Source: an optimization exercise on an open RTL-to-GDS flow (aim: small area and a short achievable clock period). Production flows keep margins and buffers that such runs may drop.
At most, simulation tests tie the RTL to the original design; equivalence was not proved.
Some runs may be left out. An edit can pass the tests and still lose a function that they never use.
The RTL of runs 4 to 8 and 13 was laid out without a check of its function.

### design/flow/config.mk
export PLATFORM = sky130hd
export DESIGN_NAME = top
export DESIGN_NICKNAME = top
export VERILOG_FILES = /design/flow/design.v
export SDC_FILE = /design/flow/constraint.sdc
export NUM_CORES = 4
export LEC_CHECK = 0
export CAP_MARGIN = 20
export CORE_MARGIN = 2
export CORE_UTILIZATION = 40
export SLEW_MARGIN = 20
### design/flow/constraint.sdc
create_clock -name core_clock -period 25.0 [get_ports {clk}]
set_input_delay 5.0000 -clock core_clock [delete_from_list [all_inputs] [get_ports {clk}]]
set_output_delay 5.0000 -clock core_clock [all_outputs]
set_load 0.01 [all_outputs]
### design/flow/design.v
module wallace_16bit(A, B, LO, HNZ);
input [15:0] A, B;
output [15:0] LO;    
output HNZ;          
wire pp_0_0 = A[0] & B[0];
wire pp_0_1 = A[0] & B[1];
wire pp_0_2 = A[0] & B[2];
wire pp_0_3 = A[0] & B[3];
wire pp_0_4 = A[0] & B[4];
wire pp_0_5 = A[0] & B[5];
wire pp_0_6 = A[0] & B[6];
wire pp_0_7 = A[0] & B[7];
wire pp_0_8 = A[0] & B[8];
wire pp_0_9 = A[0] & B[9];
wire pp_0_10 = A[0] & B[10];
wire pp_0_11 = A[0] & B[11];
wire pp_0_12 = A[0] & B[12];
wire pp_0_13 = A[0] & B[13];
wire pp_0_14 = A[0] & B[14];
wire pp_0_15 = A[0] & B[15];
wire pp_1_0 = A[1] & B[0];
wire pp_1_1 = A[1] & B[1];
wire pp_1_2 = A[1] & B[2];
wire pp_1_3 = A[1] & B[3];
wire pp_1_4 = A[1] & B[4];
wire pp_1_5 = A[1] & B[5];
wire pp_1_6 = A[1] & B[6];
wire pp_1_7 = A[1] & B[7];
wire pp_1_8 = A[1] & B[8];
wire pp_1_9 = A[1] & B[9];
wire pp_1_10 = A[1] & B[10];
wire pp_1_11 = A[1] & B[11];
wire pp_1_12 = A[1] & B[12];
wire pp_1_13 = A[1] & B[13];
wire pp_1_14 = A[1] & B[14];
wire pp_1_15 = A[1] & B[15];
wire pp_2_0 = A[2] & B[0];
wire pp_2_1 = A[2] & B[1];
wire pp_2_2 = A[2] & B[2];
wire pp_2_3 = A[2] & B[3];
wire pp_2_4 = A[2] & B[4];
wire pp_2_5 = A[2] & B[5];
wire pp_2_6 = A[2] & B[6];
wire pp_2_7 = A[2] & B[7];
wire pp_2_8 = A[2] & B[8];
wire pp_2_9 = A[2] & B[9];
wire pp_2_10 = A[2] & B[10];
wire pp_2_11 = A[2] & B[11];
wire pp_2_12 = A[2] & B[12];
wire pp_2_13 = A[2] & B[13];
wire pp_2_14 = A[2] & B[14];
wire pp_2_15 = A[2] & B[15];
wire pp_3_0 = A[3] & B[0];
wire pp_3_1 = A[3] & B[1];
wire pp_3_2 = A[3] & B[2];
wire pp_3_3 = A[3] & B[3];
wire pp_3_4 = A[3] & B[4];
wire pp_3_5 = A[3] & B[5];
wire pp_3_6 = A[3] & B[6];
wire pp_3_7 = A[3] & B[7];
wire pp_3_8 = A[3] & B[8];
wire pp_3_9 = A[3] & B[9];
wire pp_3_10 = A[3] & B[10];
wire pp_3_11 = A[3] & B[11];
wire pp_3_12 = A[3] & B[12];
wire pp_3_13 = A[3] & B[13];
wire pp_3_14 = A[3] & B[14];
wire pp_3_15 = A[3] & B[15];
wire pp_4_0 = A[4] & B[0];
wire pp_4_1 = A[4] & B[1];
wire pp_4_2 = A[4] & B[2];
wire pp_4_3 = A[4] & B[3];
wire pp_4_4 = A[4] & B[4];
wire pp_4_5 = A[4] & B[5];
wire pp_4_6 = A[4] & B[6];
wire pp_4_7 = A[4] & B[7];
wire pp_4_8 = A[4] & B[8];
wire pp_4_9 = A[4] & B[9];
wire pp_4_10 = A[4] & B[10];
wire pp_4_11 = A[4] & B[11];
wire pp_4_12 = A[4] & B[12];
wire pp_4_13 = A[4] & B[13];
wire pp_4_14 = A[4] & B[14];
wire pp_4_15 = A[4] & B[15];
wire pp_5_0 = A[5] & B[0];
wire pp_5_1 = A[5] & B[1];
wire pp_5_2 = A[5] & B[2];
wire pp_5_3 = A[5] & B[3];
wire pp_5_4 = A[5] & B[4];
wire pp_5_5 = A[5] & B[5];
wire pp_5_6 = A[5] & B[6];
wire pp_5_7 = A[5] & B[7];
wire pp_5_8 = A[5] & B[8];
wire pp_5_9 = A[5] & B[9];
wire pp_5_10 = A[5] & B[10];
wire pp_5_11 = A[5] & B[11];
wire pp_5_12 = A[5] & B[12];
wire pp_5_13 = A[5] & B[13];
wire pp_5_14 = A[5] & B[14];
wire pp_5_15 = A[5] & B[15];
wire pp_6_0 = A[6] & B[0];
wire pp_6_1 = A[6] & B[1];
wire pp_6_2 = A[6] & B[2];
wire pp_6_3 = A[6] & B[3];
wire pp_6_4 = A[6] & B[4];
wire pp_6_5 = A[6] & B[5];
wire pp_6_6 = A[6] & B[6];
wire pp_6_7 = A[6] & B[7];
wire pp_6_8 = A[6] & B[8];
wire pp_6_9 = A[6] & B[9];
wire pp_6_10 = A[6] & B[10];
wire pp_6_11 = A[6] & B[11];
wire pp_6_12 = A[6] & B[12];
wire pp_6_13 = A[6] & B[13];
wire pp_6_14 = A[6] & B[14];
wire pp_6_15 = A[6] & B[15];
wire pp_7_0 = A[7] & B[0];
wire pp_7_1 = A[7] & B[1];
wire pp_7_2 = A[7] & B[2];
wire pp_7_3 = A[7] & B[3];
wire pp_7_4 = A[7] & B[4];
wire pp_7_5 = A[7] & B[5];
wire pp_7_6 = A[7] & B[6];
wire pp_7_7 = A[7] & B[7];
wire pp_7_8 = A[7] & B[8];
wire pp_7_9 = A[7] & B[9];
wire pp_7_10 = A[7] & B[10];
wire pp_7_11 = A[7] & B[11];
wire pp_7_12 = A[7] & B[12];
wire pp_7_13 = A[7] & B[13];
wire pp_7_14 = A[7] & B[14];
wire pp_7_15 = A[7] & B[15];
wire pp_8_0 = A[8] & B[0];
wire pp_8_1 = A[8] & B[1];
wire pp_8_2 = A[8] & B[2];
wire pp_8_3 = A[8] & B[3];
wire pp_8_4 = A[8] & B[4];
wire pp_8_5 = A[8] & B[5];
wire pp_8_6 = A[8] & B[6];
wire pp_8_7 = A[8] & B[7];
wire pp_8_8 = A[8] & B[8];
wire pp_8_9 = A[8] & B[9];
wire pp_8_10 = A[8] & B[10];
wire pp_8_11 = A[8] & B[11];
wire pp_8_12 = A[8] & B[12];
wire pp_8_13 = A[8] & B[13];
wire pp_8_14 = A[8] & B[14];
wire pp_8_15 = A[8] & B[15];
wire pp_9_0 = A[9] & B[0];
wire pp_9_1 = A[9] & B[1];
wire pp_9_2 = A[9] & B[2];
wire pp_9_3 = A[9] & B[3];
wire pp_9_4 = A[9] & B[4];
wire pp_9_5 = A[9] & B[5];
wire pp_9_6 = A[9] & B[6];
wire pp_9_7 = A[9] & B[7];
wire pp_9_8 = A[9] & B[8];
wire pp_9_9 = A[9] & B[9];
wire pp_9_10 = A[9] & B[10];
wire pp_9_11 = A[9] & B[11];
wire pp_9_12 = A[9] & B[12];
wire pp_9_13 = A[9] & B[13];
wire pp_9_14 = A[9] & B[14];
wire pp_9_15 = A[9] & B[15];
wire pp_10_0 = A[10] & B[0];
wire pp_10_1 = A[10] & B[1];
wire pp_10_2 = A[10] & B[2];
wire pp_10_3 = A[10] & B[3];
wire pp_10_4 = A[10] & B[4];
wire pp_10_5 = A[10] & B[5];
wire pp_10_6 = A[10] & B[6];
wire pp_10_7 = A[10] & B[7];
wire pp_10_8 = A[10] & B[8];
wire pp_10_9 = A[10] & B[9];
wire pp_10_10 = A[10] & B[10];
wire pp_10_11 = A[10] & B[11];
wire pp_10_12 = A[10] & B[12];
wire pp_10_13 = A[10] & B[13];
wire pp_10_14 = A[10] & B[14];
wire pp_10_15 = A[10] & B[15];
wire pp_11_0 = A[11] & B[0];
wire pp_11_1 = A[11] & B[1];
wire pp_11_2 = A[11] & B[2];
wire pp_11_3 = A[11] & B[3];
wire pp_11_4 = A[11] & B[4];
wire pp_11_5 = A[11] & B[5];
wire pp_11_6 = A[11] & B[6];
wire pp_11_7 = A[11] & B[7];
wire pp_11_8 = A[11] & B[8];
wire pp_11_9 = A[11] & B[9];
wire pp_11_10 = A[11] & B[10];
wire pp_11_11 = A[11] & B[11];
wire pp_11_12 = A[11] & B[12];
wire pp_11_13 = A[11] & B[13];
wire pp_11_14 = A[11] & B[14];
wire pp_11_15 = A[11] & B[15];
wire pp_12_0 = A[12] & B[0];
wire pp_12_1 = A[12] & B[1];
wire pp_12_2 = A[12] & B[2];
wire pp_12_3 = A[12] & B[3];
wire pp_12_4 = A[12] & B[4];
wire pp_12_5 = A[12] & B[5];
wire pp_12_6 = A[12] & B[6];
wire pp_12_7 = A[12] & B[7];
wire pp_12_8 = A[12] & B[8];
wire pp_12_9 = A[12] & B[9];
wire pp_12_10 = A[12] & B[10];
wire pp_12_11 = A[12] & B[11];
wire pp_12_12 = A[12] & B[12];
wire pp_12_13 = A[12] & B[13];
wire pp_12_14 = A[12] & B[14];
wire pp_12_15 = A[12] & B[15];
wire pp_13_0 = A[13] & B[0];
wire pp_13_1 = A[13] & B[1];
wire pp_13_2 = A[13] & B[2];
wire pp_13_3 = A[13] & B[3];
wire pp_13_4 = A[13] & B[4];
wire pp_13_5 = A[13] & B[5];
wire pp_13_6 = A[13] & B[6];
wire pp_13_7 = A[13] & B[7];
wire pp_13_8 = A[13] & B[8];
wire pp_13_9 = A[13] & B[9];
wire pp_13_10 = A[13] & B[10];
wire pp_13_11 = A[13] & B[11];
wire pp_13_12 = A[13] & B[12];
wire pp_13_13 = A[13] & B[13];
wire pp_13_14 = A[13] & B[14];
wire pp_13_15 = A[13] & B[15];
wire pp_14_0 = A[14] & B[0];
wire pp_14_1 = A[14] & B[1];
wire pp_14_2 = A[14] & B[2];
wire pp_14_3 = A[14] & B[3];
wire pp_14_4 = A[14] & B[4];
wire pp_14_5 = A[14] & B[5];
wire pp_14_6 = A[14] & B[6];
wire pp_14_7 = A[14] & B[7];
wire pp_14_8 = A[14] & B[8];
wire pp_14_9 = A[14] & B[9];
wire pp_14_10 = A[14] & B[10];
wire pp_14_11 = A[14] & B[11];
wire pp_14_12 = A[14] & B[12];
wire pp_14_13 = A[14] & B[13];
wire pp_14_14 = A[14] & B[14];
wire pp_14_15 = A[14] & B[15];
wire pp_15_0 = A[15] & B[0];
wire pp_15_1 = A[15] & B[1];
wire pp_15_2 = A[15] & B[2];
wire pp_15_3 = A[15] & B[3];
wire pp_15_4 = A[15] & B[4];
wire pp_15_5 = A[15] & B[5];
wire pp_15_6 = A[15] & B[6];
wire pp_15_7 = A[15] & B[7];
wire pp_15_8 = A[15] & B[8];
wire pp_15_9 = A[15] & B[9];
wire pp_15_10 = A[15] & B[10];
wire pp_15_11 = A[15] & B[11];
wire pp_15_12 = A[15] & B[12];
wire pp_15_13 = A[15] & B[13];
wire pp_15_14 = A[15] & B[14];
wire pp_15_15 = A[15] & B[15];
wire wc113;
wire wc126;
wire wc127;
wire wc47;
wire wc48;
wire wc60;
wire wc61;
wire wc62;
wire wc74;
wire wc75;
wire ws113;
wire ws126;
wire ws127;
wire ws47;
wire ws48;
wire ws60;
wire ws61;
wire ws62;
wire ws74;
wire ws75;
assign {wc48,ws48} = pp_7_15 + pp_8_14;
assign {wc47,ws47} = pp_6_15 + pp_7_14 + pp_8_13;
assign {wc113,ws113} = ws48 + wc47;
assign {wc62,ws62} = pp_9_14 + pp_10_13 + pp_11_12;
assign {wc61,ws61} = pp_9_13 + pp_10_12 + pp_11_11;
assign {wc75,ws75} = pp_12_11 + pp_13_10 + pp_14_9;
assign {wc127,ws127} = ws62 + wc61 + ws75;
assign {wc60,ws60} = pp_9_12 + pp_10_11 + pp_11_10;
assign {wc74,ws74} = pp_12_10 + pp_13_9 + pp_14_8;
assign {wc126,ws126} = ws61 + wc60 + ws74;
wire e_s, e_c;
assign {e_c, e_s} = wc113 + ws127 + wc126;
wire hs0, hc0;
assign hs0 = pp_0_13 ^ pp_1_12;
assign hc0 = pp_0_13 & pp_1_12;
wire fs1, fc1;
assign fs1 = pp_0_14 ^ pp_1_13 ^ pp_2_12;
assign fc1 = (pp_0_14 & pp_1_13) | (pp_0_14 & pp_2_12) | (pp_1_13 & pp_2_12);
wire hs2, hc2;
assign hs2 = pp_3_11 ^ pp_4_10;
assign hc2 = pp_3_11 & pp_4_10;
wire fs3, fc3;
assign fs3 = pp_0_15 ^ pp_1_14 ^ pp_2_13;
assign fc3 = (pp_0_15 & pp_1_14) | (pp_0_15 & pp_2_13) | (pp_1_14 & pp_2_13);
wire fs4, fc4;
assign fs4 = pp_3_12 ^ pp_4_11 ^ pp_5_10;
assign fc4 = (pp_3_12 & pp_4_11) | (pp_3_12 & pp_5_10) | (pp_4_11 & pp_5_10);
wire hs5, hc5;
assign hs5 = pp_6_9 ^ pp_7_8;
assign hc5 = pp_6_9 & pp_7_8;
wire fs6, fc6;
assign fs6 = pp_1_15 ^ pp_2_14 ^ pp_3_13;
assign fc6 = (pp_1_15 & pp_2_14) | (pp_1_15 & pp_3_13) | (pp_2_14 & pp_3_13);
wire fs7, fc7;
assign fs7 = pp_4_12 ^ pp_5_11 ^ pp_6_10;
assign fc7 = (pp_4_12 & pp_5_11) | (pp_4_12 & pp_6_10) | (pp_5_11 & pp_6_10);
wire hs8, hc8;
assign hs8 = pp_7_9 ^ pp_8_8;
assign hc8 = pp_7_9 & pp_8_8;
wire fs9, fc9;
assign fs9 = pp_2_15 ^ pp_3_14 ^ pp_4_13;
assign fc9 = (pp_2_15 & pp_3_14) | (pp_2_15 & pp_4_13) | (pp_3_14 & pp_4_13);
wire fs10, fc10;
assign fs10 = pp_5_12 ^ pp_6_11 ^ pp_7_10;
assign fc10 = (pp_5_12 & pp_6_11) | (pp_5_12 & pp_7_10) | (pp_6_11 & pp_7_10);
wire fs11, fc11;
assign fs11 = pp_3_15 ^ pp_4_14 ^ pp_5_13;
assign fc11 = (pp_3_15 & pp_4_14) | (pp_3_15 & pp_5_13) | (pp_4_14 & pp_5_13);
wire hs12, hc12;
assign hs12 = pp_0_9 ^ pp_1_8;
assign hc12 = pp_0_9 & pp_1_8;
wire fs13, fc13;
assign fs13 = pp_0_10 ^ pp_1_9 ^ pp_2_8;
assign fc13 = (pp_0_10 & pp_1_9) | (pp_0_10 & pp_2_8) | (pp_1_9 & pp_2_8);
wire hs14, hc14;
assign hs14 = pp_3_7 ^ pp_4_6;
assign hc14 = pp_3_7 & pp_4_6;
wire fs15, fc15;
assign fs15 = pp_0_11 ^ pp_1_10 ^ pp_2_9;
assign fc15 = (pp_0_11 & pp_1_10) | (pp_0_11 & pp_2_9) | (pp_1_10 & pp_2_9);
wire fs16, fc16;
assign fs16 = pp_3_8 ^ pp_4_7 ^ pp_5_6;
assign fc16 = (pp_3_8 & pp_4_7) | (pp_3_8 & pp_5_6) | (pp_4_7 & pp_5_6);
wire hs17, hc17;
assign hs17 = pp_6_5 ^ pp_7_4;
assign hc17 = pp_6_5 & pp_7_4;
wire fs18, fc18;
assign fs18 = pp_0_12 ^ pp_1_11 ^ pp_2_10;
assign fc18 = (pp_0_12 & pp_1_11) | (pp_0_12 & pp_2_10) | (pp_1_11 & pp_2_10);
wire fs19, fc19;
assign fs19 = pp_3_9 ^ pp_4_8 ^ pp_5_7;
assign fc19 = (pp_3_9 & pp_4_8) | (pp_3_9 & pp_5_7) | (pp_4_8 & pp_5_7);
wire fs20, fc20;
assign fs20 = pp_6_6 ^ pp_7_5 ^ pp_8_4;
assign fc20 = (pp_6_6 & pp_7_5) | (pp_6_6 & pp_8_4) | (pp_7_5 & pp_8_4);
wire hs21, hc21;
assign hs21 = pp_9_3 ^ pp_10_2;
assign hc21 = pp_9_3 & pp_10_2;
wire fs22, fc22;
assign fs22 = pp_2_11 ^ pp_3_10 ^ pp_4_9;
assign fc22 = (pp_2_11 & pp_3_10) | (pp_2_11 & pp_4_9) | (pp_3_10 & pp_4_9);
wire fs23, fc23;
assign fs23 = pp_5_8 ^ pp_6_7 ^ pp_7_6;
assign fc23 = (pp_5_8 & pp_6_7) | (pp_5_8 & pp_7_6) | (pp_6_7 & pp_7_6);
wire fs24, fc24;
assign fs24 = pp_8_5 ^ pp_9_4 ^ pp_10_3;
assign fc24 = (pp_8_5 & pp_9_4) | (pp_8_5 & pp_10_3) | (pp_9_4 & pp_10_3);
wire fs25, fc25;
assign fs25 = pp_11_2 ^ pp_12_1 ^ pp_13_0;
assign fc25 = (pp_11_2 & pp_12_1) | (pp_11_2 & pp_13_0) | (pp_12_1 & pp_13_0);
wire fs26, fc26;
assign fs26 = pp_5_9 ^ pp_6_8 ^ pp_7_7;
assign fc26 = (pp_5_9 & pp_6_8) | (pp_5_9 & pp_7_7) | (pp_6_8 & pp_7_7);
wire fs27, fc27;
assign fs27 = pp_8_6 ^ pp_9_5 ^ pp_10_4;
assign fc27 = (pp_8_6 & pp_9_5) | (pp_8_6 & pp_10_4) | (pp_9_5 & pp_10_4);
wire fs28, fc28;
assign fs28 = pp_11_3 ^ pp_12_2 ^ pp_13_1;
assign fc28 = (pp_11_3 & pp_12_2) | (pp_11_3 & pp_13_1) | (pp_12_2 & pp_13_1);
wire fs29, fc29;
assign fs29 = pp_14_0 ^ hc0 ^ hs2;
assign fc29 = (pp_14_0 & hc0) | (pp_14_0 & hs2) | (hc0 & hs2);
wire fs30, fc30;
assign fs30 = pp_8_7 ^ pp_9_6 ^ pp_10_5;
assign fc30 = (pp_8_7 & pp_9_6) | (pp_8_7 & pp_10_5) | (pp_9_6 & pp_10_5);
wire fs31, fc31;
assign fs31 = pp_11_4 ^ pp_12_3 ^ pp_13_2;
assign fc31 = (pp_11_4 & pp_12_3) | (pp_11_4 & pp_13_2) | (pp_12_3 & pp_13_2);
wire fs32, fc32;
assign fs32 = pp_14_1 ^ pp_15_0 ^ hc2;
assign fc32 = (pp_14_1 & pp_15_0) | (pp_14_1 & hc2) | (pp_15_0 & hc2);
wire fs33, fc33;
assign fs33 = hs5 ^ fc1 ^ fs3;
assign fc33 = (hs5 & fc1) | (hs5 & fs3) | (fc1 & fs3);
wire fs34, fc34;
assign fs34 = pp_9_7 ^ pp_10_6 ^ pp_11_5;
assign fc34 = (pp_9_7 & pp_10_6) | (pp_9_7 & pp_11_5) | (pp_10_6 & pp_11_5);
wire fs35, fc35;
assign fs35 = pp_12_4 ^ pp_13_3 ^ pp_14_2;
assign fc35 = (pp_12_4 & pp_13_3) | (pp_12_4 & pp_14_2) | (pp_13_3 & pp_14_2);
wire fs36, fc36;
assign fs36 = pp_15_1 ^ hc5 ^ hs8;
assign fc36 = (pp_15_1 & hc5) | (pp_15_1 & hs8) | (hc5 & hs8);
wire fs37, fc37;
assign fs37 = fc3 ^ fc4 ^ fs6;
assign fc37 = (fc3 & fc4) | (fc3 & fs6) | (fc4 & fs6);
wire fs38, fc38;
assign fs38 = pp_8_9 ^ pp_9_8 ^ pp_10_7;
assign fc38 = (pp_8_9 & pp_9_8) | (pp_8_9 & pp_10_7) | (pp_9_8 & pp_10_7);
wire fs39, fc39;
assign fs39 = pp_11_6 ^ pp_12_5 ^ pp_13_4;
assign fc39 = (pp_11_6 & pp_12_5) | (pp_11_6 & pp_13_4) | (pp_12_5 & pp_13_4);
wire fs40, fc40;
assign fs40 = pp_14_3 ^ pp_15_2 ^ hc8;
assign fc40 = (pp_14_3 & pp_15_2) | (pp_14_3 & hc8) | (pp_15_2 & hc8);
wire fs41, fc41;
assign fs41 = fc6 ^ fc7 ^ fs9;
assign fc41 = (fc6 & fc7) | (fc6 & fs9) | (fc7 & fs9);
wire fs42, fc42;
assign fs42 = pp_6_12 ^ pp_7_11 ^ pp_8_10;
assign fc42 = (pp_6_12 & pp_7_11) | (pp_6_12 & pp_8_10) | (pp_7_11 & pp_8_10);
wire fs43, fc43;
assign fs43 = pp_9_9 ^ pp_10_8 ^ pp_11_7;
assign fc43 = (pp_9_9 & pp_10_8) | (pp_9_9 & pp_11_7) | (pp_10_8 & pp_11_7);
wire fs44, fc44;
assign fs44 = pp_12_6 ^ pp_13_5 ^ pp_14_4;
assign fc44 = (pp_12_6 & pp_13_5) | (pp_12_6 & pp_14_4) | (pp_13_5 & pp_14_4);
wire fs45, fc45;
assign fs45 = pp_15_3 ^ fc9 ^ fc10;
assign fc45 = (pp_15_3 & fc9) | (pp_15_3 & fc10) | (fc9 & fc10);
wire fs46, fc46;
assign fs46 = pp_4_15 ^ pp_5_14 ^ pp_6_13;
assign fc46 = (pp_4_15 & pp_5_14) | (pp_4_15 & pp_6_13) | (pp_5_14 & pp_6_13);
wire fs47, fc47;
assign fs47 = pp_7_12 ^ pp_8_11 ^ pp_9_10;
assign fc47 = (pp_7_12 & pp_8_11) | (pp_7_12 & pp_9_10) | (pp_8_11 & pp_9_10);
wire fs48, fc48;
assign fs48 = pp_10_9 ^ pp_11_8 ^ pp_12_7;
assign fc48 = (pp_10_9 & pp_11_8) | (pp_10_9 & pp_12_7) | (pp_11_8 & pp_12_7);
wire fs49, fc49;
assign fs49 = pp_13_6 ^ pp_14_5 ^ pp_15_4;
assign fc49 = (pp_13_6 & pp_14_5) | (pp_13_6 & pp_15_4) | (pp_14_5 & pp_15_4);
wire fs50, fc50;
assign fs50 = pp_5_15 ^ pp_6_14 ^ pp_7_13;
assign fc50 = (pp_5_15 & pp_6_14) | (pp_5_15 & pp_7_13) | (pp_6_14 & pp_7_13);
wire fs51, fc51;
assign fs51 = pp_8_12 ^ pp_9_11 ^ pp_10_10;
assign fc51 = (pp_8_12 & pp_9_11) | (pp_8_12 & pp_10_10) | (pp_9_11 & pp_10_10);
wire fs52, fc52;
assign fs52 = pp_11_9 ^ pp_12_8 ^ pp_13_7;
assign fc52 = (pp_11_9 & pp_12_8) | (pp_11_9 & pp_13_7) | (pp_12_8 & pp_13_7);
wire fs53, fc53;
assign fs53 = pp_6_15 ^ pp_7_14 ^ pp_8_13;
assign fc53 = (pp_6_15 & pp_7_14) | (pp_6_15 & pp_8_13) | (pp_7_14 & pp_8_13);
wire fs54, fc54;
assign fs54 = pp_9_12 ^ pp_10_11 ^ pp_11_10;
assign fc54 = (pp_9_12 & pp_10_11) | (pp_9_12 & pp_11_10) | (pp_10_11 & pp_11_10);
wire fs55, fc55;
assign fs55 = pp_7_15 ^ pp_8_14 ^ pp_9_13;
assign fc55 = (pp_7_15 & pp_8_14) | (pp_7_15 & pp_9_13) | (pp_8_14 & pp_9_13);
wire fs56, fc56;
assign fs56 = pp_8_15 ^ pp_9_14 ^ pp_10_13;
assign fc56 = (pp_8_15 & pp_9_14) | (pp_8_15 & pp_10_13) | (pp_9_14 & pp_10_13);
wire hs57, hc57;
assign hs57 = pp_0_6 ^ pp_1_5;
assign hc57 = pp_0_6 & pp_1_5;
wire fs58, fc58;
assign fs58 = pp_0_7 ^ pp_1_6 ^ pp_2_5;
assign fc58 = (pp_0_7 & pp_1_6) | (pp_0_7 & pp_2_5) | (pp_1_6 & pp_2_5);
wire hs59, hc59;
assign hs59 = pp_3_4 ^ pp_4_3;
assign hc59 = pp_3_4 & pp_4_3;
wire fs60, fc60;
assign fs60 = pp_0_8 ^ pp_1_7 ^ pp_2_6;
assign fc60 = (pp_0_8 & pp_1_7) | (pp_0_8 & pp_2_6) | (pp_1_7 & pp_2_6);
wire fs61, fc61;
assign fs61 = pp_3_5 ^ pp_4_4 ^ pp_5_3;
assign fc61 = (pp_3_5 & pp_4_4) | (pp_3_5 & pp_5_3) | (pp_4_4 & pp_5_3);
wire hs62, hc62;
assign hs62 = pp_6_2 ^ pp_7_1;
assign hc62 = pp_6_2 & pp_7_1;
wire fs63, fc63;
assign fs63 = pp_2_7 ^ pp_3_6 ^ pp_4_5;
assign fc63 = (pp_2_7 & pp_3_6) | (pp_2_7 & pp_4_5) | (pp_3_6 & pp_4_5);
wire fs64, fc64;
assign fs64 = pp_5_4 ^ pp_6_3 ^ pp_7_2;
assign fc64 = (pp_5_4 & pp_6_3) | (pp_5_4 & pp_7_2) | (pp_6_3 & pp_7_2);
wire fs65, fc65;
assign fs65 = pp_8_1 ^ pp_9_0 ^ hs12;
assign fc65 = (pp_8_1 & pp_9_0) | (pp_8_1 & hs12) | (pp_9_0 & hs12);
wire fs66, fc66;
assign fs66 = pp_5_5 ^ pp_6_4 ^ pp_7_3;
assign fc66 = (pp_5_5 & pp_6_4) | (pp_5_5 & pp_7_3) | (pp_6_4 & pp_7_3);
wire fs67, fc67;
assign fs67 = pp_8_2 ^ pp_9_1 ^ pp_10_0;
assign fc67 = (pp_8_2 & pp_9_1) | (pp_8_2 & pp_10_0) | (pp_9_1 & pp_10_0);
wire fs68, fc68;
assign fs68 = hc12 ^ hs14 ^ fs13;
assign fc68 = (hc12 & hs14) | (hc12 & fs13) | (hs14 & fs13);
wire fs69, fc69;
assign fs69 = pp_8_3 ^ pp_9_2 ^ pp_10_1;
assign fc69 = (pp_8_3 & pp_9_2) | (pp_8_3 & pp_10_1) | (pp_9_2 & pp_10_1);
wire fs70, fc70;
assign fs70 = pp_11_0 ^ hc14 ^ hs17;
assign fc70 = (pp_11_0 & hc14) | (pp_11_0 & hs17) | (hc14 & hs17);
wire fs71, fc71;
assign fs71 = fc13 ^ fs15 ^ fs16;
assign fc71 = (fc13 & fs15) | (fc13 & fs16) | (fs15 & fs16);
wire fs72, fc72;
assign fs72 = pp_11_1 ^ pp_12_0 ^ hc17;
assign fc72 = (pp_11_1 & pp_12_0) | (pp_11_1 & hc17) | (pp_12_0 & hc17);
wire fs73, fc73;
assign fs73 = hs21 ^ fc15 ^ fc16;
assign fc73 = (hs21 & fc15) | (hs21 & fc16) | (fc15 & fc16);
wire fs74, fc74;
assign fs74 = fs18 ^ fs19 ^ fs20;
assign fc74 = (fs18 & fs19) | (fs18 & fs20) | (fs19 & fs20);
wire fs75, fc75;
assign fs75 = hc21 ^ hs0 ^ fc18;
assign fc75 = (hc21 & hs0) | (hc21 & fc18) | (hs0 & fc18);
wire fs76, fc76;
assign fs76 = fc19 ^ fc20 ^ fs22;
assign fc76 = (fc19 & fc20) | (fc19 & fs22) | (fc20 & fs22);
wire fs77, fc77;
assign fs77 = fs23 ^ fs24 ^ fs25;
assign fc77 = (fs23 & fs24) | (fs23 & fs25) | (fs24 & fs25);
wire fs78, fc78;
assign fs78 = fc22 ^ fc23 ^ fc24;
assign fc78 = (fc22 & fc23) | (fc22 & fc24) | (fc23 & fc24);
wire fs79, fc79;
assign fs79 = fc25 ^ fs26 ^ fs27;
assign fc79 = (fc25 & fs26) | (fc25 & fs27) | (fs26 & fs27);
wire fs80, fc80;
assign fs80 = fs28 ^ fs1 ^ fs29;
assign fc80 = (fs28 & fs1) | (fs28 & fs29) | (fs1 & fs29);
wire fs81, fc81;
assign fs81 = fc26 ^ fc27 ^ fc28;
assign fc81 = (fc26 & fc27) | (fc26 & fc28) | (fc27 & fc28);
wire fs82, fc82;
assign fs82 = fs30 ^ fs31 ^ fs4;
assign fc82 = (fs30 & fs31) | (fs30 & fs4) | (fs31 & fs4);
wire fs83, fc83;
assign fs83 = fc29 ^ fs32 ^ fs33;
assign fc83 = (fc29 & fs32) | (fc29 & fs33) | (fs32 & fs33);
wire fs84, fc84;
assign fs84 = fc30 ^ fc31 ^ fs34;
assign fc84 = (fc30 & fc31) | (fc30 & fs34) | (fc31 & fs34);
wire fs85, fc85;
assign fs85 = fs35 ^ fs7 ^ fc32;
assign fc85 = (fs35 & fs7) | (fs35 & fc32) | (fs7 & fc32);
wire fs86, fc86;
assign fs86 = fs36 ^ fc33 ^ fs37;
assign fc86 = (fs36 & fc33) | (fs36 & fs37) | (fc33 & fs37);
wire fs87, fc87;
assign fs87 = fc34 ^ fc35 ^ fs38;
assign fc87 = (fc34 & fc35) | (fc34 & fs38) | (fc35 & fs38);
wire fs88, fc88;
assign fs88 = fs39 ^ fs10 ^ fc36;
assign fc88 = (fs39 & fs10) | (fs39 & fc36) | (fs10 & fc36);
wire fs89, fc89;
assign fs89 = fs40 ^ fc37 ^ fs41;
assign fc89 = (fs40 & fc37) | (fs40 & fs41) | (fc37 & fs41);
wire fs90, fc90;
assign fs90 = fc38 ^ fc39 ^ fs42;
assign fc90 = (fc38 & fc39) | (fc38 & fs42) | (fc39 & fs42);
wire fs91, fc91;
assign fs91 = fs43 ^ fs44 ^ fs11;
assign fc91 = (fs43 & fs44) | (fs43 & fs11) | (fs44 & fs11);
wire fs92, fc92;
assign fs92 = fc40 ^ fc41 ^ fs45;
assign fc92 = (fc40 & fc41) | (fc40 & fs45) | (fc41 & fs45);
wire fs93, fc93;
assign fs93 = fc42 ^ fc43 ^ fc44;
assign fc93 = (fc42 & fc43) | (fc42 & fc44) | (fc43 & fc44);
wire fs94, fc94;
assign fs94 = fs46 ^ fs47 ^ fs48;
assign fc94 = (fs46 & fs47) | (fs46 & fs48) | (fs47 & fs48);
wire fs95, fc95;
assign fs95 = fs49 ^ fc11 ^ fc45;
assign fc95 = (fs49 & fc11) | (fs49 & fc45) | (fc11 & fc45);
wire fs96, fc96;
assign fs96 = pp_14_6 ^ pp_15_5 ^ fc46;
assign fc96 = (pp_14_6 & pp_15_5) | (pp_14_6 & fc46) | (pp_15_5 & fc46);
wire fs97, fc97;
assign fs97 = fc47 ^ fc48 ^ fc49;
assign fc97 = (fc47 & fc48) | (fc47 & fc49) | (fc48 & fc49);
wire fs98, fc98;
assign fs98 = fs50 ^ fs51 ^ fs52;
assign fc98 = (fs50 & fs51) | (fs50 & fs52) | (fs51 & fs52);
wire fs99, fc99;
assign fs99 = pp_12_9 ^ pp_13_8 ^ pp_14_7;
assign fc99 = (pp_12_9 & pp_13_8) | (pp_12_9 & pp_14_7) | (pp_13_8 & pp_14_7);
wire fs100, fc100;
assign fs100 = pp_15_6 ^ fc50 ^ fc51;
assign fc100 = (pp_15_6 & fc50) | (pp_15_6 & fc51) | (fc50 & fc51);
wire fs101, fc101;
assign fs101 = fc52 ^ fs53 ^ fs54;
assign fc101 = (fc52 & fs53) | (fc52 & fs54) | (fs53 & fs54);
wire fs102, fc102;
assign fs102 = pp_10_12 ^ pp_11_11 ^ pp_12_10;
assign fc102 = (pp_10_12 & pp_11_11) | (pp_10_12 & pp_12_10) | (pp_11_11 & pp_12_10);
wire fs103, fc103;
assign fs103 = pp_13_9 ^ pp_14_8 ^ pp_15_7;
assign fc103 = (pp_13_9 & pp_14_8) | (pp_13_9 & pp_15_7) | (pp_14_8 & pp_15_7);
wire fs104, fc104;
assign fs104 = fc53 ^ fc54 ^ fs55;
assign fc104 = (fc53 & fc54) | (fc53 & fs55) | (fc54 & fs55);
wire fs105, fc105;
assign fs105 = pp_11_12 ^ pp_12_11 ^ pp_13_10;
assign fc105 = (pp_11_12 & pp_12_11) | (pp_11_12 & pp_13_10) | (pp_12_11 & pp_13_10);
wire fs106, fc106;
assign fs106 = pp_14_9 ^ pp_15_8 ^ fc55;
assign fc106 = (pp_14_9 & pp_15_8) | (pp_14_9 & fc55) | (pp_15_8 & fc55);
wire fs107, fc107;
assign fs107 = fs56 ^ e_c ^ ~e_s;
assign fc107 = (fs56 & e_c) | (fs56 & ~e_s) | (e_c & ~e_s);
wire fs108, fc108;
assign fs108 = pp_9_15 ^ pp_10_14 ^ pp_11_13;
assign fc108 = (pp_9_15 & pp_10_14) | (pp_9_15 & pp_11_13) | (pp_10_14 & pp_11_13);
wire fs109, fc109;
assign fs109 = pp_12_12 ^ pp_13_11 ^ pp_14_10;
assign fc109 = (pp_12_12 & pp_13_11) | (pp_12_12 & pp_14_10) | (pp_13_11 & pp_14_10);
wire hs110, hc110;
assign hs110 = pp_15_9 ^ fc56;
assign hc110 = pp_15_9 & fc56;
wire fs111, fc111;
assign fs111 = pp_10_15 ^ pp_11_14 ^ pp_12_13;
assign fc111 = (pp_10_15 & pp_11_14) | (pp_10_15 & pp_12_13) | (pp_11_14 & pp_12_13);
wire hs112, hc112;
assign hs112 = pp_13_12 ^ pp_14_11;
assign hc112 = pp_13_12 & pp_14_11;
wire hs113, hc113;
assign hs113 = pp_11_15 ^ pp_12_14;
assign hc113 = pp_11_15 & pp_12_14;
wire hs114, hc114;
assign hs114 = pp_0_4 ^ pp_1_3;
assign hc114 = pp_0_4 & pp_1_3;
wire fs115, fc115;
assign fs115 = pp_0_5 ^ pp_1_4 ^ pp_2_3;
assign fc115 = (pp_0_5 & pp_1_4) | (pp_0_5 & pp_2_3) | (pp_1_4 & pp_2_3);
wire hs116, hc116;
assign hs116 = pp_3_2 ^ pp_4_1;
assign hc116 = pp_3_2 & pp_4_1;
wire fs117, fc117;
assign fs117 = pp_2_4 ^ pp_3_3 ^ pp_4_2;
assign fc117 = (pp_2_4 & pp_3_3) | (pp_2_4 & pp_4_2) | (pp_3_3 & pp_4_2);
wire fs118, fc118;
assign fs118 = pp_5_1 ^ pp_6_0 ^ hs57;
assign fc118 = (pp_5_1 & pp_6_0) | (pp_5_1 & hs57) | (pp_6_0 & hs57);
wire fs119, fc119;
assign fs119 = pp_5_2 ^ pp_6_1 ^ pp_7_0;
assign fc119 = (pp_5_2 & pp_6_1) | (pp_5_2 & pp_7_0) | (pp_6_1 & pp_7_0);
wire fs120, fc120;
assign fs120 = hc57 ^ hs59 ^ fs58;
assign fc120 = (hc57 & hs59) | (hc57 & fs58) | (hs59 & fs58);
wire fs121, fc121;
assign fs121 = pp_8_0 ^ hc59 ^ hs62;
assign fc121 = (pp_8_0 & hc59) | (pp_8_0 & hs62) | (hc59 & hs62);
wire fs122, fc122;
assign fs122 = fc58 ^ fs60 ^ fs61;
assign fc122 = (fc58 & fs60) | (fc58 & fs61) | (fs60 & fs61);
wire fs123, fc123;
assign fs123 = hc62 ^ fc60 ^ fc61;
assign fc123 = (hc62 & fc60) | (hc62 & fc61) | (fc60 & fc61);
wire fs124, fc124;
assign fs124 = fs63 ^ fs64 ^ fs65;
assign fc124 = (fs63 & fs64) | (fs63 & fs65) | (fs64 & fs65);
wire fs125, fc125;
assign fs125 = fc63 ^ fc64 ^ fs66;
assign fc125 = (fc63 & fc64) | (fc63 & fs66) | (fc64 & fs66);
wire fs126, fc126;
assign fs126 = fs67 ^ fc65 ^ fs68;
assign fc126 = (fs67 & fc65) | (fs67 & fs68) | (fc65 & fs68);
wire fs127, fc127;
assign fs127 = fc66 ^ fc67 ^ fs69;
assign fc127 = (fc66 & fc67) | (fc66 & fs69) | (fc67 & fs69);
wire fs128, fc128;
assign fs128 = fs70 ^ fc68 ^ fs71;
assign fc128 = (fs70 & fc68) | (fs70 & fs71) | (fc68 & fs71);
wire fs129, fc129;
assign fs129 = fc69 ^ fc70 ^ fs72;
assign fc129 = (fc69 & fc70) | (fc69 & fs72) | (fc70 & fs72);
wire fs130, fc130;
assign fs130 = fc71 ^ fs73 ^ fs74;
assign fc130 = (fc71 & fs73) | (fc71 & fs74) | (fs73 & fs74);
wire fs131, fc131;
assign fs131 = fc72 ^ fc73 ^ fc74;
assign fc131 = (fc72 & fc73) | (fc72 & fc74) | (fc73 & fc74);
wire fs132, fc132;
assign fs132 = fs75 ^ fs76 ^ fs77;
assign fc132 = (fs75 & fs76) | (fs75 & fs77) | (fs76 & fs77);
wire fs133, fc133;
assign fs133 = fc75 ^ fc76 ^ fc77;
assign fc133 = (fc75 & fc76) | (fc75 & fc77) | (fc76 & fc77);
wire fs134, fc134;
assign fs134 = fs78 ^ fs79 ^ fs80;
assign fc134 = (fs78 & fs79) | (fs78 & fs80) | (fs79 & fs80);
wire fs135, fc135;
assign fs135 = fc78 ^ fc79 ^ fs81;
assign fc135 = (fc78 & fc79) | (fc78 & fs81) | (fc79 & fs81);
wire fs136, fc136;
assign fs136 = fs82 ^ fc80 ^ fs83;
assign fc136 = (fs82 & fc80) | (fs82 & fs83) | (fc80 & fs83);
wire fs137, fc137;
assign fs137 = fc81 ^ fc82 ^ fs84;
assign fc137 = (fc81 & fc82) | (fc81 & fs84) | (fc82 & fs84);
wire fs138, fc138;
assign fs138 = fs85 ^ fc83 ^ fs86;
assign fc138 = (fs85 & fc83) | (fs85 & fs86) | (fc83 & fs86);
wire fs139, fc139;
assign fs139 = fc84 ^ fs87 ^ fc85;
assign fc139 = (fc84 & fs87) | (fc84 & fc85) | (fs87 & fc85);
wire fs140, fc140;
assign fs140 = fs88 ^ fc86 ^ fs89;
assign fc140 = (fs88 & fc86) | (fs88 & fs89) | (fc86 & fs89);
wire fs141, fc141;
assign fs141 = fc87 ^ fs90 ^ fs91;
assign fc141 = (fc87 & fs90) | (fc87 & fs91) | (fs90 & fs91);
wire fs142, fc142;
assign fs142 = fc88 ^ fc89 ^ fs92;
assign fc142 = (fc88 & fc89) | (fc88 & fs92) | (fc89 & fs92);
wire fs143, fc143;
assign fs143 = fc90 ^ fc91 ^ fs93;
assign fc143 = (fc90 & fc91) | (fc90 & fs93) | (fc91 & fs93);
wire fs144, fc144;
assign fs144 = fs94 ^ fc92 ^ fs95;
assign fc144 = (fs94 & fc92) | (fs94 & fs95) | (fc92 & fs95);
wire fs145, fc145;
assign fs145 = fc93 ^ fc94 ^ fs96;
assign fc145 = (fc93 & fc94) | (fc93 & fs96) | (fc94 & fs96);
wire fs146, fc146;
assign fs146 = fs97 ^ fs98 ^ fc95;
assign fc146 = (fs97 & fs98) | (fs97 & fc95) | (fs98 & fc95);
wire fs147, fc147;
assign fs147 = fs99 ^ fc96 ^ fc97;
assign fc147 = (fs99 & fc96) | (fs99 & fc97) | (fc96 & fc97);
wire fs148, fc148;
assign fs148 = fc98 ^ fs100 ^ fs101;
assign fc148 = (fc98 & fs100) | (fc98 & fs101) | (fs100 & fs101);
wire fs149, fc149;
assign fs149 = fc99 ^ fs102 ^ fs103;
assign fc149 = (fc99 & fs102) | (fc99 & fs103) | (fs102 & fs103);
wire fs150, fc150;
assign fs150 = fc100 ^ fc101 ^ fs104;
assign fc150 = (fc100 & fc101) | (fc100 & fs104) | (fc101 & fs104);
wire fs151, fc151;
assign fs151 = fc102 ^ fc103 ^ fs105;
assign fc151 = (fc102 & fc103) | (fc102 & fs105) | (fc103 & fs105);
wire fs152, fc152;
assign fs152 = fc104 ^ fs106 ^ fs107;
assign fc152 = (fc104 & fs106) | (fc104 & fs107) | (fs106 & fs107);
wire fs153, fc153;
assign fs153 = fc105 ^ fs108 ^ fs109;
assign fc153 = (fc105 & fs108) | (fc105 & fs109) | (fs108 & fs109);
wire fs154, fc154;
assign fs154 = hs110 ^ fc106 ^ fc107;
assign fc154 = (hs110 & fc106) | (hs110 & fc107) | (fc106 & fc107);
wire fs155, fc155;
assign fs155 = pp_15_10 ^ hs112 ^ fc108;
assign fc155 = (pp_15_10 & hs112) | (pp_15_10 & fc108) | (hs112 & fc108);
wire fs156, fc156;
assign fs156 = fc109 ^ fs111 ^ hc110;
assign fc156 = (fc109 & fs111) | (fc109 & hc110) | (fs111 & hc110);
wire fs157, fc157;
assign fs157 = pp_13_13 ^ pp_14_12 ^ pp_15_11;
assign fc157 = (pp_13_13 & pp_14_12) | (pp_13_13 & pp_15_11) | (pp_14_12 & pp_15_11);
wire fs158, fc158;
assign fs158 = hc112 ^ hs113 ^ fc111;
assign fc158 = (hc112 & hs113) | (hc112 & fc111) | (hs113 & fc111);
wire fs159, fc159;
assign fs159 = pp_12_15 ^ pp_13_14 ^ pp_14_13;
assign fc159 = (pp_12_15 & pp_13_14) | (pp_12_15 & pp_14_13) | (pp_13_14 & pp_14_13);
wire hs160, hc160;
assign hs160 = pp_15_12 ^ hc113;
assign hc160 = pp_15_12 & hc113;
wire hs161, hc161;
assign hs161 = pp_13_15 ^ pp_14_14;
assign hc161 = pp_13_15 & pp_14_14;
wire hs162, hc162;
assign hs162 = pp_0_3 ^ pp_1_2;
assign hc162 = pp_0_3 & pp_1_2;
wire fs163, fc163;
assign fs163 = pp_2_2 ^ pp_3_1 ^ pp_4_0;
assign fc163 = (pp_2_2 & pp_3_1) | (pp_2_2 & pp_4_0) | (pp_3_1 & pp_4_0);
wire fs164, fc164;
assign fs164 = pp_5_0 ^ hc114 ^ hs116;
assign fc164 = (pp_5_0 & hc114) | (pp_5_0 & hs116) | (hc114 & hs116);
wire fs165, fc165;
assign fs165 = hc116 ^ fc115 ^ fs117;
assign fc165 = (hc116 & fc115) | (hc116 & fs117) | (fc115 & fs117);
wire fs166, fc166;
assign fs166 = fc117 ^ fs119 ^ fc118;
assign fc166 = (fc117 & fs119) | (fc117 & fc118) | (fs119 & fc118);
wire fs167, fc167;
assign fs167 = fc119 ^ fs121 ^ fc120;
assign fc167 = (fc119 & fs121) | (fc119 & fc120) | (fs121 & fc120);
wire fs168, fc168;
assign fs168 = fc121 ^ fc122 ^ fs123;
assign fc168 = (fc121 & fc122) | (fc121 & fs123) | (fc122 & fs123);
wire fs169, fc169;
assign fs169 = fc123 ^ fs125 ^ fc124;
assign fc169 = (fc123 & fs125) | (fc123 & fc124) | (fs125 & fc124);
wire fs170, fc170;
assign fs170 = fc125 ^ fs127 ^ fc126;
assign fc170 = (fc125 & fs127) | (fc125 & fc126) | (fs127 & fc126);
wire fs171, fc171;
assign fs171 = fc127 ^ fs129 ^ fc128;
assign fc171 = (fc127 & fs129) | (fc127 & fc128) | (fs129 & fc128);
wire fs172, fc172;
assign fs172 = fc129 ^ fc130 ^ fs131;
assign fc172 = (fc129 & fc130) | (fc129 & fs131) | (fc130 & fs131);
wire fs173, fc173;
assign fs173 = fc131 ^ fc132 ^ fs133;
assign fc173 = (fc131 & fc132) | (fc131 & fs133) | (fc132 & fs133);
wire fs174, fc174;
assign fs174 = fc133 ^ fs135 ^ fc134;
assign fc174 = (fc133 & fs135) | (fc133 & fc134) | (fs135 & fc134);
wire fs175, fc175;
assign fs175 = fc135 ^ fs137 ^ fc136;
assign fc175 = (fc135 & fs137) | (fc135 & fc136) | (fs137 & fc136);
wire fs176, fc176;
assign fs176 = fc137 ^ fs139 ^ fc138;
assign fc176 = (fc137 & fs139) | (fc137 & fc138) | (fs139 & fc138);
wire fs177, fc177;
assign fs177 = fs141 ^ fc139 ^ fc140;
assign fc177 = (fs141 & fc139) | (fs141 & fc140) | (fc139 & fc140);
wire fs178, fc178;
assign fs178 = fc141 ^ fs143 ^ fc142;
assign fc178 = (fc141 & fs143) | (fc141 & fc142) | (fs143 & fc142);
wire fs179, fc179;
assign fs179 = fc143 ^ fs145 ^ fc144;
assign fc179 = (fc143 & fs145) | (fc143 & fc144) | (fs145 & fc144);
wire fs180, fc180;
assign fs180 = fc145 ^ fs147 ^ fs148;
assign fc180 = (fc145 & fs147) | (fc145 & fs148) | (fs147 & fs148);
wire fs181, fc181;
assign fs181 = fs149 ^ fc147 ^ fc148;
assign fc181 = (fs149 & fc147) | (fs149 & fc148) | (fc147 & fc148);
wire fs182, fc182;
assign fs182 = fc149 ^ fs151 ^ fc150;
assign fc182 = (fc149 & fs151) | (fc149 & fc150) | (fs151 & fc150);
wire fs183, fc183;
assign fs183 = fc151 ^ fs153 ^ fc152;
assign fc183 = (fc151 & fs153) | (fc151 & fc152) | (fs153 & fc152);
wire fs184, fc184;
assign fs184 = fc153 ^ fs155 ^ fs156;
assign fc184 = (fc153 & fs155) | (fc153 & fs156) | (fs155 & fs156);
wire fs185, fc185;
assign fs185 = fs157 ^ fc155 ^ fs158;
assign fc185 = (fs157 & fc155) | (fs157 & fs158) | (fc155 & fs158);
wire fs186, fc186;
assign fs186 = fc157 ^ fs159 ^ hs160;
assign fc186 = (fc157 & fs159) | (fc157 & hs160) | (fs159 & hs160);
wire fs187, fc187;
assign fs187 = pp_15_13 ^ hs161 ^ fc159;
assign fc187 = (pp_15_13 & hs161) | (pp_15_13 & fc159) | (hs161 & fc159);
wire hs188, hc188;
assign hs188 = pp_14_15 ^ pp_15_14;
assign hc188 = pp_14_15 & pp_15_14;
wire hs189, hc189;
assign hs189 = pp_0_2 ^ pp_1_1;
assign hc189 = pp_0_2 & pp_1_1;
wire fs190, fc190;
assign fs190 = pp_2_1 ^ pp_3_0 ^ hs162;
assign fc190 = (pp_2_1 & pp_3_0) | (pp_2_1 & hs162) | (pp_3_0 & hs162);
wire fs191, fc191;
assign fs191 = hc162 ^ hs114 ^ fs163;
assign fc191 = (hc162 & hs114) | (hc162 & fs163) | (hs114 & fs163);
wire fs192, fc192;
assign fs192 = fc163 ^ fs115 ^ fs164;
assign fc192 = (fc163 & fs115) | (fc163 & fs164) | (fs115 & fs164);
wire fs193, fc193;
assign fs193 = fc164 ^ fs118 ^ fs165;
assign fc193 = (fc164 & fs118) | (fc164 & fs165) | (fs118 & fs165);
wire fs194, fc194;
assign fs194 = fc165 ^ fs120 ^ fs166;
assign fc194 = (fc165 & fs120) | (fc165 & fs166) | (fs120 & fs166);
wire fs195, fc195;
assign fs195 = fs122 ^ fc166 ^ fs167;
assign fc195 = (fs122 & fc166) | (fs122 & fs167) | (fc166 & fs167);
wire fs196, fc196;
assign fs196 = fs124 ^ fc167 ^ fs168;
assign fc196 = (fs124 & fc167) | (fs124 & fs168) | (fc167 & fs168);
wire fs197, fc197;
assign fs197 = fc168 ^ fs126 ^ fs169;
assign fc197 = (fc168 & fs126) | (fc168 & fs169) | (fs126 & fs169);
wire fs198, fc198;
assign fs198 = fs128 ^ fc169 ^ fs170;
assign fc198 = (fs128 & fc169) | (fs128 & fs170) | (fc169 & fs170);
wire fs199, fc199;
assign fs199 = fs130 ^ fc170 ^ fs171;
assign fc199 = (fs130 & fc170) | (fs130 & fs171) | (fc170 & fs171);
wire fs200, fc200;
assign fs200 = fs132 ^ fc171 ^ fs172;
assign fc200 = (fs132 & fc171) | (fs132 & fs172) | (fc171 & fs172);
wire fs201, fc201;
assign fs201 = fs134 ^ fc172 ^ fs173;
assign fc201 = (fs134 & fc172) | (fs134 & fs173) | (fc172 & fs173);
wire fs202, fc202;
assign fs202 = fc173 ^ fs136 ^ fs174;
assign fc202 = (fc173 & fs136) | (fc173 & fs174) | (fs136 & fs174);
wire fs203, fc203;
assign fs203 = fs138 ^ fc174 ^ fs175;
assign fc203 = (fs138 & fc174) | (fs138 & fs175) | (fc174 & fs175);
wire fs204, fc204;
assign fs204 = fs140 ^ fc175 ^ fs176;
assign fc204 = (fs140 & fc175) | (fs140 & fs176) | (fc175 & fs176);
wire fs205, fc205;
assign fs205 = fs142 ^ fc176 ^ fs177;
assign fc205 = (fs142 & fc176) | (fs142 & fs177) | (fc176 & fs177);
wire fs206, fc206;
assign fs206 = fs144 ^ fc177 ^ fs178;
assign fc206 = (fs144 & fc177) | (fs144 & fs178) | (fc177 & fs178);
wire fs207, fc207;
assign fs207 = fs146 ^ fc178 ^ fs179;
assign fc207 = (fs146 & fc178) | (fs146 & fs179) | (fc178 & fs179);
wire fs208, fc208;
assign fs208 = fs180 ^ fc146 ^ fc179;
assign fc208 = (fs180 & fc146) | (fs180 & fc179) | (fc146 & fc179);
wire fs209, fc209;
assign fs209 = fs150 ^ fc180 ^ fs181;
assign fc209 = (fs150 & fc180) | (fs150 & fs181) | (fc180 & fs181);
wire fs210, fc210;
assign fs210 = fc181 ^ fs182 ^ fs152;
assign fc210 = (fc181 & fs182) | (fc181 & fs152) | (fs182 & fs152);
wire fs211, fc211;
assign fs211 = fc182 ^ fs154 ^ fs183;
assign fc211 = (fc182 & fs154) | (fc182 & fs183) | (fs154 & fs183);
wire fs212, fc212;
assign fs212 = fs184 ^ fc154 ^ fc183;
assign fc212 = (fs184 & fc154) | (fs184 & fc183) | (fc154 & fc183);
wire fs213, fc213;
assign fs213 = fc156 ^ fs185 ^ fc184;
assign fc213 = (fc156 & fs185) | (fc156 & fc184) | (fs185 & fc184);
wire fs214, fc214;
assign fs214 = fc158 ^ fs186 ^ fc185;
assign fc214 = (fc158 & fs186) | (fc158 & fc185) | (fs186 & fc185);
wire fs215, fc215;
assign fs215 = hc160 ^ fs187 ^ fc186;
assign fc215 = (hc160 & fs187) | (hc160 & fc186) | (fs187 & fc186);
wire fs216, fc216;
assign fs216 = hs188 ^ hc161 ^ fc187;
assign fc216 = (hs188 & hc161) | (hs188 & fc187) | (hc161 & fc187);
wire hs217, hc217;
assign hs217 = pp_15_15 ^ hc188;
assign hc217 = pp_15_15 & hc188;
wire [31:0] X = {hc217, fc216, fc215, fc214, fc213, fc212, fc211, fc210, fc209, fc208, fc207, fc206, fc205, fc204, fc203, fc202, fc201, fc200, fc199, fc198, fc197, fc196, fc195, fc194, fc193, fc192, fc191, fc190, hc189, hs189, pp_0_1, pp_0_0};
wire [31:0] Y = {1'b0, hs217, fs216, fs215, fs214, fs213, fs212, fs211, fs210, fs209, fs208, fs207, fs206, fs205, fs204, fs203, fs202, fs201, fs200, fs199, fs198, fs197, fs196, fs195, fs194, fs193, fs192, fs191, fs190, pp_2_0, pp_1_0, 1'b0};
wire cout;
assign {cout, LO} = X[15:0] + Y[15:0];
localparam [15:0] K = 16'h0080;
wire [15:0] xh = X[31:16], yh = Y[31:16];
wire [15:0] t = xh ^ yh ^ K;    
wire [15:0] g = (K & xh & yh) | (~K & (xh | yh));   
wire loc = &(~(g[14:0] ^ t[15:1]));
assign HNZ = ~(loc & (cout == t[0]));
endmodule
`timescale 1ns / 1ps
module top(data_in,clk,interrupt,reset,data_out,
           pm_addr,pm_rdata,dm_en,dm_we,dm_addr,dm_wdata,dm_rdata);
input[15:0] data_in;
input clk,reset,interrupt;
output[15:0] data_out;
output [15:0] pm_addr;		 
input  [31:0] pm_rdata;		 
output dm_en,dm_we;		 
output [15:0] dm_addr,dm_wdata;	 
input  [15:0] dm_rdata;		 
reg         stall_pm;
reg  [31:0] ins_prv;
wire [31:0] ins = reset ? (stall_pm ? ins_prv : pm_rdata) : 32'd0;
wire [5:0]  op  = ins[31:26];
wire [4:0]  RA  = ins[20:16];
wire [4:0]  RB  = ins[15:11];
reg sq, sq1, sq2;
wire st_jump = ~op[5] & op[4] & op[3] & op[2] & ~sq1;
wire st_ld   = (op == 6'b010100) & ~sq2;
wire st_hlt  = (op == 6'b010001);
wire stall   = st_jump | st_ld | st_hlt;
always @(posedge clk) begin
  sq       <= st_jump;
  sq1      <= reset & sq;
  sq2      <= st_ld;
  stall_pm <= stall;
end
reg  [5:0]  op_dec;
reg  [15:0] imm;
reg         imm_sel;
reg         q1, q2, q3, q4, q5;
reg         mem_rw_ex, mem_en_ex, mem_mux_sel_dm;
reg  [4:0]  reg1, reg2, RW_dm;
reg  [4:0]  RA_q;
wire [4:0]  RB_q = imm[15:11];
wire d_jmp   = (op == 6'b011000);
wire d_condj = (op[5:2] == 4'b0111);
wire d_ld    = (op == 6'b010100);
wire d_st    = (op == 6'b010101);
wire d_imm   = (op[5:3] == 3'b001);
wire keep    = ~(d_jmp | d_condj | q1);
wire [4:0] RWm = ins[25:21] & {5{keep}};
wire [4:0] RAm = RA & {5{keep}};
wire [4:0] RBm = RB & {5{keep}};
wire [4:0] reg2_n = reset ? reg1 : 5'd0;
wire [4:0] RW_n   = reset ? reg2 : RW_dm;
wire [4:0] reg4_n = reset ? RW_dm : 5'd0;
wire a_ex = (reg2_n == RAm);
wire a_dm = ~a_ex & (RW_n == RAm);
wire a_wb = ~a_ex & ~a_dm & (reg4_n == RAm);
wire b_ex = (reg2_n == RBm);
wire b_dm = ~b_ex & (RW_n == RBm);
wire b_wb = ~b_ex & ~b_dm & (reg4_n == RBm);
wire q5_n = reset & q5;	 
reg sA_ex, sA_exo, sA_rd, sA_wb, sA_bk;
reg sB_ex, sB_exo, sB_rd, sB_wb, sB_bk;
reg byA, byB;		 
always @(posedge clk) begin
  q1      <= d_ld & ~q1;
  op_dec  <= op;
  imm     <= ins[15:0];
  imm_sel <= d_imm;
  q2      <= ins[26];
  q3      <= d_ld & ~q3;
  q4      <= d_st;
  reg1    <= RWm;
  RA_q    <= RA;
  mem_rw_ex      <= reset & q2;
  mem_en_ex      <= reset & (q3 | q4);
  q5             <= reset & ~q2 & (q3 | q4);
  mem_mux_sel_dm <= reset & q5;
  reg2    <= reg2_n;
  RW_dm   <= RW_n;
  sA_ex  <= a_ex;
  sA_exo <= a_dm & ~q5_n;
  sA_rd  <= a_dm & q5_n;
  sA_wb  <= a_wb;
  sA_bk  <= ~a_ex & ~a_dm & ~a_wb;
  sB_ex  <= ~d_imm & b_ex;
  sB_exo <= ~d_imm & b_dm & ~q5_n;
  sB_rd  <= ~d_imm & b_dm & q5_n;
  sB_wb  <= ~d_imm & b_wb;
  sB_bk  <= ~d_imm & ~b_ex & ~b_dm & ~b_wb;
  byA    <= ~reset | (RA == RW_dm);
  byB    <= ~reset | (RB == RW_dm);
end
reg  [15:0] ans_ex, Ex_out, ans_wb;
wire [15:0] ans_dm = mem_mux_sel_dm ? dm_rdata : Ex_out;
reg  [15:0] rf [1:31];
wire [15:0] rf_wd = ans_dm & {16{reset}};
integer k;
always @(posedge clk) begin
  for (k = 1; k < 32; k = k + 1)
    if (!reset || RW_dm == k) rf[k] <= rf_wd;
end
function [15:0] rf_rd(input [4:0] a);
  reg [15:0] m [0:7];
  integer i;
  begin
    for (i = 0; i < 8; i = i + 1) begin
      case (a[1:0])
        2'd0:    m[i] = (i == 0) ? 16'd8 : rf[4*i];
        2'd1:    m[i] = rf[4*i+1];
        2'd2:    m[i] = rf[4*i+2];
        default: m[i] = rf[4*i+3];
      endcase
    end
    rf_rd = m[a[4:2]];
  end
endfunction
wire [15:0] AR = byA ? ans_wb : rf_rd(RA_q);
wire [15:0] BR = byB ? ans_wb : rf_rd(RB_q);
wire [15:0] A_e = ({16{sA_ex}} & ans_ex) | ({16{sA_exo}} & Ex_out) |
                  ({16{sA_wb}} & ans_wb) | ({16{sA_bk}} & AR);
wire [15:0] B_e = ({16{sB_ex}} & ans_ex) | ({16{sB_exo}} & Ex_out) |
                  ({16{sB_wb}} & ans_wb) | ({16{sB_bk}} & BR) | ({16{imm_sel}} & imm);
wire [15:0] A = sA_rd ? dm_rdata : A_e;
wire [15:0] B = sB_rd ? dm_rdata : B_e;
wire        sub = op_dec[0];
wire [15:0] Bx  = B ^ {16{sub}};
wire [15:0] sum = A + Bx + {15'd0, sub};
wire        b3_15 = sub ? (~B[15] ^ (B[14:0] == 15'd0)) : B[15];
wire        ovf_add = (A[15] == b3_15) & (sum[15] != A[15]);
wire        sh_l   = (op_dec == 6'b011001);
wire        sh_a   = (op_dec == 6'b011011);
wire        sh_big = (B[15:4] != 12'd0);
wire [3:0]  shn    = B[3:0];
function [15:0] rev16(input [15:0] x);
  integer i;
  for (i = 0; i < 16; i = i + 1) rev16[i] = x[15-i];
endfunction
wire [15:0] sh_in  = sh_l ? rev16(A) : A;
wire        sh_f   = sh_a & A[15];
wire [15:0] st1    = shn[0] ? {sh_f, sh_in[15:1]} : sh_in;
wire [15:0] st2    = shn[1] ? {{2{sh_f}}, st1[15:2]} : st1;
wire [15:0] st3    = shn[2] ? {{4{sh_f}}, st2[15:4]} : st2;
wire [15:0] st4    = shn[3] ? {{8{sh_f}}, st3[15:8]} : st3;
wire [15:0] sh_r   = st4 & {16{~(sh_big & ~sh_a)}};	 
wire [15:0] sh_out = sh_l ? rev16(sh_r) : sh_r;
wire [15:0] mul_lo;
wire        mul_hnz;
wallace_16bit w1(A, B, mul_lo, mul_hnz);
reg [15:0] ans_tmp;
always @(*) begin
  case (op_dec)
    6'b000000, 6'b000001, 6'b001000, 6'b001001: ans_tmp = sum;
    6'b000010, 6'b001010: ans_tmp = B;
    6'b000100, 6'b001100: ans_tmp = A & B;
    6'b000101, 6'b001101: ans_tmp = A | B;
    6'b000110, 6'b001110: ans_tmp = A ^ B;
    6'b000111, 6'b001111: ans_tmp = ~B;
    6'b010100, 6'b010101: ans_tmp = A;
    6'b010110: ans_tmp = data_in;
    6'b011001, 6'b011010, 6'b011011: ans_tmp = sh_out;
    6'b111111: ans_tmp = mul_lo;
    default:   ans_tmp = ans_ex;
  endcase
end
wire addsub = (op_dec[5:4] == 2'b00) & (op_dec[2:1] == 2'b00);
wire ovf = addsub ? ovf_add : (op_dec == 6'b111111) ? mul_hnz : 1'b0;
wire [1:0] flag_ex = {ans_tmp == 16'd0, ovf};
reg [15:0] DM_data, data_out;
always @(posedge clk) begin
  ans_ex   <= reset ? ans_tmp : 16'd0;
  data_out <= reset ? ((op_dec == 6'b010111) ? A : data_out) : 16'd0;
  DM_data  <= B;	 
  Ex_out   <= reset ? ans_ex : 16'd0;
  ans_wb   <= reset ? ans_dm : 16'd0;
end
reg         jsel;
reg  [15:0] cat;		 
reg  [15:0] hold_address;
reg         run;		 
wire j_v   = (op == 6'b011100);
wire j_nv  = (op == 6'b011101);
wire j_z   = (op == 6'b011110);
wire j_nz  = (op == 6'b011111);
wire j_mp  = (op == 6'b011000);
wire j_ret = (op == 6'b010000);
wire j_unc = j_mp | j_ret | jsel;
wire taken = j_unc | (j_v & flag_ex[0]) | (j_nv & ~flag_ex[0]) |
             (j_z & flag_ex[1]) | (j_nz & ~flag_ex[1]);
wire [15:0] jmp_loc = j_ret ? cat : (jsel ? 16'hf000 : ins[15:0]);
wire [15:0] next_address = run ? hold_address + 16'd1 : 16'd0;
wire [15:0] CAJ     = stall ? hold_address : next_address;
assign pm_addr = reset ? (taken ? jmp_loc : CAJ) : 16'd0;
wire [15:0] pc_inc = pm_addr + 16'd1;
always @(posedge clk) begin
  jsel         <= reset & interrupt;
  cat          <= reset ? (interrupt ? pc_inc : cat) : 16'd0;
  hold_address <= pm_addr;
  run          <= reset;
  ins_prv      <= ins;
end
assign dm_en    = mem_en_ex;
assign dm_we    = mem_rw_ex;
assign dm_addr  = ans_ex;
assign dm_wdata = DM_data;
endmodule
### design/flow/flow/run.sh
#!/bin/bash
# Own layout flow: the standard ORFS flow, with
#  * the standard synthesis, except that the final ABC mapping uses
#    flow/abc_map.script (area-recovering mapping) instead of ORFS's speed
#    script; registers are mapped before ABC, so they are the standard ones;
#  * port buffers of a faster cell;
#  * a clock tree of mid-size buffers without dummy loads;
#  * a setup-repair margin, so that repair_timing works below the clock period.
# make's output is in make_standard.log, each step's log in orfs/logs/.
set -euo pipefail
cd "$(dirname "$0")/.."
W=$(pwd)
{
  cat <<'EOT'
# Use the flow's own ABC script for the technology mapping.
proc abc {args} {
  set i [lsearch -exact $args -script]
  if {$i >= 0} { lset args [expr {$i + 1}] $::env(OWN_ABC_SCRIPT) }
  yosys abc {*}$args
}
EOT
  cat synth_recipe.tcl
} > own_synth.tcl
export OWN_ABC_SCRIPT=$W/flow/abc_map.script
bash standard.sh \
  "SYNTH_SCRIPT=$W/own_synth.tcl" \
  "BUFFER_PORTS_ARGS=-buffer_cell sky130_fd_sc_hd__buf_2" \
  "CTS_ARGS=-sink_clustering_enable -repair_clock_nets -buf_list sky130_fd_sc_hd__clkbuf_8 -sink_clustering_size 24 -dont_use_dummy_load" \
  "SETUP_SLACK_MARGIN=9" \
  finish > make_standard.log 2>&1
### design/flow/flow/abc_map.script
&get -n
&st
&dch -f
&nf -R 1000
&st
&dch -f
&nf -R 1000
&put
buffer -c
topo
stime -c
upsize -c
dnsize -c
### design/flow/standard.sh
#!/bin/bash
# synth_recipe.tcl (not shown) runs the flow's synth.tcl, then flattens the netlist and writes it again
# the make line also repeats each setting of config.mk as NAME=value (left out here)
make -C /OpenROAD-flow-scripts/flow DESIGN_CONFIG=/design/flow/config.mk WORK_HOME=/design/flow/orfs CLKGATE_MAP_FILE= SYNTH_SCRIPT=/design/flow/synth_recipe.tcl "${@:-finish}"
==> notes.md, run 1 <==
Global routing
After global routing, the most crowded layer is met2. The number of antenna violations at the first check in global routing came to 9. The first global-routing pass estimated 237.2 mm of wire. For met1 alone, demand over resource in global routing was 42.32%. The number of global-route vias before repair was 34.74k. The largest net degree at the start of global routing is 119. The global routing usage summed across all routing layers is 30.92%. For met3 alone, demand over resource in global routing was 6.481%. The total global routing overflow is 0. In the global route stage, met2 resource usage came out at 46.42%.

Worst setup path
The endpoint of the most critical setup path is pm_addr[13]. The worst setup path is launched from a primary input. The worst flop-to-flop path endpoint is cat[12]$_SDFFE_PN0P_. Counting buffers and inverters, the worst setup path is 31 cells deep. The total buffers and inverters traversed by the critical path is 7.

The startpoint of the most critical setup path is dm_rdata[8]. The count of cells along the worst register-to-register path is 40. The cell with the biggest individual delay on the critical path is sky130_fd_sc_hd__fa_1. On the critical path the largest part of the delay comes from adder cells. Of all nets on the critical path, the largest fanout is 8. STA puts the critical path data arrival time at 11.50 ns. In this design, the critical path's most frequently occurring cell is sky130_fd_sc_hd__fa_1. The critical path class is in -> out. The minimum setup slack among reg-to-reg paths is 13.14 ns. For the worst setup path, the data required time is 20.00 ns. The largest incremental delay on the critical path is 0.63 ns. In this run the critical register-to-register path is launched from RA_q[1]$_DFF_P_.

STA classifies the critical path endpoint as an output port.

Logic synthesis
The simple-gate area share of the yosys netlist is 10.26%. Yosys mapped the design onto 86 distinct sky130hd cell types. In this run, synthesis produced a sequential element count of 681. The area fraction in compound gates after synthesis is 22.40%. The portion of netlist area occupied by mux cells is 0.8330%.

The adder-cell area share of the yosys netlist is 12.92%. Counting every instance in the synthesized netlist gives 4,064. The top flip-flop cell by instance count after synthesis is sky130_fd_sc_hd__edfxtp_1. The synthesized netlist occupies a cell area of 0.04086 sq mm. Sorting the synthesized cells by area gives the leading types as sky130_fd_sc_hd__edfxtp_1, sky130_fd_sc_hd__fa_1, sky130_fd_sc_hd__dfxtp_1. By area, the combinational part of the netlist is dominated by compound AO/OA/AOI/OAI gates. The share of the synthesized area in the top cell type is 36.45%. Dividing the synthesized area by the synthesized cell count gives 10.05 sq um.

Of the total synthesized cell area, the portion taken by XOR and XNOR cells is 2.037%. By count the netlist is led by sky130_fd_sc_hd__edfxtp_1, sky130_fd_sc_hd__nor2_1, sky130_fd_sc_hd__o21ai_0. The count of warnings emitted by yosys is 4. The post-synthesis sequential area ratio is 45.52%. The share of flip-flops with an asynchronous set or reset is 0%.

The number of enable flip-flop cells after synthesis is 496. The biggest area contributor in the post-synthesis netlist is sky130_fd_sc_hd__edfxtp_1.

The most common cell in the synthesized netlist is sky130_fd_sc_hd__edfxtp_1.

Clock network
The clock latency of the later-clocked register in the worst-skew pair is 0.80 ns. The number of buffers on the longest clock path is 3. TritonCTS built the clock tree.

The total CTS buffers is 112. The number of buffers added to fix hold violations after cts is 0. CTS built an H-tree with a depth of 3. The number of setup buffers added after CTS is 134. The CTS clock-pin slew for the worst setup and hold paths is 0.06 ns. The number of sinks handled by clock tree synthesis is 681.

The number of resized instances in the post-cts repair step is 240. The master cell of the clock root buffer is sky130_fd_sc_hd__clkbuf_8.

Layout
The register with the most flip-flops in the layout has 496 of them. Multi-input gates account for 43.97% of the area. The sequential share of cell area is 38.82%. The clock buffers instantiated in the layout total 112. The final layout contains 4,685 nets. By area, the class that comes first in the final layout consists of multi-input gates.

2 antenna diodes ended up in the layout. The clock-cell share of area is 3.216%. The area used by multi-input combinational logic is 0.02107 sq mm. The area growth from synthesis to layout is 17.31%.

After routing the design area is 0.04793 sq mm. In the final layout, non-clock buffers account for 7.626% of the cell area. Fill cells in the final layout number 9,452. There are 681 flip-flops and latches. The register area is 0.01861 sq mm.

After layout, the buffer instance count without clock buffers stands at 444. The leading cell type in the layout, fill and taps excluded is sky130_fd_sc_hd__edfxtp_1. Counting flops per register, the top entry is rf.

Of the cells placed in the final design, the portion with a size suffix greater than 1 is 18.98%. The top cell types in the final layout, fill and taps aside, are sky130_fd_sc_hd__edfxtp_1, sky130_fd_sc_hd__nor2_1, sky130_fd_sc_hd__o21ai_0. The non-clock inverters instantiated in the layout total 320. The count of multi-input gates is 2,757.

STA
The time the worst path needs with I/O delays and setup is 16.50 ns. Setup violations remaining at the end of the flow were counted as 0. The worst relative slew slack is 13.05%. For the pin with the worst max-slew slack, the measured transition is 1.299 ns. Setup repair after global routing could not meet its margin everywhere.

The achievable clock frequency is 0.06061 GHz. The number of endpoints with negative hold slack in the final report is 0. The total negative setup slack is 0 ns. The worst-case clock skew is 0.1332 ns.

Across all hold checks on the routed design, the worst slack comes to 0.4024 ns. The count of final max-slew check failures is 0. Dividing the final minimum period by the clock period gives 66.00%.

Placed design
The HPWL after detailed placement is 102.3 mm. The area after detailed placement is 0.04368 sq mm. The total instance count after detailed placement is 5,395. The number of input and output port buffers inserted is 132. OpenSTA, run right after detailed placement, puts the worst setup slack at 6.968 ns. At the end of routability-driven placement, the weighted congestion stood at 0.9512.

Route
Detailed routing placed a total of 72.94 mm of wire on met2. The number of vias per cell is 6.411. The total vias in the final route is 36.44k. The DRC violation total after the first TritonRoute iteration is 5,671. The final wirelength is 166.4 mm. The post-route antenna net violation count is 0.

The post-route DRC violation count is 0. In the detailed route, the total length drawn on met3 is 20.00 mm. The detailed-routing wirelength on met1 is 64.52 mm. The first-pass iteration count of the detailed router is 8. The uppermost metal layer occupied by signal nets is met5. After detailed routing, the average wire length per cell comes to 29.28 microns.

Min path
The path with the worst hold slack has its endpoint at sq2$_DFF_P_. In this run the most critical hold path is launched from sq2$_DFF_P_. The tightest min-delay check is of the reg -> reg type.

Along the worst hold path, the cell count comes to 1.

Run
Max-cap violations in this run came to 0.

Die
The die width is 323.6 microns. The number of top-level design ports is 133. The area of the core region is 0.1016 sq mm. The die covers 0.1047 sq mm. The count of standard-cell rows is 117. During tapcell insertion the tool placed 1,368 well taps. The starting density of the core is 40.22%. The floorplan step set the die height to 323.6 microns.

Status
The run finished with no timing, DRC or antenna violations.
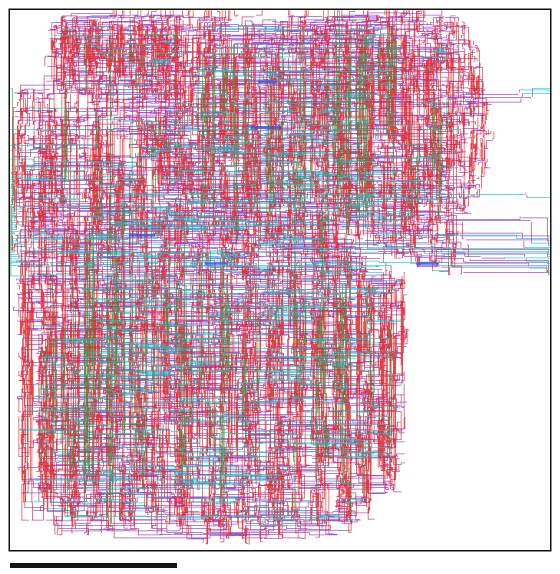
Fig. 1. Metal layers overlaid (run 1).
The bar under the picture is 100 microns long.
layer	colour	wire length
met3	cyan	20,000 microns
met2	red	72.9 mm
met4	green	8,910 microns
met1	purple	64.5 mm
met5	blue	64.4 microns

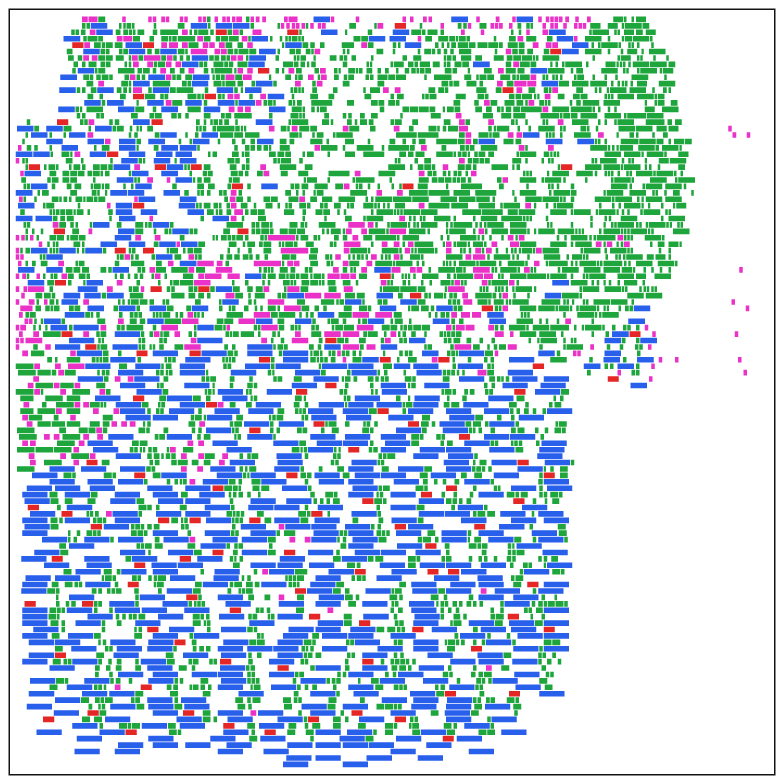
Fig. 2. Cells coloured by class (run 1).
class	colour	cells	share of their area
other buffers and delay cells	magenta	444	7.9%
all other logic	green	3,077	48%
flip-flops	blue	681	40%
cells driving clock nets	red	112	3.3%

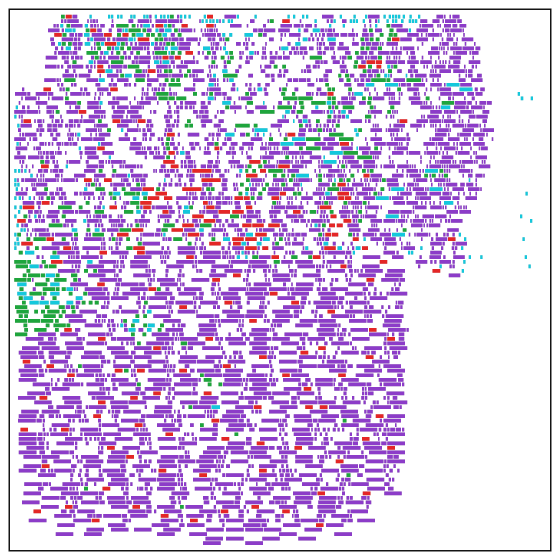
Fig. 3. Cells by drive strength (run 1).
size	colour	cells	share	most used
drive 6 and up	red	187	4.3%	clkbuf_8
drive 2	cyan	270	6.3%	buf_2
drive 1 or less	purple	3,495	81%	edfxtp_1
drive 3 to 4	green	362	8.4%	buf_4

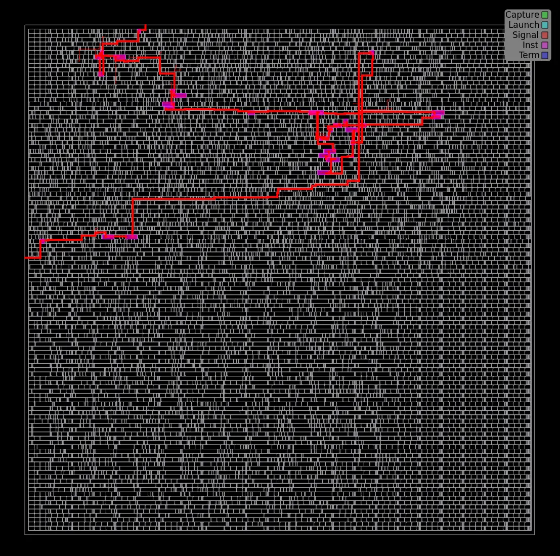
Fig. 4. Path with the least slack (run 1).
final cell utilization of the core: 47.17%
PnR worst setup slack: 8.501 ns
final non-filler cell total: 5,684

Fig. 5: run 1, metal 1
The bar under the picture is 100 microns long. Supply wires on this layer in grey.
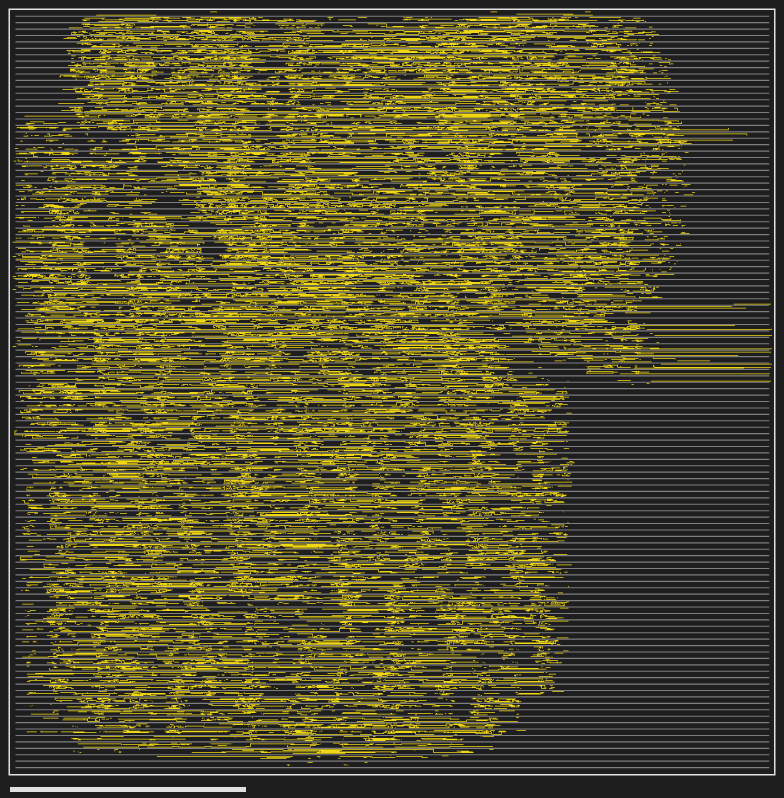

==> run 2, diff against run 1 <==
==> design/flow/flow/run.sh (replaced) <==
#!/bin/bash
# Own layout flow: the standard ORFS flow (standard synthesis unchanged),
# with port buffers of a faster cell, a clock tree of mid-size buffers
# without dummy loads, and a setup-repair margin so that repair_timing
# works below the clock period. Each step's log is in orfs/logs/.
set -euo pipefail
cd "$(dirname "$0")/.."
bash standard.sh \
  "BUFFER_PORTS_ARGS=-buffer_cell sky130_fd_sc_hd__buf_2" \
  "CTS_ARGS=-sink_clustering_enable -repair_clock_nets -buf_list sky130_fd_sc_hd__clkbuf_8 -sink_clustering_size 24 -dont_use_dummy_load" \
  "SETUP_SLACK_MARGIN=9" \
  finish > make_standard.log 2>&1
removed: design/flow/flow/abc_map.script
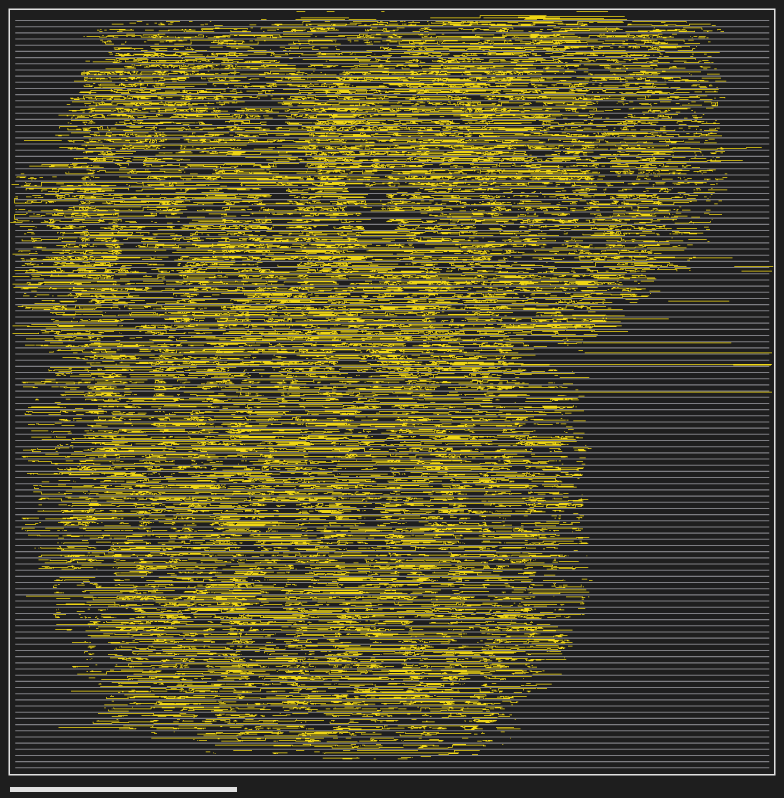
Fig. 6. Metal 1 (run 2).
The bar under the picture is 100 microns long. Supply wires on this layer in grey.
longest straight run	129 microns
main direction	horizontal
nets with wire on the layer	4,399
wire length on this layer	68.9 mm
share of all routed wire	40%

==> run 2 against run 1 <==
Compared with the run above:
- register-to-register slack lost 0.88 ns
- non-clock buffer count down 122
- first-iteration DRC count down 11%
- clock-buffer cell count is 2 lower
- worst hold slack better by 0.018 ns
- sequential cell count did not move
- sequential share of layout area fell by 1.6 points
- synthesized cell count is 1.8% higher
- critical endpoint is now pm_addr[7]
- largest cell class unchanged
- highest routed layer unchanged
==> notes.md, run 2 <==
Layout
The sequential share of cell area was 37.20% (-1.6 points). Leaving out fill and tap cells, the most frequent cell in the layout is sky130_fd_sc_hd__edfxtp_1. In the layout the commonest cells are sky130_fd_sc_hd__edfxtp_1, sky130_fd_sc_hd__nor2_1, sky130_fd_sc_hd__mux2i_1.

The area share of buffers outside the clock network came to 4.983% (-2.6 points). The dominant kind of cell is multi-input gates. The area growth from synthesis to layout is 13.16%.

The flip-flop and latch count is 681 (unchanged). The number of standard cells in the layout, taps in and fillers out is 5,769 (+1.5%). The number of clock buffers in the layout came to 110 (-1.8%). The count of multi-input gates is 2,841 (+3.0%). The number of flip-flops under the largest register name is 496 (unchanged).

The post-route standard cell area excluding fillers is 0.05004 sq mm (+4.4%). The net total in the final layout is 4,662 (-0.49%). The fraction of final layout cells with drive strength greater than 1 was 18.13% (-0.85 points). The count of inverters other than clock inverters in the layout was 337 (+5.3%). The register with the most flip-flops in the final layout is rf.

Min path
The class of the tightest hold or removal check is reg -> reg. The worst hold path stage count is 1 (unchanged). For hold timing, the worst endpoint is q3$_DFF_P_.

Placed design
The final HPWL from detailed placement is 116.1 mm (+13%). The worst slack at placement is 6.776 ns (-0.1918 ns). The total instance count after detailed placement is 5,585 (+3.5%). The final weighted congestion of routability-driven global placement is 0.9711 (+2.1%).

Run
The count of max-cap constraint violations came to 0 (unchanged).

Worst setup path
The number of cells on the critical path is 31 (unchanged). The minimum setup slack among reg-to-reg paths came to 12.26 ns (-0.88 ns). The largest fanout on the critical path is 8 (unchanged). The total buffers and inverters traversed by the critical path is 9 (+2). In this run the critical register-to-register path is captured at cat[10]$_SDFFE_PN0P_. The critical path required time is 20.00 ns (about the same). The worst setup path is launched from a primary input. Following the worst setup path forward leads to its endpoint at pm_addr[7].

The kind of end point of the critical path is an output port. The largest individual stage delay along the critical path comes from the cell sky130_fd_sc_hd__fa_1. The most repeated library cell on the critical path is sky130_fd_sc_hd__fa_1. In this run the critical register-to-register path is launched from imm[12]$_DFF_P_.

Die
The well-tap cell count is 1,476 (+7.9%). The area of the core region is 0.1093 sq mm (+7.6%). The die width is 336.5 microns (+4.0%). The number of top-level design ports came to 133 (unchanged).

The count of standard-cell rows is 121 (+3.4%). The starting density of the core came to 40.45% (+0.24 points).

Global routing
The global-route wire length before repair came to 247.3 mm (+4.3%). The met1 track demand over resource came to 40.72% (-1.6 points). The fraction of met2 tracks used by global routing is 45.44% (-0.98 points). The global routing usage summed across all routing layers is 30.02% (-0.90 points). The total global routing overflow is 0 (unchanged). The met3 track demand over resource is 6.827% (+0.35 points). The number of antenna violations at the first check in global routing is 12 (+3).

Route
The total vias in the final route is 36.62k (+0.48%). The final wirelength is 173.6 mm (+4.3%). The number of vias per cell was 6.347 (-1.0%). The total met2 wirelength after detailed routing is 76.36 mm (+4.7%). The first-pass iteration count of the detailed router came to 7 (-1). The post-route DRC violation count is 0 (unchanged). The DRC violation total after the first TritonRoute iteration is 5,071 (-11%). The routed length on met3 came to 19.15 mm (-4.2%). The post-route antenna net violation count is 0 (unchanged).

Clock network
The number of buffers on the longest clock path is 3 (unchanged). The total CTS buffers is 110 (-1.8%). The buffer count from post-CTS setup fixing is 45 (-66%). The TritonCTS clock tree is done. The number of sinks handled by clock tree synthesis is 681 (unchanged).

The H-tree level count came to 3 (unchanged). The number of buffers added to fix hold violations after cts is 0 (unchanged). The CTS clock-pin slew for the worst setup and hold paths is 0.06 ns (about the same). The number of resized instances in the post-cts repair step is 123 (-49%).

Logic synthesis
The number of standard cells after synthesis is 4,139 (+1.8%). The post-synthesis cell type count came to 107 (+24%). The top flip-flop cell by instance count after synthesis is sky130_fd_sc_hd__edfxtp_1. The simple-gate area share of the yosys netlist came to 12.15% (+1.9 points).

The count of warnings emitted by yosys was 4 (unchanged). By area, the combinational part of the netlist is dominated by multiplexers. After synthesis, the cell types taking the most area are sky130_fd_sc_hd__edfxtp_1, sky130_fd_sc_hd__fa_1, sky130_fd_sc_hd__dfxtp_1. The synthesized design spends more area on one cell type than any other, namely sky130_fd_sc_hd__edfxtp_1.

The post-synthesis sequential area ratio was 42.06% (-3.5 points). By count the netlist is led by sky130_fd_sc_hd__edfxtp_1, sky130_fd_sc_hd__nor2_1, sky130_fd_sc_hd__mux2i_1. The average instance area after synthesis is 10.68 sq um (+6.3%).

Status
The run finished with no timing, DRC or antenna violations.

STA
The worst-case clock skew is 0.09534 ns (-0.03785 ns). The worst setup slack after layout was 7.844 ns (-0.6570 ns). Setup repair after global routing could not meet its margin everywhere. The number of endpoints with negative hold slack in the final report was 0 (unchanged). The count of final max-slew check failures is 0 (unchanged). The time the worst path needs with I/O delays and setup came to 17.16 ns (+0.6570 ns). The worst relative slew slack is 17.95% (+4.9 points). The share of the clock period used by the worst path after layout is 68.63% (+2.6 points).
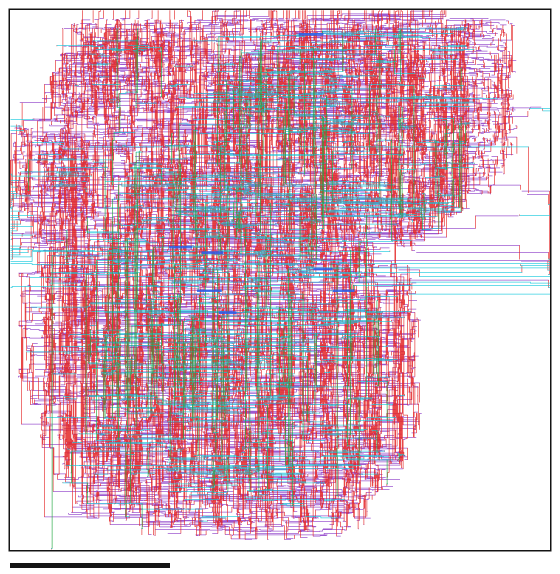
Fig. 7. Metal layers overlaid (run 2).
The bar under the picture is 100 microns long.
layer	colour	wire length
met3	cyan	19,100 microns
met5	blue	83.7 microns
met2	red	76.4 mm
met4	green	9,140 microns
met1	purple	68.9 mm

Fig. 8: run 2, path with the least slack
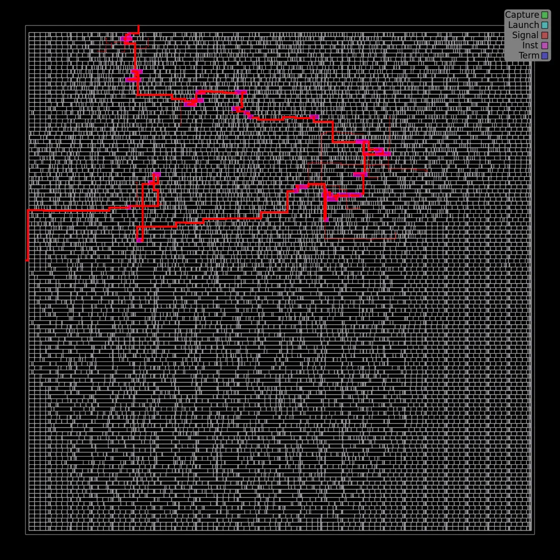

==> run 3, diff against run 2 <==
--- a/design/flow/flow/run.sh
+++ b/design/flow/flow/run.sh
@@ -9,4 +9,4 @@
   "BUFFER_PORTS_ARGS=-buffer_cell sky130_fd_sc_hd__buf_2" \
   "CTS_ARGS=-sink_clustering_enable -repair_clock_nets -buf_list sky130_fd_sc_hd__clkbuf_8 -sink_clustering_size 24 -dont_use_dummy_load" \
-  "SETUP_SLACK_MARGIN=9" \
+  "SETUP_SLACK_MARGIN=12" \
   finish > make_standard.log 2>&1
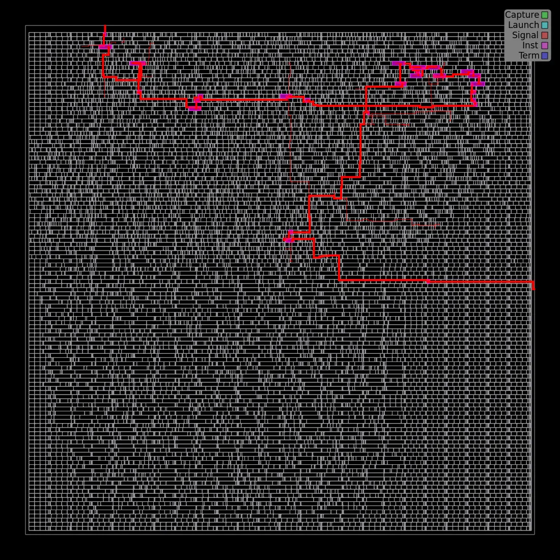
Fig. 9. Path with the least slack (run 3).
PnR worst setup slack: 7.915 ns
final-layout setup total negative slack: 0 ns
final non-filler cell total: 5,783
final cell utilization of the core: 45.82%

==> run 3 against run 2 <==
Compared with the run above:
- cell count rose by 0.24%
- final area about the same
- routed wire length is 0.30% lower
- clock-buffer cell count shrank 1
- area after synthesis unchanged
- die area unchanged
==> notes.md, run 3 <==
Status
The flow ran to the end and the layout has no timing, DRC or antenna violations.

Layout
The sequential cells in the finished layout cover a total of 0.01861 sq mm. The number of clock buffers in the layout is 109 (-0.91%). The area share of buffers outside the clock network is 4.956% (-0.027 points). The dominant kind of cell is multi-input gates.

Of the total standard cell area in the layout, the multi-input combinational portion is 48.44%. The number of flip-flops under the largest register name is 496 (unchanged). The flip-flop and latch count is 681 (unchanged).

The fraction of final layout cells with drive strength greater than 1 came to 18.57% (+0.44 points). The register with the most flip-flops is rf. The post-route standard cell area excluding fillers is 0.05009 sq mm (about the same).

The count of multi-input gates is 2,841 (unchanged). The net total in the final layout is 4,673 (+0.24%). The area growth from synthesis to layout is 13.28% (about the same). The sequential share of cell area is 37.16% (-0.040 points). The fraction of final cell area spent on clock buffers and inverters in this run is 2.995%. The filler cell count in the final layout is 10.31k. The number of antenna diodes in the final layout is 5.

The top cell types in the final layout, fill and taps aside, are sky130_fd_sc_hd__edfxtp_1, sky130_fd_sc_hd__nor2_1, sky130_fd_sc_hd__mux2i_1. The plain and repair buffers instantiated in the layout total 334. The count of inverters other than clock inverters in the layout is 337 (unchanged). The leading cell type in the layout, fill and taps excluded is sky130_fd_sc_hd__edfxtp_1. The multi-input combinational cells in the finished layout cover a total of 0.02426 sq mm.

Worst setup path
The minimum setup slack among reg-to-reg paths is 12.58 ns (+0.32 ns). Among all stages on the critical path, the largest delay is contributed by sky130_fd_sc_hd__fa_2. Among cell families on the critical path, the largest total delay comes from adder cells. Measured in cells, the most critical reg-to-reg path has a length of 40.

The most repeated library cell on the critical path is sky130_fd_sc_hd__fa_2. The critical path in this run is classified as in -> out. The launching element type of the critical path is a primary input. The number of cells on the critical path is 27 (-13%).

The critical path data arrival time is 12.08 ns. The most critical setup path has its endpoint at pm_addr[14]. STA classifies the critical path endpoint as an output port.

The total buffers and inverters traversed by the critical path is 7 (-2). The critical path required time is 20.00 ns (about the same). The largest incremental delay on the critical path is 0.55 ns. The most critical setup path has its startpoint at dm_rdata[9]. The startpoint of the most critical register-to-register path is RA_q[0]$_DFF_P_. The largest fanout on the critical path is 16 (+8). The worst flop-to-flop path endpoint is cat[10]$_SDFFE_PN0P_.

Die
The count of standard-cell rows is 121 (unchanged). The die covers 0.1132 sq mm. The number of top-level design ports is 133 (unchanged).

The well-tap cell count came to 1,476 (unchanged). The area of the core region is 0.1093 sq mm (unchanged). The die width is 336.5 microns (unchanged). The starting density of the core is 40.45% (unchanged). The die boundary height is 336.5 microns.

Route
The routed length on met3 came to 20.97 mm (+9.5%). The detailed router put a total of 67.54 mm of wire on met1. The post-route antenna net violation count is 0 (unchanged). The first-pass iteration count of the detailed router came to 6 (-1). After detailed routing, no signal wire sits above met5. The final wirelength was 173.1 mm (-0.30%). The post-route DRC violation count is 0 (unchanged). The DRC violation total after the first TritonRoute iteration is 4,890 (-3.6%). The number of vias per cell is 6.337 (-0.16%).

The total vias in the final route came to 36.65k (+0.085%). The total met2 wirelength after detailed routing is 74.80 mm (-2.0%). In the final routed layout, each cell accounts on average for 29.93 microns.

Global routing
The fraction of met2 tracks used by global routing came to 45.08% (-0.37 points). The global routing usage summed across all routing layers came to 30.09% (+0.073 points). The busiest layer in global routing is met2. The total global routing overflow is 0 (unchanged). Entering global routing, the biggest net connects 54 pins. The number of global-route vias before repair is 35.93k. The global-route wire length before repair is 248.6 mm (+0.54%).

The number of antenna violations at the first check in global routing is 12 (unchanged). The met1 track demand over resource is 40.80% (+0.075 points). The met3 track demand over resource was 7.391% (+0.56 points).

Logic synthesis
The count of warnings emitted by yosys came to 4 (unchanged). The cell area that synthesis handed to floorplanning was 0.04422 sq mm. By area the synthesized netlist is led by sky130_fd_sc_hd__edfxtp_1, sky130_fd_sc_hd__fa_1, sky130_fd_sc_hd__dfxtp_1. The post-synthesis cell type count was 107 (unchanged). The share of the synthesized area in the top cell type is 33.68%.

The average instance area after synthesis is 10.68 sq um (unchanged). The top flip-flop cell by instance count after synthesis is sky130_fd_sc_hd__edfxtp_1. The area fraction in compound gates after synthesis is 12.82%.

Counting flops and latches in the post-synthesis netlist gives 681. The simple-gate area share of the yosys netlist came to 12.15% (unchanged). The number of standard cells after synthesis was 4,139 (unchanged). By area, the combinational part of the netlist is dominated by multiplexers.

The number of enable flip-flop cells after synthesis is 496. The synthesized design spends more area on one cell type than any other, namely sky130_fd_sc_hd__edfxtp_1. Of the total synthesized cell area, the portion taken by full adders, half adders and majority gates is 11.94%. The commonest cells after synthesis are sky130_fd_sc_hd__edfxtp_1, sky130_fd_sc_hd__nor2_1, sky130_fd_sc_hd__mux2i_1. The portion of netlist area occupied by mux cells is 13.10%. The post-synthesis sequential area ratio is 42.06% (unchanged). For this run, asynchronously set or reset flops after synthesis account for 0%. The post-synthesis xor/xnor area fraction is 2.080%.

Yosys instantiated no cell more often than sky130_fd_sc_hd__edfxtp_1.

Clock network
The total CTS buffers is 109 (-0.91%). The H-tree level count was 3 (unchanged). The buffer count from post-CTS setup fixing is 54 (+20%). The number of sinks handled by clock tree synthesis was 681 (unchanged).

The clock latency of the later-clocked register in the worst-skew pair is 0.80 ns. The number of resized instances in the post-cts repair step is 157 (+28%). TritonCTS built the clock tree. The master cell of the clock root buffer is sky130_fd_sc_hd__clkbuf_8.

The number of buffers on the longest clock path is 3 (unchanged). The CTS clock-pin slew for the worst setup and hold paths is 0.05 ns (about the same). The number of buffers added to fix hold violations after cts is 0 (unchanged).

Placed design
The final HPWL from detailed placement came to 118.2 mm (+1.8%). Summing all placed instances gives a cell area of 0.04698 sq mm. The number of input and output port buffers inserted is 132. The final weighted congestion of routability-driven global placement was 0.9588 (-1.3%). The worst slack at placement is 6.931 ns (+0.1550 ns).

The total instance count after detailed placement is 5,593 (+0.14%).

STA
The worst relative slew slack came to 18.00% (+0.052 points). The number of endpoints with negative hold slack in the final report is 0 (unchanged). Based on the critical path, the design can be clocked at up to 0.05853 GHz. Setup violations remaining at the end of the flow were counted as 0. Setup repair after global routing could not meet its margin everywhere.

The transition at the pin with the smallest max-transition slack is 1.219 ns. The share of the clock period used by the worst path after layout is 68.34% (-0.29 points). The count of final max-slew check failures was 0 (unchanged).

Across all hold checks on the routed design, the worst slack comes to 0.4156 ns. The time the worst path needs with I/O delays and setup came to 17.08 ns (-0.07191 ns). The worst-case clock skew is 0.1309 ns (+0.03553 ns).

Min path
The hold path startpoint is sq2$_DFF_P_. The class of the tightest hold or removal check is reg -> reg. The worst hold path terminates at sq2$_DFF_P_.

The worst hold path stage count is 1 (unchanged).

Run
The count of max-cap constraint violations is 0 (unchanged).
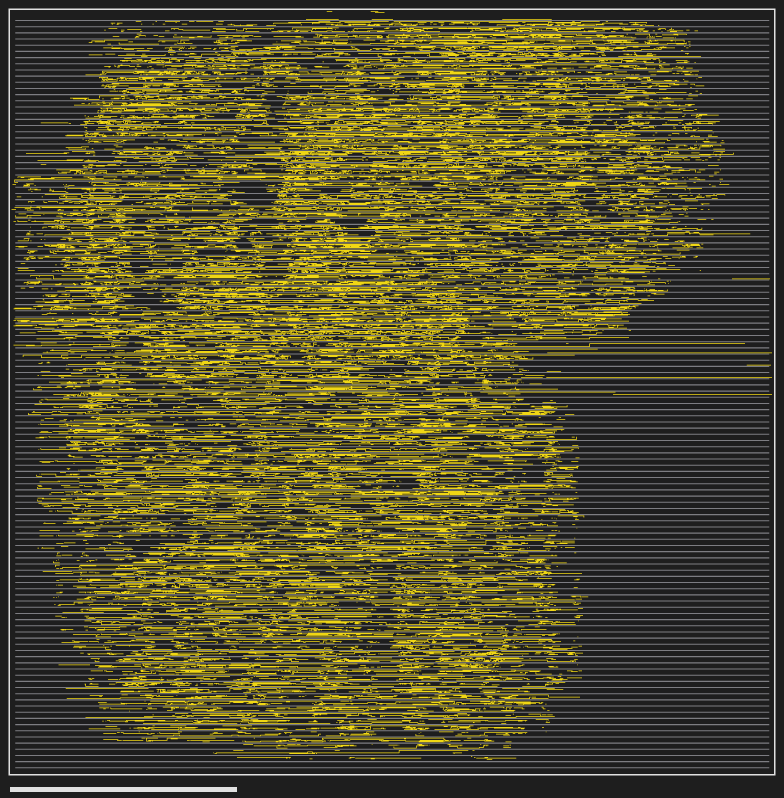
Fig. 10. Metal 1 (run 3).
The bar under the picture is 100 microns long. Supply wires on this layer in grey.
wire length on this layer	67.5 mm
longest straight run	99.4 microns
share of all routed wire	39%
nets with wire on the layer	4,396

Fig. 11: run 3, metal layers overlaid
The bar under the picture is 100 microns long.
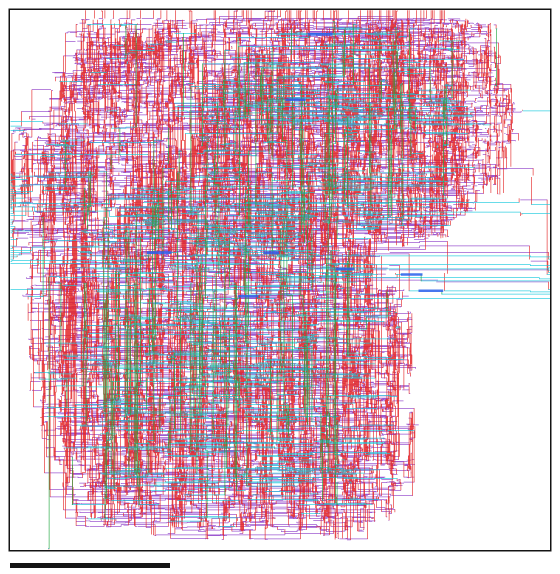

==> run 4, diff against run 3 <==
--- a/design/flow/design.v
+++ b/design/flow/design.v
@@ -1090,10 +1090,7 @@
 wire [15:0] sh_in  = sh_l ? rev16(A) : A;
 wire        sh_f   = sh_a & A[15];
-wire [15:0] st1    = shn[0] ? {sh_f, sh_in[15:1]} : sh_in;
-wire [15:0] st2    = shn[1] ? {{2{sh_f}}, st1[15:2]} : st1;
-wire [15:0] st3    = shn[2] ? {{4{sh_f}}, st2[15:4]} : st2;
-wire [15:0] st4    = shn[3] ? {{8{sh_f}}, st3[15:8]} : st3;
-wire [15:0] sh_r   = st4 & {16{~(sh_big & ~sh_a)}};	 
-wire [15:0] sh_out = sh_l ? rev16(sh_r) : sh_r;
+wire [31:0] sh_ext = {{16{sh_f}}, sh_in} >> shn;
+wire [15:0] sh_r   = sh_ext[15:0];
+wire [15:0] sh_out = (sh_big & ~sh_a) ? 16'd0 : (sh_l ? rev16(sh_r) : sh_r);
 wire [15:0] mul_lo;
 wire        mul_hnz;
@@ -1128,6 +1125,5 @@
 reg         jsel;
 reg  [15:0] cat;		 
-reg  [15:0] hold_address;
-reg         run;		 
+reg  [15:0] hold_address, next_address;
 wire j_v   = (op == 6'b011100);
 wire j_nv  = (op == 6'b011101);
@@ -1140,5 +1136,4 @@
              (j_z & flag_ex[1]) | (j_nz & ~flag_ex[1]);
 wire [15:0] jmp_loc = j_ret ? cat : (jsel ? 16'hf000 : ins[15:0]);
-wire [15:0] next_address = run ? hold_address + 16'd1 : 16'd0;
 wire [15:0] CAJ     = stall ? hold_address : next_address;
 assign pm_addr = reset ? (taken ? jmp_loc : CAJ) : 16'd0;
@@ -1148,5 +1143,5 @@
   cat          <= reset ? (interrupt ? pc_inc : cat) : 16'd0;
   hold_address <= pm_addr;
-  run          <= reset;
+  next_address <= reset ? pc_inc : 16'd0;
   ins_prv      <= ins;
 end
==> design/flow/flow/run.sh (replaced) <==
#!/bin/bash
# Own layout flow: the standard ORFS flow (standard synthesis unchanged),
# with port buffers of a faster cell, smaller clock-tree buffers and a
# setup-repair margin, so that repair_timing works below the clock period.
set -euo pipefail
cd "$(dirname "$0")/.."
bash standard.sh \
  "BUFFER_PORTS_ARGS=-buffer_cell sky130_fd_sc_hd__buf_2" \
  "CTS_BUF_LIST=sky130_fd_sc_hd__clkbuf_8" \
  "SETUP_SLACK_MARGIN=5" \
  finish > make_standard.log 2>&1
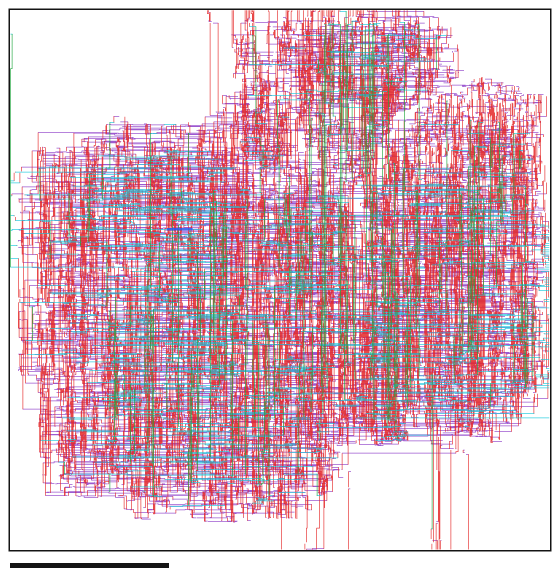
Fig. 12. Metal layers overlaid (run 4).
The bar under the picture is 100 microns long.
total via count in the routed design: 36.98k
routed wire length: 174.3 mm
overall fraction of global-route tracks in use: 29.42%

==> run 4 against run 3 <==
Compared with the run above:
- maximum frequency down 10%
- synthesized cell count up 0.19%
- via count up 0.92%
- final area down 0.15%
- highest routed layer unchanged
- critical endpoint is now pm_addr[0]
- core utilization down 1.4 points
- die area up 2.5%
==> notes.md, run 4 <==
Status
The flow ran to the end and the layout has no timing, DRC or antenna violations.

STA
The total negative setup slack is 0 ns (unchanged). The transition at the pin with the smallest max-transition slack is 1.231 ns (+0.01271 ns). The worst relative slew slack came to 17.59% (-0.41 points). The achievable clock frequency is 0.05261 GHz (-10%).

The number of setup violations in the final report is 0 (unchanged). The worst-case clock skew is 0.1180 ns (-0.01291 ns). The count of final max-slew check failures is 0 (unchanged).

The number of endpoints with negative hold slack in the final report is 0 (unchanged).

Layout
The area used by multi-input combinational logic is 0.02394 sq mm (-1.3%). The count of multi-input gates is 2,832 (-0.32%). The dominant kind of cell is multi-input gates. The area share of buffers outside the clock network is 3.322% (-1.6 points). The post-route standard cell area excluding fillers is 0.05001 sq mm (-0.15%). Counting flops per register, the top entry is rf.

The number of diodes added for antenna fixing was 7 (+2). The fraction of final layout cells with drive strength greater than 1 is 16.66% (-1.9 points). Leaving out fill and tap cells, the most frequent cells in the layout are sky130_fd_sc_hd__edfxtp_1, sky130_fd_sc_hd__nor2_1, sky130_fd_sc_hd__inv_1. The register area is 0.01891 sq mm (+1.6%). The number of flip-flops under the largest register name is 496 (unchanged). The flip-flop and latch count is 696 (+2.2%). The clock-cell share of area is 4.718% (+1.7 points). The count of inverters other than clock inverters in the layout is 331 (-1.8%).

The multi-input logic portion of the cell area is 47.86% (-0.57 points). The sequential share of cell area came to 37.82% (+0.66 points). The area growth from synthesis to layout is 10.34%. The filler cell count in the final layout is 10.60k (+2.9%).

Worst setup path
Among cell families on the critical path, the largest total delay comes from adder cells. The critical path is of the in -> out type. The count of cells along the worst register-to-register path is 36 (-10%).

The number of cells on the critical path is 31 (+15%). The largest fanout on the critical path is 16 (unchanged). The largest incremental delay on the critical path is 0.82 ns (+0.27 ns). The critical path required time is 20.00 ns (about the same). The endpoint of the most critical setup path is pm_addr[0]. The kind of end point of the critical path is an output port. The worst flop-to-flop path endpoint is cat[6]$_SDFFE_PN0P_. The startpoint of the most critical register-to-register path is imm[12]$_DFF_P_. The total buffers and inverters traversed by the critical path came to 6 (-1). The critical path data arrival time is 14.01 ns (+1.93 ns).

Route
The post-route DRC violation count was 0 (unchanged). The average routed wire per standard cell is 29.78 microns (-0.52%). The DRC violation total after the first TritonRoute iteration was 4,858 (-0.65%).

The first-pass iteration count of the detailed router is 6 (unchanged). The total met2 wirelength after detailed routing is 78.37 mm (+4.8%). The number of vias per cell was 6.318 (-0.29%). The detailed-routing wirelength on met1 is 66.59 mm (-1.4%).

The routed length on met3 is 18.61 mm (-11%).

Placed design
The final HPWL from detailed placement is 118.8 mm (+0.45%). The area after detailed placement is 0.04762 sq mm (+1.4%). The worst slack at placement was 6.242 ns (-0.6893 ns). The total instance count after detailed placement is 5,620 (+0.48%). The number of input and output port buffers inserted is 132 (unchanged). The final weighted congestion of routability-driven global placement was 0.9931 (+3.6%).

Clock network
The total CTS buffers is 120 (+10%). The H-tree level count came to 3 (unchanged). Clock tree synthesis selected as its root buffer the cell sky130_fd_sc_hd__clkbuf_8. The number of resized instances in the post-cts repair step is 0 (-100%).

Die
The count of standard-cell rows is 123 (+1.7%). The number of top-level design ports is 133 (unchanged). The die width is 340.6 microns (+1.2%). The well-tap cell count was 1,500 (+1.6%). The starting density of the core is 40.29% (-0.16 points). The area of the core region is 0.1125 sq mm (+2.9%). The overall die area is 0.1160 sq mm (+2.5%).

Global routing
The met1 track demand over resource was 38.34% (-2.5 points). The met3 track demand over resource came to 6.055% (-1.3 points). The busiest layer in global routing is met2. The number of antenna violations at the first check in global routing is 11 (-1). The fraction of met2 tracks used by global routing came to 45.99% (+0.91 points).

The number of global-route vias before repair is 36.18k (+0.71%). The total global routing overflow came to 0 (unchanged). The largest net degree at the start of global routing is 126 (+130%).

The global-route wire length before repair is 250.9 mm (+0.92%).

Logic synthesis
The post-synthesis sequential area ratio came to 41.69% (-0.37 points). After synthesis, the most frequently instantiated cells are sky130_fd_sc_hd__edfxtp_1, sky130_fd_sc_hd__nor2_1, sky130_fd_sc_hd__inv_1. The total standard cell area after synthesis came to 0.04533 sq mm (+2.5%). The largest family of logic cells by synthesized area is compound AO/OA/AOI/OAI gates. The top flip-flop cell by instance count after synthesis is sky130_fd_sc_hd__edfxtp_1.

The area fraction in compound gates after synthesis is 14.28% (+1.5 points). The number of flip-flops and latches in the synthesized netlist was 696 (+2.2%). The number of enable flip-flop cells after synthesis is 496 (unchanged).

The number of standard cells after synthesis was 4,147 (+0.19%). The most used standard cell by instance count after synthesis is sky130_fd_sc_hd__edfxtp_1. The count of warnings emitted by yosys is 4 (unchanged). The portion of netlist area occupied by mux cells is 11.76% (-1.3 points). The adder-cell area share of the yosys netlist came to 11.64% (-0.30 points). The simple-gate area share of the yosys netlist is 12.62% (+0.46 points).

Min path
The capture endpoint of the worst hold path is sq$_DFF_P_. The worst hold path stage count is 1 (unchanged). The path class of the tightest hold or removal check is reg -> reg.
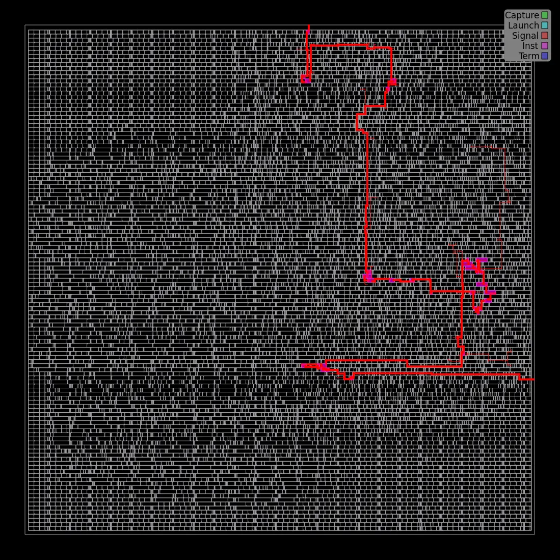
Fig. 13. Path with the least slack (run 4).
final cell utilization of the core: 44.46%
final non-filler cell total: 5,853
time the final worst path needs with I/O delays and setup: 19.01 ns
PnR worst setup slack: 5.992 ns

Fig. 14: run 4, cells by drive strength
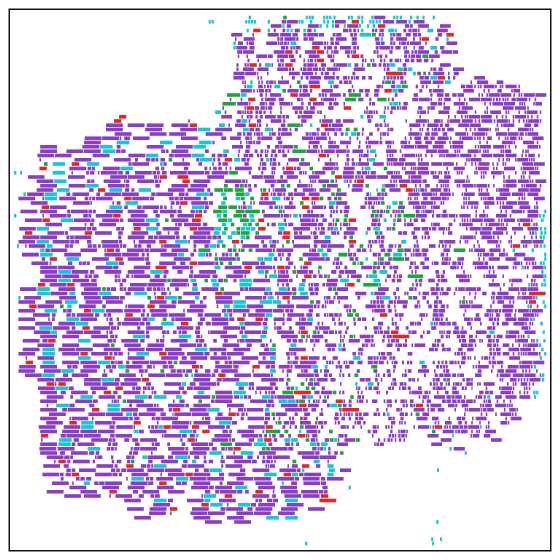

==> run 5, diff against run 4 <==
--- a/design/flow/flow/run.sh
+++ b/design/flow/flow/run.sh
@@ -8,4 +8,4 @@
   "BUFFER_PORTS_ARGS=-buffer_cell sky130_fd_sc_hd__buf_2" \
   "CTS_BUF_LIST=sky130_fd_sc_hd__clkbuf_8" \
-  "SETUP_SLACK_MARGIN=5" \
+  "SETUP_SLACK_MARGIN=9" \
   finish > make_standard.log 2>&1
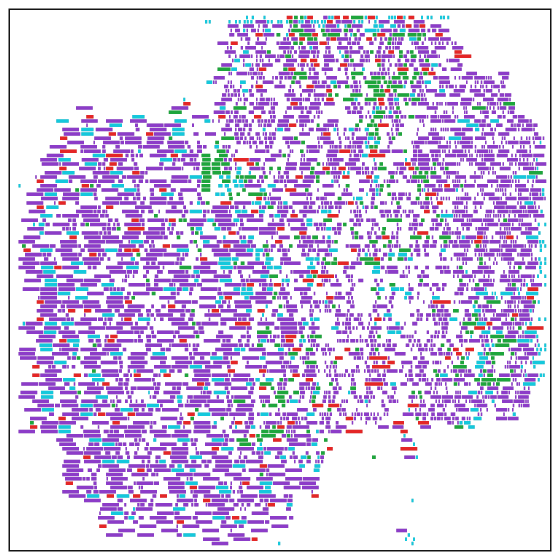
Fig. 15. Cells by drive strength (run 5).
size	colour	cells	share	most used
drive 3 to 4	green	351	7.9%	buf_4
drive 6 and up	red	207	4.7%	clkbuf_8
drive 2	cyan	470	11%	buf_2
drive 1 or less	purple	3,422	77%	edfxtp_1

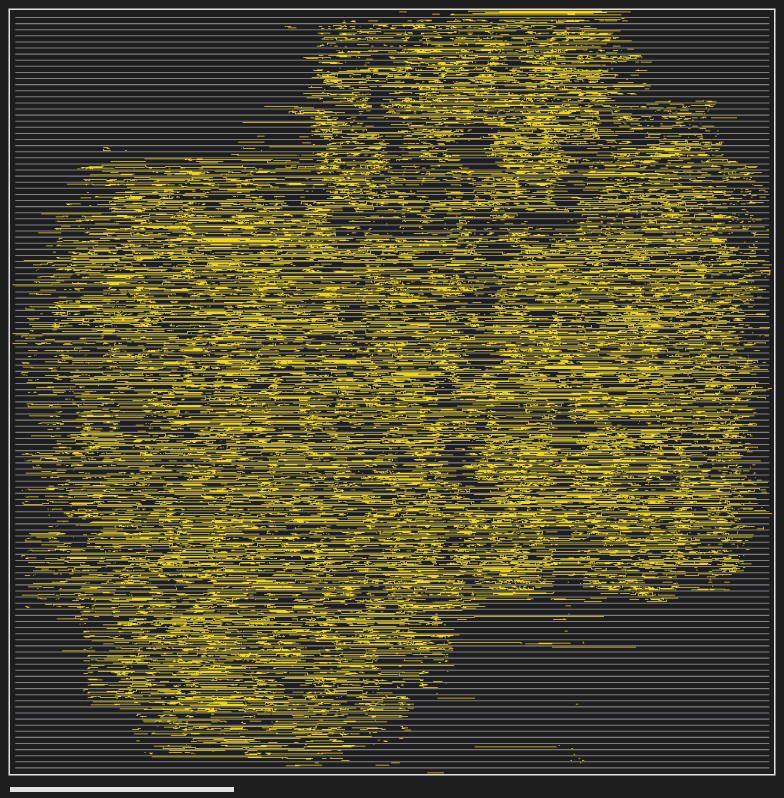
Fig. 16. Metal 1 (run 5).
The bar under the picture is 100 microns long. Supply wires on this layer in grey.
nets with wire on the layer	4,474
main direction	horizontal
longest straight run	94.5 microns
wire length on this layer	68.4 mm

==> run 5 against run 4 <==
Compared with the run above:
- non-clock buffer count rose by 114
- register-to-register slack improved by 1.6 ns
- synthesized cell count unchanged
- global-route usage up 0.44 points
- worst setup slack gained 2.1 ns
- critical endpoint is now pm_addr[13]
- highest routed layer unchanged
==> notes.md, run 5 <==
Die
The number of top-level design ports was 133 (unchanged). The well-tap cell count was 1,500 (unchanged). The starting density of the core is 40.29% (unchanged). The count of standard-cell rows is 123 (unchanged). The overall die area came to 0.1160 sq mm (unchanged). The area of the core region is 0.1125 sq mm (unchanged).

STA
The time the worst path needs with I/O delays and setup is 16.92 ns (-2.088 ns). The worst relative slew slack was 19.17% (+1.6 points). The total negative setup slack came to 0 ns (unchanged). The achievable clock frequency came to 0.05910 GHz (+12%). The worst setup slack after layout is 8.080 ns (+2.088 ns). The worst-case clock skew is 0.08508 ns (-0.03289 ns). The transition at the pin with the smallest max-transition slack is 1.200 ns (-0.03171 ns). The number of setup violations in the final report is 0 (unchanged). The number of endpoints with negative hold slack in the final report was 0 (unchanged).

Clock network
The number of buffers on the longest clock path is 3. The number of resized instances in the post-cts repair step came to 196 (+196). The H-tree level count is 3 (unchanged).

The total CTS buffers is 121 (+0.83%). The master cell of the clock root buffer is sky130_fd_sc_hd__clkbuf_8.

Layout
The number of diodes added for antenna fixing was 10 (+3). The number of standard cells in the layout, taps in and fillers out is 5,960 (+1.8%). Relative to the synthesized area, the layout overhead comes to 16.18%. The multi-input logic portion of the cell area is 47.61% (-0.26 points).

The filler cell count in the final layout is 10.29k (-2.9%). The count of multi-input gates came to 2,833 (+0.035%). The flip-flop and latch count came to 696 (unchanged).

The fraction of final layout cells with drive strength greater than 1 is 23.10% (+6.4 points). The area used by multi-input combinational logic is 0.02507 sq mm (+4.7%). The clock-cell share of area is 4.519% (-0.20 points). The register area is 0.01891 sq mm (unchanged). The dominant kind of cell is multi-input gates. The register with the most flip-flops is rf. The sequential share of cell area was 35.92% (-1.9 points). The number of flip-flops under the largest register name is 496 (unchanged). The area share of buffers outside the clock network came to 5.764% (+2.4 points). The core occupancy in the finished layout is 46.81% (+2.4 points). The count of inverters other than clock inverters in the layout was 332 (+0.30%).

The post-route standard cell area excluding fillers came to 0.05266 sq mm (+5.3%).

Logic synthesis
The number of standard cells after synthesis is 4,147 (unchanged). The total standard cell area after synthesis came to 0.04533 sq mm (unchanged). The number of enable flip-flop cells after synthesis was 496 (unchanged).

The number of flip-flops and latches in the synthesized netlist came to 696 (unchanged). The simple-gate area share of the yosys netlist is 12.62% (unchanged). For this run, the leading register cell type out of synthesis is sky130_fd_sc_hd__edfxtp_1. The area fraction in compound gates after synthesis came to 14.28% (unchanged). The portion of netlist area occupied by mux cells is 11.76% (unchanged).

Sorting the synthesized cells by how often they occur yields sky130_fd_sc_hd__edfxtp_1, sky130_fd_sc_hd__nor2_1, sky130_fd_sc_hd__inv_1. The post-synthesis sequential area ratio is 41.69% (unchanged). The count of warnings emitted by yosys was 4 (unchanged).

The largest family of logic cells by synthesized area is compound AO/OA/AOI/OAI gates. The netlist uses 123 different library cells. The adder-cell area share of the yosys netlist was 11.64% (unchanged). Among all cell types in the netlist, the one instantiated most often is sky130_fd_sc_hd__edfxtp_1.

Route
The DRC violation total after the first TritonRoute iteration is 4,725 (-2.7%). The average routed wire per standard cell was 29.78 microns (about the same). The first-pass iteration count of the detailed router is 9 (+3).

The detailed-routing wirelength on met1 is 68.44 mm (+2.8%). The final wirelength is 177.5 mm (+1.8%). The post-route DRC violation count was 0 (unchanged). The routed length on met3 was 18.12 mm (-2.7%). The number of vias per cell is 6.287 (-0.50%). The total met2 wirelength after detailed routing is 80.20 mm (+2.3%).

Worst setup path
The startpoint of the most critical register-to-register path is RA_q[1]$_DFF_P_. Counting stages on the worst path, the most repeated cell is sky130_fd_sc_hd__fa_1. The cell family contributing the most delay on the critical path is adder cells. The most critical setup path has its endpoint at pm_addr[13]. The critical path required time is 20.00 ns (about the same). The largest fanout on the critical path is 7 (-9). The total buffers and inverters traversed by the critical path was 10 (+4). The largest incremental delay on the critical path is 0.58 ns (-0.24 ns). The worst flop-to-flop path endpoint is cat[6]$_SDFFE_PN0P_. The count of cells along the worst register-to-register path is 42 (+17%). The critical path in this run is classified as in -> out. The number of cells on the critical path is 31 (unchanged). The critical path data arrival time is 11.92 ns (-2.09 ns).

Min path
The class of the tightest hold or removal check is reg -> reg. The worst hold path stage count is 1 (unchanged). For hold timing, the worst endpoint is sq$_DFF_P_.

Placed design
The worst slack at placement came to 6.594 ns (+0.3519 ns). The number of input and output port buffers inserted is 132 (unchanged). The final HPWL from detailed placement is 119.6 mm (+0.65%). The final weighted congestion of routability-driven global placement came to 0.9765 (-1.7%). The total instance count after detailed placement is 5,607 (-0.23%).

Status
The flow ran to the end and the layout has no timing, DRC or antenna violations.

Global routing
After global routing, the most crowded layer is met2. The total global routing overflow was 0 (unchanged). The fraction of met2 tracks used by global routing is 46.76% (+0.77 points). The met1 track demand over resource is 39.13% (+0.80 points). The global-route wire length before repair was 255.0 mm (+1.6%). The met3 track demand over resource was 5.877% (-0.18 points). The number of global-route vias before repair is 36.22k (+0.099%). The number of antenna violations at the first check in global routing is 10 (-1). The global routing usage summed across all routing layers is 29.87% (+0.44 points).
Fig. 17: run 5, metal layers overlaid
The bar under the picture is 100 microns long.
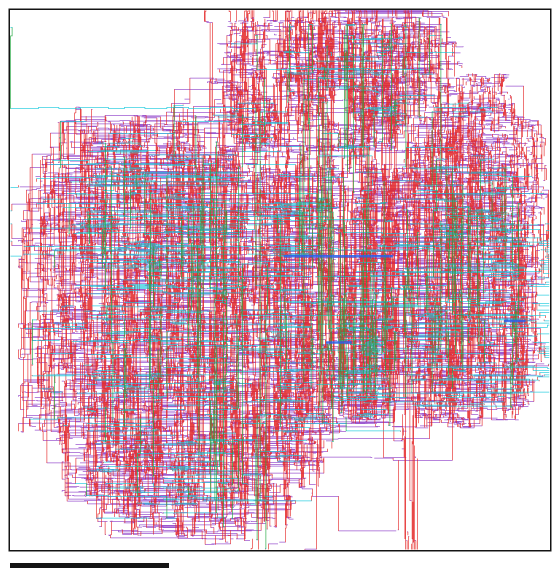

==> run 6, diff against run 5 <==
--- a/design/flow/design.v
+++ b/design/flow/design.v
@@ -1046,27 +1046,14 @@
 wire [15:0] ans_dm = mem_mux_sel_dm ? dm_rdata : Ex_out;
 reg  [15:0] rf [1:31];
-wire [15:0] rf_wd = ans_dm & {16{reset}};
 integer k;
 always @(posedge clk) begin
-  for (k = 1; k < 32; k = k + 1)
-    if (!reset || RW_dm == k) rf[k] <= rf_wd;
-end
-function [15:0] rf_rd(input [4:0] a);
-  reg [15:0] m [0:7];
-  integer i;
-  begin
-    for (i = 0; i < 8; i = i + 1) begin
-      case (a[1:0])
-        2'd0:    m[i] = (i == 0) ? 16'd8 : rf[4*i];
-        2'd1:    m[i] = rf[4*i+1];
-        2'd2:    m[i] = rf[4*i+2];
-        default: m[i] = rf[4*i+3];
-      endcase
-    end
-    rf_rd = m[a[4:2]];
+  if (!reset) begin
+    for (k = 1; k < 32; k = k + 1) rf[k] <= 16'd0;
+  end else if (RW_dm != 5'd0) begin
+    rf[RW_dm] <= ans_dm;
   end
-endfunction
-wire [15:0] AR = byA ? ans_wb : rf_rd(RA_q);
-wire [15:0] BR = byB ? ans_wb : rf_rd(RB_q);
+end
+wire [15:0] AR = byA ? ans_wb : (RA_q == 5'd0) ? 16'd8 : rf[RA_q];
+wire [15:0] BR = byB ? ans_wb : (RB_q == 5'd0) ? 16'd8 : rf[RB_q];
 wire [15:0] A_e = ({16{sA_ex}} & ans_ex) | ({16{sA_exo}} & Ex_out) |
                   ({16{sA_wb}} & ans_wb) | ({16{sA_bk}} & AR);
@@ -1112,7 +1099,48 @@
   endcase
 end
+wire [15:0] zx = A, zy = Bx;
+wire        z_add = (~((zx[0] ^ zy[0]) ^ sub)) &
+                    (&(~((zx[14:0] | zy[14:0]) ^ (zx[15:1] ^ zy[15:1]))));
+wire [16:0] za, zb;	 
+genvar gi;
+generate for (gi = 0; gi <= 16; gi = gi + 1) begin : g_tz
+  if (gi == 0) begin
+    assign za[gi] = 1'b1;
+    assign zb[gi] = 1'b1;
+  end else begin
+    assign za[gi] = (A[gi-1:0] == 0);
+    assign zb[gi] = (B[gi-1:0] == 0);
+  end
+end endgenerate
+wire [16:0] zab;
+generate for (gi = 0; gi <= 16; gi = gi + 1) begin : g_tzab
+  assign zab[gi] = za[gi] & zb[16-gi];
+end endgenerate
+wire        z_mul = |zab;
+wire [15:0] mask_r = 16'hffff << shn;	 
+wire [15:0] mask_l = 16'hffff >> shn;	 
+wire        z_shr = ((A & mask_r) == 16'd0);
+wire        z_shl = ((A & mask_l) == 16'd0);
+reg zero;
+always @(*) begin
+  case (op_dec)
+    6'b000000, 6'b000001, 6'b001000, 6'b001001: zero = z_add;
+    6'b000010, 6'b001010: zero = (B == 16'd0);
+    6'b000100, 6'b001100: zero = ((A & B) == 16'd0);
+    6'b000101, 6'b001101: zero = ((A | B) == 16'd0);
+    6'b000110, 6'b001110: zero = (A == B);
+    6'b000111, 6'b001111: zero = (B == 16'hffff);
+    6'b010100, 6'b010101: zero = (A == 16'd0);
+    6'b010110: zero = (data_in == 16'd0);
+    6'b011001: zero = sh_big | z_shl;
+    6'b011010: zero = sh_big | z_shr;
+    6'b011011: zero = z_shr;
+    6'b111111: zero = z_mul;
+    default:   zero = (ans_ex == 16'd0);
+  endcase
+end
 wire addsub = (op_dec[5:4] == 2'b00) & (op_dec[2:1] == 2'b00);
 wire ovf = addsub ? ovf_add : (op_dec == 6'b111111) ? mul_hnz : 1'b0;
-wire [1:0] flag_ex = {ans_tmp == 16'd0, ovf};
+wire [1:0] flag_ex = {zero, ovf};
 reg [15:0] DM_data, data_out;
 always @(posedge clk) begin
==> design/flow/run.sh (new file) <==
#!/bin/bash
# synth_recipe.tcl (not shown) runs the flow's synth.tcl, then flattens the netlist and writes it again
# the make line also repeats each setting of config.mk as NAME=value (left out here)
make -C /OpenROAD-flow-scripts/flow DESIGN_CONFIG=/design/flow/config.mk WORK_HOME=/design/flow/orfs CLKGATE_MAP_FILE= SYNTH_SCRIPT=/design/flow/synth_recipe.tcl finish
removed: design/flow/flow/run.sh
removed: design/flow/standard.sh
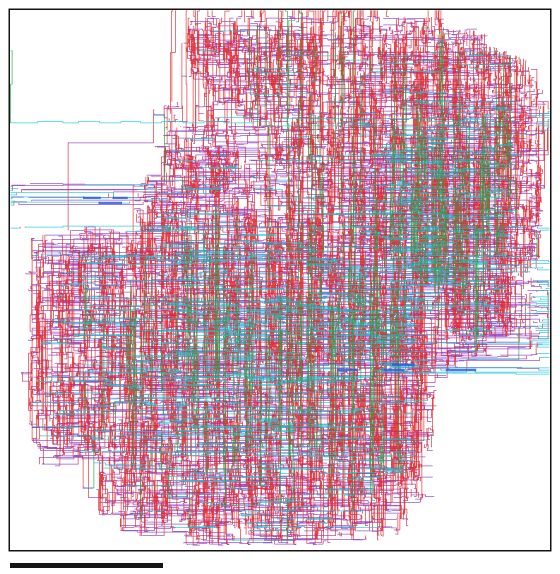
Fig. 18. Metal layers overlaid (run 6).
The bar under the picture is 100 microns long.
layer	colour	wire length
met3	cyan	24.2 mm
met1	purple	72.5 mm
met2	red	83.9 mm
met4	green	12,200 microns
met5	blue	87.4 microns

==> run 6 against run 5 <==
Compared with the run above:
- global-route usage increased by 0.37 points
- routed wire length increased by 8.6%
- register-to-register slack lost 1.7 ns
- clock skew down 0.034 ns
- core utilization down 1.4 points
- critical path type unchanged
==> notes.md, run 6 <==
Global routing
In this run the most used layer during global routing was met2. Entering global routing, the biggest net connects 88 pins. The fraction of met2 tracks used by global routing is 45.60% (-1.2 points). The total global routing overflow was 0 (unchanged). The met1 track demand over resource is 39.64% (+0.51 points). The met3 track demand over resource was 8.109% (+2.2 points).

The number of antenna violations at the first check in global routing came to 14 (+4). The global-route wire length before repair was 276.7 mm (+8.5%). The global routing usage summed across all routing layers is 30.24% (+0.37 points). The number of global-route vias before repair is 38.86k (+7.3%).

Status
The flow ran to the end and the layout has no timing, DRC or antenna violations.

Placed design
The final weighted congestion of routability-driven global placement is 1.006 (+3.0%). The final HPWL from detailed placement came to 131.7 mm (+10%). The number of input and output port buffers inserted is 132 (unchanged). The worst slack at placement came to 5.506 ns (-1.088 ns).

The total instance count after detailed placement was 6,277 (+12%).

Logic synthesis
The adder-cell area share of the yosys netlist came to 11.29% (-0.36 points). The area fraction in compound gates after synthesis is 11.22% (-3.1 points). The number of enable flip-flop cells after synthesis is 512 (+3.2%).

The top flip-flop cell by instance count after synthesis is sky130_fd_sc_hd__edfxtp_1. By instance count, the leading cell after synthesis is sky130_fd_sc_hd__nor2_1. The post-synthesis xor/xnor area fraction is 2.181%. For this run, asynchronously set or reset flops after synthesis account for 0%. The post-synthesis sequential area ratio is 40.01% (-1.7 points). The simple-gate area share of the yosys netlist is 14.29% (+1.7 points). Sorting the synthesized cells by area gives the leading types as sky130_fd_sc_hd__edfxtp_1, sky130_fd_sc_hd__dfxtp_1, sky130_fd_sc_hd__fa_1. The largest family of logic cells by synthesized area is multiplexers. The number of flip-flops and latches in the synthesized netlist came to 712 (+2.3%).

The number of standard cells after synthesis is 4,752 (+15%). The commonest cells after synthesis are sky130_fd_sc_hd__nor2_1, sky130_fd_sc_hd__edfxtp_1, sky130_fd_sc_hd__inv_1. The count of warnings emitted by yosys was 1 (-3). The total standard cell area after synthesis is 0.04843 sq mm (+6.8%).

The portion of netlist area occupied by mux cells is 14.55% (+2.8 points). The post-synthesis cell type count is 113 (-8.1%).

Worst setup path
The cell family contributing the most delay on the critical path is adder cells. The total buffers and inverters traversed by the critical path is 4 (-6). The startpoint of the most critical register-to-register path is RA_q[0]$_DFF_P_.

The critical path ends at pm_addr[14]. The largest incremental delay on the critical path came to 0.60 ns (+0.02 ns). The number of cells on the critical path is 31 (unchanged). The critical path required time came to 20.00 ns (about the same).

STA classifies the critical path startpoint as a primary input. The worst setup path is of the in -> out kind. The count of cells along the worst register-to-register path was 39 (-7.1%). The critical path data arrival time is 14.66 ns (+2.74 ns). The endpoint identified for the worst register-to-register timing path is cat[14]$_SDFFE_PN0P_. The largest fanout on the critical path was 39 (+32). Among all stages on the critical path, the largest delay is contributed by sky130_fd_sc_hd__clkdlybuf4s50_1. The minimum setup slack among reg-to-reg paths is 11.51 ns. The most repeated library cell on the critical path is sky130_fd_sc_hd__fa_1.

STA
The time the worst path needs with I/O delays and setup is 19.66 ns (+2.736 ns). The count of final max-slew check failures is 0. The worst relative slew slack is 20.90% (+1.7 points). The number of setup violations in the final report was 0 (unchanged). The total negative setup slack is 0 ns (unchanged). The number of endpoints with negative hold slack in the final report came to 0 (unchanged). The worst-case clock skew was 0.05108 ns (-0.03401 ns). The achievable clock frequency is 0.05088 GHz (-14%). The final critical path takes up 78.62% of the cycle. The transition at the pin with the smallest max-transition slack was 1.177 ns (-0.02230 ns).

The worst setup slack after layout came to 5.344 ns (-2.736 ns).

Layout
The clock-cell share of area is 5.170% (+0.65 points). The net total in the final layout is 5,136. The register area is 0.01940 sq mm (+2.6%). The core occupancy in the finished layout was 45.37% (-1.4 points). The number of standard cells in the layout, taps in and fillers out is 6,438 (+8.0%). The number of diodes added for antenna fixing is 4 (-6).

The area growth from synthesis to layout is 12.39%. Counting plain and timing-repair buffers in the layout gives 269. The post-route standard cell area excluding fillers is 0.05443 sq mm (+3.4%).

The sequential share of cell area was 35.64% (-0.27 points). The area share of buffers outside the clock network came to 4.395% (-1.4 points). The number of flip-flops under the largest register name is 512 (+3.2%). The area used by multi-input combinational logic is 0.02635 sq mm (+5.1%). The flip-flop and latch count is 712 (+2.3%). The multi-input logic portion of the cell area was 48.40% (+0.80 points). The count of multi-input gates came to 3,298 (+16%). The fraction of final layout cells with drive strength greater than 1 is 12.24% (-11 points).

The register with the most flip-flops in the final layout is rf. By area, multi-input gates come first. The count of inverters other than clock inverters in the layout is 386 (+16%). The filler cell count in the final layout is 11.22k (+9.0%).

Clock network
The H-tree level count was 3 (unchanged). The total CTS buffers is 86 (-29%). Buffers inserted to repair hold after CTS numbered 0. The number of buffers on the longest clock path is 3 (unchanged). The number of resized instances in the post-cts repair step is 0 (-100%). The tree is rooted in a sky130_fd_sc_hd__clkbuf_16.

TritonCTS built the clock tree. Buffers added to address setup during post-CTS repair amount to 0. Counting every sink on the clock net gives 712.

Route
The DRC violation total after the first TritonRoute iteration is 5,920 (+25%). The total met2 wirelength after detailed routing is 83.88 mm (+4.6%). The number of vias per cell is 6.282 (about the same). The average routed wire per standard cell is 29.94 microns (+0.56%). The detailed-routing wirelength on met1 is 72.46 mm (+5.9%).

The first-pass iteration count of the detailed router is 8 (-1). The post-route DRC violation count is 0 (unchanged). The final wirelength is 192.8 mm (+8.6%). For this block, the via count after detailed routing is 40.44k.

The routed length on met3 came to 24.17 mm (+33%).

Die
The die boundary height is 352.0 microns. The starting density of the core was 40.37% (+0.075 points). The number of top-level design ports is 133 (unchanged). The overall die area is 0.1239 sq mm (+6.8%). The area of the core region is 0.1200 sq mm (+6.6%). The count of standard-cell rows is 127 (+3.3%). The well-tap cell count is 1,612 (+7.5%).

Min path
The worst hold path stage count is 1 (unchanged). The class of the tightest hold or removal check is reg -> reg. The capture endpoint of the worst hold path is sq$_DFF_P_.

Run
The tool flagged a number of max-cap violations equal to 0.
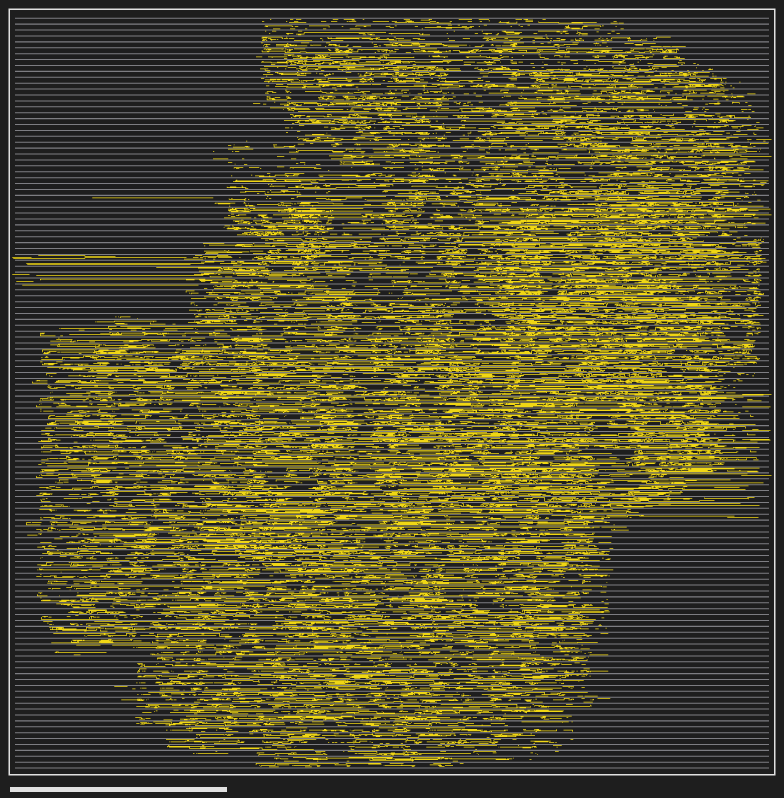
Fig. 19. Metal 1 (run 6).
The bar under the picture is 100 microns long. Supply wires on this layer in grey.
share of all routed wire	38%
main direction	horizontal
longest straight run	93.6 microns
nets with wire on the layer	4,840

==> run 7, diff against run 6 <==
--- a/design/flow/config.mk
+++ b/design/flow/config.mk
@@ -6,4 +6,5 @@
 export NUM_CORES = 4
 export LEC_CHECK = 0
+export ABC_CLOCK_PERIOD_IN_PS = 10000
 export CAP_MARGIN = 20
 export CORE_MARGIN = 2
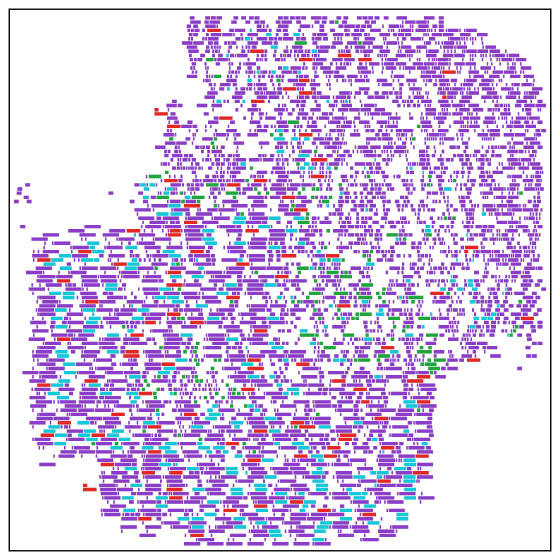
Fig. 20. Cells by drive strength (run 7).
size	colour	cells	share	most used
drive 2	cyan	305	6.3%	mux4_2
drive 6 and up	red	107	2.2%	clkbuf_16
drive 3 to 4	green	178	3.7%	buf_4
drive 1 or less	purple	4,232	88%	nor2_1

==> run 7 against run 6 <==
Compared with the run above:
- critical endpoint unchanged
- worst hold slack unchanged
- still clean
- final area unchanged
- synthesized cell count unchanged
- sequential cell count unchanged
==> notes.md, run 7 <==
Worst setup path
The critical path required time is 20.00 ns (about the same). The total buffers and inverters traversed by the critical path is 4 (unchanged). The count of cells along the worst register-to-register path is 39 (unchanged). The number of cells on the critical path is 31 (unchanged).

The largest fanout on the critical path is 39 (unchanged). The endpoint identified for the worst register-to-register timing path is cat[14]$_SDFFE_PN0P_. The cell family contributing the most delay on the critical path is adder cells.

In this design, the critical path's most frequently occurring cell is sky130_fd_sc_hd__fa_1. The startpoint of the most critical register-to-register path is RA_q[0]$_DFF_P_. The critical path data arrival time came to 14.66 ns (about the same).

Clock network
The total CTS buffers is 86 (unchanged). The number of resized instances in the post-cts repair step is 0 (unchanged). The number of buffers on the longest clock path was 3 (unchanged).

The H-tree level count is 3 (unchanged). TritonCTS built the clock tree. The number of buffers added to fix hold violations after cts was 0 (unchanged).

Global routing
The busiest layer in global routing is met2. The largest net degree at the start of global routing is 88 (unchanged). The met1 track demand over resource is 39.64% (unchanged). The global routing usage summed across all routing layers is 30.24% (unchanged). The fraction of met2 tracks used by global routing is 45.60% (unchanged).

Route
The total met2 wirelength after detailed routing came to 83.88 mm (unchanged). The number of vias per cell is 6.282 (unchanged). The detailed-routing wirelength on met1 is 72.46 mm (unchanged).

The final wirelength is 192.8 mm (unchanged). The routed length on met3 is 24.17 mm (unchanged). The total vias in the final route came to 40.44k (unchanged).

Placed design
The final HPWL from detailed placement came to 131.7 mm (unchanged). The worst slack at placement is 5.506 ns (unchanged). The number of input and output port buffers inserted is 132 (unchanged). The final weighted congestion of routability-driven global placement is 1.006 (unchanged).

Logic synthesis
The post-synthesis xor/xnor area fraction is 2.181% (unchanged). sky130_fd_sc_hd__nor2_1 is the most common cell in the netlist. The simple-gate area share of the yosys netlist came to 14.29% (unchanged). The area fraction in compound gates after synthesis came to 11.22% (unchanged). The portion of netlist area occupied by mux cells is 14.55% (unchanged). For this run, the leading register cell type out of synthesis is sky130_fd_sc_hd__edfxtp_1.

Run
The count of max-cap constraint violations is 0 (unchanged).

STA
The transition at the pin with the smallest max-transition slack is 1.177 ns (unchanged). The achievable clock frequency is 0.05088 GHz (unchanged). The worst-case clock skew is 0.05108 ns (unchanged). The share of the clock period used by the worst path after layout is 78.62% (unchanged).

The worst relative slew slack is 20.90% (unchanged). The count of final max-slew check failures is 0 (unchanged). The number of endpoints with negative hold slack in the final report came to 0 (unchanged). The number of setup violations in the final report is 0 (unchanged).

Status
The flow ran to the end and the layout has no timing, DRC or antenna violations.

Die
The well-tap cell count is 1,612 (unchanged). The count of standard-cell rows is 127 (unchanged). The area of the core region is 0.1200 sq mm (unchanged). The number of top-level design ports was 133 (unchanged). The overall die area was 0.1239 sq mm (unchanged). The starting density of the core came to 40.37% (unchanged).

Layout
The flip-flop and latch count is 712 (unchanged). The post-route standard cell area excluding fillers is 0.05443 sq mm (unchanged). The number of flip-flops under the largest register name is 512 (unchanged). The filler cell count in the final layout came to 11.22k (unchanged).

The multi-input logic portion of the cell area is 48.40% (unchanged). The register area is 0.01940 sq mm (unchanged). The count of inverters other than clock inverters in the layout came to 386 (unchanged). The number of diodes added for antenna fixing came to 4 (unchanged). The sequential share of cell area is 35.64% (unchanged). The clock-cell share of area is 5.170% (unchanged).

The fraction of final layout cells with drive strength greater than 1 was 12.24% (unchanged).
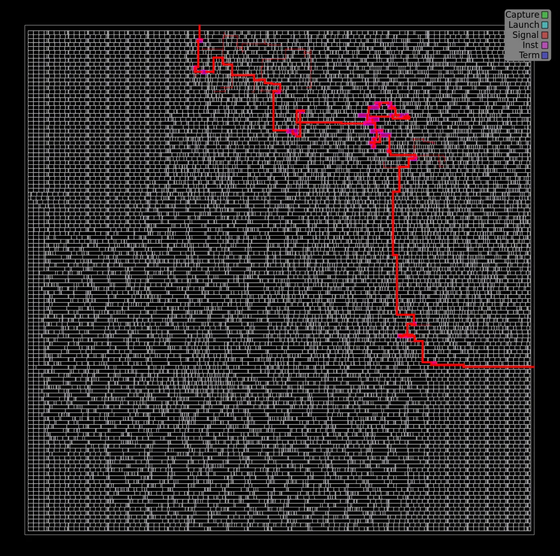
Fig. 21. Path with the least slack (run 7).
final cell utilization of the core: 45.37%
PnR worst setup slack: 5.344 ns
time the final worst path needs with I/O delays and setup: 19.66 ns
final non-filler cell total: 6,438

Fig. 22: run 7, cells coloured by class
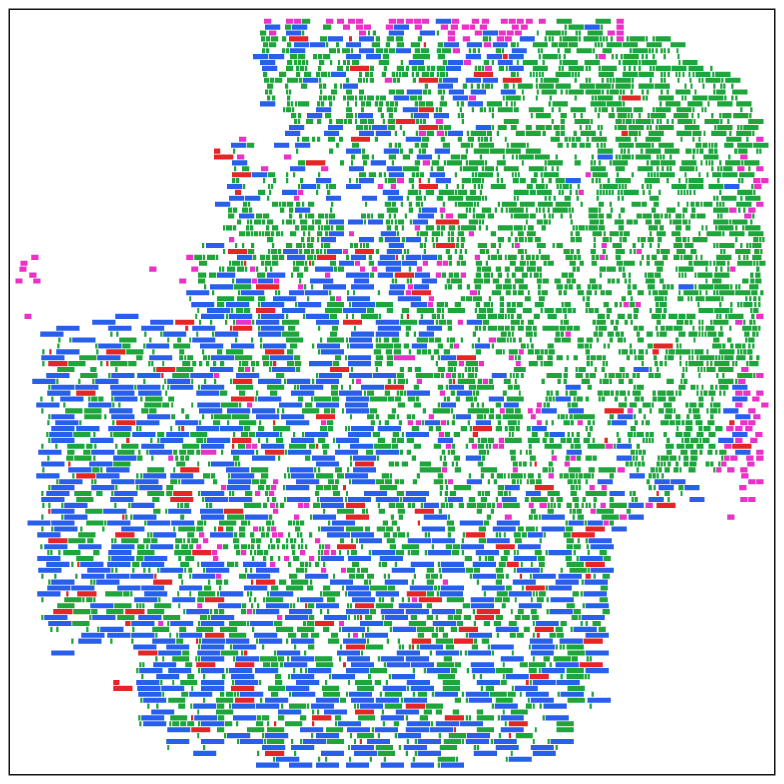

==> run 8: a larger rewrite; changed files in full <==
removed: design/flow/run.sh
==> design/flow/design.v <==
module wallace_16bit(A, B, LO, HNZ);
input [15:0] A, B;
output [15:0] LO;    
output HNZ;          
wire pp_10_11 = A[10] & B[11];
wire pp_10_12 = A[10] & B[12];
wire pp_10_13 = A[10] & B[13];
wire pp_11_10 = A[11] & B[10];
wire pp_11_11 = A[11] & B[11];
wire pp_11_12 = A[11] & B[12];
wire pp_12_10 = A[12] & B[10];
wire pp_12_11 = A[12] & B[11];
wire pp_13_10 = A[13] & B[10];
wire pp_13_9 = A[13] & B[9];
wire pp_14_8 = A[14] & B[8];
wire pp_14_9 = A[14] & B[9];
wire pp_6_15 = A[6] & B[15];
wire pp_7_14 = A[7] & B[14];
wire pp_7_15 = A[7] & B[15];
wire pp_8_13 = A[8] & B[13];
wire pp_8_14 = A[8] & B[14];
wire pp_9_12 = A[9] & B[12];
wire pp_9_13 = A[9] & B[13];
wire pp_9_14 = A[9] & B[14];
wire wc113;
wire wc126;
wire wc127;
wire wc47;
wire wc48;
wire wc60;
wire wc61;
wire wc62;
wire wc74;
wire wc75;
wire ws113;
wire ws126;
wire ws127;
wire ws47;
wire ws48;
wire ws60;
wire ws61;
wire ws62;
wire ws74;
wire ws75;
assign {wc48,ws48} = pp_7_15 + pp_8_14;
assign {wc47,ws47} = pp_6_15 + pp_7_14 + pp_8_13;
assign {wc113,ws113} = ws48 + wc47;
assign {wc62,ws62} = pp_9_14 + pp_10_13 + pp_11_12;
assign {wc61,ws61} = pp_9_13 + pp_10_12 + pp_11_11;
assign {wc75,ws75} = pp_12_11 + pp_13_10 + pp_14_9;
assign {wc127,ws127} = ws62 + wc61 + ws75;
assign {wc60,ws60} = pp_9_12 + pp_10_11 + pp_11_10;
assign {wc74,ws74} = pp_12_10 + pp_13_9 + pp_14_8;
assign {wc126,ws126} = ws61 + wc60 + ws74;
wire e_s, e_c;
assign {e_c, e_s} = wc113 + ws127 + wc126;
wire [17:0] bx = {2'b00, B};
wire [8:0] b_neg, b_one, b_two;
genvar gj;
generate for (gj = 0; gj < 9; gj = gj + 1) begin : g_dig
  wire x0 = (gj == 0) ? 1'b0 : bx[2*gj-1];
  wire x1 = bx[2*gj], x2 = bx[2*gj+1];
  assign b_neg[gj] = x2;
  assign b_one[gj] = x1 ^ x0;
  assign b_two[gj] = (x2 & ~x1 & ~x0) | (~x2 & x1 & x0);
end endgenerate
wire [16:0] ax = {A, 1'b0};    
wire [16:0] az = {1'b0, A};    
wire [16:0] r0 = ((az & {17{b_one[0]}}) | (ax & {17{b_two[0]}})) ^ {17{b_neg[0]}};
wire [16:0] r1 = ((az & {17{b_one[1]}}) | (ax & {17{b_two[1]}})) ^ {17{b_neg[1]}};
wire [16:0] r2 = ((az & {17{b_one[2]}}) | (ax & {17{b_two[2]}})) ^ {17{b_neg[2]}};
wire [16:0] r3 = ((az & {17{b_one[3]}}) | (ax & {17{b_two[3]}})) ^ {17{b_neg[3]}};
wire [16:0] r4 = ((az & {17{b_one[4]}}) | (ax & {17{b_two[4]}})) ^ {17{b_neg[4]}};
wire [16:0] r5 = ((az & {17{b_one[5]}}) | (ax & {17{b_two[5]}})) ^ {17{b_neg[5]}};
wire [16:0] r6 = ((az & {17{b_one[6]}}) | (ax & {17{b_two[6]}})) ^ {17{b_neg[6]}};
wire [16:0] r7 = ((az & {17{b_one[7]}}) | (ax & {17{b_two[7]}})) ^ {17{b_neg[7]}};
wire [16:0] r8 = ((az & {17{b_one[8]}}) | (ax & {17{b_two[8]}})) ^ {17{b_neg[8]}};
wire hs0, hc0;
assign hs0 = b_neg[5] ^ r0[10];
assign hc0 = b_neg[5] & r0[10];
wire hs1, hc1;
assign hs1 = r0[11] ^ r1[9];
assign hc1 = r0[11] & r1[9];
wire fs2, fc2;
assign fs2 = b_neg[6] ^ r0[12] ^ r1[10];
assign fc2 = (b_neg[6] & r0[12]) | (b_neg[6] & r1[10]) | (r0[12] & r1[10]);
wire hs3, hc3;
assign hs3 = r2[8] ^ r3[6];
assign hc3 = r2[8] & r3[6];
wire fs4, fc4;
assign fs4 = r0[13] ^ r1[11] ^ r2[9];
assign fc4 = (r0[13] & r1[11]) | (r0[13] & r2[9]) | (r1[11] & r2[9]);
wire hs5, hc5;
assign hs5 = r3[7] ^ r4[5];
assign hc5 = r3[7] & r4[5];
wire fs6, fc6;
assign fs6 = b_neg[7] ^ r0[14] ^ r1[12];
assign fc6 = (b_neg[7] & r0[14]) | (b_neg[7] & r1[12]) | (r0[14] & r1[12]);
wire fs7, fc7;
assign fs7 = r2[10] ^ r3[8] ^ r4[6];
assign fc7 = (r2[10] & r3[8]) | (r2[10] & r4[6]) | (r3[8] & r4[6]);
wire hs8, hc8;
assign hs8 = r5[4] ^ r6[2];
assign hc8 = r5[4] & r6[2];
wire fs9, fc9;
assign fs9 = r0[15] ^ r1[13] ^ r2[11];
assign fc9 = (r0[15] & r1[13]) | (r0[15] & r2[11]) | (r1[13] & r2[11]);
wire fs10, fc10;
assign fs10 = r3[9] ^ r4[7] ^ r5[5];
assign fc10 = (r3[9] & r4[7]) | (r3[9] & r5[5]) | (r4[7] & r5[5]);
wire hs11, hc11;
assign hs11 = r6[3] ^ r7[1];
assign hc11 = r6[3] & r7[1];
wire fs12, fc12;
assign fs12 = r0[16] ^ r1[14] ^ r2[12];
assign fc12 = (r0[16] & r1[14]) | (r0[16] & r2[12]) | (r1[14] & r2[12]);
wire fs13, fc13;
assign fs13 = r3[10] ^ r4[8] ^ r5[6];
assign fc13 = (r3[10] & r4[8]) | (r3[10] & r5[6]) | (r4[8] & r5[6]);
wire fs14, fc14;
assign fs14 = r6[4] ^ r7[2] ^ r8[0];
assign fc14 = (r6[4] & r7[2]) | (r6[4] & r8[0]) | (r7[2] & r8[0]);
wire fs15, fc15;
assign fs15 = ~b_neg[0] ^ r1[15] ^ r2[13];
assign fc15 = (~b_neg[0] & r1[15]) | (~b_neg[0] & r2[13]) | (r1[15] & r2[13]);
wire fs16, fc16;
assign fs16 = r3[11] ^ r4[9] ^ r5[7];
assign fc16 = (r3[11] & r4[9]) | (r3[11] & r5[7]) | (r4[9] & r5[7]);
wire fs17, fc17;
assign fs17 = r6[5] ^ r7[3] ^ r8[1];
assign fc17 = (r6[5] & r7[3]) | (r6[5] & r8[1]) | (r7[3] & r8[1]);
wire fs18, fc18;
assign fs18 = r1[16] ^ r2[14] ^ r3[12];
assign fc18 = (r1[16] & r2[14]) | (r1[16] & r3[12]) | (r2[14] & r3[12]);
wire fs19, fc19;
assign fs19 = r4[10] ^ r5[8] ^ r6[6];
assign fc19 = (r4[10] & r5[8]) | (r4[10] & r6[6]) | (r5[8] & r6[6]);
wire hs20, hc20;
assign hs20 = r7[4] ^ r8[2];
assign hc20 = r7[4] & r8[2];
wire fs21, fc21;
assign fs21 = ~b_neg[1] ^ r2[15] ^ r3[13];
assign fc21 = (~b_neg[1] & r2[15]) | (~b_neg[1] & r3[13]) | (r2[15] & r3[13]);
wire fs22, fc22;
assign fs22 = r4[11] ^ r5[9] ^ r6[7];
assign fc22 = (r4[11] & r5[9]) | (r4[11] & r6[7]) | (r5[9] & r6[7]);
wire hs23, hc23;
assign hs23 = r7[5] ^ r8[3];
assign hc23 = r7[5] & r8[3];
wire fs24, fc24;
assign fs24 = r2[16] ^ r3[14] ^ r4[12];
assign fc24 = (r2[16] & r3[14]) | (r2[16] & r4[12]) | (r3[14] & r4[12]);
wire fs25, fc25;
assign fs25 = r5[10] ^ r6[8] ^ r7[6];
assign fc25 = (r5[10] & r6[8]) | (r5[10] & r7[6]) | (r6[8] & r7[6]);
wire fs26, fc26;
assign fs26 = ~b_neg[2] ^ r3[15] ^ r4[13];
assign fc26 = (~b_neg[2] & r3[15]) | (~b_neg[2] & r4[13]) | (r3[15] & r4[13]);
wire hs27, hc27;
assign hs27 = r5[11] ^ r6[9];
assign hc27 = r5[11] & r6[9];
wire fs28, fc28;
assign fs28 = r3[16] ^ r4[14] ^ r5[12];
assign fc28 = (r3[16] & r4[14]) | (r3[16] & r5[12]) | (r4[14] & r5[12]);
wire fs29, fc29;
assign fs29 = ~b_neg[3] ^ r4[15] ^ r5[13];
assign fc29 = (~b_neg[3] & r4[15]) | (~b_neg[3] & r5[13]) | (r4[15] & r5[13]);
wire hs30, hc30;
assign hs30 = r6[11] ^ r7[9];
assign hc30 = r6[11] & r7[9];
wire hs31, hc31;
assign hs31 = r4[16] ^ r5[14];
assign hc31 = r4[16] & r5[14];
wire hs32, hc32;
assign hs32 = b_neg[3] ^ r0[6];
assign hc32 = b_neg[3] & r0[6];
wire hs33, hc33;
assign hs33 = r0[7] ^ r1[5];
assign hc33 = r0[7] & r1[5];
wire fs34, fc34;
assign fs34 = b_neg[4] ^ r0[8] ^ r1[6];
assign fc34 = (b_neg[4] & r0[8]) | (b_neg[4] & r1[6]) | (r0[8] & r1[6]);
wire hs35, hc35;
assign hs35 = r2[4] ^ r3[2];
assign hc35 = r2[4] & r3[2];
wire fs36, fc36;
assign fs36 = r0[9] ^ r1[7] ^ r2[5];
assign fc36 = (r0[9] & r1[7]) | (r0[9] & r2[5]) | (r1[7] & r2[5]);
wire hs37, hc37;
assign hs37 = r3[3] ^ r4[1];
assign hc37 = r3[3] & r4[1];
wire fs38, fc38;
assign fs38 = r1[8] ^ r2[6] ^ r3[4];
assign fc38 = (r1[8] & r2[6]) | (r1[8] & r3[4]) | (r2[6] & r3[4]);
wire fs39, fc39;
assign fs39 = r4[2] ^ r5[0] ^ hs0;
assign fc39 = (r4[2] & r5[0]) | (r4[2] & hs0) | (r5[0] & hs0);
wire fs40, fc40;
assign fs40 = r2[7] ^ r3[5] ^ r4[3];
assign fc40 = (r2[7] & r3[5]) | (r2[7] & r4[3]) | (r3[5] & r4[3]);
wire fs41, fc41;
assign fs41 = r5[1] ^ hc0 ^ hs1;
assign fc41 = (r5[1] & hc0) | (r5[1] & hs1) | (hc0 & hs1);
wire fs42, fc42;
assign fs42 = r4[4] ^ r5[2] ^ r6[0];
assign fc42 = (r4[4] & r5[2]) | (r4[4] & r6[0]) | (r5[2] & r6[0]);
wire fs43, fc43;
assign fs43 = hc1 ^ hs3 ^ fs2;
assign fc43 = (hc1 & hs3) | (hc1 & fs2) | (hs3 & fs2);
wire fs44, fc44;
assign fs44 = r5[3] ^ r6[1] ^ hc3;
assign fc44 = (r5[3] & r6[1]) | (r5[3] & hc3) | (r6[1] & hc3);
wire fs45, fc45;
assign fs45 = hs5 ^ fc2 ^ fs4;
assign fc45 = (hs5 & fc2) | (hs5 & fs4) | (fc2 & fs4);
wire fs46, fc46;
assign fs46 = r7[0] ^ hc5 ^ hs8;
assign fc46 = (r7[0] & hc5) | (r7[0] & hs8) | (hc5 & hs8);
wire fs47, fc47;
assign fs47 = fc4 ^ fs6 ^ fs7;
assign fc47 = (fc4 & fs6) | (fc4 & fs7) | (fs6 & fs7);
wire fs48, fc48;
assign fs48 = hc8 ^ hs11 ^ fc6;
assign fc48 = (hc8 & hs11) | (hc8 & fc6) | (hs11 & fc6);
wire fs49, fc49;
assign fs49 = fc7 ^ fs9 ^ fs10;
assign fc49 = (fc7 & fs9) | (fc7 & fs10) | (fs9 & fs10);
wire fs50, fc50;
assign fs50 = hc11 ^ fc9 ^ fc10;
assign fc50 = (hc11 & fc9) | (hc11 & fc10) | (fc9 & fc10);
wire fs51, fc51;
assign fs51 = fs12 ^ fs13 ^ fs14;
assign fc51 = (fs12 & fs13) | (fs12 & fs14) | (fs13 & fs14);
wire fs52, fc52;
assign fs52 = fc12 ^ fc13 ^ fc14;
assign fc52 = (fc12 & fc13) | (fc12 & fc14) | (fc13 & fc14);
wire fs53, fc53;
assign fs53 = fs15 ^ fs16 ^ fs17;
assign fc53 = (fs15 & fs16) | (fs15 & fs17) | (fs16 & fs17);
wire fs54, fc54;
assign fs54 = hs20 ^ fc15 ^ fc16;
assign fc54 = (hs20 & fc15) | (hs20 & fc16) | (fc15 & fc16);
wire fs55, fc55;
assign fs55 = fc17 ^ fs18 ^ fs19;
assign fc55 = (fc17 & fs18) | (fc17 & fs19) | (fs18 & fs19);
wire fs56, fc56;
assign fs56 = hc20 ^ hs23 ^ fc18;
assign fc56 = (hc20 & hs23) | (hc20 & fc18) | (hs23 & fc18);
wire fs57, fc57;
assign fs57 = fc19 ^ fs21 ^ fs22;
assign fc57 = (fc19 & fs21) | (fc19 & fs22) | (fs21 & fs22);
wire fs58, fc58;
assign fs58 = r8[4] ^ hc23 ^ fc21;
assign fc58 = (r8[4] & hc23) | (r8[4] & fc21) | (hc23 & fc21);
wire fs59, fc59;
assign fs59 = fc22 ^ fs24 ^ fs25;
assign fc59 = (fc22 & fs24) | (fc22 & fs25) | (fs24 & fs25);
wire fs60, fc60;
assign fs60 = r7[7] ^ r8[5] ^ hs27;
assign fc60 = (r7[7] & r8[5]) | (r7[7] & hs27) | (r8[5] & hs27);
wire fs61, fc61;
assign fs61 = fc24 ^ fc25 ^ fs26;
assign fc61 = (fc24 & fc25) | (fc24 & fs26) | (fc25 & fs26);
wire fs62, fc62;
assign fs62 = r6[10] ^ r7[8] ^ r8[6];
assign fc62 = (r6[10] & r7[8]) | (r6[10] & r8[6]) | (r7[8] & r8[6]);
wire fs63, fc63;
assign fs63 = hc27 ^ fc26 ^ fs28;
assign fc63 = (hc27 & fc26) | (hc27 & fs28) | (fc26 & fs28);
wire fs64, fc64;
assign fs64 = r8[7] ^ hs30 ^ fc28;
assign fc64 = (r8[7] & hs30) | (r8[7] & fc28) | (hs30 & fc28);
wire fs65, fc65;
assign fs65 = fs29 ^ e_c ^ ~e_s;
assign fc65 = (fs29 & e_c) | (fs29 & ~e_s) | (e_c & ~e_s);
wire fs66, fc66;
assign fs66 = r6[12] ^ r7[10] ^ r8[8];
assign fc66 = (r6[12] & r7[10]) | (r6[12] & r8[8]) | (r7[10] & r8[8]);
wire fs67, fc67;
assign fs67 = hc30 ^ hs31 ^ fc29;
assign fc67 = (hc30 & hs31) | (hc30 & fc29) | (hs31 & fc29);
wire fs68, fc68;
assign fs68 = ~b_neg[4] ^ r5[15] ^ r6[13];
assign fc68 = (~b_neg[4] & r5[15]) | (~b_neg[4] & r6[13]) | (r5[15] & r6[13]);
wire fs69, fc69;
assign fs69 = r7[11] ^ r8[9] ^ hc31;
assign fc69 = (r7[11] & r8[9]) | (r7[11] & hc31) | (r8[9] & hc31);
wire fs70, fc70;
assign fs70 = r5[16] ^ r6[14] ^ r7[12];
assign fc70 = (r5[16] & r6[14]) | (r5[16] & r7[12]) | (r6[14] & r7[12]);
wire hs71, hc71;
assign hs71 = ~b_neg[5] ^ r6[15];
assign hc71 = ~b_neg[5] & r6[15];
wire hs72, hc72;
assign hs72 = b_neg[2] ^ r0[4];
assign hc72 = b_neg[2] & r0[4];
wire hs73, hc73;
assign hs73 = r0[5] ^ r1[3];
assign hc73 = r0[5] & r1[3];
wire fs74, fc74;
assign fs74 = r1[4] ^ r2[2] ^ r3[0];
assign fc74 = (r1[4] & r2[2]) | (r1[4] & r3[0]) | (r2[2] & r3[0]);
wire fs75, fc75;
assign fs75 = r2[3] ^ r3[1] ^ hc32;
assign fc75 = (r2[3] & r3[1]) | (r2[3] & hc32) | (r3[1] & hc32);
wire fs76, fc76;
assign fs76 = r4[0] ^ hc33 ^ hs35;
assign fc76 = (r4[0] & hc33) | (r4[0] & hs35) | (hc33 & hs35);
wire fs77, fc77;
assign fs77 = hc35 ^ hs37 ^ fc34;
assign fc77 = (hc35 & hs37) | (hc35 & fc34) | (hs37 & fc34);
wire fs78, fc78;
assign fs78 = hc37 ^ fc36 ^ fs38;
assign fc78 = (hc37 & fc36) | (hc37 & fs38) | (fc36 & fs38);
wire fs79, fc79;
assign fs79 = fc38 ^ fs40 ^ fc39;
assign fc79 = (fc38 & fs40) | (fc38 & fc39) | (fs40 & fc39);
wire fs80, fc80;
assign fs80 = fc40 ^ fs42 ^ fc41;
assign fc80 = (fc40 & fs42) | (fc40 & fc41) | (fs42 & fc41);
wire fs81, fc81;
assign fs81 = fc42 ^ fs44 ^ fc43;
assign fc81 = (fc42 & fs44) | (fc42 & fc43) | (fs44 & fc43);
wire fs82, fc82;
assign fs82 = fc44 ^ fs46 ^ fc45;
assign fc82 = (fc44 & fs46) | (fc44 & fc45) | (fs46 & fc45);
wire fs83, fc83;
assign fs83 = fc46 ^ fc47 ^ fs48;
assign fc83 = (fc46 & fc47) | (fc46 & fs48) | (fc47 & fs48);
wire fs84, fc84;
assign fs84 = fc48 ^ fc49 ^ fs50;
assign fc84 = (fc48 & fc49) | (fc48 & fs50) | (fc49 & fs50);
wire fs85, fc85;
assign fs85 = fc50 ^ fc51 ^ fs52;
assign fc85 = (fc50 & fc51) | (fc50 & fs52) | (fc51 & fs52);
wire fs86, fc86;
assign fs86 = fc52 ^ fc53 ^ fs54;
assign fc86 = (fc52 & fc53) | (fc52 & fs54) | (fc53 & fs54);
wire fs87, fc87;
assign fs87 = fc54 ^ fc55 ^ fs56;
assign fc87 = (fc54 & fc55) | (fc54 & fs56) | (fc55 & fs56);
wire fs88, fc88;
assign fs88 = fc56 ^ fc57 ^ fs58;
assign fc88 = (fc56 & fc57) | (fc56 & fs58) | (fc57 & fs58);
wire fs89, fc89;
assign fs89 = fs60 ^ fc58 ^ fc59;
assign fc89 = (fs60 & fc58) | (fs60 & fc59) | (fc58 & fc59);
wire fs90, fc90;
assign fs90 = fs62 ^ fc60 ^ fc61;
assign fc90 = (fs62 & fc60) | (fs62 & fc61) | (fc60 & fc61);
wire fs91, fc91;
assign fs91 = fc62 ^ fc63 ^ fs64;
assign fc91 = (fc62 & fc63) | (fc62 & fs64) | (fc63 & fs64);
wire fs92, fc92;
assign fs92 = fs66 ^ fc64 ^ fs67;
assign fc92 = (fs66 & fc64) | (fs66 & fs67) | (fc64 & fs67);
wire fs93, fc93;
assign fs93 = fc66 ^ fs68 ^ fs69;
assign fc93 = (fc66 & fs68) | (fc66 & fs69) | (fs68 & fs69);
wire fs94, fc94;
assign fs94 = r8[10] ^ fc68 ^ fs70;
assign fc94 = (r8[10] & fc68) | (r8[10] & fs70) | (fc68 & fs70);
wire fs95, fc95;
assign fs95 = r7[13] ^ r8[11] ^ hs71;
assign fc95 = (r7[13] & r8[11]) | (r7[13] & hs71) | (r8[11] & hs71);
wire fs96, fc96;
assign fs96 = r6[16] ^ r7[14] ^ r8[12];
assign fc96 = (r6[16] & r7[14]) | (r6[16] & r8[12]) | (r7[14] & r8[12]);
wire hs97, hc97;
assign hs97 = ~b_neg[6] ^ r7[15];
assign hc97 = ~b_neg[6] & r7[15];
wire hs98, hc98;
assign hs98 = b_neg[1] ^ r0[2];
assign hc98 = b_neg[1] & r0[2];
wire hs99, hc99;
assign hs99 = r0[3] ^ r1[1];
assign hc99 = r0[3] & r1[1];
wire fs100, fc100;
assign fs100 = r1[2] ^ r2[0] ^ hs72;
assign fc100 = (r1[2] & r2[0]) | (r1[2] & hs72) | (r2[0] & hs72);
wire fs101, fc101;
assign fs101 = r2[1] ^ hc72 ^ hs73;
assign fc101 = (r2[1] & hc72) | (r2[1] & hs73) | (hc72 & hs73);
wire fs102, fc102;
assign fs102 = hc73 ^ hs32 ^ fs74;
assign fc102 = (hc73 & hs32) | (hc73 & fs74) | (hs32 & fs74);
wire fs103, fc103;
assign fs103 = hs33 ^ fc74 ^ fs75;
assign fc103 = (hs33 & fc74) | (hs33 & fs75) | (fc74 & fs75);
wire fs104, fc104;
assign fs104 = fs34 ^ fc75 ^ fs76;
assign fc104 = (fs34 & fc75) | (fs34 & fs76) | (fc75 & fs76);
wire fs105, fc105;
assign fs105 = fs36 ^ fc76 ^ fs77;
assign fc105 = (fs36 & fc76) | (fs36 & fs77) | (fc76 & fs77);
wire fs106, fc106;
assign fs106 = fs39 ^ fc77 ^ fs78;
assign fc106 = (fs39 & fc77) | (fs39 & fs78) | (fc77 & fs78);
wire fs107, fc107;
assign fs107 = fs41 ^ fc78 ^ fs79;
assign fc107 = (fs41 & fc78) | (fs41 & fs79) | (fc78 & fs79);
wire fs108, fc108;
assign fs108 = fs43 ^ fc79 ^ fs80;
assign fc108 = (fs43 & fc79) | (fs43 & fs80) | (fc79 & fs80);
wire fs109, fc109;
assign fs109 = fs45 ^ fc80 ^ fs81;
assign fc109 = (fs45 & fc80) | (fs45 & fs81) | (fc80 & fs81);
wire fs110, fc110;
assign fs110 = fs47 ^ fc81 ^ fs82;
assign fc110 = (fs47 & fc81) | (fs47 & fs82) | (fc81 & fs82);
wire fs111, fc111;
assign fs111 = fs49 ^ fc82 ^ fs83;
assign fc111 = (fs49 & fc82) | (fs49 & fs83) | (fc82 & fs83);
wire fs112, fc112;
assign fs112 = fs51 ^ fc83 ^ fs84;
assign fc112 = (fs51 & fc83) | (fs51 & fs84) | (fc83 & fs84);
wire fs113, fc113;
assign fs113 = fs53 ^ fc84 ^ fs85;
assign fc113 = (fs53 & fc84) | (fs53 & fs85) | (fc84 & fs85);
wire fs114, fc114;
assign fs114 = fs55 ^ fc85 ^ fs86;
assign fc114 = (fs55 & fc85) | (fs55 & fs86) | (fc85 & fs86);
wire fs115, fc115;
assign fs115 = fs57 ^ fc86 ^ fs87;
assign fc115 = (fs57 & fc86) | (fs57 & fs87) | (fc86 & fs87);
wire fs116, fc116;
assign fs116 = fs59 ^ fc87 ^ fs88;
assign fc116 = (fs59 & fc87) | (fs59 & fs88) | (fc87 & fs88);
wire fs117, fc117;
assign fs117 = fs61 ^ fc88 ^ fs89;
assign fc117 = (fs61 & fc88) | (fs61 & fs89) | (fc88 & fs89);
wire fs118, fc118;
assign fs118 = fs63 ^ fc89 ^ fs90;
assign fc118 = (fs63 & fc89) | (fs63 & fs90) | (fc89 & fs90);
wire fs119, fc119;
assign fs119 = fc90 ^ fs91 ^ fs65;
assign fc119 = (fc90 & fs91) | (fc90 & fs65) | (fs91 & fs65);
wire fs120, fc120;
assign fs120 = fc91 ^ fs92 ^ fc65;
assign fc120 = (fc91 & fs92) | (fc91 & fc65) | (fs92 & fc65);
wire fs121, fc121;
assign fs121 = fc67 ^ fs93 ^ fc92;
assign fc121 = (fc67 & fs93) | (fc67 & fc92) | (fs93 & fc92);
wire fs122, fc122;
assign fs122 = fc69 ^ fs94 ^ fc93;
assign fc122 = (fc69 & fs94) | (fc69 & fc93) | (fs94 & fc93);
wire fs123, fc123;
assign fs123 = fc70 ^ fs95 ^ fc94;
assign fc123 = (fc70 & fs95) | (fc70 & fc94) | (fs95 & fc94);
wire fs124, fc124;
assign fs124 = hc71 ^ fs96 ^ fc95;
assign fc124 = (hc71 & fs96) | (hc71 & fc95) | (fs96 & fc95);
wire fs125, fc125;
assign fs125 = r8[13] ^ hs97 ^ fc96;
assign fc125 = (r8[13] & hs97) | (r8[13] & fc96) | (hs97 & fc96);
wire fs126, fc126;
assign fs126 = r7[16] ^ r8[14] ^ hc97;
assign fc126 = (r7[16] & r8[14]) | (r7[16] & hc97) | (r8[14] & hc97);
wire hs127, hc127;
assign hs127 = ~b_neg[7] ^ r8[15];
assign hc127 = ~b_neg[7] & r8[15];
wire [31:0] X = {fc126, fc125, fc124, fc123, fc122, fc121, fc120, fc119, fc118, fc117, fc116, fc115, fc114, fc113, fc112, fc111, fc110, fc109, fc108, fc107, fc106, fc105, fc104, fc103, fc102, fc101, fc100, hc99, hc98, hs98, r0[1], b_neg[0]};
wire [31:0] Y = {hs127, fs126, fs125, fs124, fs123, fs122, fs121, fs120, fs119, fs118, fs117, fs116, fs115, fs114, fs113, fs112, fs111, fs110, fs109, fs108, fs107, fs106, fs105, fs104, fs103, fs102, fs101, fs100, hs99, r1[0], 1'b0, r0[0]};
wire cout;
assign {cout, LO} = X[15:0] + Y[15:0];
localparam [15:0] K = 16'hab2a;
wire [15:0] xh = X[31:16], yh = Y[31:16];
wire [15:0] t = xh ^ yh ^ K;    
wire [15:0] g = (K & xh & yh) | (~K & (xh | yh));   
wire loc = &(~(g[14:0] ^ t[15:1]));
assign HNZ = ~(loc & (cout == t[0]));
endmodule
`timescale 1ns / 1ps
module top(data_in,clk,interrupt,reset,data_out,
           pm_addr,pm_rdata,dm_en,dm_we,dm_addr,dm_wdata,dm_rdata);
input[15:0] data_in;
input clk,reset,interrupt;
output[15:0] data_out;
output [15:0] pm_addr;		 
input  [31:0] pm_rdata;		 
output dm_en,dm_we;		 
output [15:0] dm_addr,dm_wdata;	 
input  [15:0] dm_rdata;		 
reg         stall_pm;
reg  [31:0] ins_prv;
wire [31:0] ins = reset ? (stall_pm ? ins_prv : pm_rdata) : 32'd0;
wire [5:0]  op  = ins[31:26];
wire [4:0]  RA  = ins[20:16];
wire [4:0]  RB  = ins[15:11];
reg sq, sq1, sq2;
wire st_jump = ~op[5] & op[4] & op[3] & op[2] & ~sq1;
wire st_ld   = (op == 6'b010100) & ~sq2;
wire st_hlt  = (op == 6'b010001);
wire stall   = st_jump | st_ld | st_hlt;
always @(posedge clk) begin
  sq       <= st_jump;
  sq1      <= reset & sq;
  sq2      <= st_ld;
  stall_pm <= stall;
end
reg  [5:0]  op_dec;
reg  [15:0] imm;
reg         imm_sel;
reg         q1, q2, q3, q4, q5;
reg         mem_rw_ex, mem_en_ex, mem_mux_sel_dm;
reg  [4:0]  reg1, reg2, RW_dm;
reg  [4:0]  RA_q;
wire [4:0]  RB_q = imm[15:11];
wire d_jmp   = (op == 6'b011000);
wire d_condj = (op[5:2] == 4'b0111);
wire d_ld    = (op == 6'b010100);
wire d_st    = (op == 6'b010101);
wire d_imm   = (op[5:3] == 3'b001);
wire keep    = ~(d_jmp | d_condj | q1);
wire [4:0] RWm = ins[25:21] & {5{keep}};
wire [4:0] RAm = RA & {5{keep}};
wire [4:0] RBm = RB & {5{keep}};
wire [4:0] reg2_n = reset ? reg1 : 5'd0;
wire [4:0] RW_n   = reset ? reg2 : RW_dm;
wire [4:0] reg4_n = reset ? RW_dm : 5'd0;
wire a_ex = (reg2_n == RAm);
wire a_dm = ~a_ex & (RW_n == RAm);
wire a_wb = ~a_ex & ~a_dm & (reg4_n == RAm);
wire b_ex = (reg2_n == RBm);
wire b_dm = ~b_ex & (RW_n == RBm);
wire b_wb = ~b_ex & ~b_dm & (reg4_n == RBm);
wire q5_n = reset & q5;	 
reg sA_ex, sA_exo, sA_rd, sA_wb, sA_bk;
reg sB_ex, sB_exo, sB_rd, sB_wb, sB_bk;
reg byA, byB;		 
always @(posedge clk) begin
  q1      <= d_ld & ~q1;
  op_dec  <= op;
  imm     <= ins[15:0];
  imm_sel <= d_imm;
  q2      <= ins[26];
  q3      <= d_ld & ~q3;
  q4      <= d_st;
  reg1    <= RWm;
  RA_q    <= RA;
  mem_rw_ex      <= reset & q2;
  mem_en_ex      <= reset & (q3 | q4);
  q5             <= reset & ~q2 & (q3 | q4);
  mem_mux_sel_dm <= reset & q5;
  reg2    <= reg2_n;
  RW_dm   <= RW_n;
  sA_ex  <= a_ex;
  sA_exo <= a_dm & ~q5_n;
  sA_rd  <= a_dm & q5_n;
  sA_wb  <= a_wb;
  sA_bk  <= ~a_ex & ~a_dm & ~a_wb;
  sB_ex  <= ~d_imm & b_ex;
  sB_exo <= ~d_imm & b_dm & ~q5_n;
  sB_rd  <= ~d_imm & b_dm & q5_n;
  sB_wb  <= ~d_imm & b_wb;
  sB_bk  <= ~d_imm & ~b_ex & ~b_dm & ~b_wb;
  byA    <= ~reset | (RA == RW_dm);
  byB    <= ~reset | (RB == RW_dm);
end
reg  [15:0] ans_ex, Ex_out, ans_wb;
wire [15:0] ans_dm = mem_mux_sel_dm ? dm_rdata : Ex_out;
reg  [15:0] rf [1:31];
wire [15:0] rf_wd = ans_dm & {16{reset}};
integer k;
always @(posedge clk) begin
  for (k = 1; k < 32; k = k + 1)
    if (!reset || RW_dm == k) rf[k] <= rf_wd;
end
function [15:0] rf_rd(input [4:0] a);
  integer i;
  begin
    rf_rd = (a == 5'd0) ? 16'd8 : 16'd0;
    for (i = 1; i < 32; i = i + 1)
      rf_rd = rf_rd | (rf[i] & {16{a == i}});
  end
endfunction
wire [15:0] AR = byA ? ans_wb : rf_rd(RA_q);
wire [15:0] BR = byB ? ans_wb : rf_rd(RB_q);
wire [15:0] A_e = ({16{sA_ex}} & ans_ex) | ({16{sA_exo}} & Ex_out) |
                  ({16{sA_wb}} & ans_wb) | ({16{sA_bk}} & AR);
wire [15:0] B_e = ({16{sB_ex}} & ans_ex) | ({16{sB_exo}} & Ex_out) |
                  ({16{sB_wb}} & ans_wb) | ({16{sB_bk}} & BR) | ({16{imm_sel}} & imm);
wire [15:0] A = sA_rd ? dm_rdata : A_e;
wire [15:0] B = sB_rd ? dm_rdata : B_e;
wire        sub = op_dec[0];
wire [15:0] Bx  = B ^ {16{sub}};
wire [15:0] sum = A + Bx + {15'd0, sub};
wire        b3_15 = sub ? (~B[15] ^ (B[14:0] == 15'd0)) : B[15];
wire        ovf_add = (A[15] == b3_15) & (sum[15] != A[15]);
wire        sh_l   = (op_dec == 6'b011001);
wire        sh_a   = (op_dec == 6'b011011);
wire        sh_big = (B[15:4] != 12'd0);
wire [3:0]  shn    = B[3:0];
function [15:0] rev16(input [15:0] x);
  integer i;
  for (i = 0; i < 16; i = i + 1) rev16[i] = x[15-i];
endfunction
wire [15:0] sh_in  = sh_l ? rev16(A) : A;
wire        sh_f   = sh_a & A[15];
wire [15:0] st1    = shn[0] ? {sh_f, sh_in[15:1]} : sh_in;
wire [15:0] st2    = shn[1] ? {{2{sh_f}}, st1[15:2]} : st1;
wire [15:0] st3    = shn[2] ? {{4{sh_f}}, st2[15:4]} : st2;
wire [15:0] st4    = shn[3] ? {{8{sh_f}}, st3[15:8]} : st3;
wire [15:0] sh_r   = st4 & {16{~(sh_big & ~sh_a)}};	 
wire [15:0] sh_out = sh_l ? rev16(sh_r) : sh_r;
wire [15:0] mul_lo;
wire        mul_hnz;
wallace_16bit w1(A, B, mul_lo, mul_hnz);
reg [15:0] ans_tmp;
always @(*) begin
  case (op_dec)
    6'b000000, 6'b000001, 6'b001000, 6'b001001: ans_tmp = sum;
    6'b000010, 6'b001010: ans_tmp = B;
    6'b000100, 6'b001100: ans_tmp = A & B;
    6'b000101, 6'b001101: ans_tmp = A | B;
    6'b000110, 6'b001110: ans_tmp = A ^ B;
    6'b000111, 6'b001111: ans_tmp = ~B;
    6'b010100, 6'b010101: ans_tmp = A;
    6'b010110: ans_tmp = data_in;
    6'b011001, 6'b011010, 6'b011011: ans_tmp = sh_out;
    6'b111111: ans_tmp = mul_lo;
    default:   ans_tmp = ans_ex;
  endcase
end
wire addsub = (op_dec[5:4] == 2'b00) & (op_dec[2:1] == 2'b00);
wire ovf = addsub ? ovf_add : (op_dec == 6'b111111) ? mul_hnz : 1'b0;
wire [1:0] flag_ex = {ans_tmp == 16'd0, ovf};
reg [15:0] DM_data, data_out;
always @(posedge clk) begin
  ans_ex   <= reset ? ans_tmp : 16'd0;
  data_out <= reset ? ((op_dec == 6'b010111) ? A : data_out) : 16'd0;
  DM_data  <= B;	 
  Ex_out   <= reset ? ans_ex : 16'd0;
  ans_wb   <= reset ? ans_dm : 16'd0;
end
reg         jsel;
reg  [15:0] cat;		 
reg  [15:0] hold_address;
reg         run;		 
wire j_v   = (op == 6'b011100);
wire j_nv  = (op == 6'b011101);
wire j_z   = (op == 6'b011110);
wire j_nz  = (op == 6'b011111);
wire j_mp  = (op == 6'b011000);
wire j_ret = (op == 6'b010000);
wire j_unc = j_mp | j_ret | jsel;
wire taken = j_unc | (j_v & flag_ex[0]) | (j_nv & ~flag_ex[0]) |
             (j_z & flag_ex[1]) | (j_nz & ~flag_ex[1]);
wire [15:0] jmp_loc = j_ret ? cat : (jsel ? 16'hf000 : ins[15:0]);
wire [15:0] next_address = run ? hold_address + 16'd1 : 16'd0;
wire [15:0] CAJ     = stall ? hold_address : next_address;
assign pm_addr = reset ? (taken ? jmp_loc : CAJ) : 16'd0;
wire [15:0] pc_inc = pm_addr + 16'd1;
always @(posedge clk) begin
  jsel         <= reset & interrupt;
  cat          <= reset ? (interrupt ? pc_inc : cat) : 16'd0;
  hold_address <= pm_addr;
  run          <= reset;
  ins_prv      <= ins;
end
assign dm_en    = mem_en_ex;
assign dm_we    = mem_rw_ex;
assign dm_addr  = ans_ex;
assign dm_wdata = DM_data;
endmodule
==> design/flow/flow/run.sh <==
#!/bin/bash
# Own layout flow: the standard ORFS flow, with
#  * the standard synthesis, except that the final ABC mapping uses
#    flow/abc_map.script (area-recovering mapping) instead of ORFS's speed
#    script; registers are mapped before ABC, so they are the standard ones;
#  * port buffers of a faster cell;
#  * a clock tree of mid-size buffers without dummy loads;
#  * a setup-repair margin, so that repair_timing works below the clock period.
# make's output is in make_standard.log, each step's log in orfs/logs/.
set -euo pipefail
cd "$(dirname "$0")/.."
W=$(pwd)
{
  cat <<'EOT'
# Use the flow's own ABC script for the technology mapping.
proc abc {args} {
  set i [lsearch -exact $args -script]
  if {$i >= 0} { lset args [expr {$i + 1}] $::env(OWN_ABC_SCRIPT) }
  yosys abc {*}$args
}
EOT
  cat synth_recipe.tcl
} > own_synth.tcl
export OWN_ABC_SCRIPT=$W/flow/abc_map.script
bash standard.sh \
  "SYNTH_SCRIPT=$W/own_synth.tcl" \
  "BUFFER_PORTS_ARGS=-buffer_cell sky130_fd_sc_hd__buf_2" \
  "CTS_ARGS=-sink_clustering_enable -repair_clock_nets -buf_list sky130_fd_sc_hd__clkbuf_8 -sink_clustering_size 12 -sink_clustering_max_diameter 60 -dont_use_dummy_load" \
  "SETUP_SLACK_MARGIN=12" \
  finish > make_standard.log 2>&1
==> design/flow/flow/abc_map.script <==
&get -n
&st
&dch -f
&nf -R 1000
&st
&dch -f
&nf -R 1000
&put
buffer -c
topo
stime -c
upsize -c
dnsize -c
==> design/flow/standard.sh <==
#!/bin/bash
# synth_recipe.tcl (not shown) runs the flow's synth.tcl, then flattens the netlist and writes it again
# the make line also repeats each setting of config.mk as NAME=value (left out here)
make -C /OpenROAD-flow-scripts/flow DESIGN_CONFIG=/design/flow/config.mk WORK_HOME=/design/flow/orfs CLKGATE_MAP_FILE= SYNTH_SCRIPT=/design/flow/synth_recipe.tcl "${@:-finish}"
==> design/flow/config.mk <==
export PLATFORM = sky130hd
export DESIGN_NAME = top
export DESIGN_NICKNAME = top
export VERILOG_FILES = /design/flow/design.v
export SDC_FILE = /design/flow/constraint.sdc
export NUM_CORES = 4
export LEC_CHECK = 0
export CAP_MARGIN = 20
export CORE_MARGIN = 2
export CORE_UTILIZATION = 40
export SLEW_MARGIN = 20
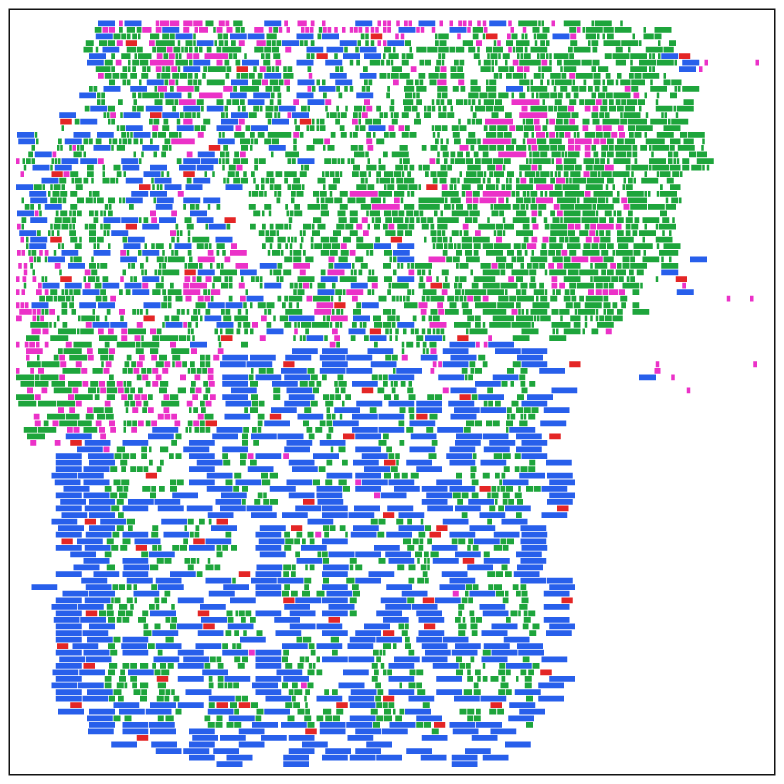
Fig. 23. Cells coloured by class (run 8).
class	colour	cells	share of their area
other buffers and delay cells	magenta	463	8.6%
all other logic	green	2,700	47%
flip-flops	blue	681	42%
cells driving clock nets	red	75	2.3%

==> run 8 against run 7 <==
Compared with the run above:
- synthesized cell count down 23%
- clock skew up 0.092 ns
- die area down 19%
- largest cell class unchanged
- global-route usage up 5.0 points
- routed wire length down 6.0%
==> notes.md, run 8 <==
Status
The run finished with no timing, DRC or antenna violations.

Die
In this run the vertical extent of the chip is 317.0 microns. The number of top-level design ports is 133 (unchanged). The overall die area is 0.1005 sq mm (-19%).

The die width is 317.0 microns. The well-tap cell count is 1,276 (-21%). The area of the core region is 0.09685 sq mm (-19%). The starting density of the core came to 40.46% (+0.088 points). The count of standard-cell rows is 114 (-10%).

Placed design
After detailed placement, the design holds a cell count of 4,956. The number of input and output port buffers inserted was 132 (unchanged). The final HPWL from detailed placement came to 106.2 mm (-19%). The area after detailed placement is 0.04239 sq mm. The worst slack at placement was 7.282 ns (+1.776 ns). The final weighted congestion of routability-driven global placement was 0.9371 (-6.8%).

Global routing
The largest net degree at the start of global routing came to 61 (-31%). The layer flagged by global routing as most heavily used is met2. The fraction of met2 tracks used by global routing is 49.19% (+3.6 points). The number of antenna violations at the first check in global routing came to 13. The met1 track demand over resource came to 47.03% (+7.4 points). The global-route wire length before repair is 251.7 mm. The global routing usage summed across all routing layers is 35.25% (+5.0 points). After global routing the overflow that remains totals 0. The number of global-route vias before repair is 33.99k. The met3 track demand over resource is 13.53%.

Worst setup path
Setup slack on the worst reg-to-reg path comes out at 14.02 ns. The critical path class is in -> out. The largest incremental delay on the critical path is 0.56 ns. The count of cells along the worst register-to-register path is 43 (+10%).

The number of cells on the critical path is 34 (+9.7%). The critical path required time is 20.00 ns (about the same). The critical path data arrival time is 11.27 ns (-3.39 ns).

Following the worst setup path forward leads to its endpoint at pm_addr[8]. The kind of end point of the critical path is an output port. The total buffers and inverters traversed by the critical path is 9 (+5). The endpoint identified for the worst register-to-register timing path is cat[15]$_SDFFE_PN0P_. The worst setup path is launched from a primary input. For this design, the slowest cell found on the critical path is sky130_fd_sc_hd__fa_1.

The startpoint of the most critical register-to-register path is imm[12]$_DFF_P_. The largest fanout on the critical path is 9 (-77%). The startpoint of the most critical setup path is dm_rdata[1]. The cell class contributing the biggest share of worst-path delay is compound AO/OA/AOI/OAI gates.

STA
The worst setup slack after layout is 8.728 ns (+3.384 ns). The number of setup violations in the final report came to 0 (unchanged). The worst-case clock skew was 0.1435 ns (+0.09241 ns). The worst relative slew slack is 12.83% (-8.1 points). The number of endpoints with negative hold slack in the final report is 0 (unchanged).

The tightest hold path in the finished design has a slack of 0.4090 ns. The achievable clock frequency is 0.06146 GHz (+21%). The transition at the pin with the smallest max-transition slack is 1.298 ns (+0.1201 ns). The total negative setup slack is 0 ns. Setup repair after global routing could not meet its margin everywhere. The count of final max-slew check failures came to 0 (unchanged).

The share of the clock period used by the worst path after layout is 65.09% (-14 points).

Route
The final wirelength is 181.3 mm (-6.0%). The total met2 wirelength after detailed routing is 73.00 mm (-13%). For this run, the detailed router's first-pass iteration total came to 8. The detailed-routing wirelength on met1 came to 65.94 mm (-9.0%). The average routed wire per standard cell is 34.87 microns. For this block, the initial DRC count from the detailed router was 7,459. After detailed routing, the number of remaining DRC violations is 0. The post-route antenna net violation count is 0.

The highest layer touched by signal routing is met5. The routed length on met3 is 30.18 mm (+25%). The total vias in the final route is 36.29k (-10%). The number of vias per cell is 6.981 (+11%).

Clock network
The H-tree level count is 3 (unchanged). The cell sitting at the root of the clock tree is a sky130_fd_sc_hd__clkbuf_8. For the worst-skew pair, the clock arrives at the later sink with an insertion delay of 0.76 ns. The number of resized instances in the post-cts repair step is 199 (+199). The number of buffers on the longest clock path is 3 (unchanged).

Clock-pin slew was measured on the worst setup and hold paths at 0.07 ns. Buffers added to address setup during post-CTS repair amount to 126. The total CTS buffers is 75 (-13%). The number of sinks handled by clock tree synthesis is 681.

The TritonCTS clock tree is done. The number of buffers added to fix hold violations after cts is 0 (unchanged).

Min path
The class of the tightest hold or removal check is reg -> reg. The worst hold path terminates at sq2$_DFF_P_. The hold path startpoint is sq2$_DFF_P_. Along the worst hold path, the cell count comes to 1.

Layout
The number of diodes added for antenna fixing is 4 (unchanged). The multi-input logic portion of the cell area is 43.97% (-4.4 points). The fraction of final layout cells with drive strength greater than 1 is 20.97% (+8.7 points). The number of standard cells in the layout, taps in and fillers out is 5,199 (-19%). The sequential share of cell area is 40.21% (+4.6 points). The count of multi-input gates is 2,508. The dominant kind of cell is multi-input gates. After layout, the clock buffer instance count stands at 75.

The area share of buffers outside the clock network is 8.311%. The register with the most flip-flops in the final layout is rf. The count of inverters other than clock inverters in the layout is 192 (-50%). The number of flip-flops under the largest register name was 496 (-3.1%). In the layout the commonest cells are sky130_fd_sc_hd__edfxtp_1, sky130_fd_sc_hd__buf_4, sky130_fd_sc_hd__nor2_1. The flip-flop and latch count is 681 (-4.4%). The post-route standard cell area excluding fillers is 0.04625 sq mm (-15%).

The area growth from synthesis to layout is 18.04%. The library cell used most frequently in the layout, excluding fill and tap cells, is sky130_fd_sc_hd__edfxtp_1. The net total in the final layout is 4,201.

The register area is 0.01860 sq mm (-4.1%). Leaving out the clock tree, the finished layout contains a buffer count of 463. The filler cell count in the final layout is 8,712 (-22%). The clock-cell share of area is 2.232% (-2.9 points).

Summing all multi-input logic gate instances after layout gives 0.02034 sq mm.

Logic synthesis
The total standard cell area after synthesis is 0.03918 sq mm. The area fraction in compound gates after synthesis is 21.81% (+11 points). By area the synthesized netlist is led by sky130_fd_sc_hd__edfxtp_1, sky130_fd_sc_hd__dfxtp_1, sky130_fd_sc_hd__fa_1.

The number of enable flip-flop cells after synthesis is 496. After synthesis, the largest area contributor takes up 38.01% of total cell area.

The simple-gate area share of the yosys netlist is 10.64% (-3.7 points). The average instance area after synthesis is 10.67 sq um. By area, the combinational part of the netlist is dominated by compound AO/OA/AOI/OAI gates. The portion of netlist area occupied by mux cells was 1.367% (-13 points). The count of warnings emitted by yosys is 2. Among all cell types in the netlist, the one instantiated most often is sky130_fd_sc_hd__edfxtp_1. Of the total synthesized cell area, the portion taken by full adders, half adders and majority gates is 8.890%. The top flip-flop cell by instance count after synthesis is sky130_fd_sc_hd__edfxtp_1. sky130_fd_sc_hd__edfxtp_1 takes more of the synthesized area than any other cell. The post-synthesis cell type count is 87.

The share of flip-flops with an asynchronous set or reset is 0%. In this run, synthesis produced a sequential element count of 681. Ranked by instance count, the synthesized netlist is headed by sky130_fd_sc_hd__edfxtp_1, sky130_fd_sc_hd__nor2_1, sky130_fd_sc_hd__clkbuf_1. The post-synthesis sequential area ratio is 47.47%. The post-synthesis xor/xnor area fraction is 4.918% (+2.7 points). Synthesis produced 3,673 cells.

Run
The count of max-cap constraint violations is 0 (unchanged).
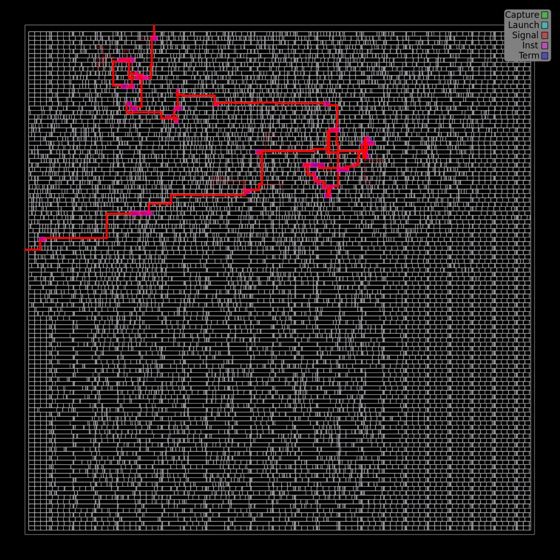
Fig. 24. Path with the least slack (run 8).
time the final worst path needs with I/O delays and setup: 16.27 ns
final cell utilization of the core: 47.75%

Fig. 25: run 8, cells by drive strength
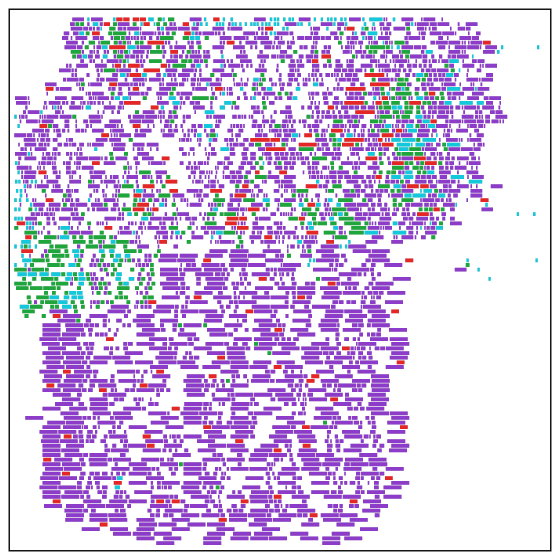

==> run 9, diff against run 8 <==
--- a/design/flow/design.v
+++ b/design/flow/design.v
@@ -526,7 +526,10 @@
 wire b_wb = ~b_ex & ~b_dm & (reg4_n == RBm);
 wire q5_n = reset & q5;	 
+wire a_bk = ~a_ex & ~a_dm & ~a_wb;
+wire b_bk = ~b_ex & ~b_dm & ~b_wb;
+wire a_by = (RA == RW_dm);
+wire b_by = (RB == RW_dm);
 reg sA_ex, sA_exo, sA_rd, sA_wb, sA_bk;
 reg sB_ex, sB_exo, sB_rd, sB_wb, sB_bk;
-reg byA, byB;		 
 always @(posedge clk) begin
   q1      <= d_ld & ~q1;
@@ -548,13 +551,11 @@
   sA_exo <= a_dm & ~q5_n;
   sA_rd  <= a_dm & q5_n;
-  sA_wb  <= a_wb;
-  sA_bk  <= ~a_ex & ~a_dm & ~a_wb;
+  sA_wb  <= a_wb | (a_bk & a_by);
+  sA_bk  <= a_bk & ~a_by;
   sB_ex  <= ~d_imm & b_ex;
   sB_exo <= ~d_imm & b_dm & ~q5_n;
   sB_rd  <= ~d_imm & b_dm & q5_n;
-  sB_wb  <= ~d_imm & b_wb;
-  sB_bk  <= ~d_imm & ~b_ex & ~b_dm & ~b_wb;
-  byA    <= ~reset | (RA == RW_dm);
-  byB    <= ~reset | (RB == RW_dm);
+  sB_wb  <= ~d_imm & (b_wb | (b_bk & b_by));
+  sB_bk  <= ~d_imm & b_bk & ~b_by;
 end
 reg  [15:0] ans_ex, Ex_out, ans_wb;
@@ -575,6 +576,6 @@
   end
 endfunction
-wire [15:0] AR = byA ? ans_wb : rf_rd(RA_q);
-wire [15:0] BR = byB ? ans_wb : rf_rd(RB_q);
+wire [15:0] AR = rf_rd(RA_q);
+wire [15:0] BR = rf_rd(RB_q);
 wire [15:0] A_e = ({16{sA_ex}} & ans_ex) | ({16{sA_exo}} & Ex_out) |
                   ({16{sA_wb}} & ans_wb) | ({16{sA_bk}} & AR);
@@ -607,23 +608,37 @@
 wire        mul_hnz;
 wallace_16bit w1(A, B, mul_lo, mul_hnz);
-reg [15:0] ans_tmp;
+reg [15:0] ans_nm;	 
 always @(*) begin
   case (op_dec)
-    6'b000000, 6'b000001, 6'b001000, 6'b001001: ans_tmp = sum;
-    6'b000010, 6'b001010: ans_tmp = B;
-    6'b000100, 6'b001100: ans_tmp = A & B;
-    6'b000101, 6'b001101: ans_tmp = A | B;
-    6'b000110, 6'b001110: ans_tmp = A ^ B;
-    6'b000111, 6'b001111: ans_tmp = ~B;
-    6'b010100, 6'b010101: ans_tmp = A;
-    6'b010110: ans_tmp = data_in;
-    6'b011001, 6'b011010, 6'b011011: ans_tmp = sh_out;
-    6'b111111: ans_tmp = mul_lo;
-    default:   ans_tmp = ans_ex;
+    6'b000000, 6'b000001, 6'b001000, 6'b001001: ans_nm = sum;
+    6'b000010, 6'b001010: ans_nm = B;
+    6'b000100, 6'b001100: ans_nm = A & B;
+    6'b000101, 6'b001101: ans_nm = A | B;
+    6'b000110, 6'b001110: ans_nm = A ^ B;
+    6'b000111, 6'b001111: ans_nm = ~B;
+    6'b010100, 6'b010101: ans_nm = A;
+    6'b010110: ans_nm = data_in;
+    6'b011001, 6'b011010, 6'b011011: ans_nm = sh_out;
+    default:   ans_nm = ans_ex;
   endcase
 end
+wire        mulop   = (op_dec == 6'b111111);
+wire [15:0] ans_tmp = mulop ? mul_lo : ans_nm;
+wire [16:0] tza, tzb;	 
+assign tza[0] = 1'b1;
+assign tzb[0] = 1'b1;
+genvar gi;
+generate for (gi = 1; gi <= 16; gi = gi + 1) begin : g_tz
+  assign tza[gi] = tza[gi-1] & ~A[gi-1];
+  assign tzb[gi] = tzb[gi-1] & ~B[gi-1];
+end endgenerate
+wire [16:0] tzab;
+generate for (gi = 0; gi <= 16; gi = gi + 1) begin : g_tzab
+  assign tzab[gi] = tza[gi] & tzb[16-gi];
+end endgenerate
+wire zero = mulop ? (|tzab) : (ans_nm == 16'd0);
 wire addsub = (op_dec[5:4] == 2'b00) & (op_dec[2:1] == 2'b00);
-wire ovf = addsub ? ovf_add : (op_dec == 6'b111111) ? mul_hnz : 1'b0;
-wire [1:0] flag_ex = {ans_tmp == 16'd0, ovf};
+wire ovf = addsub ? ovf_add : mulop ? mul_hnz : 1'b0;
+wire [1:0] flag_ex = {zero, ovf};
 reg [15:0] DM_data, data_out;
 always @(posedge clk) begin
@@ -647,12 +662,12 @@
 wire taken = j_unc | (j_v & flag_ex[0]) | (j_nv & ~flag_ex[0]) |
              (j_z & flag_ex[1]) | (j_nz & ~flag_ex[1]);
-wire [15:0] jmp_loc = j_ret ? cat : (jsel ? 16'hf000 : ins[15:0]);
+wire [15:0] jmp_loc = j_ret ? cat_eff : (jsel ? 16'hf000 : ins[15:0]);
 wire [15:0] next_address = run ? hold_address + 16'd1 : 16'd0;
 wire [15:0] CAJ     = stall ? hold_address : next_address;
-assign pm_addr = reset ? (taken ? jmp_loc : CAJ) : 16'd0;
-wire [15:0] pc_inc = pm_addr + 16'd1;
+wire [15:0] cat_eff = jsel ? next_address : cat;
+assign pm_addr = taken ? (jmp_loc & {16{reset}}) : (CAJ & {16{reset}});
 always @(posedge clk) begin
   jsel         <= reset & interrupt;
-  cat          <= reset ? (interrupt ? pc_inc : cat) : 16'd0;
+  cat          <= reset ? cat_eff : 16'd0;
   hold_address <= pm_addr;
   run          <= reset;
--- a/design/flow/flow/run.sh
+++ b/design/flow/flow/run.sh
@@ -4,5 +4,6 @@
 #    flow/abc_map.script (area-recovering mapping) instead of ORFS's speed
 #    script; registers are mapped before ABC, so they are the standard ones;
-#  * port buffers of a faster cell;
+#  * port buffers of the smallest buffer cell (repair sizes the critical ones);
+#  * a higher core utilization;
 #  * a clock tree of mid-size buffers without dummy loads;
 #  * a setup-repair margin, so that repair_timing works below the clock period.
@@ -25,6 +26,7 @@
 bash standard.sh \
   "SYNTH_SCRIPT=$W/own_synth.tcl" \
-  "BUFFER_PORTS_ARGS=-buffer_cell sky130_fd_sc_hd__buf_2" \
+  "BUFFER_PORTS_ARGS=-buffer_cell sky130_fd_sc_hd__buf_1" \
   "CTS_ARGS=-sink_clustering_enable -repair_clock_nets -buf_list sky130_fd_sc_hd__clkbuf_8 -sink_clustering_size 12 -sink_clustering_max_diameter 60 -dont_use_dummy_load" \
   "SETUP_SLACK_MARGIN=12" \
+  "CORE_UTILIZATION=50" \
   finish > make_standard.log 2>&1
==> design/flow/flow/abc_map.script (replaced) <==
&get -n
&st
&dc2
&dch -f
&nf -R 1000
&st
&dch -f
&nf -R 1000
&put
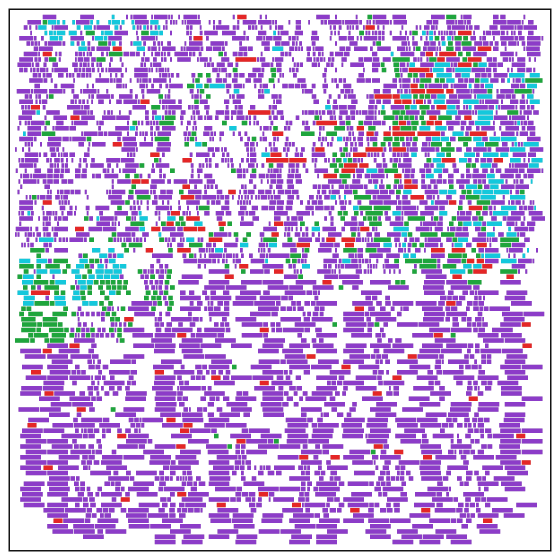
Fig. 26. Cells by drive strength (run 9).
size	colour	cells	share	most used
drive 1 or less	purple	3,132	81%	edfxtp_1
drive 3 to 4	green	354	9.2%	buf_4
drive 2	cyan	221	5.7%	o22ai_2
drive 6 and up	red	149	3.9%	clkbuf_8

==> run 9 against run 8 <==
Compared with the run above:
- worst hold slack worse by 0.0072 ns
- sequential cell count fell by 2
- die area down 24%
- clock skew is 0.0058 ns lower
- non-clock buffer count down 18
- critical path depth decreased by 8
- worst setup slack gained 0.23 ns
- via count rose by 1.0%
==> notes.md, run 9 <==
Status
The run finished with no timing, DRC or antenna violations.

Logic synthesis
The adder-cell area share of the yosys netlist is 9.318% (+0.43 points). The average instance area after synthesis is 11.18 sq um (+4.8%). The number of standard cells after synthesis was 3,332 (-9.3%). The share of flip-flops with an asynchronous set or reset is 0% (unchanged). Among all cell types in the netlist, the one instantiated most often is sky130_fd_sc_hd__edfxtp_1.

The area fraction in compound gates after synthesis is 22.75% (+0.94 points). The share of the synthesized area in the top cell type is 39.99% (+2.0 points). The count of warnings emitted by yosys was 2 (unchanged).

Ranked by instance count, the synthesized netlist is headed by sky130_fd_sc_hd__edfxtp_1, sky130_fd_sc_hd__nor2_1, sky130_fd_sc_hd__a22oi_1. Sorting the synthesized cells by area gives the leading types as sky130_fd_sc_hd__edfxtp_1, sky130_fd_sc_hd__dfxtp_1, sky130_fd_sc_hd__fa_1.

STA
Setup repair after global routing could not meet its margin everywhere. The count of final max-slew check failures came to 0 (unchanged). The number of setup violations in the final report is 0 (unchanged). The share of the clock period used by the worst path after layout was 64.16% (-0.92 points). The transition at the pin with the smallest max-transition slack is 1.086 ns (-0.2119 ns). The worst-case clock skew is 0.1377 ns (-0.005787 ns). The achievable clock frequency came to 0.06234 GHz (+1.4%).

Placed design
The area after detailed placement came to 0.04126 sq mm (-2.7%). The final weighted congestion of routability-driven global placement is 0.9934 (+6.0%). The total instance count after detailed placement is 4,604 (-7.1%). The number of input and output port buffers inserted is 132 (unchanged). The worst slack at placement is 7.446 ns (+0.1645 ns).

Layout
The clock-cell share of area came to 2.189% (-0.043 points). The number of flip-flops under the largest register name is 496 (unchanged). The net total in the final layout is 4,137 (-1.5%). The leading cell type in the layout, fill and taps excluded is sky130_fd_sc_hd__edfxtp_1. From synthesis to final layout, the design area changed by 21.53%. The number of non-clock buffers in the layout is 445 (-3.9%).

The count of inverters other than clock inverters in the layout was 177 (-7.8%). The fraction of final layout cells with drive strength greater than 1 is 18.78% (-2.2 points). The flip-flop and latch count is 679 (-0.29%). The count of multi-input gates is 2,483 (-1.0%).

Worst setup path
The kind of end point of the critical path is an output port. The worst flop-to-flop path endpoint is hold_address[13]$_DFF_P_. Following the worst setup path forward leads to its endpoint at pm_addr[3]. The largest incremental delay on the critical path was 0.60 ns (+0.04 ns). The largest fanout on the critical path is 11 (+2). The startpoint of the most critical setup path is dm_rdata[9]. The startpoint of the most critical register-to-register path is imm[11]$_DFF_P_. The minimum setup slack among reg-to-reg paths is 15.86 ns (+1.84 ns).

Clock network
The buffer count from post-CTS setup fixing is 102 (-19%). The total CTS buffers is 72 (-4.0%). The number of buffers added to fix hold violations after cts was 0 (unchanged).

The CTS clock-pin slew for the worst setup and hold paths is 0.07 ns (about the same). TritonCTS built the clock tree. The H-tree level count came to 3 (unchanged). The number of buffers on the longest clock path is 3 (unchanged).

Global routing
In this run the most used layer during global routing was met2. The global routing usage summed across all routing layers came to 44.98% (+9.7 points). The met3 track demand over resource came to 21.13% (+7.6 points). The total global routing overflow came to 0 (unchanged). The largest net degree at the start of global routing is 76 (+25%). The number of antenna violations at the first check in global routing came to 14 (+1).

Route
The post-route DRC violation count is 0 (unchanged). The number of vias per cell is 7.575 (+8.5%). The routed length on met3 is 31.75 mm (+5.2%). The uppermost metal layer occupied by signal nets is met5. The total met2 wirelength after detailed routing was 71.32 mm (-2.3%). The DRC violation total after the first TritonRoute iteration is 8,050 (+7.9%). The final wirelength is 179.3 mm (-1.1%).

The detailed-routing wirelength on met1 is 62.55 mm (-5.1%).

Die
The die boundary height was 276.9 microns (-13%). The overall die area was 0.07669 sq mm (-24%). The number of top-level design ports came to 133 (unchanged). The count of standard-cell rows is 100 (-12%).

Min path
The worst hold path stage count came to 1 (unchanged).
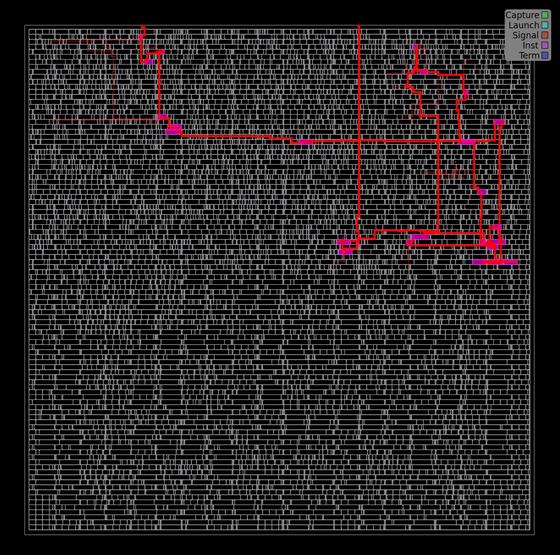
Fig. 27. Path with the least slack (run 9).
PnR worst setup slack: 8.959 ns
final cell utilization of the core: 61.11%
final non-filler cell total: 4,840
time the final worst path needs with I/O delays and setup: 16.04 ns

Fig. 28: run 9, metal layers overlaid
The bar under the picture is 100 microns long.
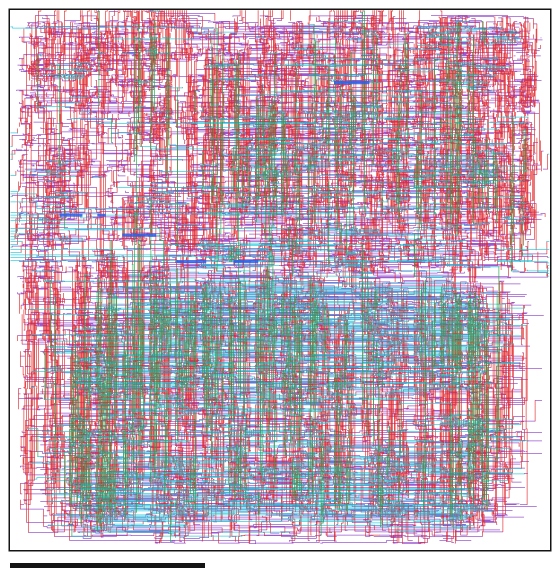

==> run 10, diff against run 9 <==
--- a/design/flow/flow/run.sh
+++ b/design/flow/flow/run.sh
@@ -29,4 +29,4 @@
   "CTS_ARGS=-sink_clustering_enable -repair_clock_nets -buf_list sky130_fd_sc_hd__clkbuf_8 -sink_clustering_size 12 -sink_clustering_max_diameter 60 -dont_use_dummy_load" \
   "SETUP_SLACK_MARGIN=12" \
-  "CORE_UTILIZATION=50" \
+  "CORE_UTILIZATION=55" \
   finish > make_standard.log 2>&1
==> design/flow/flow/abc_map.script (replaced) <==
&get -n
&st
&dch -f
&nf -R 1000
&st
&dch -f
&nf -R 1000
&put
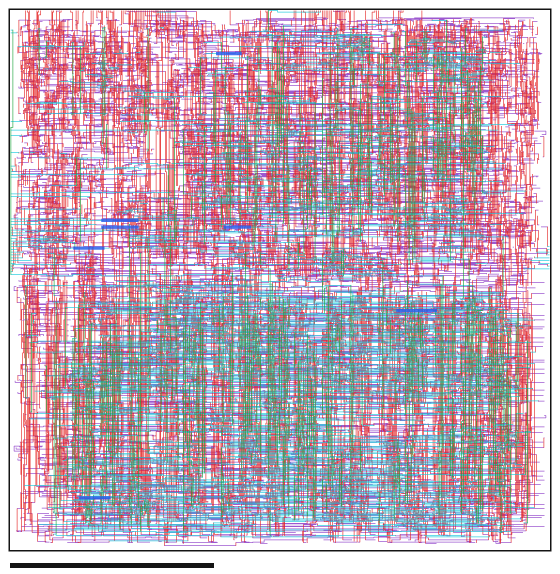
Fig. 29. Metal layers overlaid (run 10).
The bar under the picture is 100 microns long.
layer	colour	wire length
met2	red	69.5 mm
met3	cyan	32.4 mm
met5	blue	102 microns
met1	purple	59.3 mm
met4	green	13,200 microns

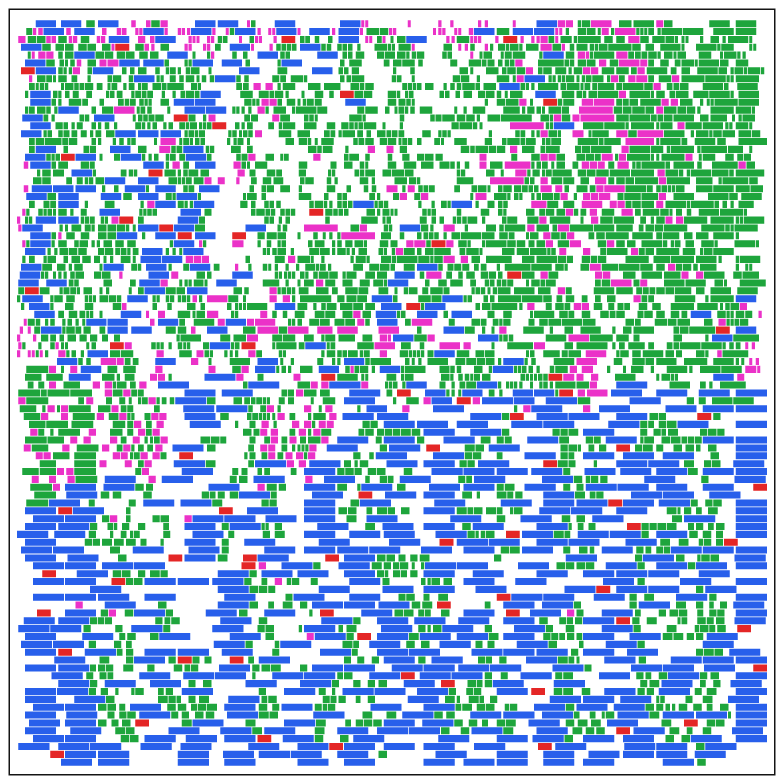
Fig. 30. Cells coloured by class (run 10).
share of the final layout cell area in sequential cells: 41.14%
core region area: 0.06716 sq mm
standard-cell rows: 95
post-layout instance area: 0.04511 sq mm
final cell utilization of the core: 67.18%

==> run 10 against run 9 <==
Compared with the run above:
- die area is 8.8% lower
- via count decreased by 0.36%
- highest routed layer unchanged
- area after synthesis rose by 0.20%
- clock skew decreased by 0.015 ns
- core utilization rose by 6.1 points
- largest cell class unchanged
- critical endpoint is now pm_addr[8]
- sequential cell count is the same
- global-route usage increased by 3.5 points
- worst hold slack gained 0.0031 ns
- still clean on timing, DRC and antenna
- non-clock buffer count decreased by 1
==> notes.md, run 10 <==

STA
Setup repair after global routing could not meet its margin everywhere. The total negative setup slack is 0 ns. The share of the clock period used by the worst path after layout was 63.85% (-0.31 points).

The number of setup violations in the final report is 0 (unchanged). The time the worst path needs with I/O delays and setup came to 15.96 ns (-0.07774 ns). The count of final max-slew check failures was 0 (unchanged).

The worst setup slack after layout is 9.037 ns (+0.07774 ns). The worst-case clock skew is 0.1226 ns (-0.01510 ns). The transition at the pin with the smallest max-transition slack is 1.080 ns (-0.005742 ns).

The achievable clock frequency was 0.06264 GHz (+0.49%).

Layout
The fraction of final cell area spent on non-clock buffers in this run is 7.779%. The number of flip-flops under the largest register name came to 496 (unchanged). The number of non-clock buffers in the layout is 444 (-0.22%). The fraction of final layout cells with drive strength greater than 1 was 18.72% (-0.058 points).

5 antenna diodes ended up in the layout. The area used by multi-input combinational logic is 0.02012 sq mm. The net total in the final layout is 4,149 (+0.29%). The area growth from synthesis to layout is 20.87%. The clock-cell share of area came to 2.166% (-0.023 points).

The flip-flop and latch count is 679 (unchanged). The leading cell type in the layout, fill and taps excluded is sky130_fd_sc_hd__edfxtp_1. The multi-input logic portion of the cell area is 44.61%. The count of multi-input gates was 2,503 (+0.81%). The count of inverters other than clock inverters in the layout is 171 (-3.4%). The number of standard cells in the layout, taps in and fillers out came to 4,746 (-1.9%).

Route
The detailed-routing wirelength on met1 is 59.34 mm (-5.1%). The total met2 wirelength after detailed routing is 69.49 mm (-2.6%). The final wirelength is 174.6 mm (-2.6%). The number of vias per cell is 7.697 (+1.6%). The post-route DRC violation count is 0 (unchanged).

The DRC violation total after the first TritonRoute iteration is 8,208 (+2.0%). The routed length on met3 came to 32.44 mm (+2.2%). The highest metal layer carrying signal wires in the routed design is met5.

Run
Across the run, the number of max-cap violations was 0.

Global routing
The largest net degree at the start of global routing is 79 (+3.9%). The first global-routing pass estimated 243.4 mm of wire. The busiest layer in global routing is met2. The number of global-route vias before repair came to 34.99k. The global routing usage summed across all routing layers is 48.44% (+3.5 points). The number of antenna violations at the first check in global routing is 9 (-5). The met3 track demand over resource is 23.23% (+2.1 points). The total global routing overflow is 0 (unchanged).

Status
The run finished with no timing, DRC or antenna violations.

Logic synthesis
The average instance area after synthesis is 11.15 sq um (-0.24%). Counting instances in the post-synthesis netlist gives the leading cell types as sky130_fd_sc_hd__edfxtp_1, sky130_fd_sc_hd__nor2_1, sky130_fd_sc_hd__a22oi_1. The post-synthesis xor/xnor area fraction is 4.764%.

Yosys mapped a number of flops with a built-in enable equal to 496. The area fraction in compound gates after synthesis came to 22.27% (-0.48 points). The share of flip-flops with an asynchronous set or reset is 0% (unchanged). The number of standard cells after synthesis was 3,347 (+0.45%). In this run, distinct cell masters in the synthesized netlist total 56. In the post-synthesis netlist, the cell with the most instances is sky130_fd_sc_hd__edfxtp_1. The count of warnings emitted by yosys is 2 (unchanged). The adder-cell area share of the yosys netlist is 9.299% (-0.019 points). The simple-gate area share of the yosys netlist is 10.69%. Ranked by total cell area, the synthesized netlist is headed by sky130_fd_sc_hd__edfxtp_1, sky130_fd_sc_hd__dfxtp_1, sky130_fd_sc_hd__fa_1.

The share of the synthesized area in the top cell type is 39.91% (-0.082 points).

Worst setup path
The largest incremental delay on the critical path is 0.57 ns (-0.03 ns). In this run the critical register-to-register path is captured at hold_address[3]$_DFF_P_. The total buffers and inverters traversed by the critical path is 5. The worst register-to-register path begins at imm[13]$_DFF_P_. The minimum setup slack among reg-to-reg paths is 15.81 ns (-0.05 ns). The critical path ends at pm_addr[8]. The most repeated library cell on the critical path is sky130_fd_sc_hd__fa_1. For this design, the slowest cell found on the critical path is sky130_fd_sc_hd__fa_1. The startpoint of the most critical setup path is dm_rdata[11]. The worst setup path is captured at an output port. The largest fanout on the critical path is 7 (-4).

Die
The overall die area is 0.06996 sq mm (-8.8%). The die boundary height is 264.5 microns (-4.5%). The die width is 264.5 microns. The number of top-level design ports is 133 (unchanged).

Min path
The worst hold path stage count came to 1 (unchanged). The worst hold path belongs to the class reg -> reg.

Clock network
The H-tree level count is 3 (unchanged). The CTS clock-pin slew for the worst setup and hold paths came to 0.08 ns (about the same). The buffer count from post-CTS setup fixing is 106 (+3.9%). The number of buffers added to fix hold violations after cts is 0 (unchanged). The master cell of the clock root buffer is sky130_fd_sc_hd__clkbuf_8. The total CTS buffers is 71 (-1.4%). The number of buffers on the longest clock path is 3 (unchanged). The TritonCTS clock tree is done.

Placed design
The final weighted congestion of routability-driven global placement is 1.003 (+0.92%). The area after detailed placement is 0.04106 sq mm (-0.47%). The worst slack at placement is 7.190 ns (-0.2564 ns). The number of input and output port buffers inserted is 132 (unchanged). The total instance count after detailed placement came to 4,510 (-2.0%).
Fig. 31: run 10, path with the least slack
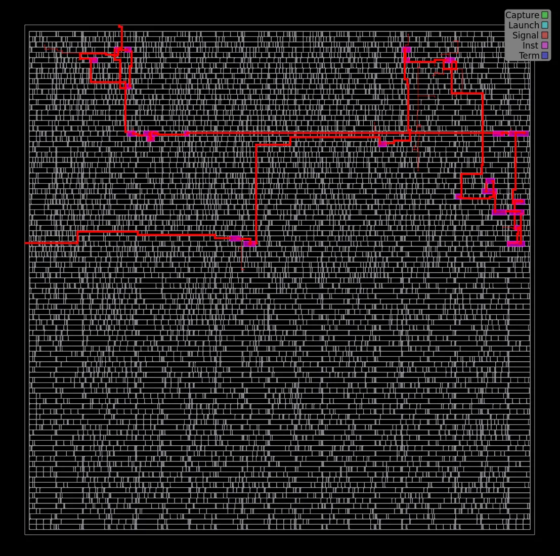

==> run 11, diff against run 10 <==
--- a/design/flow/flow/run.sh
+++ b/design/flow/flow/run.sh
@@ -7,5 +7,6 @@
 #  * a higher core utilization;
 #  * a clock tree of mid-size buffers without dummy loads;
-#  * a setup-repair margin, so that repair_timing works below the clock period.
+#  * a setup-repair margin, so that repair_timing works below the clock period,
+#    on the worst 5% of the endpoints.
 # make's output is in make_standard.log, each step's log in orfs/logs/.
 set -euo pipefail
@@ -29,4 +30,5 @@
   "CTS_ARGS=-sink_clustering_enable -repair_clock_nets -buf_list sky130_fd_sc_hd__clkbuf_8 -sink_clustering_size 12 -sink_clustering_max_diameter 60 -dont_use_dummy_load" \
   "SETUP_SLACK_MARGIN=12" \
+  "TNS_END_PERCENT=5" \
   "CORE_UTILIZATION=55" \
   finish > make_standard.log 2>&1
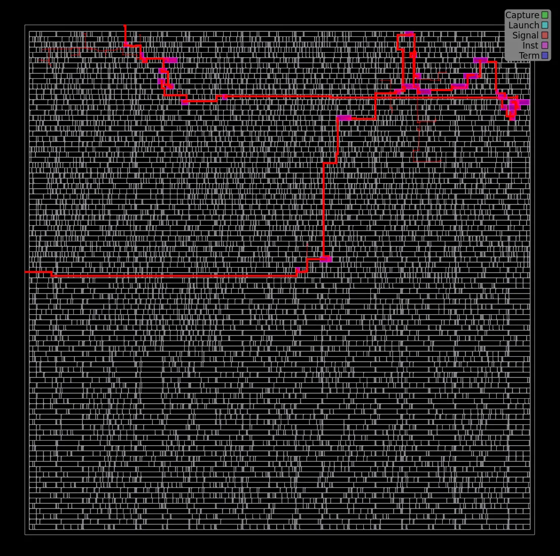
Fig. 32. Path with the least slack (run 11).
time the final worst path needs with I/O delays and setup: 16.20 ns
final cell utilization of the core: 65.18%
PnR worst setup slack: 8.799 ns

==> run 11 against run 10 <==
Compared with the run above:
- still clean
- worst hold slack got worse by 0.0045 ns
- clock skew rose by 0.013 ns
- sequential share of layout area up 1.3 points
- final area shrank 3.0%
- core utilization decreased by 2.0 points
- cell count is 0.82% lower
- largest cell class unchanged
- highest routed layer unchanged
==> notes.md, run 11 <==
Layout
The count of multi-input gates is 2,503 (unchanged). The clock-cell share of area is 2.327% (+0.16 points). The count of inverters other than clock inverters in the layout is 171 (unchanged).

The number of flip-flops under the largest register name is 496 (unchanged). The fraction of final layout cells with drive strength greater than 1 is 14.26% (-4.5 points). The flip-flop and latch count is 679 (unchanged).

The net total in the final layout is 4,109 (-0.96%). The number of diodes added for antenna fixing was 6 (+1). The multi-input logic portion of the cell area was 44.35% (-0.25 points). The library cell used most frequently in the layout, excluding fill and tap cells, is sky130_fd_sc_hd__edfxtp_1.

The number of non-clock buffers in the layout is 401 (-9.7%). The number of standard cells in the layout, taps in and fillers out is 4,707 (-0.82%).

Logic synthesis
The area fraction in compound gates after synthesis is 22.27% (unchanged). The number of standard cells after synthesis came to 3,347 (unchanged). The adder-cell area share of the yosys netlist is 9.299% (unchanged).

The post-synthesis xor/xnor area fraction was 4.764% (unchanged). Sorting the synthesized cells by area gives the leading types as sky130_fd_sc_hd__edfxtp_1, sky130_fd_sc_hd__dfxtp_1, sky130_fd_sc_hd__fa_1. The count of warnings emitted by yosys is 2 (unchanged). The share of flip-flops with an asynchronous set or reset was 0% (unchanged). The number of enable flip-flop cells after synthesis is 496 (unchanged). The share of the synthesized area in the top cell type is 39.91% (unchanged). The average instance area after synthesis is 11.15 sq um (unchanged).

Status
The run finished with no timing, DRC or antenna violations.

Route
The DRC violation total after the first TritonRoute iteration is 8,161 (-0.57%). The uppermost metal layer occupied by signal nets is met5. The number of vias per cell is 7.740 (+0.57%). The total met2 wirelength after detailed routing is 67.75 mm (-2.5%). The routed length on met3 is 31.77 mm (-2.1%).

The detailed-routing wirelength on met1 is 57.85 mm (-2.5%). The post-route DRC violation count is 0 (unchanged).

Global routing
The global routing usage summed across all routing layers is 47.38% (-1.1 points). The met3 track demand over resource was 21.00% (-2.2 points). The layer flagged by global routing as most heavily used is met2. The number of antenna violations at the first check in global routing is 9 (unchanged). The global-route wire length before repair is 238.2 mm (-2.1%).

STA
The count of final max-slew check failures came to 0 (unchanged). The number of setup violations in the final report is 0 (unchanged). The share of the clock period used by the worst path after layout came to 64.80% (+0.95 points).

The achievable clock frequency is 0.06173 GHz (-1.5%).

Clock network
The CTS clock-pin slew for the worst setup and hold paths is 0.08 ns (about the same). The number of buffers added to fix hold violations after cts came to 0 (unchanged). The H-tree level count is 3 (unchanged).

Die
The die boundary height was 264.5 microns (unchanged). The area of the core region is 0.06716 sq mm (unchanged).

Worst setup path
The endpoint of the most critical setup path is pm_addr[9]. In this run the worst setup path begins at dm_rdata[11]. The startpoint of the most critical register-to-register path is imm[12]$_DFF_P_. The cell with the biggest individual delay on the critical path is sky130_fd_sc_hd__fa_1. The endpoint identified for the worst register-to-register timing path is hold_address[12]$_DFF_P_. The largest fanout on the critical path is 16 (+9). The total buffers and inverters traversed by the critical path is 8 (+3). The minimum setup slack among reg-to-reg paths is 15.23 ns (-0.58 ns). Among the stages of the critical path, the cell type that occurs most often is sky130_fd_sc_hd__fa_1.

Placed design
The worst slack at placement is 7.032 ns (-0.1573 ns). The total instance count after detailed placement is 4,510 (unchanged). The number of input and output port buffers inserted is 132 (unchanged). The final weighted congestion of routability-driven global placement is 1.023 (+2.0%).

The area after detailed placement is 0.04092 sq mm (-0.36%).

Min path
The worst hold path stage count came to 1 (unchanged). The min-delay analysis places its worst path in the category reg -> reg.
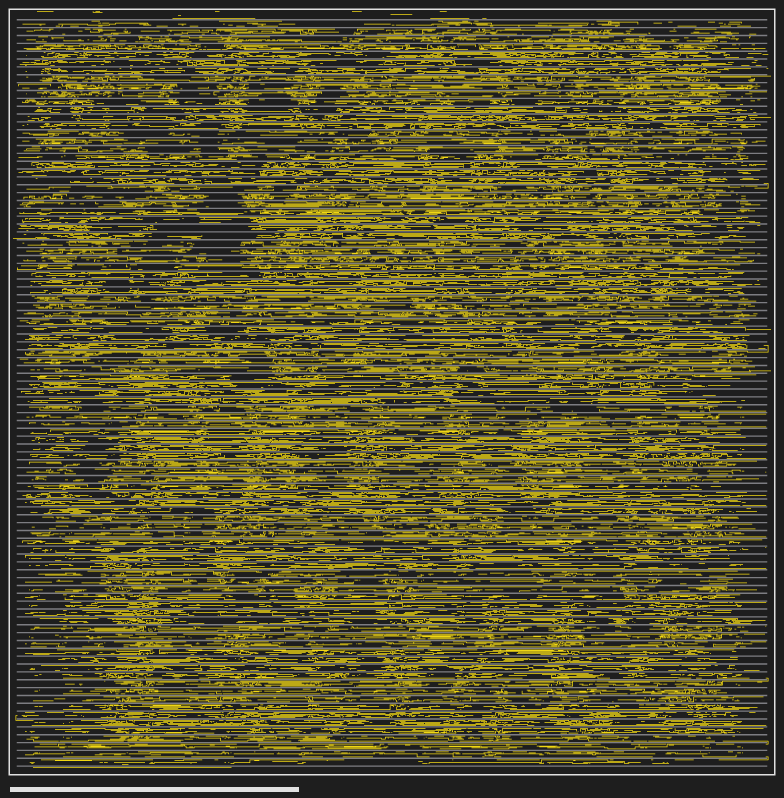
Fig. 33. Metal 1 (run 11).
The bar under the picture is 100 microns long. Supply wires on this layer in grey.
wire length on this layer	57.9 mm
main direction	horizontal

Fig. 34: run 11, cells coloured by class
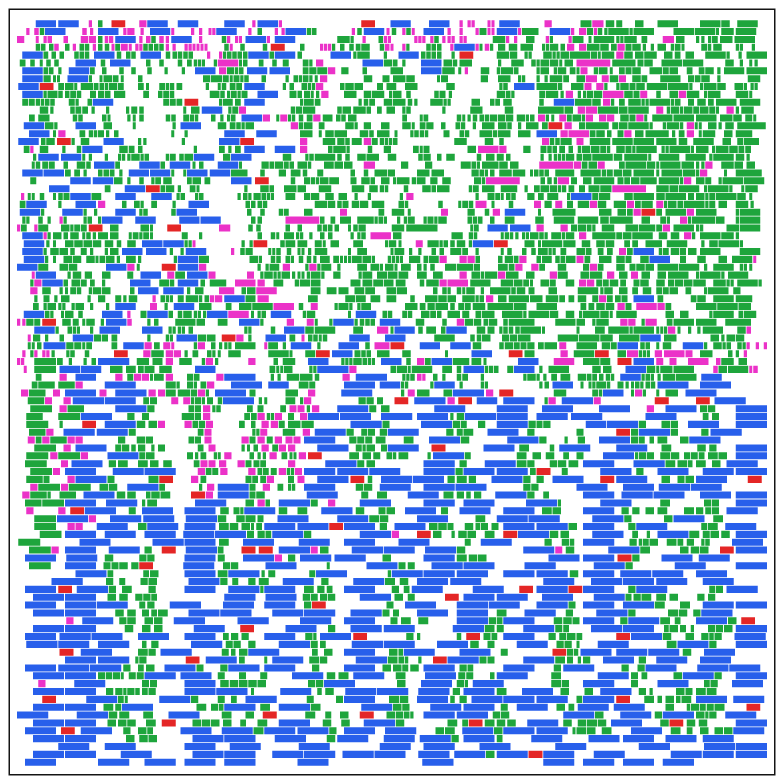

==> run 12, diff against run 11 <==
--- a/design/flow/flow/run.sh
+++ b/design/flow/flow/run.sh
@@ -31,4 +31,4 @@
   "SETUP_SLACK_MARGIN=12" \
   "TNS_END_PERCENT=5" \
-  "CORE_UTILIZATION=55" \
+  "CORE_UTILIZATION=50" \
   finish > make_standard.log 2>&1
==> design/flow/flow/abc_map.script (replaced) <==
&get -n
&st
&dc2
&dch -f
&nf -R 1000
&st
&dch -f
&nf -R 1000
&put
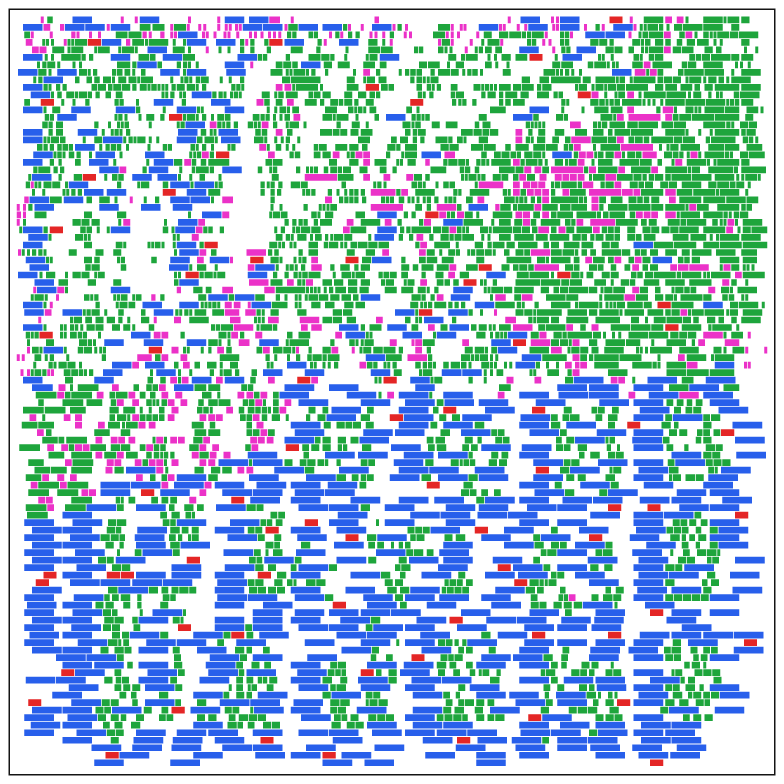
Fig. 35. Cells coloured by class (run 12).
class	colour	cells	share of their area
all other logic	green	2,660	48%
flip-flops	blue	679	42%
other buffers and delay cells	magenta	448	7.8%
cells driving clock nets	red	75	2.4%

==> run 12 against run 11 <==
Compared with the run above:
- worst setup slack improved by 0.13 ns
- via count rose by 1.1%
- routed wire length rose by 6.2%
- first-iteration DRC count fell by 2.1%
- worst hold slack improved by 0.0046 ns
- final area rose by 3.1%
- critical endpoint is now pm_addr[14]
- largest cell class unchanged
- highest routed layer unchanged
==> notes.md, run 12 <==
Global routing
Global routing used 58.71% of the available met1 tracks. The global-route wire length before repair is 248.8 mm (+4.4%). The global routing usage summed across all routing layers came to 45.41% (-2.0 points).

The largest net degree at the start of global routing is 62. Global routing consumed, on the met2 layer, 62.35% of the routing resources. The number of antenna violations at the first check in global routing is 16 (+7). The total global routing overflow is 0. The busiest layer in global routing is met2. The met3 track demand over resource came to 21.53% (+0.53 points).

Layout
The area growth from synthesis to layout is 21.21%. The clock-cell share of area came to 2.286% (-0.040 points). The number of diodes added for antenna fixing is 9 (+3). The leading cell type in the layout, fill and taps excluded is sky130_fd_sc_hd__edfxtp_1. The flip-flop and latch count is 679 (unchanged). The number of non-clock buffers in the layout was 448 (+12%). The net total in the final layout came to 4,143 (+0.83%). The multi-input logic portion of the cell area was 44.45% (+0.10 points). The fraction of final layout cells with drive strength greater than 1 is 18.38% (+4.1 points).

After layout, the clock buffer instance count stands at 75. The sequential share of cell area is 41.11%. The number of standard cells in the layout, taps in and fillers out is 4,840 (+2.8%). Summing all multi-input logic gate instances after layout gives 0.02007 sq mm. The count of multi-input gates is 2,483 (-0.80%). The number of flip-flops under the largest register name is 496 (unchanged). The count of inverters other than clock inverters in the layout was 177 (+3.5%).

Clock network
The buffer count from post-CTS setup fixing is 97. The number of sinks handled by clock tree synthesis is 679. The H-tree level count came to 3 (unchanged).

TritonCTS built the clock tree. The number of buffers added to fix hold violations after cts is 0 (unchanged). The clock latency of the later-clocked register in the worst-skew pair is 0.72 ns.

The CTS clock-pin slew for the worst setup and hold paths came to 0.08 ns (about the same). No sink is reached through more buffers than the 3 on the longest clock path. The number of clock buffers added by TritonCTS is 75. The number of resized instances in the post-cts repair step is 231.

Logic synthesis
Of the total synthesized cell area, the portion taken by AND, OR, NAND and NOR gates is 10.65%. The number of standard cells after synthesis is 3,332 (-0.45%). The count of warnings emitted by yosys is 2 (unchanged). The area fraction in compound gates after synthesis is 22.75% (+0.48 points). The top flip-flop cell by instance count after synthesis is sky130_fd_sc_hd__edfxtp_1.

The adder-cell area share of the yosys netlist is 9.318% (+0.019 points). The post-synthesis xor/xnor area fraction is 4.585% (-0.18 points). By area the synthesized netlist is led by sky130_fd_sc_hd__edfxtp_1, sky130_fd_sc_hd__dfxtp_1, sky130_fd_sc_hd__fa_1. sky130_fd_sc_hd__edfxtp_1 takes more of the synthesized area than any other cell. The number of enable flip-flop cells after synthesis is 496 (unchanged). The number of different library cells used by synthesis comes to 60. The share of flip-flops with an asynchronous set or reset is 0% (unchanged). The share of the synthesized area in the top cell type came to 39.99% (+0.082 points). The average instance area after synthesis is 11.18 sq um (+0.24%). For this run, the register share of the synthesized area comes to 49.82%.

Worst setup path
The critical path is of the in -> out type. Following the worst setup path forward leads to its endpoint at pm_addr[14]. The minimum setup slack among reg-to-reg paths came to 15.74 ns (+0.51 ns).

The worst flop-to-flop path endpoint is hold_address[14]$_DFF_P_. The startpoint of the most critical setup path is dm_rdata[4]. The total buffers and inverters traversed by the critical path came to 7 (-1). The cell family contributing the most delay on the critical path is compound AO/OA/AOI/OAI gates. The largest incremental delay on the critical path is 0.62 ns.

The largest fanout on the critical path is 8 (-8). For the worst flop-to-flop path, the logic depth is 39. The number of cells on the critical path is 31. For the worst setup path, the data required time is 20.00 ns. The kind of end point of the critical path is an output port. The cell with the biggest individual delay on the critical path is sky130_fd_sc_hd__fa_1.

The critical path data arrival time is 11.07 ns. The most numerous cell type found on the critical path is sky130_fd_sc_hd__a21oi_2. The startpoint identified for the worst register-to-register timing path is imm[11]$_DFF_P_. STA classifies the critical path startpoint as a primary input.

Route
The final wirelength is 181.3 mm. The first-pass iteration count of the detailed router is 13. The post-route DRC violation count is 0 (unchanged). The DRC violation total after the first TritonRoute iteration was 7,986 (-2.1%). The total met2 wirelength after detailed routing is 71.64 mm (+5.7%). The routed length on met3 is 33.56 mm (+5.6%). The uppermost metal layer occupied by signal nets is met5. The total vias in the final route is 36.84k.

The detailed-routing wirelength on met1 came to 62.67 mm (+8.3%). The number of vias per cell is 7.612 (-1.7%).

Min path
The hold path startpoint is sq2$_DFF_P_. The worst hold path stage count is 1 (unchanged). The class of the tightest hold or removal check is reg -> reg.

STA
The achievable clock frequency is 0.06222 GHz (+0.79%). The count of final max-slew check failures came to 0 (unchanged). Final hold analysis gives a worst-case slack of 0.4049 ns.

The share of the clock period used by the worst path after layout is 64.29% (-0.51 points). The number of setup violations in the final report is 0 (unchanged).

Die
The overall die area is 0.07669 sq mm. For this configuration, the core starts out at a cell density of 50.29%. The die boundary height is 276.9 microns (+4.7%). After floorplanning, the core was divided into 100 placement rows.

The number of top-level design ports is 133. The die is 276.9 microns wide. The area of the core region is 0.07407 sq mm (+10%).

Placed design
The number of input and output port buffers inserted is 132 (unchanged). The area after detailed placement is 0.04117 sq mm (+0.61%). The final weighted congestion of routability-driven global placement is 1.008 (-1.4%). The worst slack at placement came to 7.321 ns (+0.2890 ns).

The total instance count after detailed placement is 4,601 (+2.0%).

Status
The run finished with no timing, DRC or antenna violations.
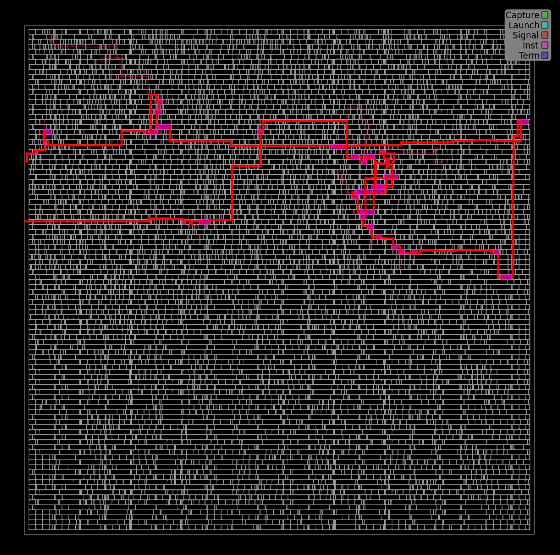
Fig. 36. Path with the least slack (run 12).
PnR worst setup slack: 8.927 ns
final cell utilization of the core: 60.95%
time the final worst path needs with I/O delays and setup: 16.07 ns

Fig. 37: run 12, metal layers overlaid
The bar under the picture is 100 microns long.
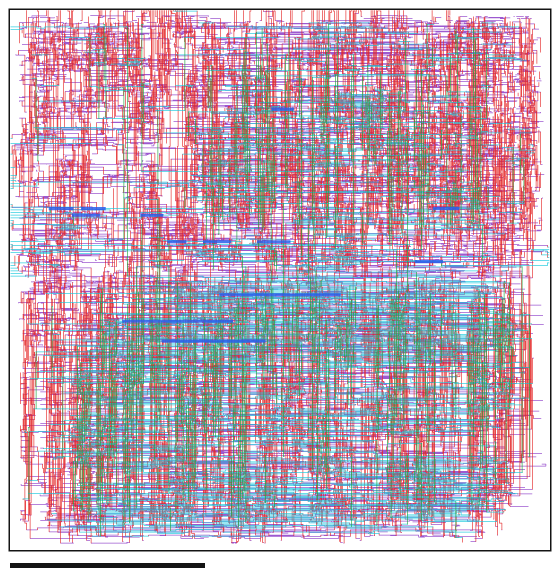

--- run 13: outline of the changes from run 12 ---
design/flow/design.v: 680 -> 691 lines; modules unchanged: 0
  wallace_16bit: edited, 472 -> 293 lines
  HA: new, 6 lines
  FA: new, 11 lines
  ALU_16bit: new, 67 lines
  right_shift: new, 6 lines
  Data_memory: new, 18 lines
  Dependency_check_block: new, 76 lines
  jump_control_block: new, 59 lines
  prog_memory: new, 32 lines
  Register_bank: new, 31 lines
  stall_control: new, 24 lines
  write_back: new, 12 lines
  top: edited, 207 -> 46 lines
==> module top as of run 13 <==
module top(data_in,clk,interrupt,reset,data_out,
           pm_addr,pm_rdata,dm_en,dm_we,dm_addr,dm_wdata,dm_rdata);
input[15:0] data_in;
input clk,reset,interrupt;
output[15:0] data_out;
output [15:0] pm_addr;		 
input  [31:0] pm_rdata;		 
output dm_en,dm_we;		 
output [15:0] dm_addr,dm_wdata;	 
input  [15:0] dm_rdata;		 
wire [31:0] ins;
wire [15:0] A;
wire [15:0] B;
wire [15:0] Current_Address;
wire [15:0] ans_ex;
wire [15:0] ans_dm;
wire[15:0] ans_wb;
wire [1:0] mux_sel_A;
wire [1:0] mux_sel_B;
wire imm_sel;
wire [15:0] AR,BR;
wire [5:0] op_dec;
wire [4:0] RA ;
wire [4:0] RB ;
wire [4:0] RW_dm;
wire [15:0] DM_data, imm, jmp_address_pm, jmp_loc;
wire  [1:0] flag_ex;
wire pc_mux_sel, stall, stall_pm;
wire mem_rw_ex, mem_en_ex, mem_mux_sel_dm;
assign RB = ins[15:11];
assign RA = ins [20:16];
assign jmp_address_pm = ins[15:0]; 
assign pm_addr = Current_Address;
assign dm_en = mem_en_ex;
assign dm_we = mem_rw_ex;
assign dm_addr = ans_ex;
assign dm_wdata = DM_data;
ALU_16bit a1(A, B, op_dec, data_in,clk,reset,ans_ex, DM_data, data_out, flag_ex);		 
Data_memory a2(ans_ex,dm_rdata,mem_mux_sel_dm,reset,clk,ans_dm);		 
Dependency_check_block a7(ins,clk,reset,imm,op_dec,RW_dm,mux_sel_A,mux_sel_B,imm_sel,mem_en_ex,mem_rw_ex,mem_mux_sel_dm);  
jump_control_block a4(jmp_address_pm,Current_Address, ins[31:26], flag_ex,interrupt,clk, reset,jmp_loc,pc_mux_sel);  
prog_memory a8(jmp_loc,pc_mux_sel,stall,stall_pm,reset,clk,pm_rdata,ins,Current_Address);  
Register_bank a3(ans_ex,ans_wb,imm,mux_sel_A,mux_sel_B,imm_sel,RA,RB,RW_dm,clk,reset,ans_dm,A,B,AR,BR);  
stall_control a5(ins[31:26],clk,reset,stall,stall_pm);  
write_back a6(ans_dm,clk,reset,ans_wb);  
endmodule
==> module HA as of run 13 <==
module HA(sum,carry,a,b);
input a,b;
output sum,carry;
assign sum=a^b;
assign carry=a&b;
endmodule
==> module stall_control as of run 13 <==
module stall_control(op,clk,reset,stall,stall_pm);
input [5:0] op;
input clk,reset;
output reg stall_pm;
output stall;
wire jump,ld,hlt;
reg q,q1,q2;
wire p,p1,p2,stall_pm_tmp;
assign jump = (~op[5])&op[4]&op[3]&op[2]&(~q1);							 
assign ld = op[4]&op[2]&(~op[1])&(~op[5])&(~op[3])&(~op[0])&(~q2); 
assign hlt = (op==6'b010001)?1'b1:1'b0;											 
assign stall= (jump|ld|hlt);													 
assign p=(reset==0)?1'b0:jump;													 
assign p1=(reset==0)?1'b0:q;														 
assign p2=(reset==0)?1'b0:ld;
assign stall_pm_tmp=(reset==0)?1'b0:stall;
always@(posedge clk)
begin
	q<=p;																				 
	q1<=p1;
	q2<=p2;
	stall_pm<=stall_pm_tmp;
end
endmodule
==> module FA as of run 13 <==
module FA( S, Cout, X1, X2, Cin);  
  input X1, X2, Cin; 
  output S, Cout;
    reg[1:0] temp;
   always @(*)
   begin 
   temp = {1'b0,X1} + {1'b0,X2}+{1'b0,Cin};
   end 
   assign S = temp[0];
   assign Cout = temp[1];
endmodule  
==> module jump_control_block as of run 13 <==
module jump_control_block(jmp_address_pm,current_address, op, flag_ex,interrupt,clk, reset,jmp_loc,pc_mux_sel
    );
input [15:0] jmp_address_pm,current_address;
input [5:0] op;
input [1:0] flag_ex;
input interrupt,clk, reset;
output wire [15:0] jmp_loc;
output pc_mux_sel;
wire jnv, jv, jz, jnz, jmp, ret;
wire [1:0] flag_tmp,  flag_mux;
wire [15:0] jmp_address_pm_out, next_address;
wire [15:0] pc_counter_mux;
reg [15:0] current_address_tmp;
reg [1:0] flag_ex_tmp;
reg jmp_address_pm_sel, flag_ex_sel;
assign jv =(~op[5] & op[4] & op[3] & op[2] & ~op[1] & ~op[0]);
assign jnv = (~op[5] & op[4] & op[3] & op[2] & ~op[1] & op[0]);
assign jz = (~op[5] & op[4] & op[3] & op[2] & op[1] & ~op[0]);
assign jnz = (~op[5] & op[4] & op[3] & op[2] & op[1] & op[0]);
assign jmp = (~op[5] & op[4] & op[3] & ~op[2] & ~op[1] & ~op[0]);
assign ret = (~op[5] & op[4] & ~op[3] & ~op[2] & ~op[1] & ~op[0]);
always@(posedge clk)
begin
	if(reset == 1'b0)
	begin
	jmp_address_pm_sel <=0;
	flag_ex_sel	<= 0;
	end
	else
	begin
	jmp_address_pm_sel <= interrupt;
	flag_ex_sel	<= jmp_address_pm_sel;
	end
end
assign w1 = jv & flag_tmp[0];
assign w2 = jnv & ~flag_tmp[0];
assign w3 = jz & flag_tmp[1];
assign w4 = jnz & ~flag_tmp[1];
assign next_address = current_address + 16'b0000000000000001;
assign pc_mux_sel = (w1|w2|w3|w4|ret|jmp|jmp_address_pm_sel);
assign pc_counter_mux = ( interrupt == 0) ? current_address_tmp : next_address;
assign jmp_address_pm_out = (jmp_address_pm_sel == 0) ? jmp_address_pm : 16'b1111000000000000; 
assign jmp_loc = (ret == 1'b0) ? jmp_address_pm_out : current_address_tmp; 
assign flag_mux = (flag_ex_sel == 1'b0) ? flag_ex_tmp : flag_ex;
assign flag_tmp = (ret == 1'b0) ? flag_ex : flag_ex_tmp;
always@(posedge clk)
begin
if(reset == 1'b0)
begin
current_address_tmp <= 0;
flag_ex_tmp <= 0;
end
else
begin
current_address_tmp <= pc_counter_mux;
flag_ex_tmp <= flag_mux;
end
end
endmodule
==> module right_shift as of run 13 <==
module right_shift(A1,B1,out);
input signed[15:0]A1;
input [3:0] B1;					 
output [15:0]out;
assign out=A1>>>B1;
endmodule
==> module Data_memory as of run 13 <==
module Data_memory(ans_ex,DM_out,mem_mux_sel_dm,reset,clk,ans_dm);
input [15:0] ans_ex,DM_out;
input mem_mux_sel_dm,reset,clk;
output [15:0] ans_dm;
reg [15:0] Ex_out;
always@(posedge clk)
begin
if(reset==1'b0)
	begin					
		Ex_out<= 16'b0;				 
	end
else
	begin
		Ex_out<=ans_ex;        
	end
end
assign ans_dm = (mem_mux_sel_dm==0)?Ex_out:DM_out;		 
endmodule
==> module write_back as of run 13 <==
module write_back(ans_dm,clk,reset,ans_wb);
input [15:0] ans_dm;
input clk,reset;
output reg [15:0] ans_wb;
always@(posedge clk)
begin
	if(reset==1'b0)
		ans_wb<=16'b0;
	else
		ans_wb<=ans_dm;								 
end
endmodule
==> design/flow/run.sh (new file) <==
#!/bin/bash
# synth_recipe.tcl (not shown) runs the flow's synth.tcl, then flattens the netlist and writes it again
# the make line also repeats each setting of config.mk as NAME=value (left out here)
make -C /OpenROAD-flow-scripts/flow DESIGN_CONFIG=/design/flow/config.mk WORK_HOME=/design/flow/orfs CLKGATE_MAP_FILE= SYNTH_SCRIPT=/design/flow/synth_recipe.tcl finish
removed: design/flow/flow/run.sh
removed: design/flow/flow/abc_map.script
removed: design/flow/standard.sh
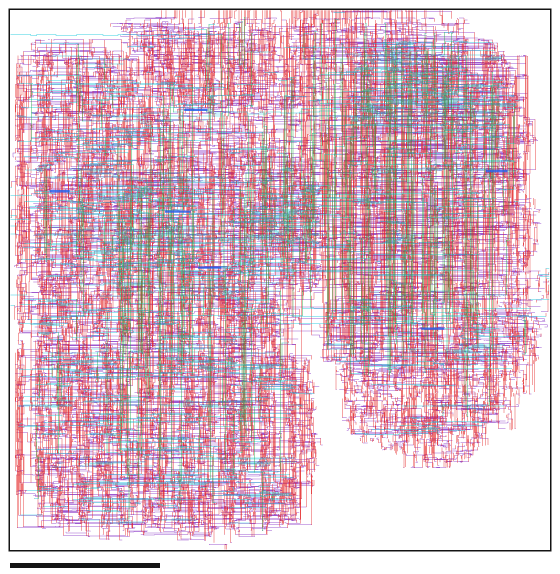
Fig. 38. Metal layers overlaid (run 13).
The bar under the picture is 100 microns long.
layer	colour	wire length
met5	blue	81.9 microns
met1	purple	88.4 mm
met2	red	103 mm
met4	green	18,000 microns
met3	cyan	24.2 mm

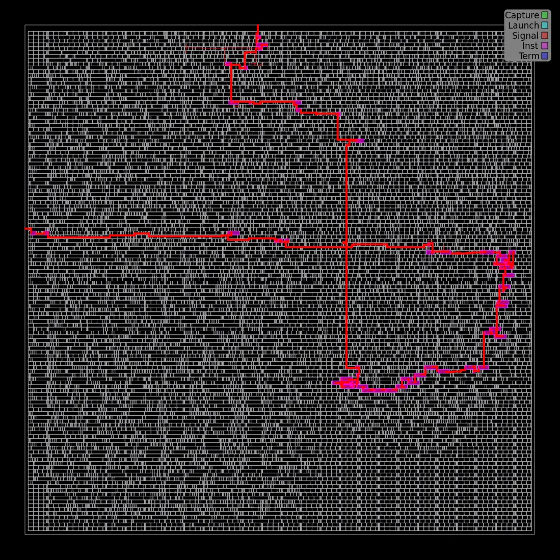
Fig. 39. Path with the least slack (run 13).
PnR worst setup slack: 0.5762 ns
final cell utilization of the core: 46.19%
final non-filler cell total: 7,754
time the final worst path needs with I/O delays and setup: 24.42 ns

==> run 13 against run 12 <==
Compared with the run above:
- sequential share of layout area fell by 6.5 points
- critical path depth rose by 29
- non-clock buffer count fell by 32
- global-route usage fell by 10 points
- sequential cell count rose by 68
- clock skew fell by 0.053 ns
- via count rose by 31%
- final area rose by 29%
- cell count rose by 60%
==> notes.md, run 13 <==
Status
The flow ran to the end and the layout has no timing, DRC or antenna violations.

Worst setup path
Grouping stages by cell kind, the critical path spends the most delay in adder cells. The critical path class is in -> out. The largest fanout on the critical path was 6 (-2). The number of cells on the critical path is 60 (+94%). The count of cells along the worst register-to-register path is 68 (+74%). The kind of end point of the critical path is an output port. The largest individual stage delay along the critical path comes from the cell sky130_fd_sc_hd__fa_2. The startpoint of the most critical register-to-register path is a7.RW_dm[2]$_DFFE_PP_. The minimum setup slack among reg-to-reg paths is 7.16 ns (-8.58 ns).

The critical path data arrival time is 19.42 ns (+8.35 ns). The total buffers and inverters traversed by the critical path is 15 (+8). The largest incremental delay on the critical path is 0.52 ns (-0.10 ns). The most critical setup path has its endpoint at pm_addr[2]. The worst flop-to-flop path endpoint is a4.current_address_tmp[8]$_SDFFE_PN0P_. Counting stages on the worst path, the most repeated cell is sky130_fd_sc_hd__fa_2.

Global routing
The largest net degree at the start of global routing is 145 (+130%). The number of antenna violations at the first check in global routing was 7 (-9). The met3 track demand over resource is 6.735% (-15 points).

The met1 track demand over resource is 45.06% (-14 points). The total global routing overflow came to 0 (unchanged). The global routing usage summed across all routing layers is 35.04% (-10 points). The fraction of met2 tracks used by global routing is 54.04% (-8.3 points). met2 is the most crowded layer. The global-route wire length before repair is 334.2 mm (+34%).

Layout
The number of clock buffers in the layout is 108 (+44%). The filler cell count in the final layout is 12.27k. The number of flip-flops under the largest register name is 512 (+3.2%). The area used by multi-input combinational logic is 0.02815 sq mm (+40%). The multi-input logic portion of the cell area came to 48.35% (+3.9 points). The count of inverters other than clock inverters in the layout is 347 (+96%). The flip-flop and latch count is 747 (+10%).

The net total in the final layout is 6,419 (+55%). From synthesis to final layout, the design area changed by 14.32%. The count of multi-input gates is 4,426 (+78%). The number of diodes added for antenna fixing was 4 (-5). The number of non-clock buffers in the layout is 416 (-7.1%).

The clock-cell share of area was 5.071% (+2.8 points). The sequential share of cell area is 34.57% (-6.5 points). The leading cell type in the layout, fill and taps excluded is sky130_fd_sc_hd__nand2_1.

Route
The post-route DRC violation count is 0 (unchanged). Routed signal wires occupy layers up through met5. The total met2 wirelength after detailed routing came to 102.8 mm (+44%). The first-pass iteration count of the detailed router is 6 (-7). The total vias in the final route is 48.22k (+31%). The detail route stage leaves a number of antenna-violating nets equal to 0. The average routed wire per standard cell is 30.12 microns.

The final wirelength is 233.6 mm (+29%). The number of vias per cell came to 6.219 (-18%). The detailed-routing wirelength on met1 came to 88.40 mm (+41%).

The DRC violation total after the first TritonRoute iteration is 6,179 (-23%).

Clock network
The number of resized instances in the post-cts repair step was 53 (-77%). The TritonCTS clock tree is done. The CTS clock-pin slew for the worst setup and hold paths is 0.06 ns (-0.02 ns).

The number of buffers added to fix hold violations after cts is 0 (unchanged). The total CTS buffers is 87 (+16%). The clock latency of the later-clocked register in the worst-skew pair is 0.74 ns (+0.02 ns). The H-tree level count was 3 (unchanged). The number of sinks handled by clock tree synthesis is 747 (+10%). The buffer count from post-CTS setup fixing was 7 (-93%).

The number of buffers on the longest clock path is 3 (unchanged).

Placed design
The worst slack at placement is -1.317 ns (-8.639 ns). The total instance count after detailed placement is 7,577 (+65%). The area after detailed placement was 0.05505 sq mm (+34%). The final weighted congestion of routability-driven global placement is 1.078 (+6.9%).

The number of input and output port buffers inserted is 132 (unchanged).

Die
The area of the core region is 0.1261 sq mm (+70%). The number of top-level design ports is 133 (unchanged). The die width came to 360.9 microns (+30%). The starting density of the core is 40.41% (-9.9 points).

The overall die area is 0.1302 sq mm (+70%). The die boundary height is 360.9 microns (+30%).

Logic synthesis
The cell taking the most area after synthesis is sky130_fd_sc_hd__edfxtp_1. The post-synthesis cell type count is 94 (+57%). The post-synthesis sequential area ratio is 39.52% (-10 points). By area the synthesized netlist is led by sky130_fd_sc_hd__edfxtp_1, sky130_fd_sc_hd__dfxtp_1, sky130_fd_sc_hd__nand2_1. For this run, the leading register cell type out of synthesis is sky130_fd_sc_hd__edfxtp_1.

The share of flip-flops with an asynchronous set or reset is 0% (unchanged). The share of the synthesized area in the top cell type was 30.48% (-9.5 points). The area fraction in compound gates after synthesis is 13.59% (-9.2 points). The adder-cell area share of the yosys netlist is 11.33% (+2.0 points). The simple-gate area share of the yosys netlist is 23.21% (+13 points). The average instance area after synthesis is 8.498 sq um (-24%). The number of enable flip-flop cells after synthesis is 517 (+4.2%). The post-synthesis xor/xnor area fraction is 1.582% (-3.0 points). The largest family of logic cells by synthesized area is simple AND/OR/NAND/NOR gates.

STA
The number of setup violations in the final report is 0 (unchanged). The achievable clock frequency is 0.04094 GHz (-34%). The share of the clock period used by the worst path after layout came to 97.70% (+33 points).

The count of final max-slew check failures came to 0 (unchanged). The tightest hold margin came to 0.4046 ns (-0.0002670 ns).

Min path
In this run the most critical hold path is launched from a7.q1$_SDFF_PN0_. The class of the tightest hold or removal check is reg -> reg. The worst hold path stage count was 1 (unchanged).

==> screenshots <==
Cells coloured by class.
panel A
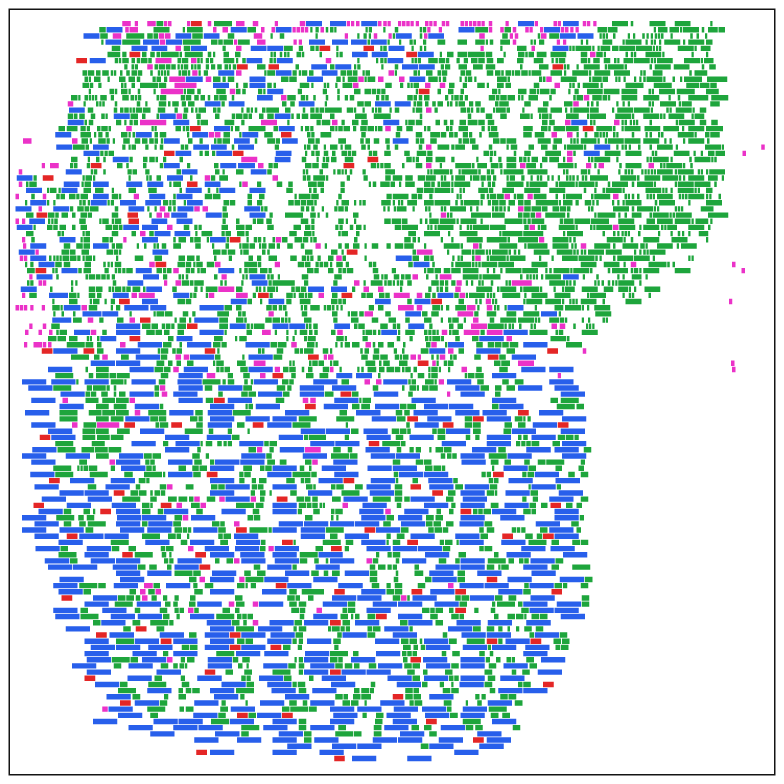
panel B
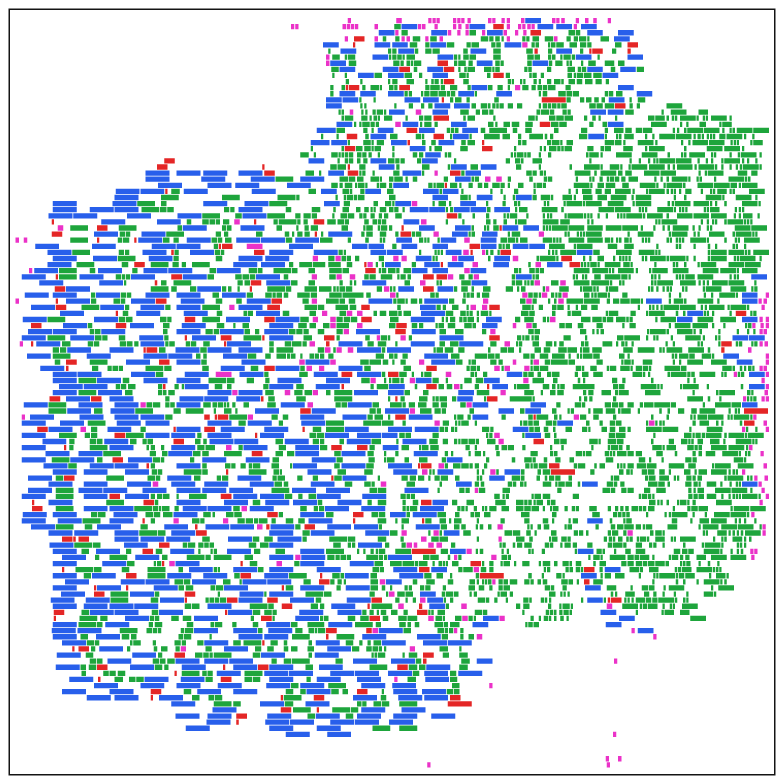
panel C
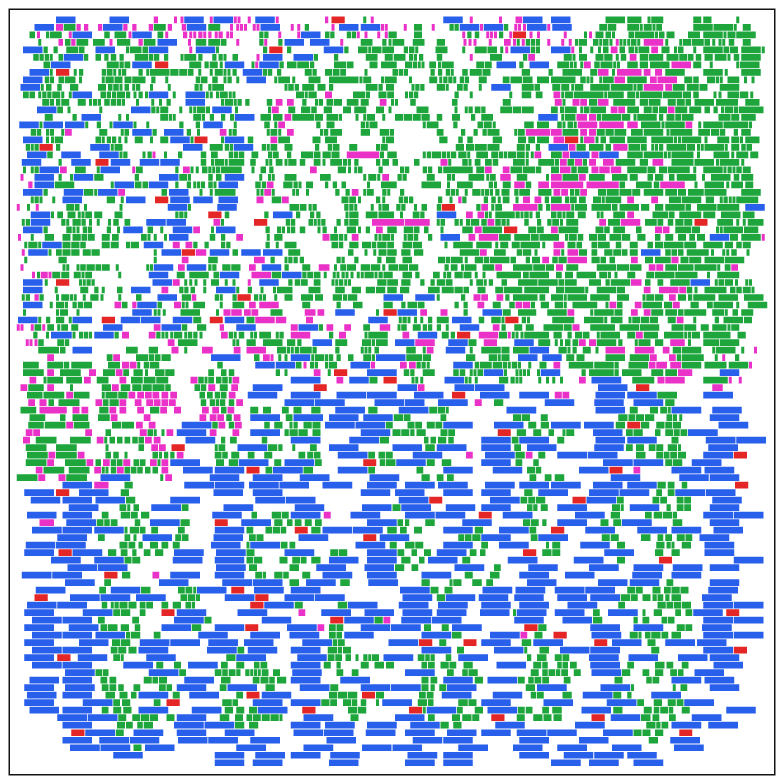
panel D
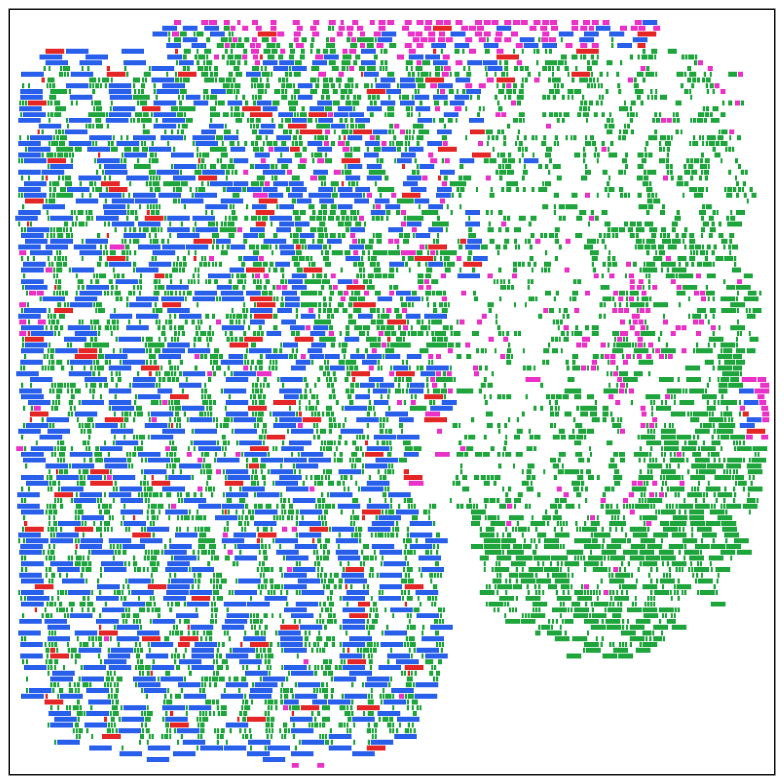
- fewest cells: panel C
- run 4 = panel B
- run 13 = panel D
- run 9 = panel C
- run 2 = panel A


==> gallery <==
Metal 1.
The bar under the picture is 100 microns long. Supply wires on this layer in grey.
image #1
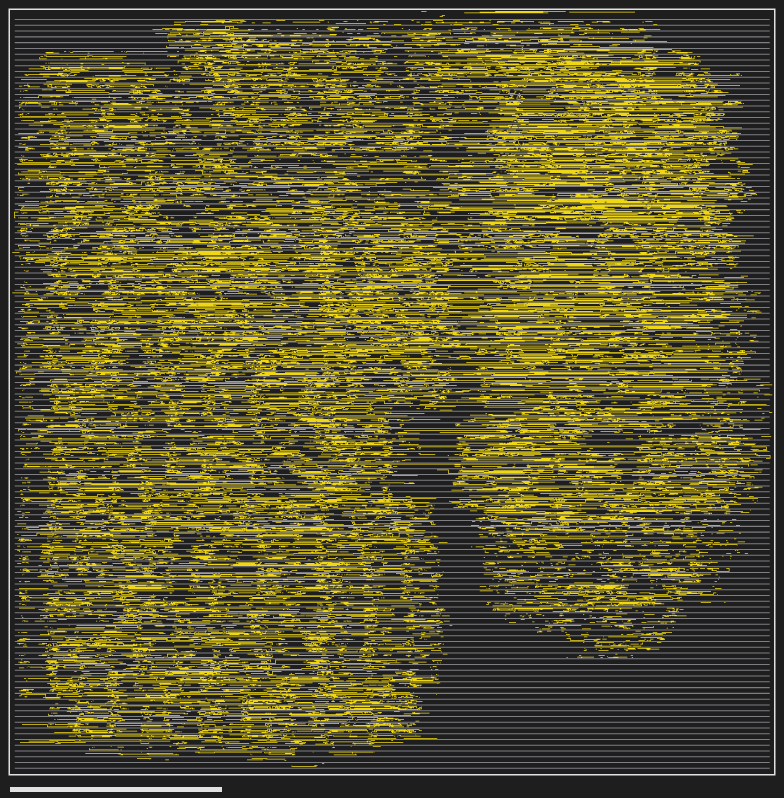
image #2
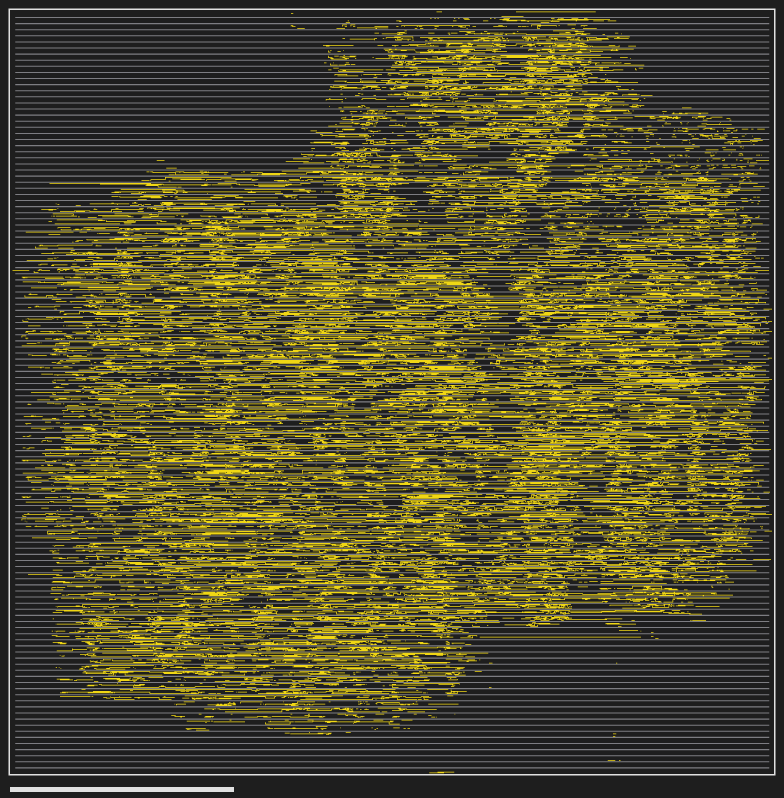
image #3
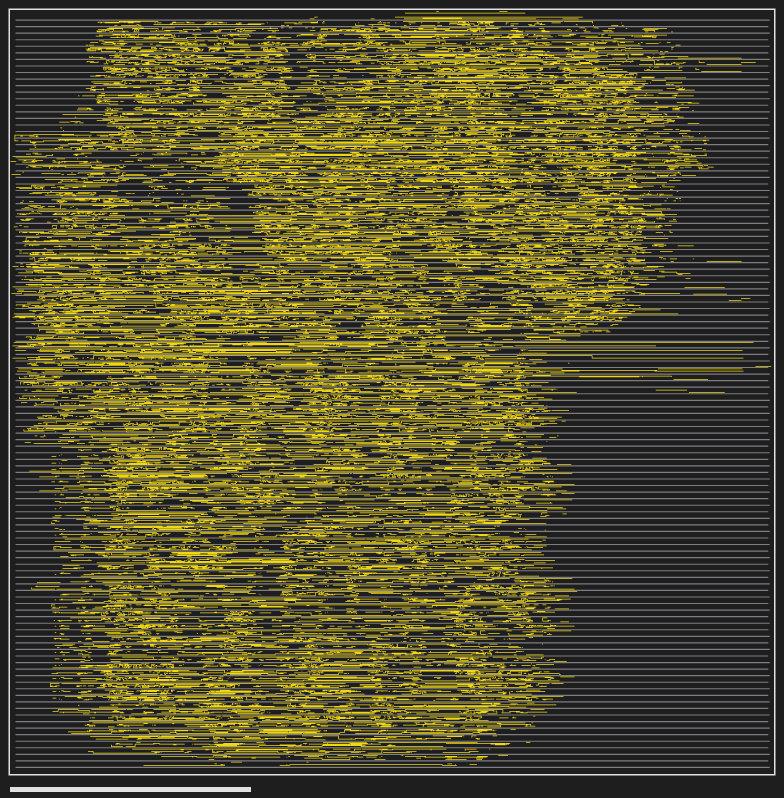
image #4
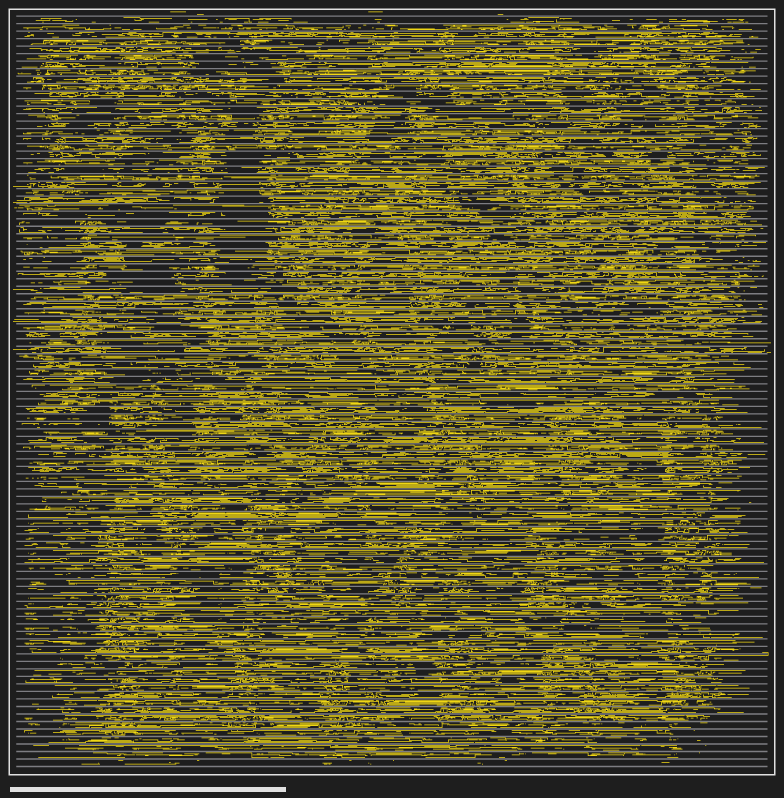
- smallest die: image #4
Image #1 comes from run 13.
Image #4 comes from run 12.
Image #2 comes from run 4.
Image #3 comes from run 8.

Key to image #2:
nets with wire on the layer	4,354
longest straight run	109 microns
wire length on this layer	66.6 mm

port drivers added, routing unchanged:
Ports are ideal in the flow. The routed layouts listed here were re-timed in OpenROAD. Step 1 sets driving cells, clkbuf_16 on the clock port and buf_2 on the other inputs (assumed; they add their load-dependent delay and slew). Step 2 moves the port delays by t, midway between the first and last clock arrival at a register: inputs arrive t later, outputs are due t later. That takes back most of the time a late clock gives input paths. a / b / c = ideal ports / drivers / drivers and shift; a / b = the first two.
| run | t, ns | setup slack, ns | latest minus earliest clock arrival (ns) |
|---|---|---|---|
| run 1 | 0.794 | 8.501 / 8.357 / 8.357 | 0.133 / 0.133 |
| run 2 | 0.804 | 7.844 / 7.727 / 7.727 | 0.099 / 0.098 |
| run 3 | 0.804 | 7.915 / 7.823 / 7.823 | 0.134 / 0.134 |
| run 4 | 0.853 | 5.992 / 5.842 / 5.842 | 0.118 / 0.119 |
| run 5 | 0.869 | 8.080 / 7.957 / 7.957 | 0.107 / 0.107 |
| run 6 | 0.735 | 5.344 / 5.261 / 5.261 | 0.059 / 0.058 |
| run 7 | 0.735 | 5.344 / 5.261 / 5.261 | 0.059 / 0.058 |
| run 8 | 0.752 | 8.728 / 8.674 / 8.674 | 0.143 / 0.143 |
| run 9 | 0.729 | 8.959 / 8.827 / 8.827 | 0.138 / 0.138 |
| run 10 | 0.718 | 9.037 / 8.926 / 8.926 | 0.123 / 0.122 |
| run 11 | 0.740 | 8.799 / 8.686 / 8.686 | 0.139 / 0.140 |
| run 12 | 0.731 | 8.927 / 8.842 / 8.842 | 0.118 / 0.118 |
| run 13 | 0.791 | 0.576 / 0.553 / 0.553 | 0.069 / 0.068 |
After both steps every run listed still meets setup and hold. For run 4, which loses most, drivers alone change the setup slack by -0.150 ns; drivers and shift together by -0.150 ns.
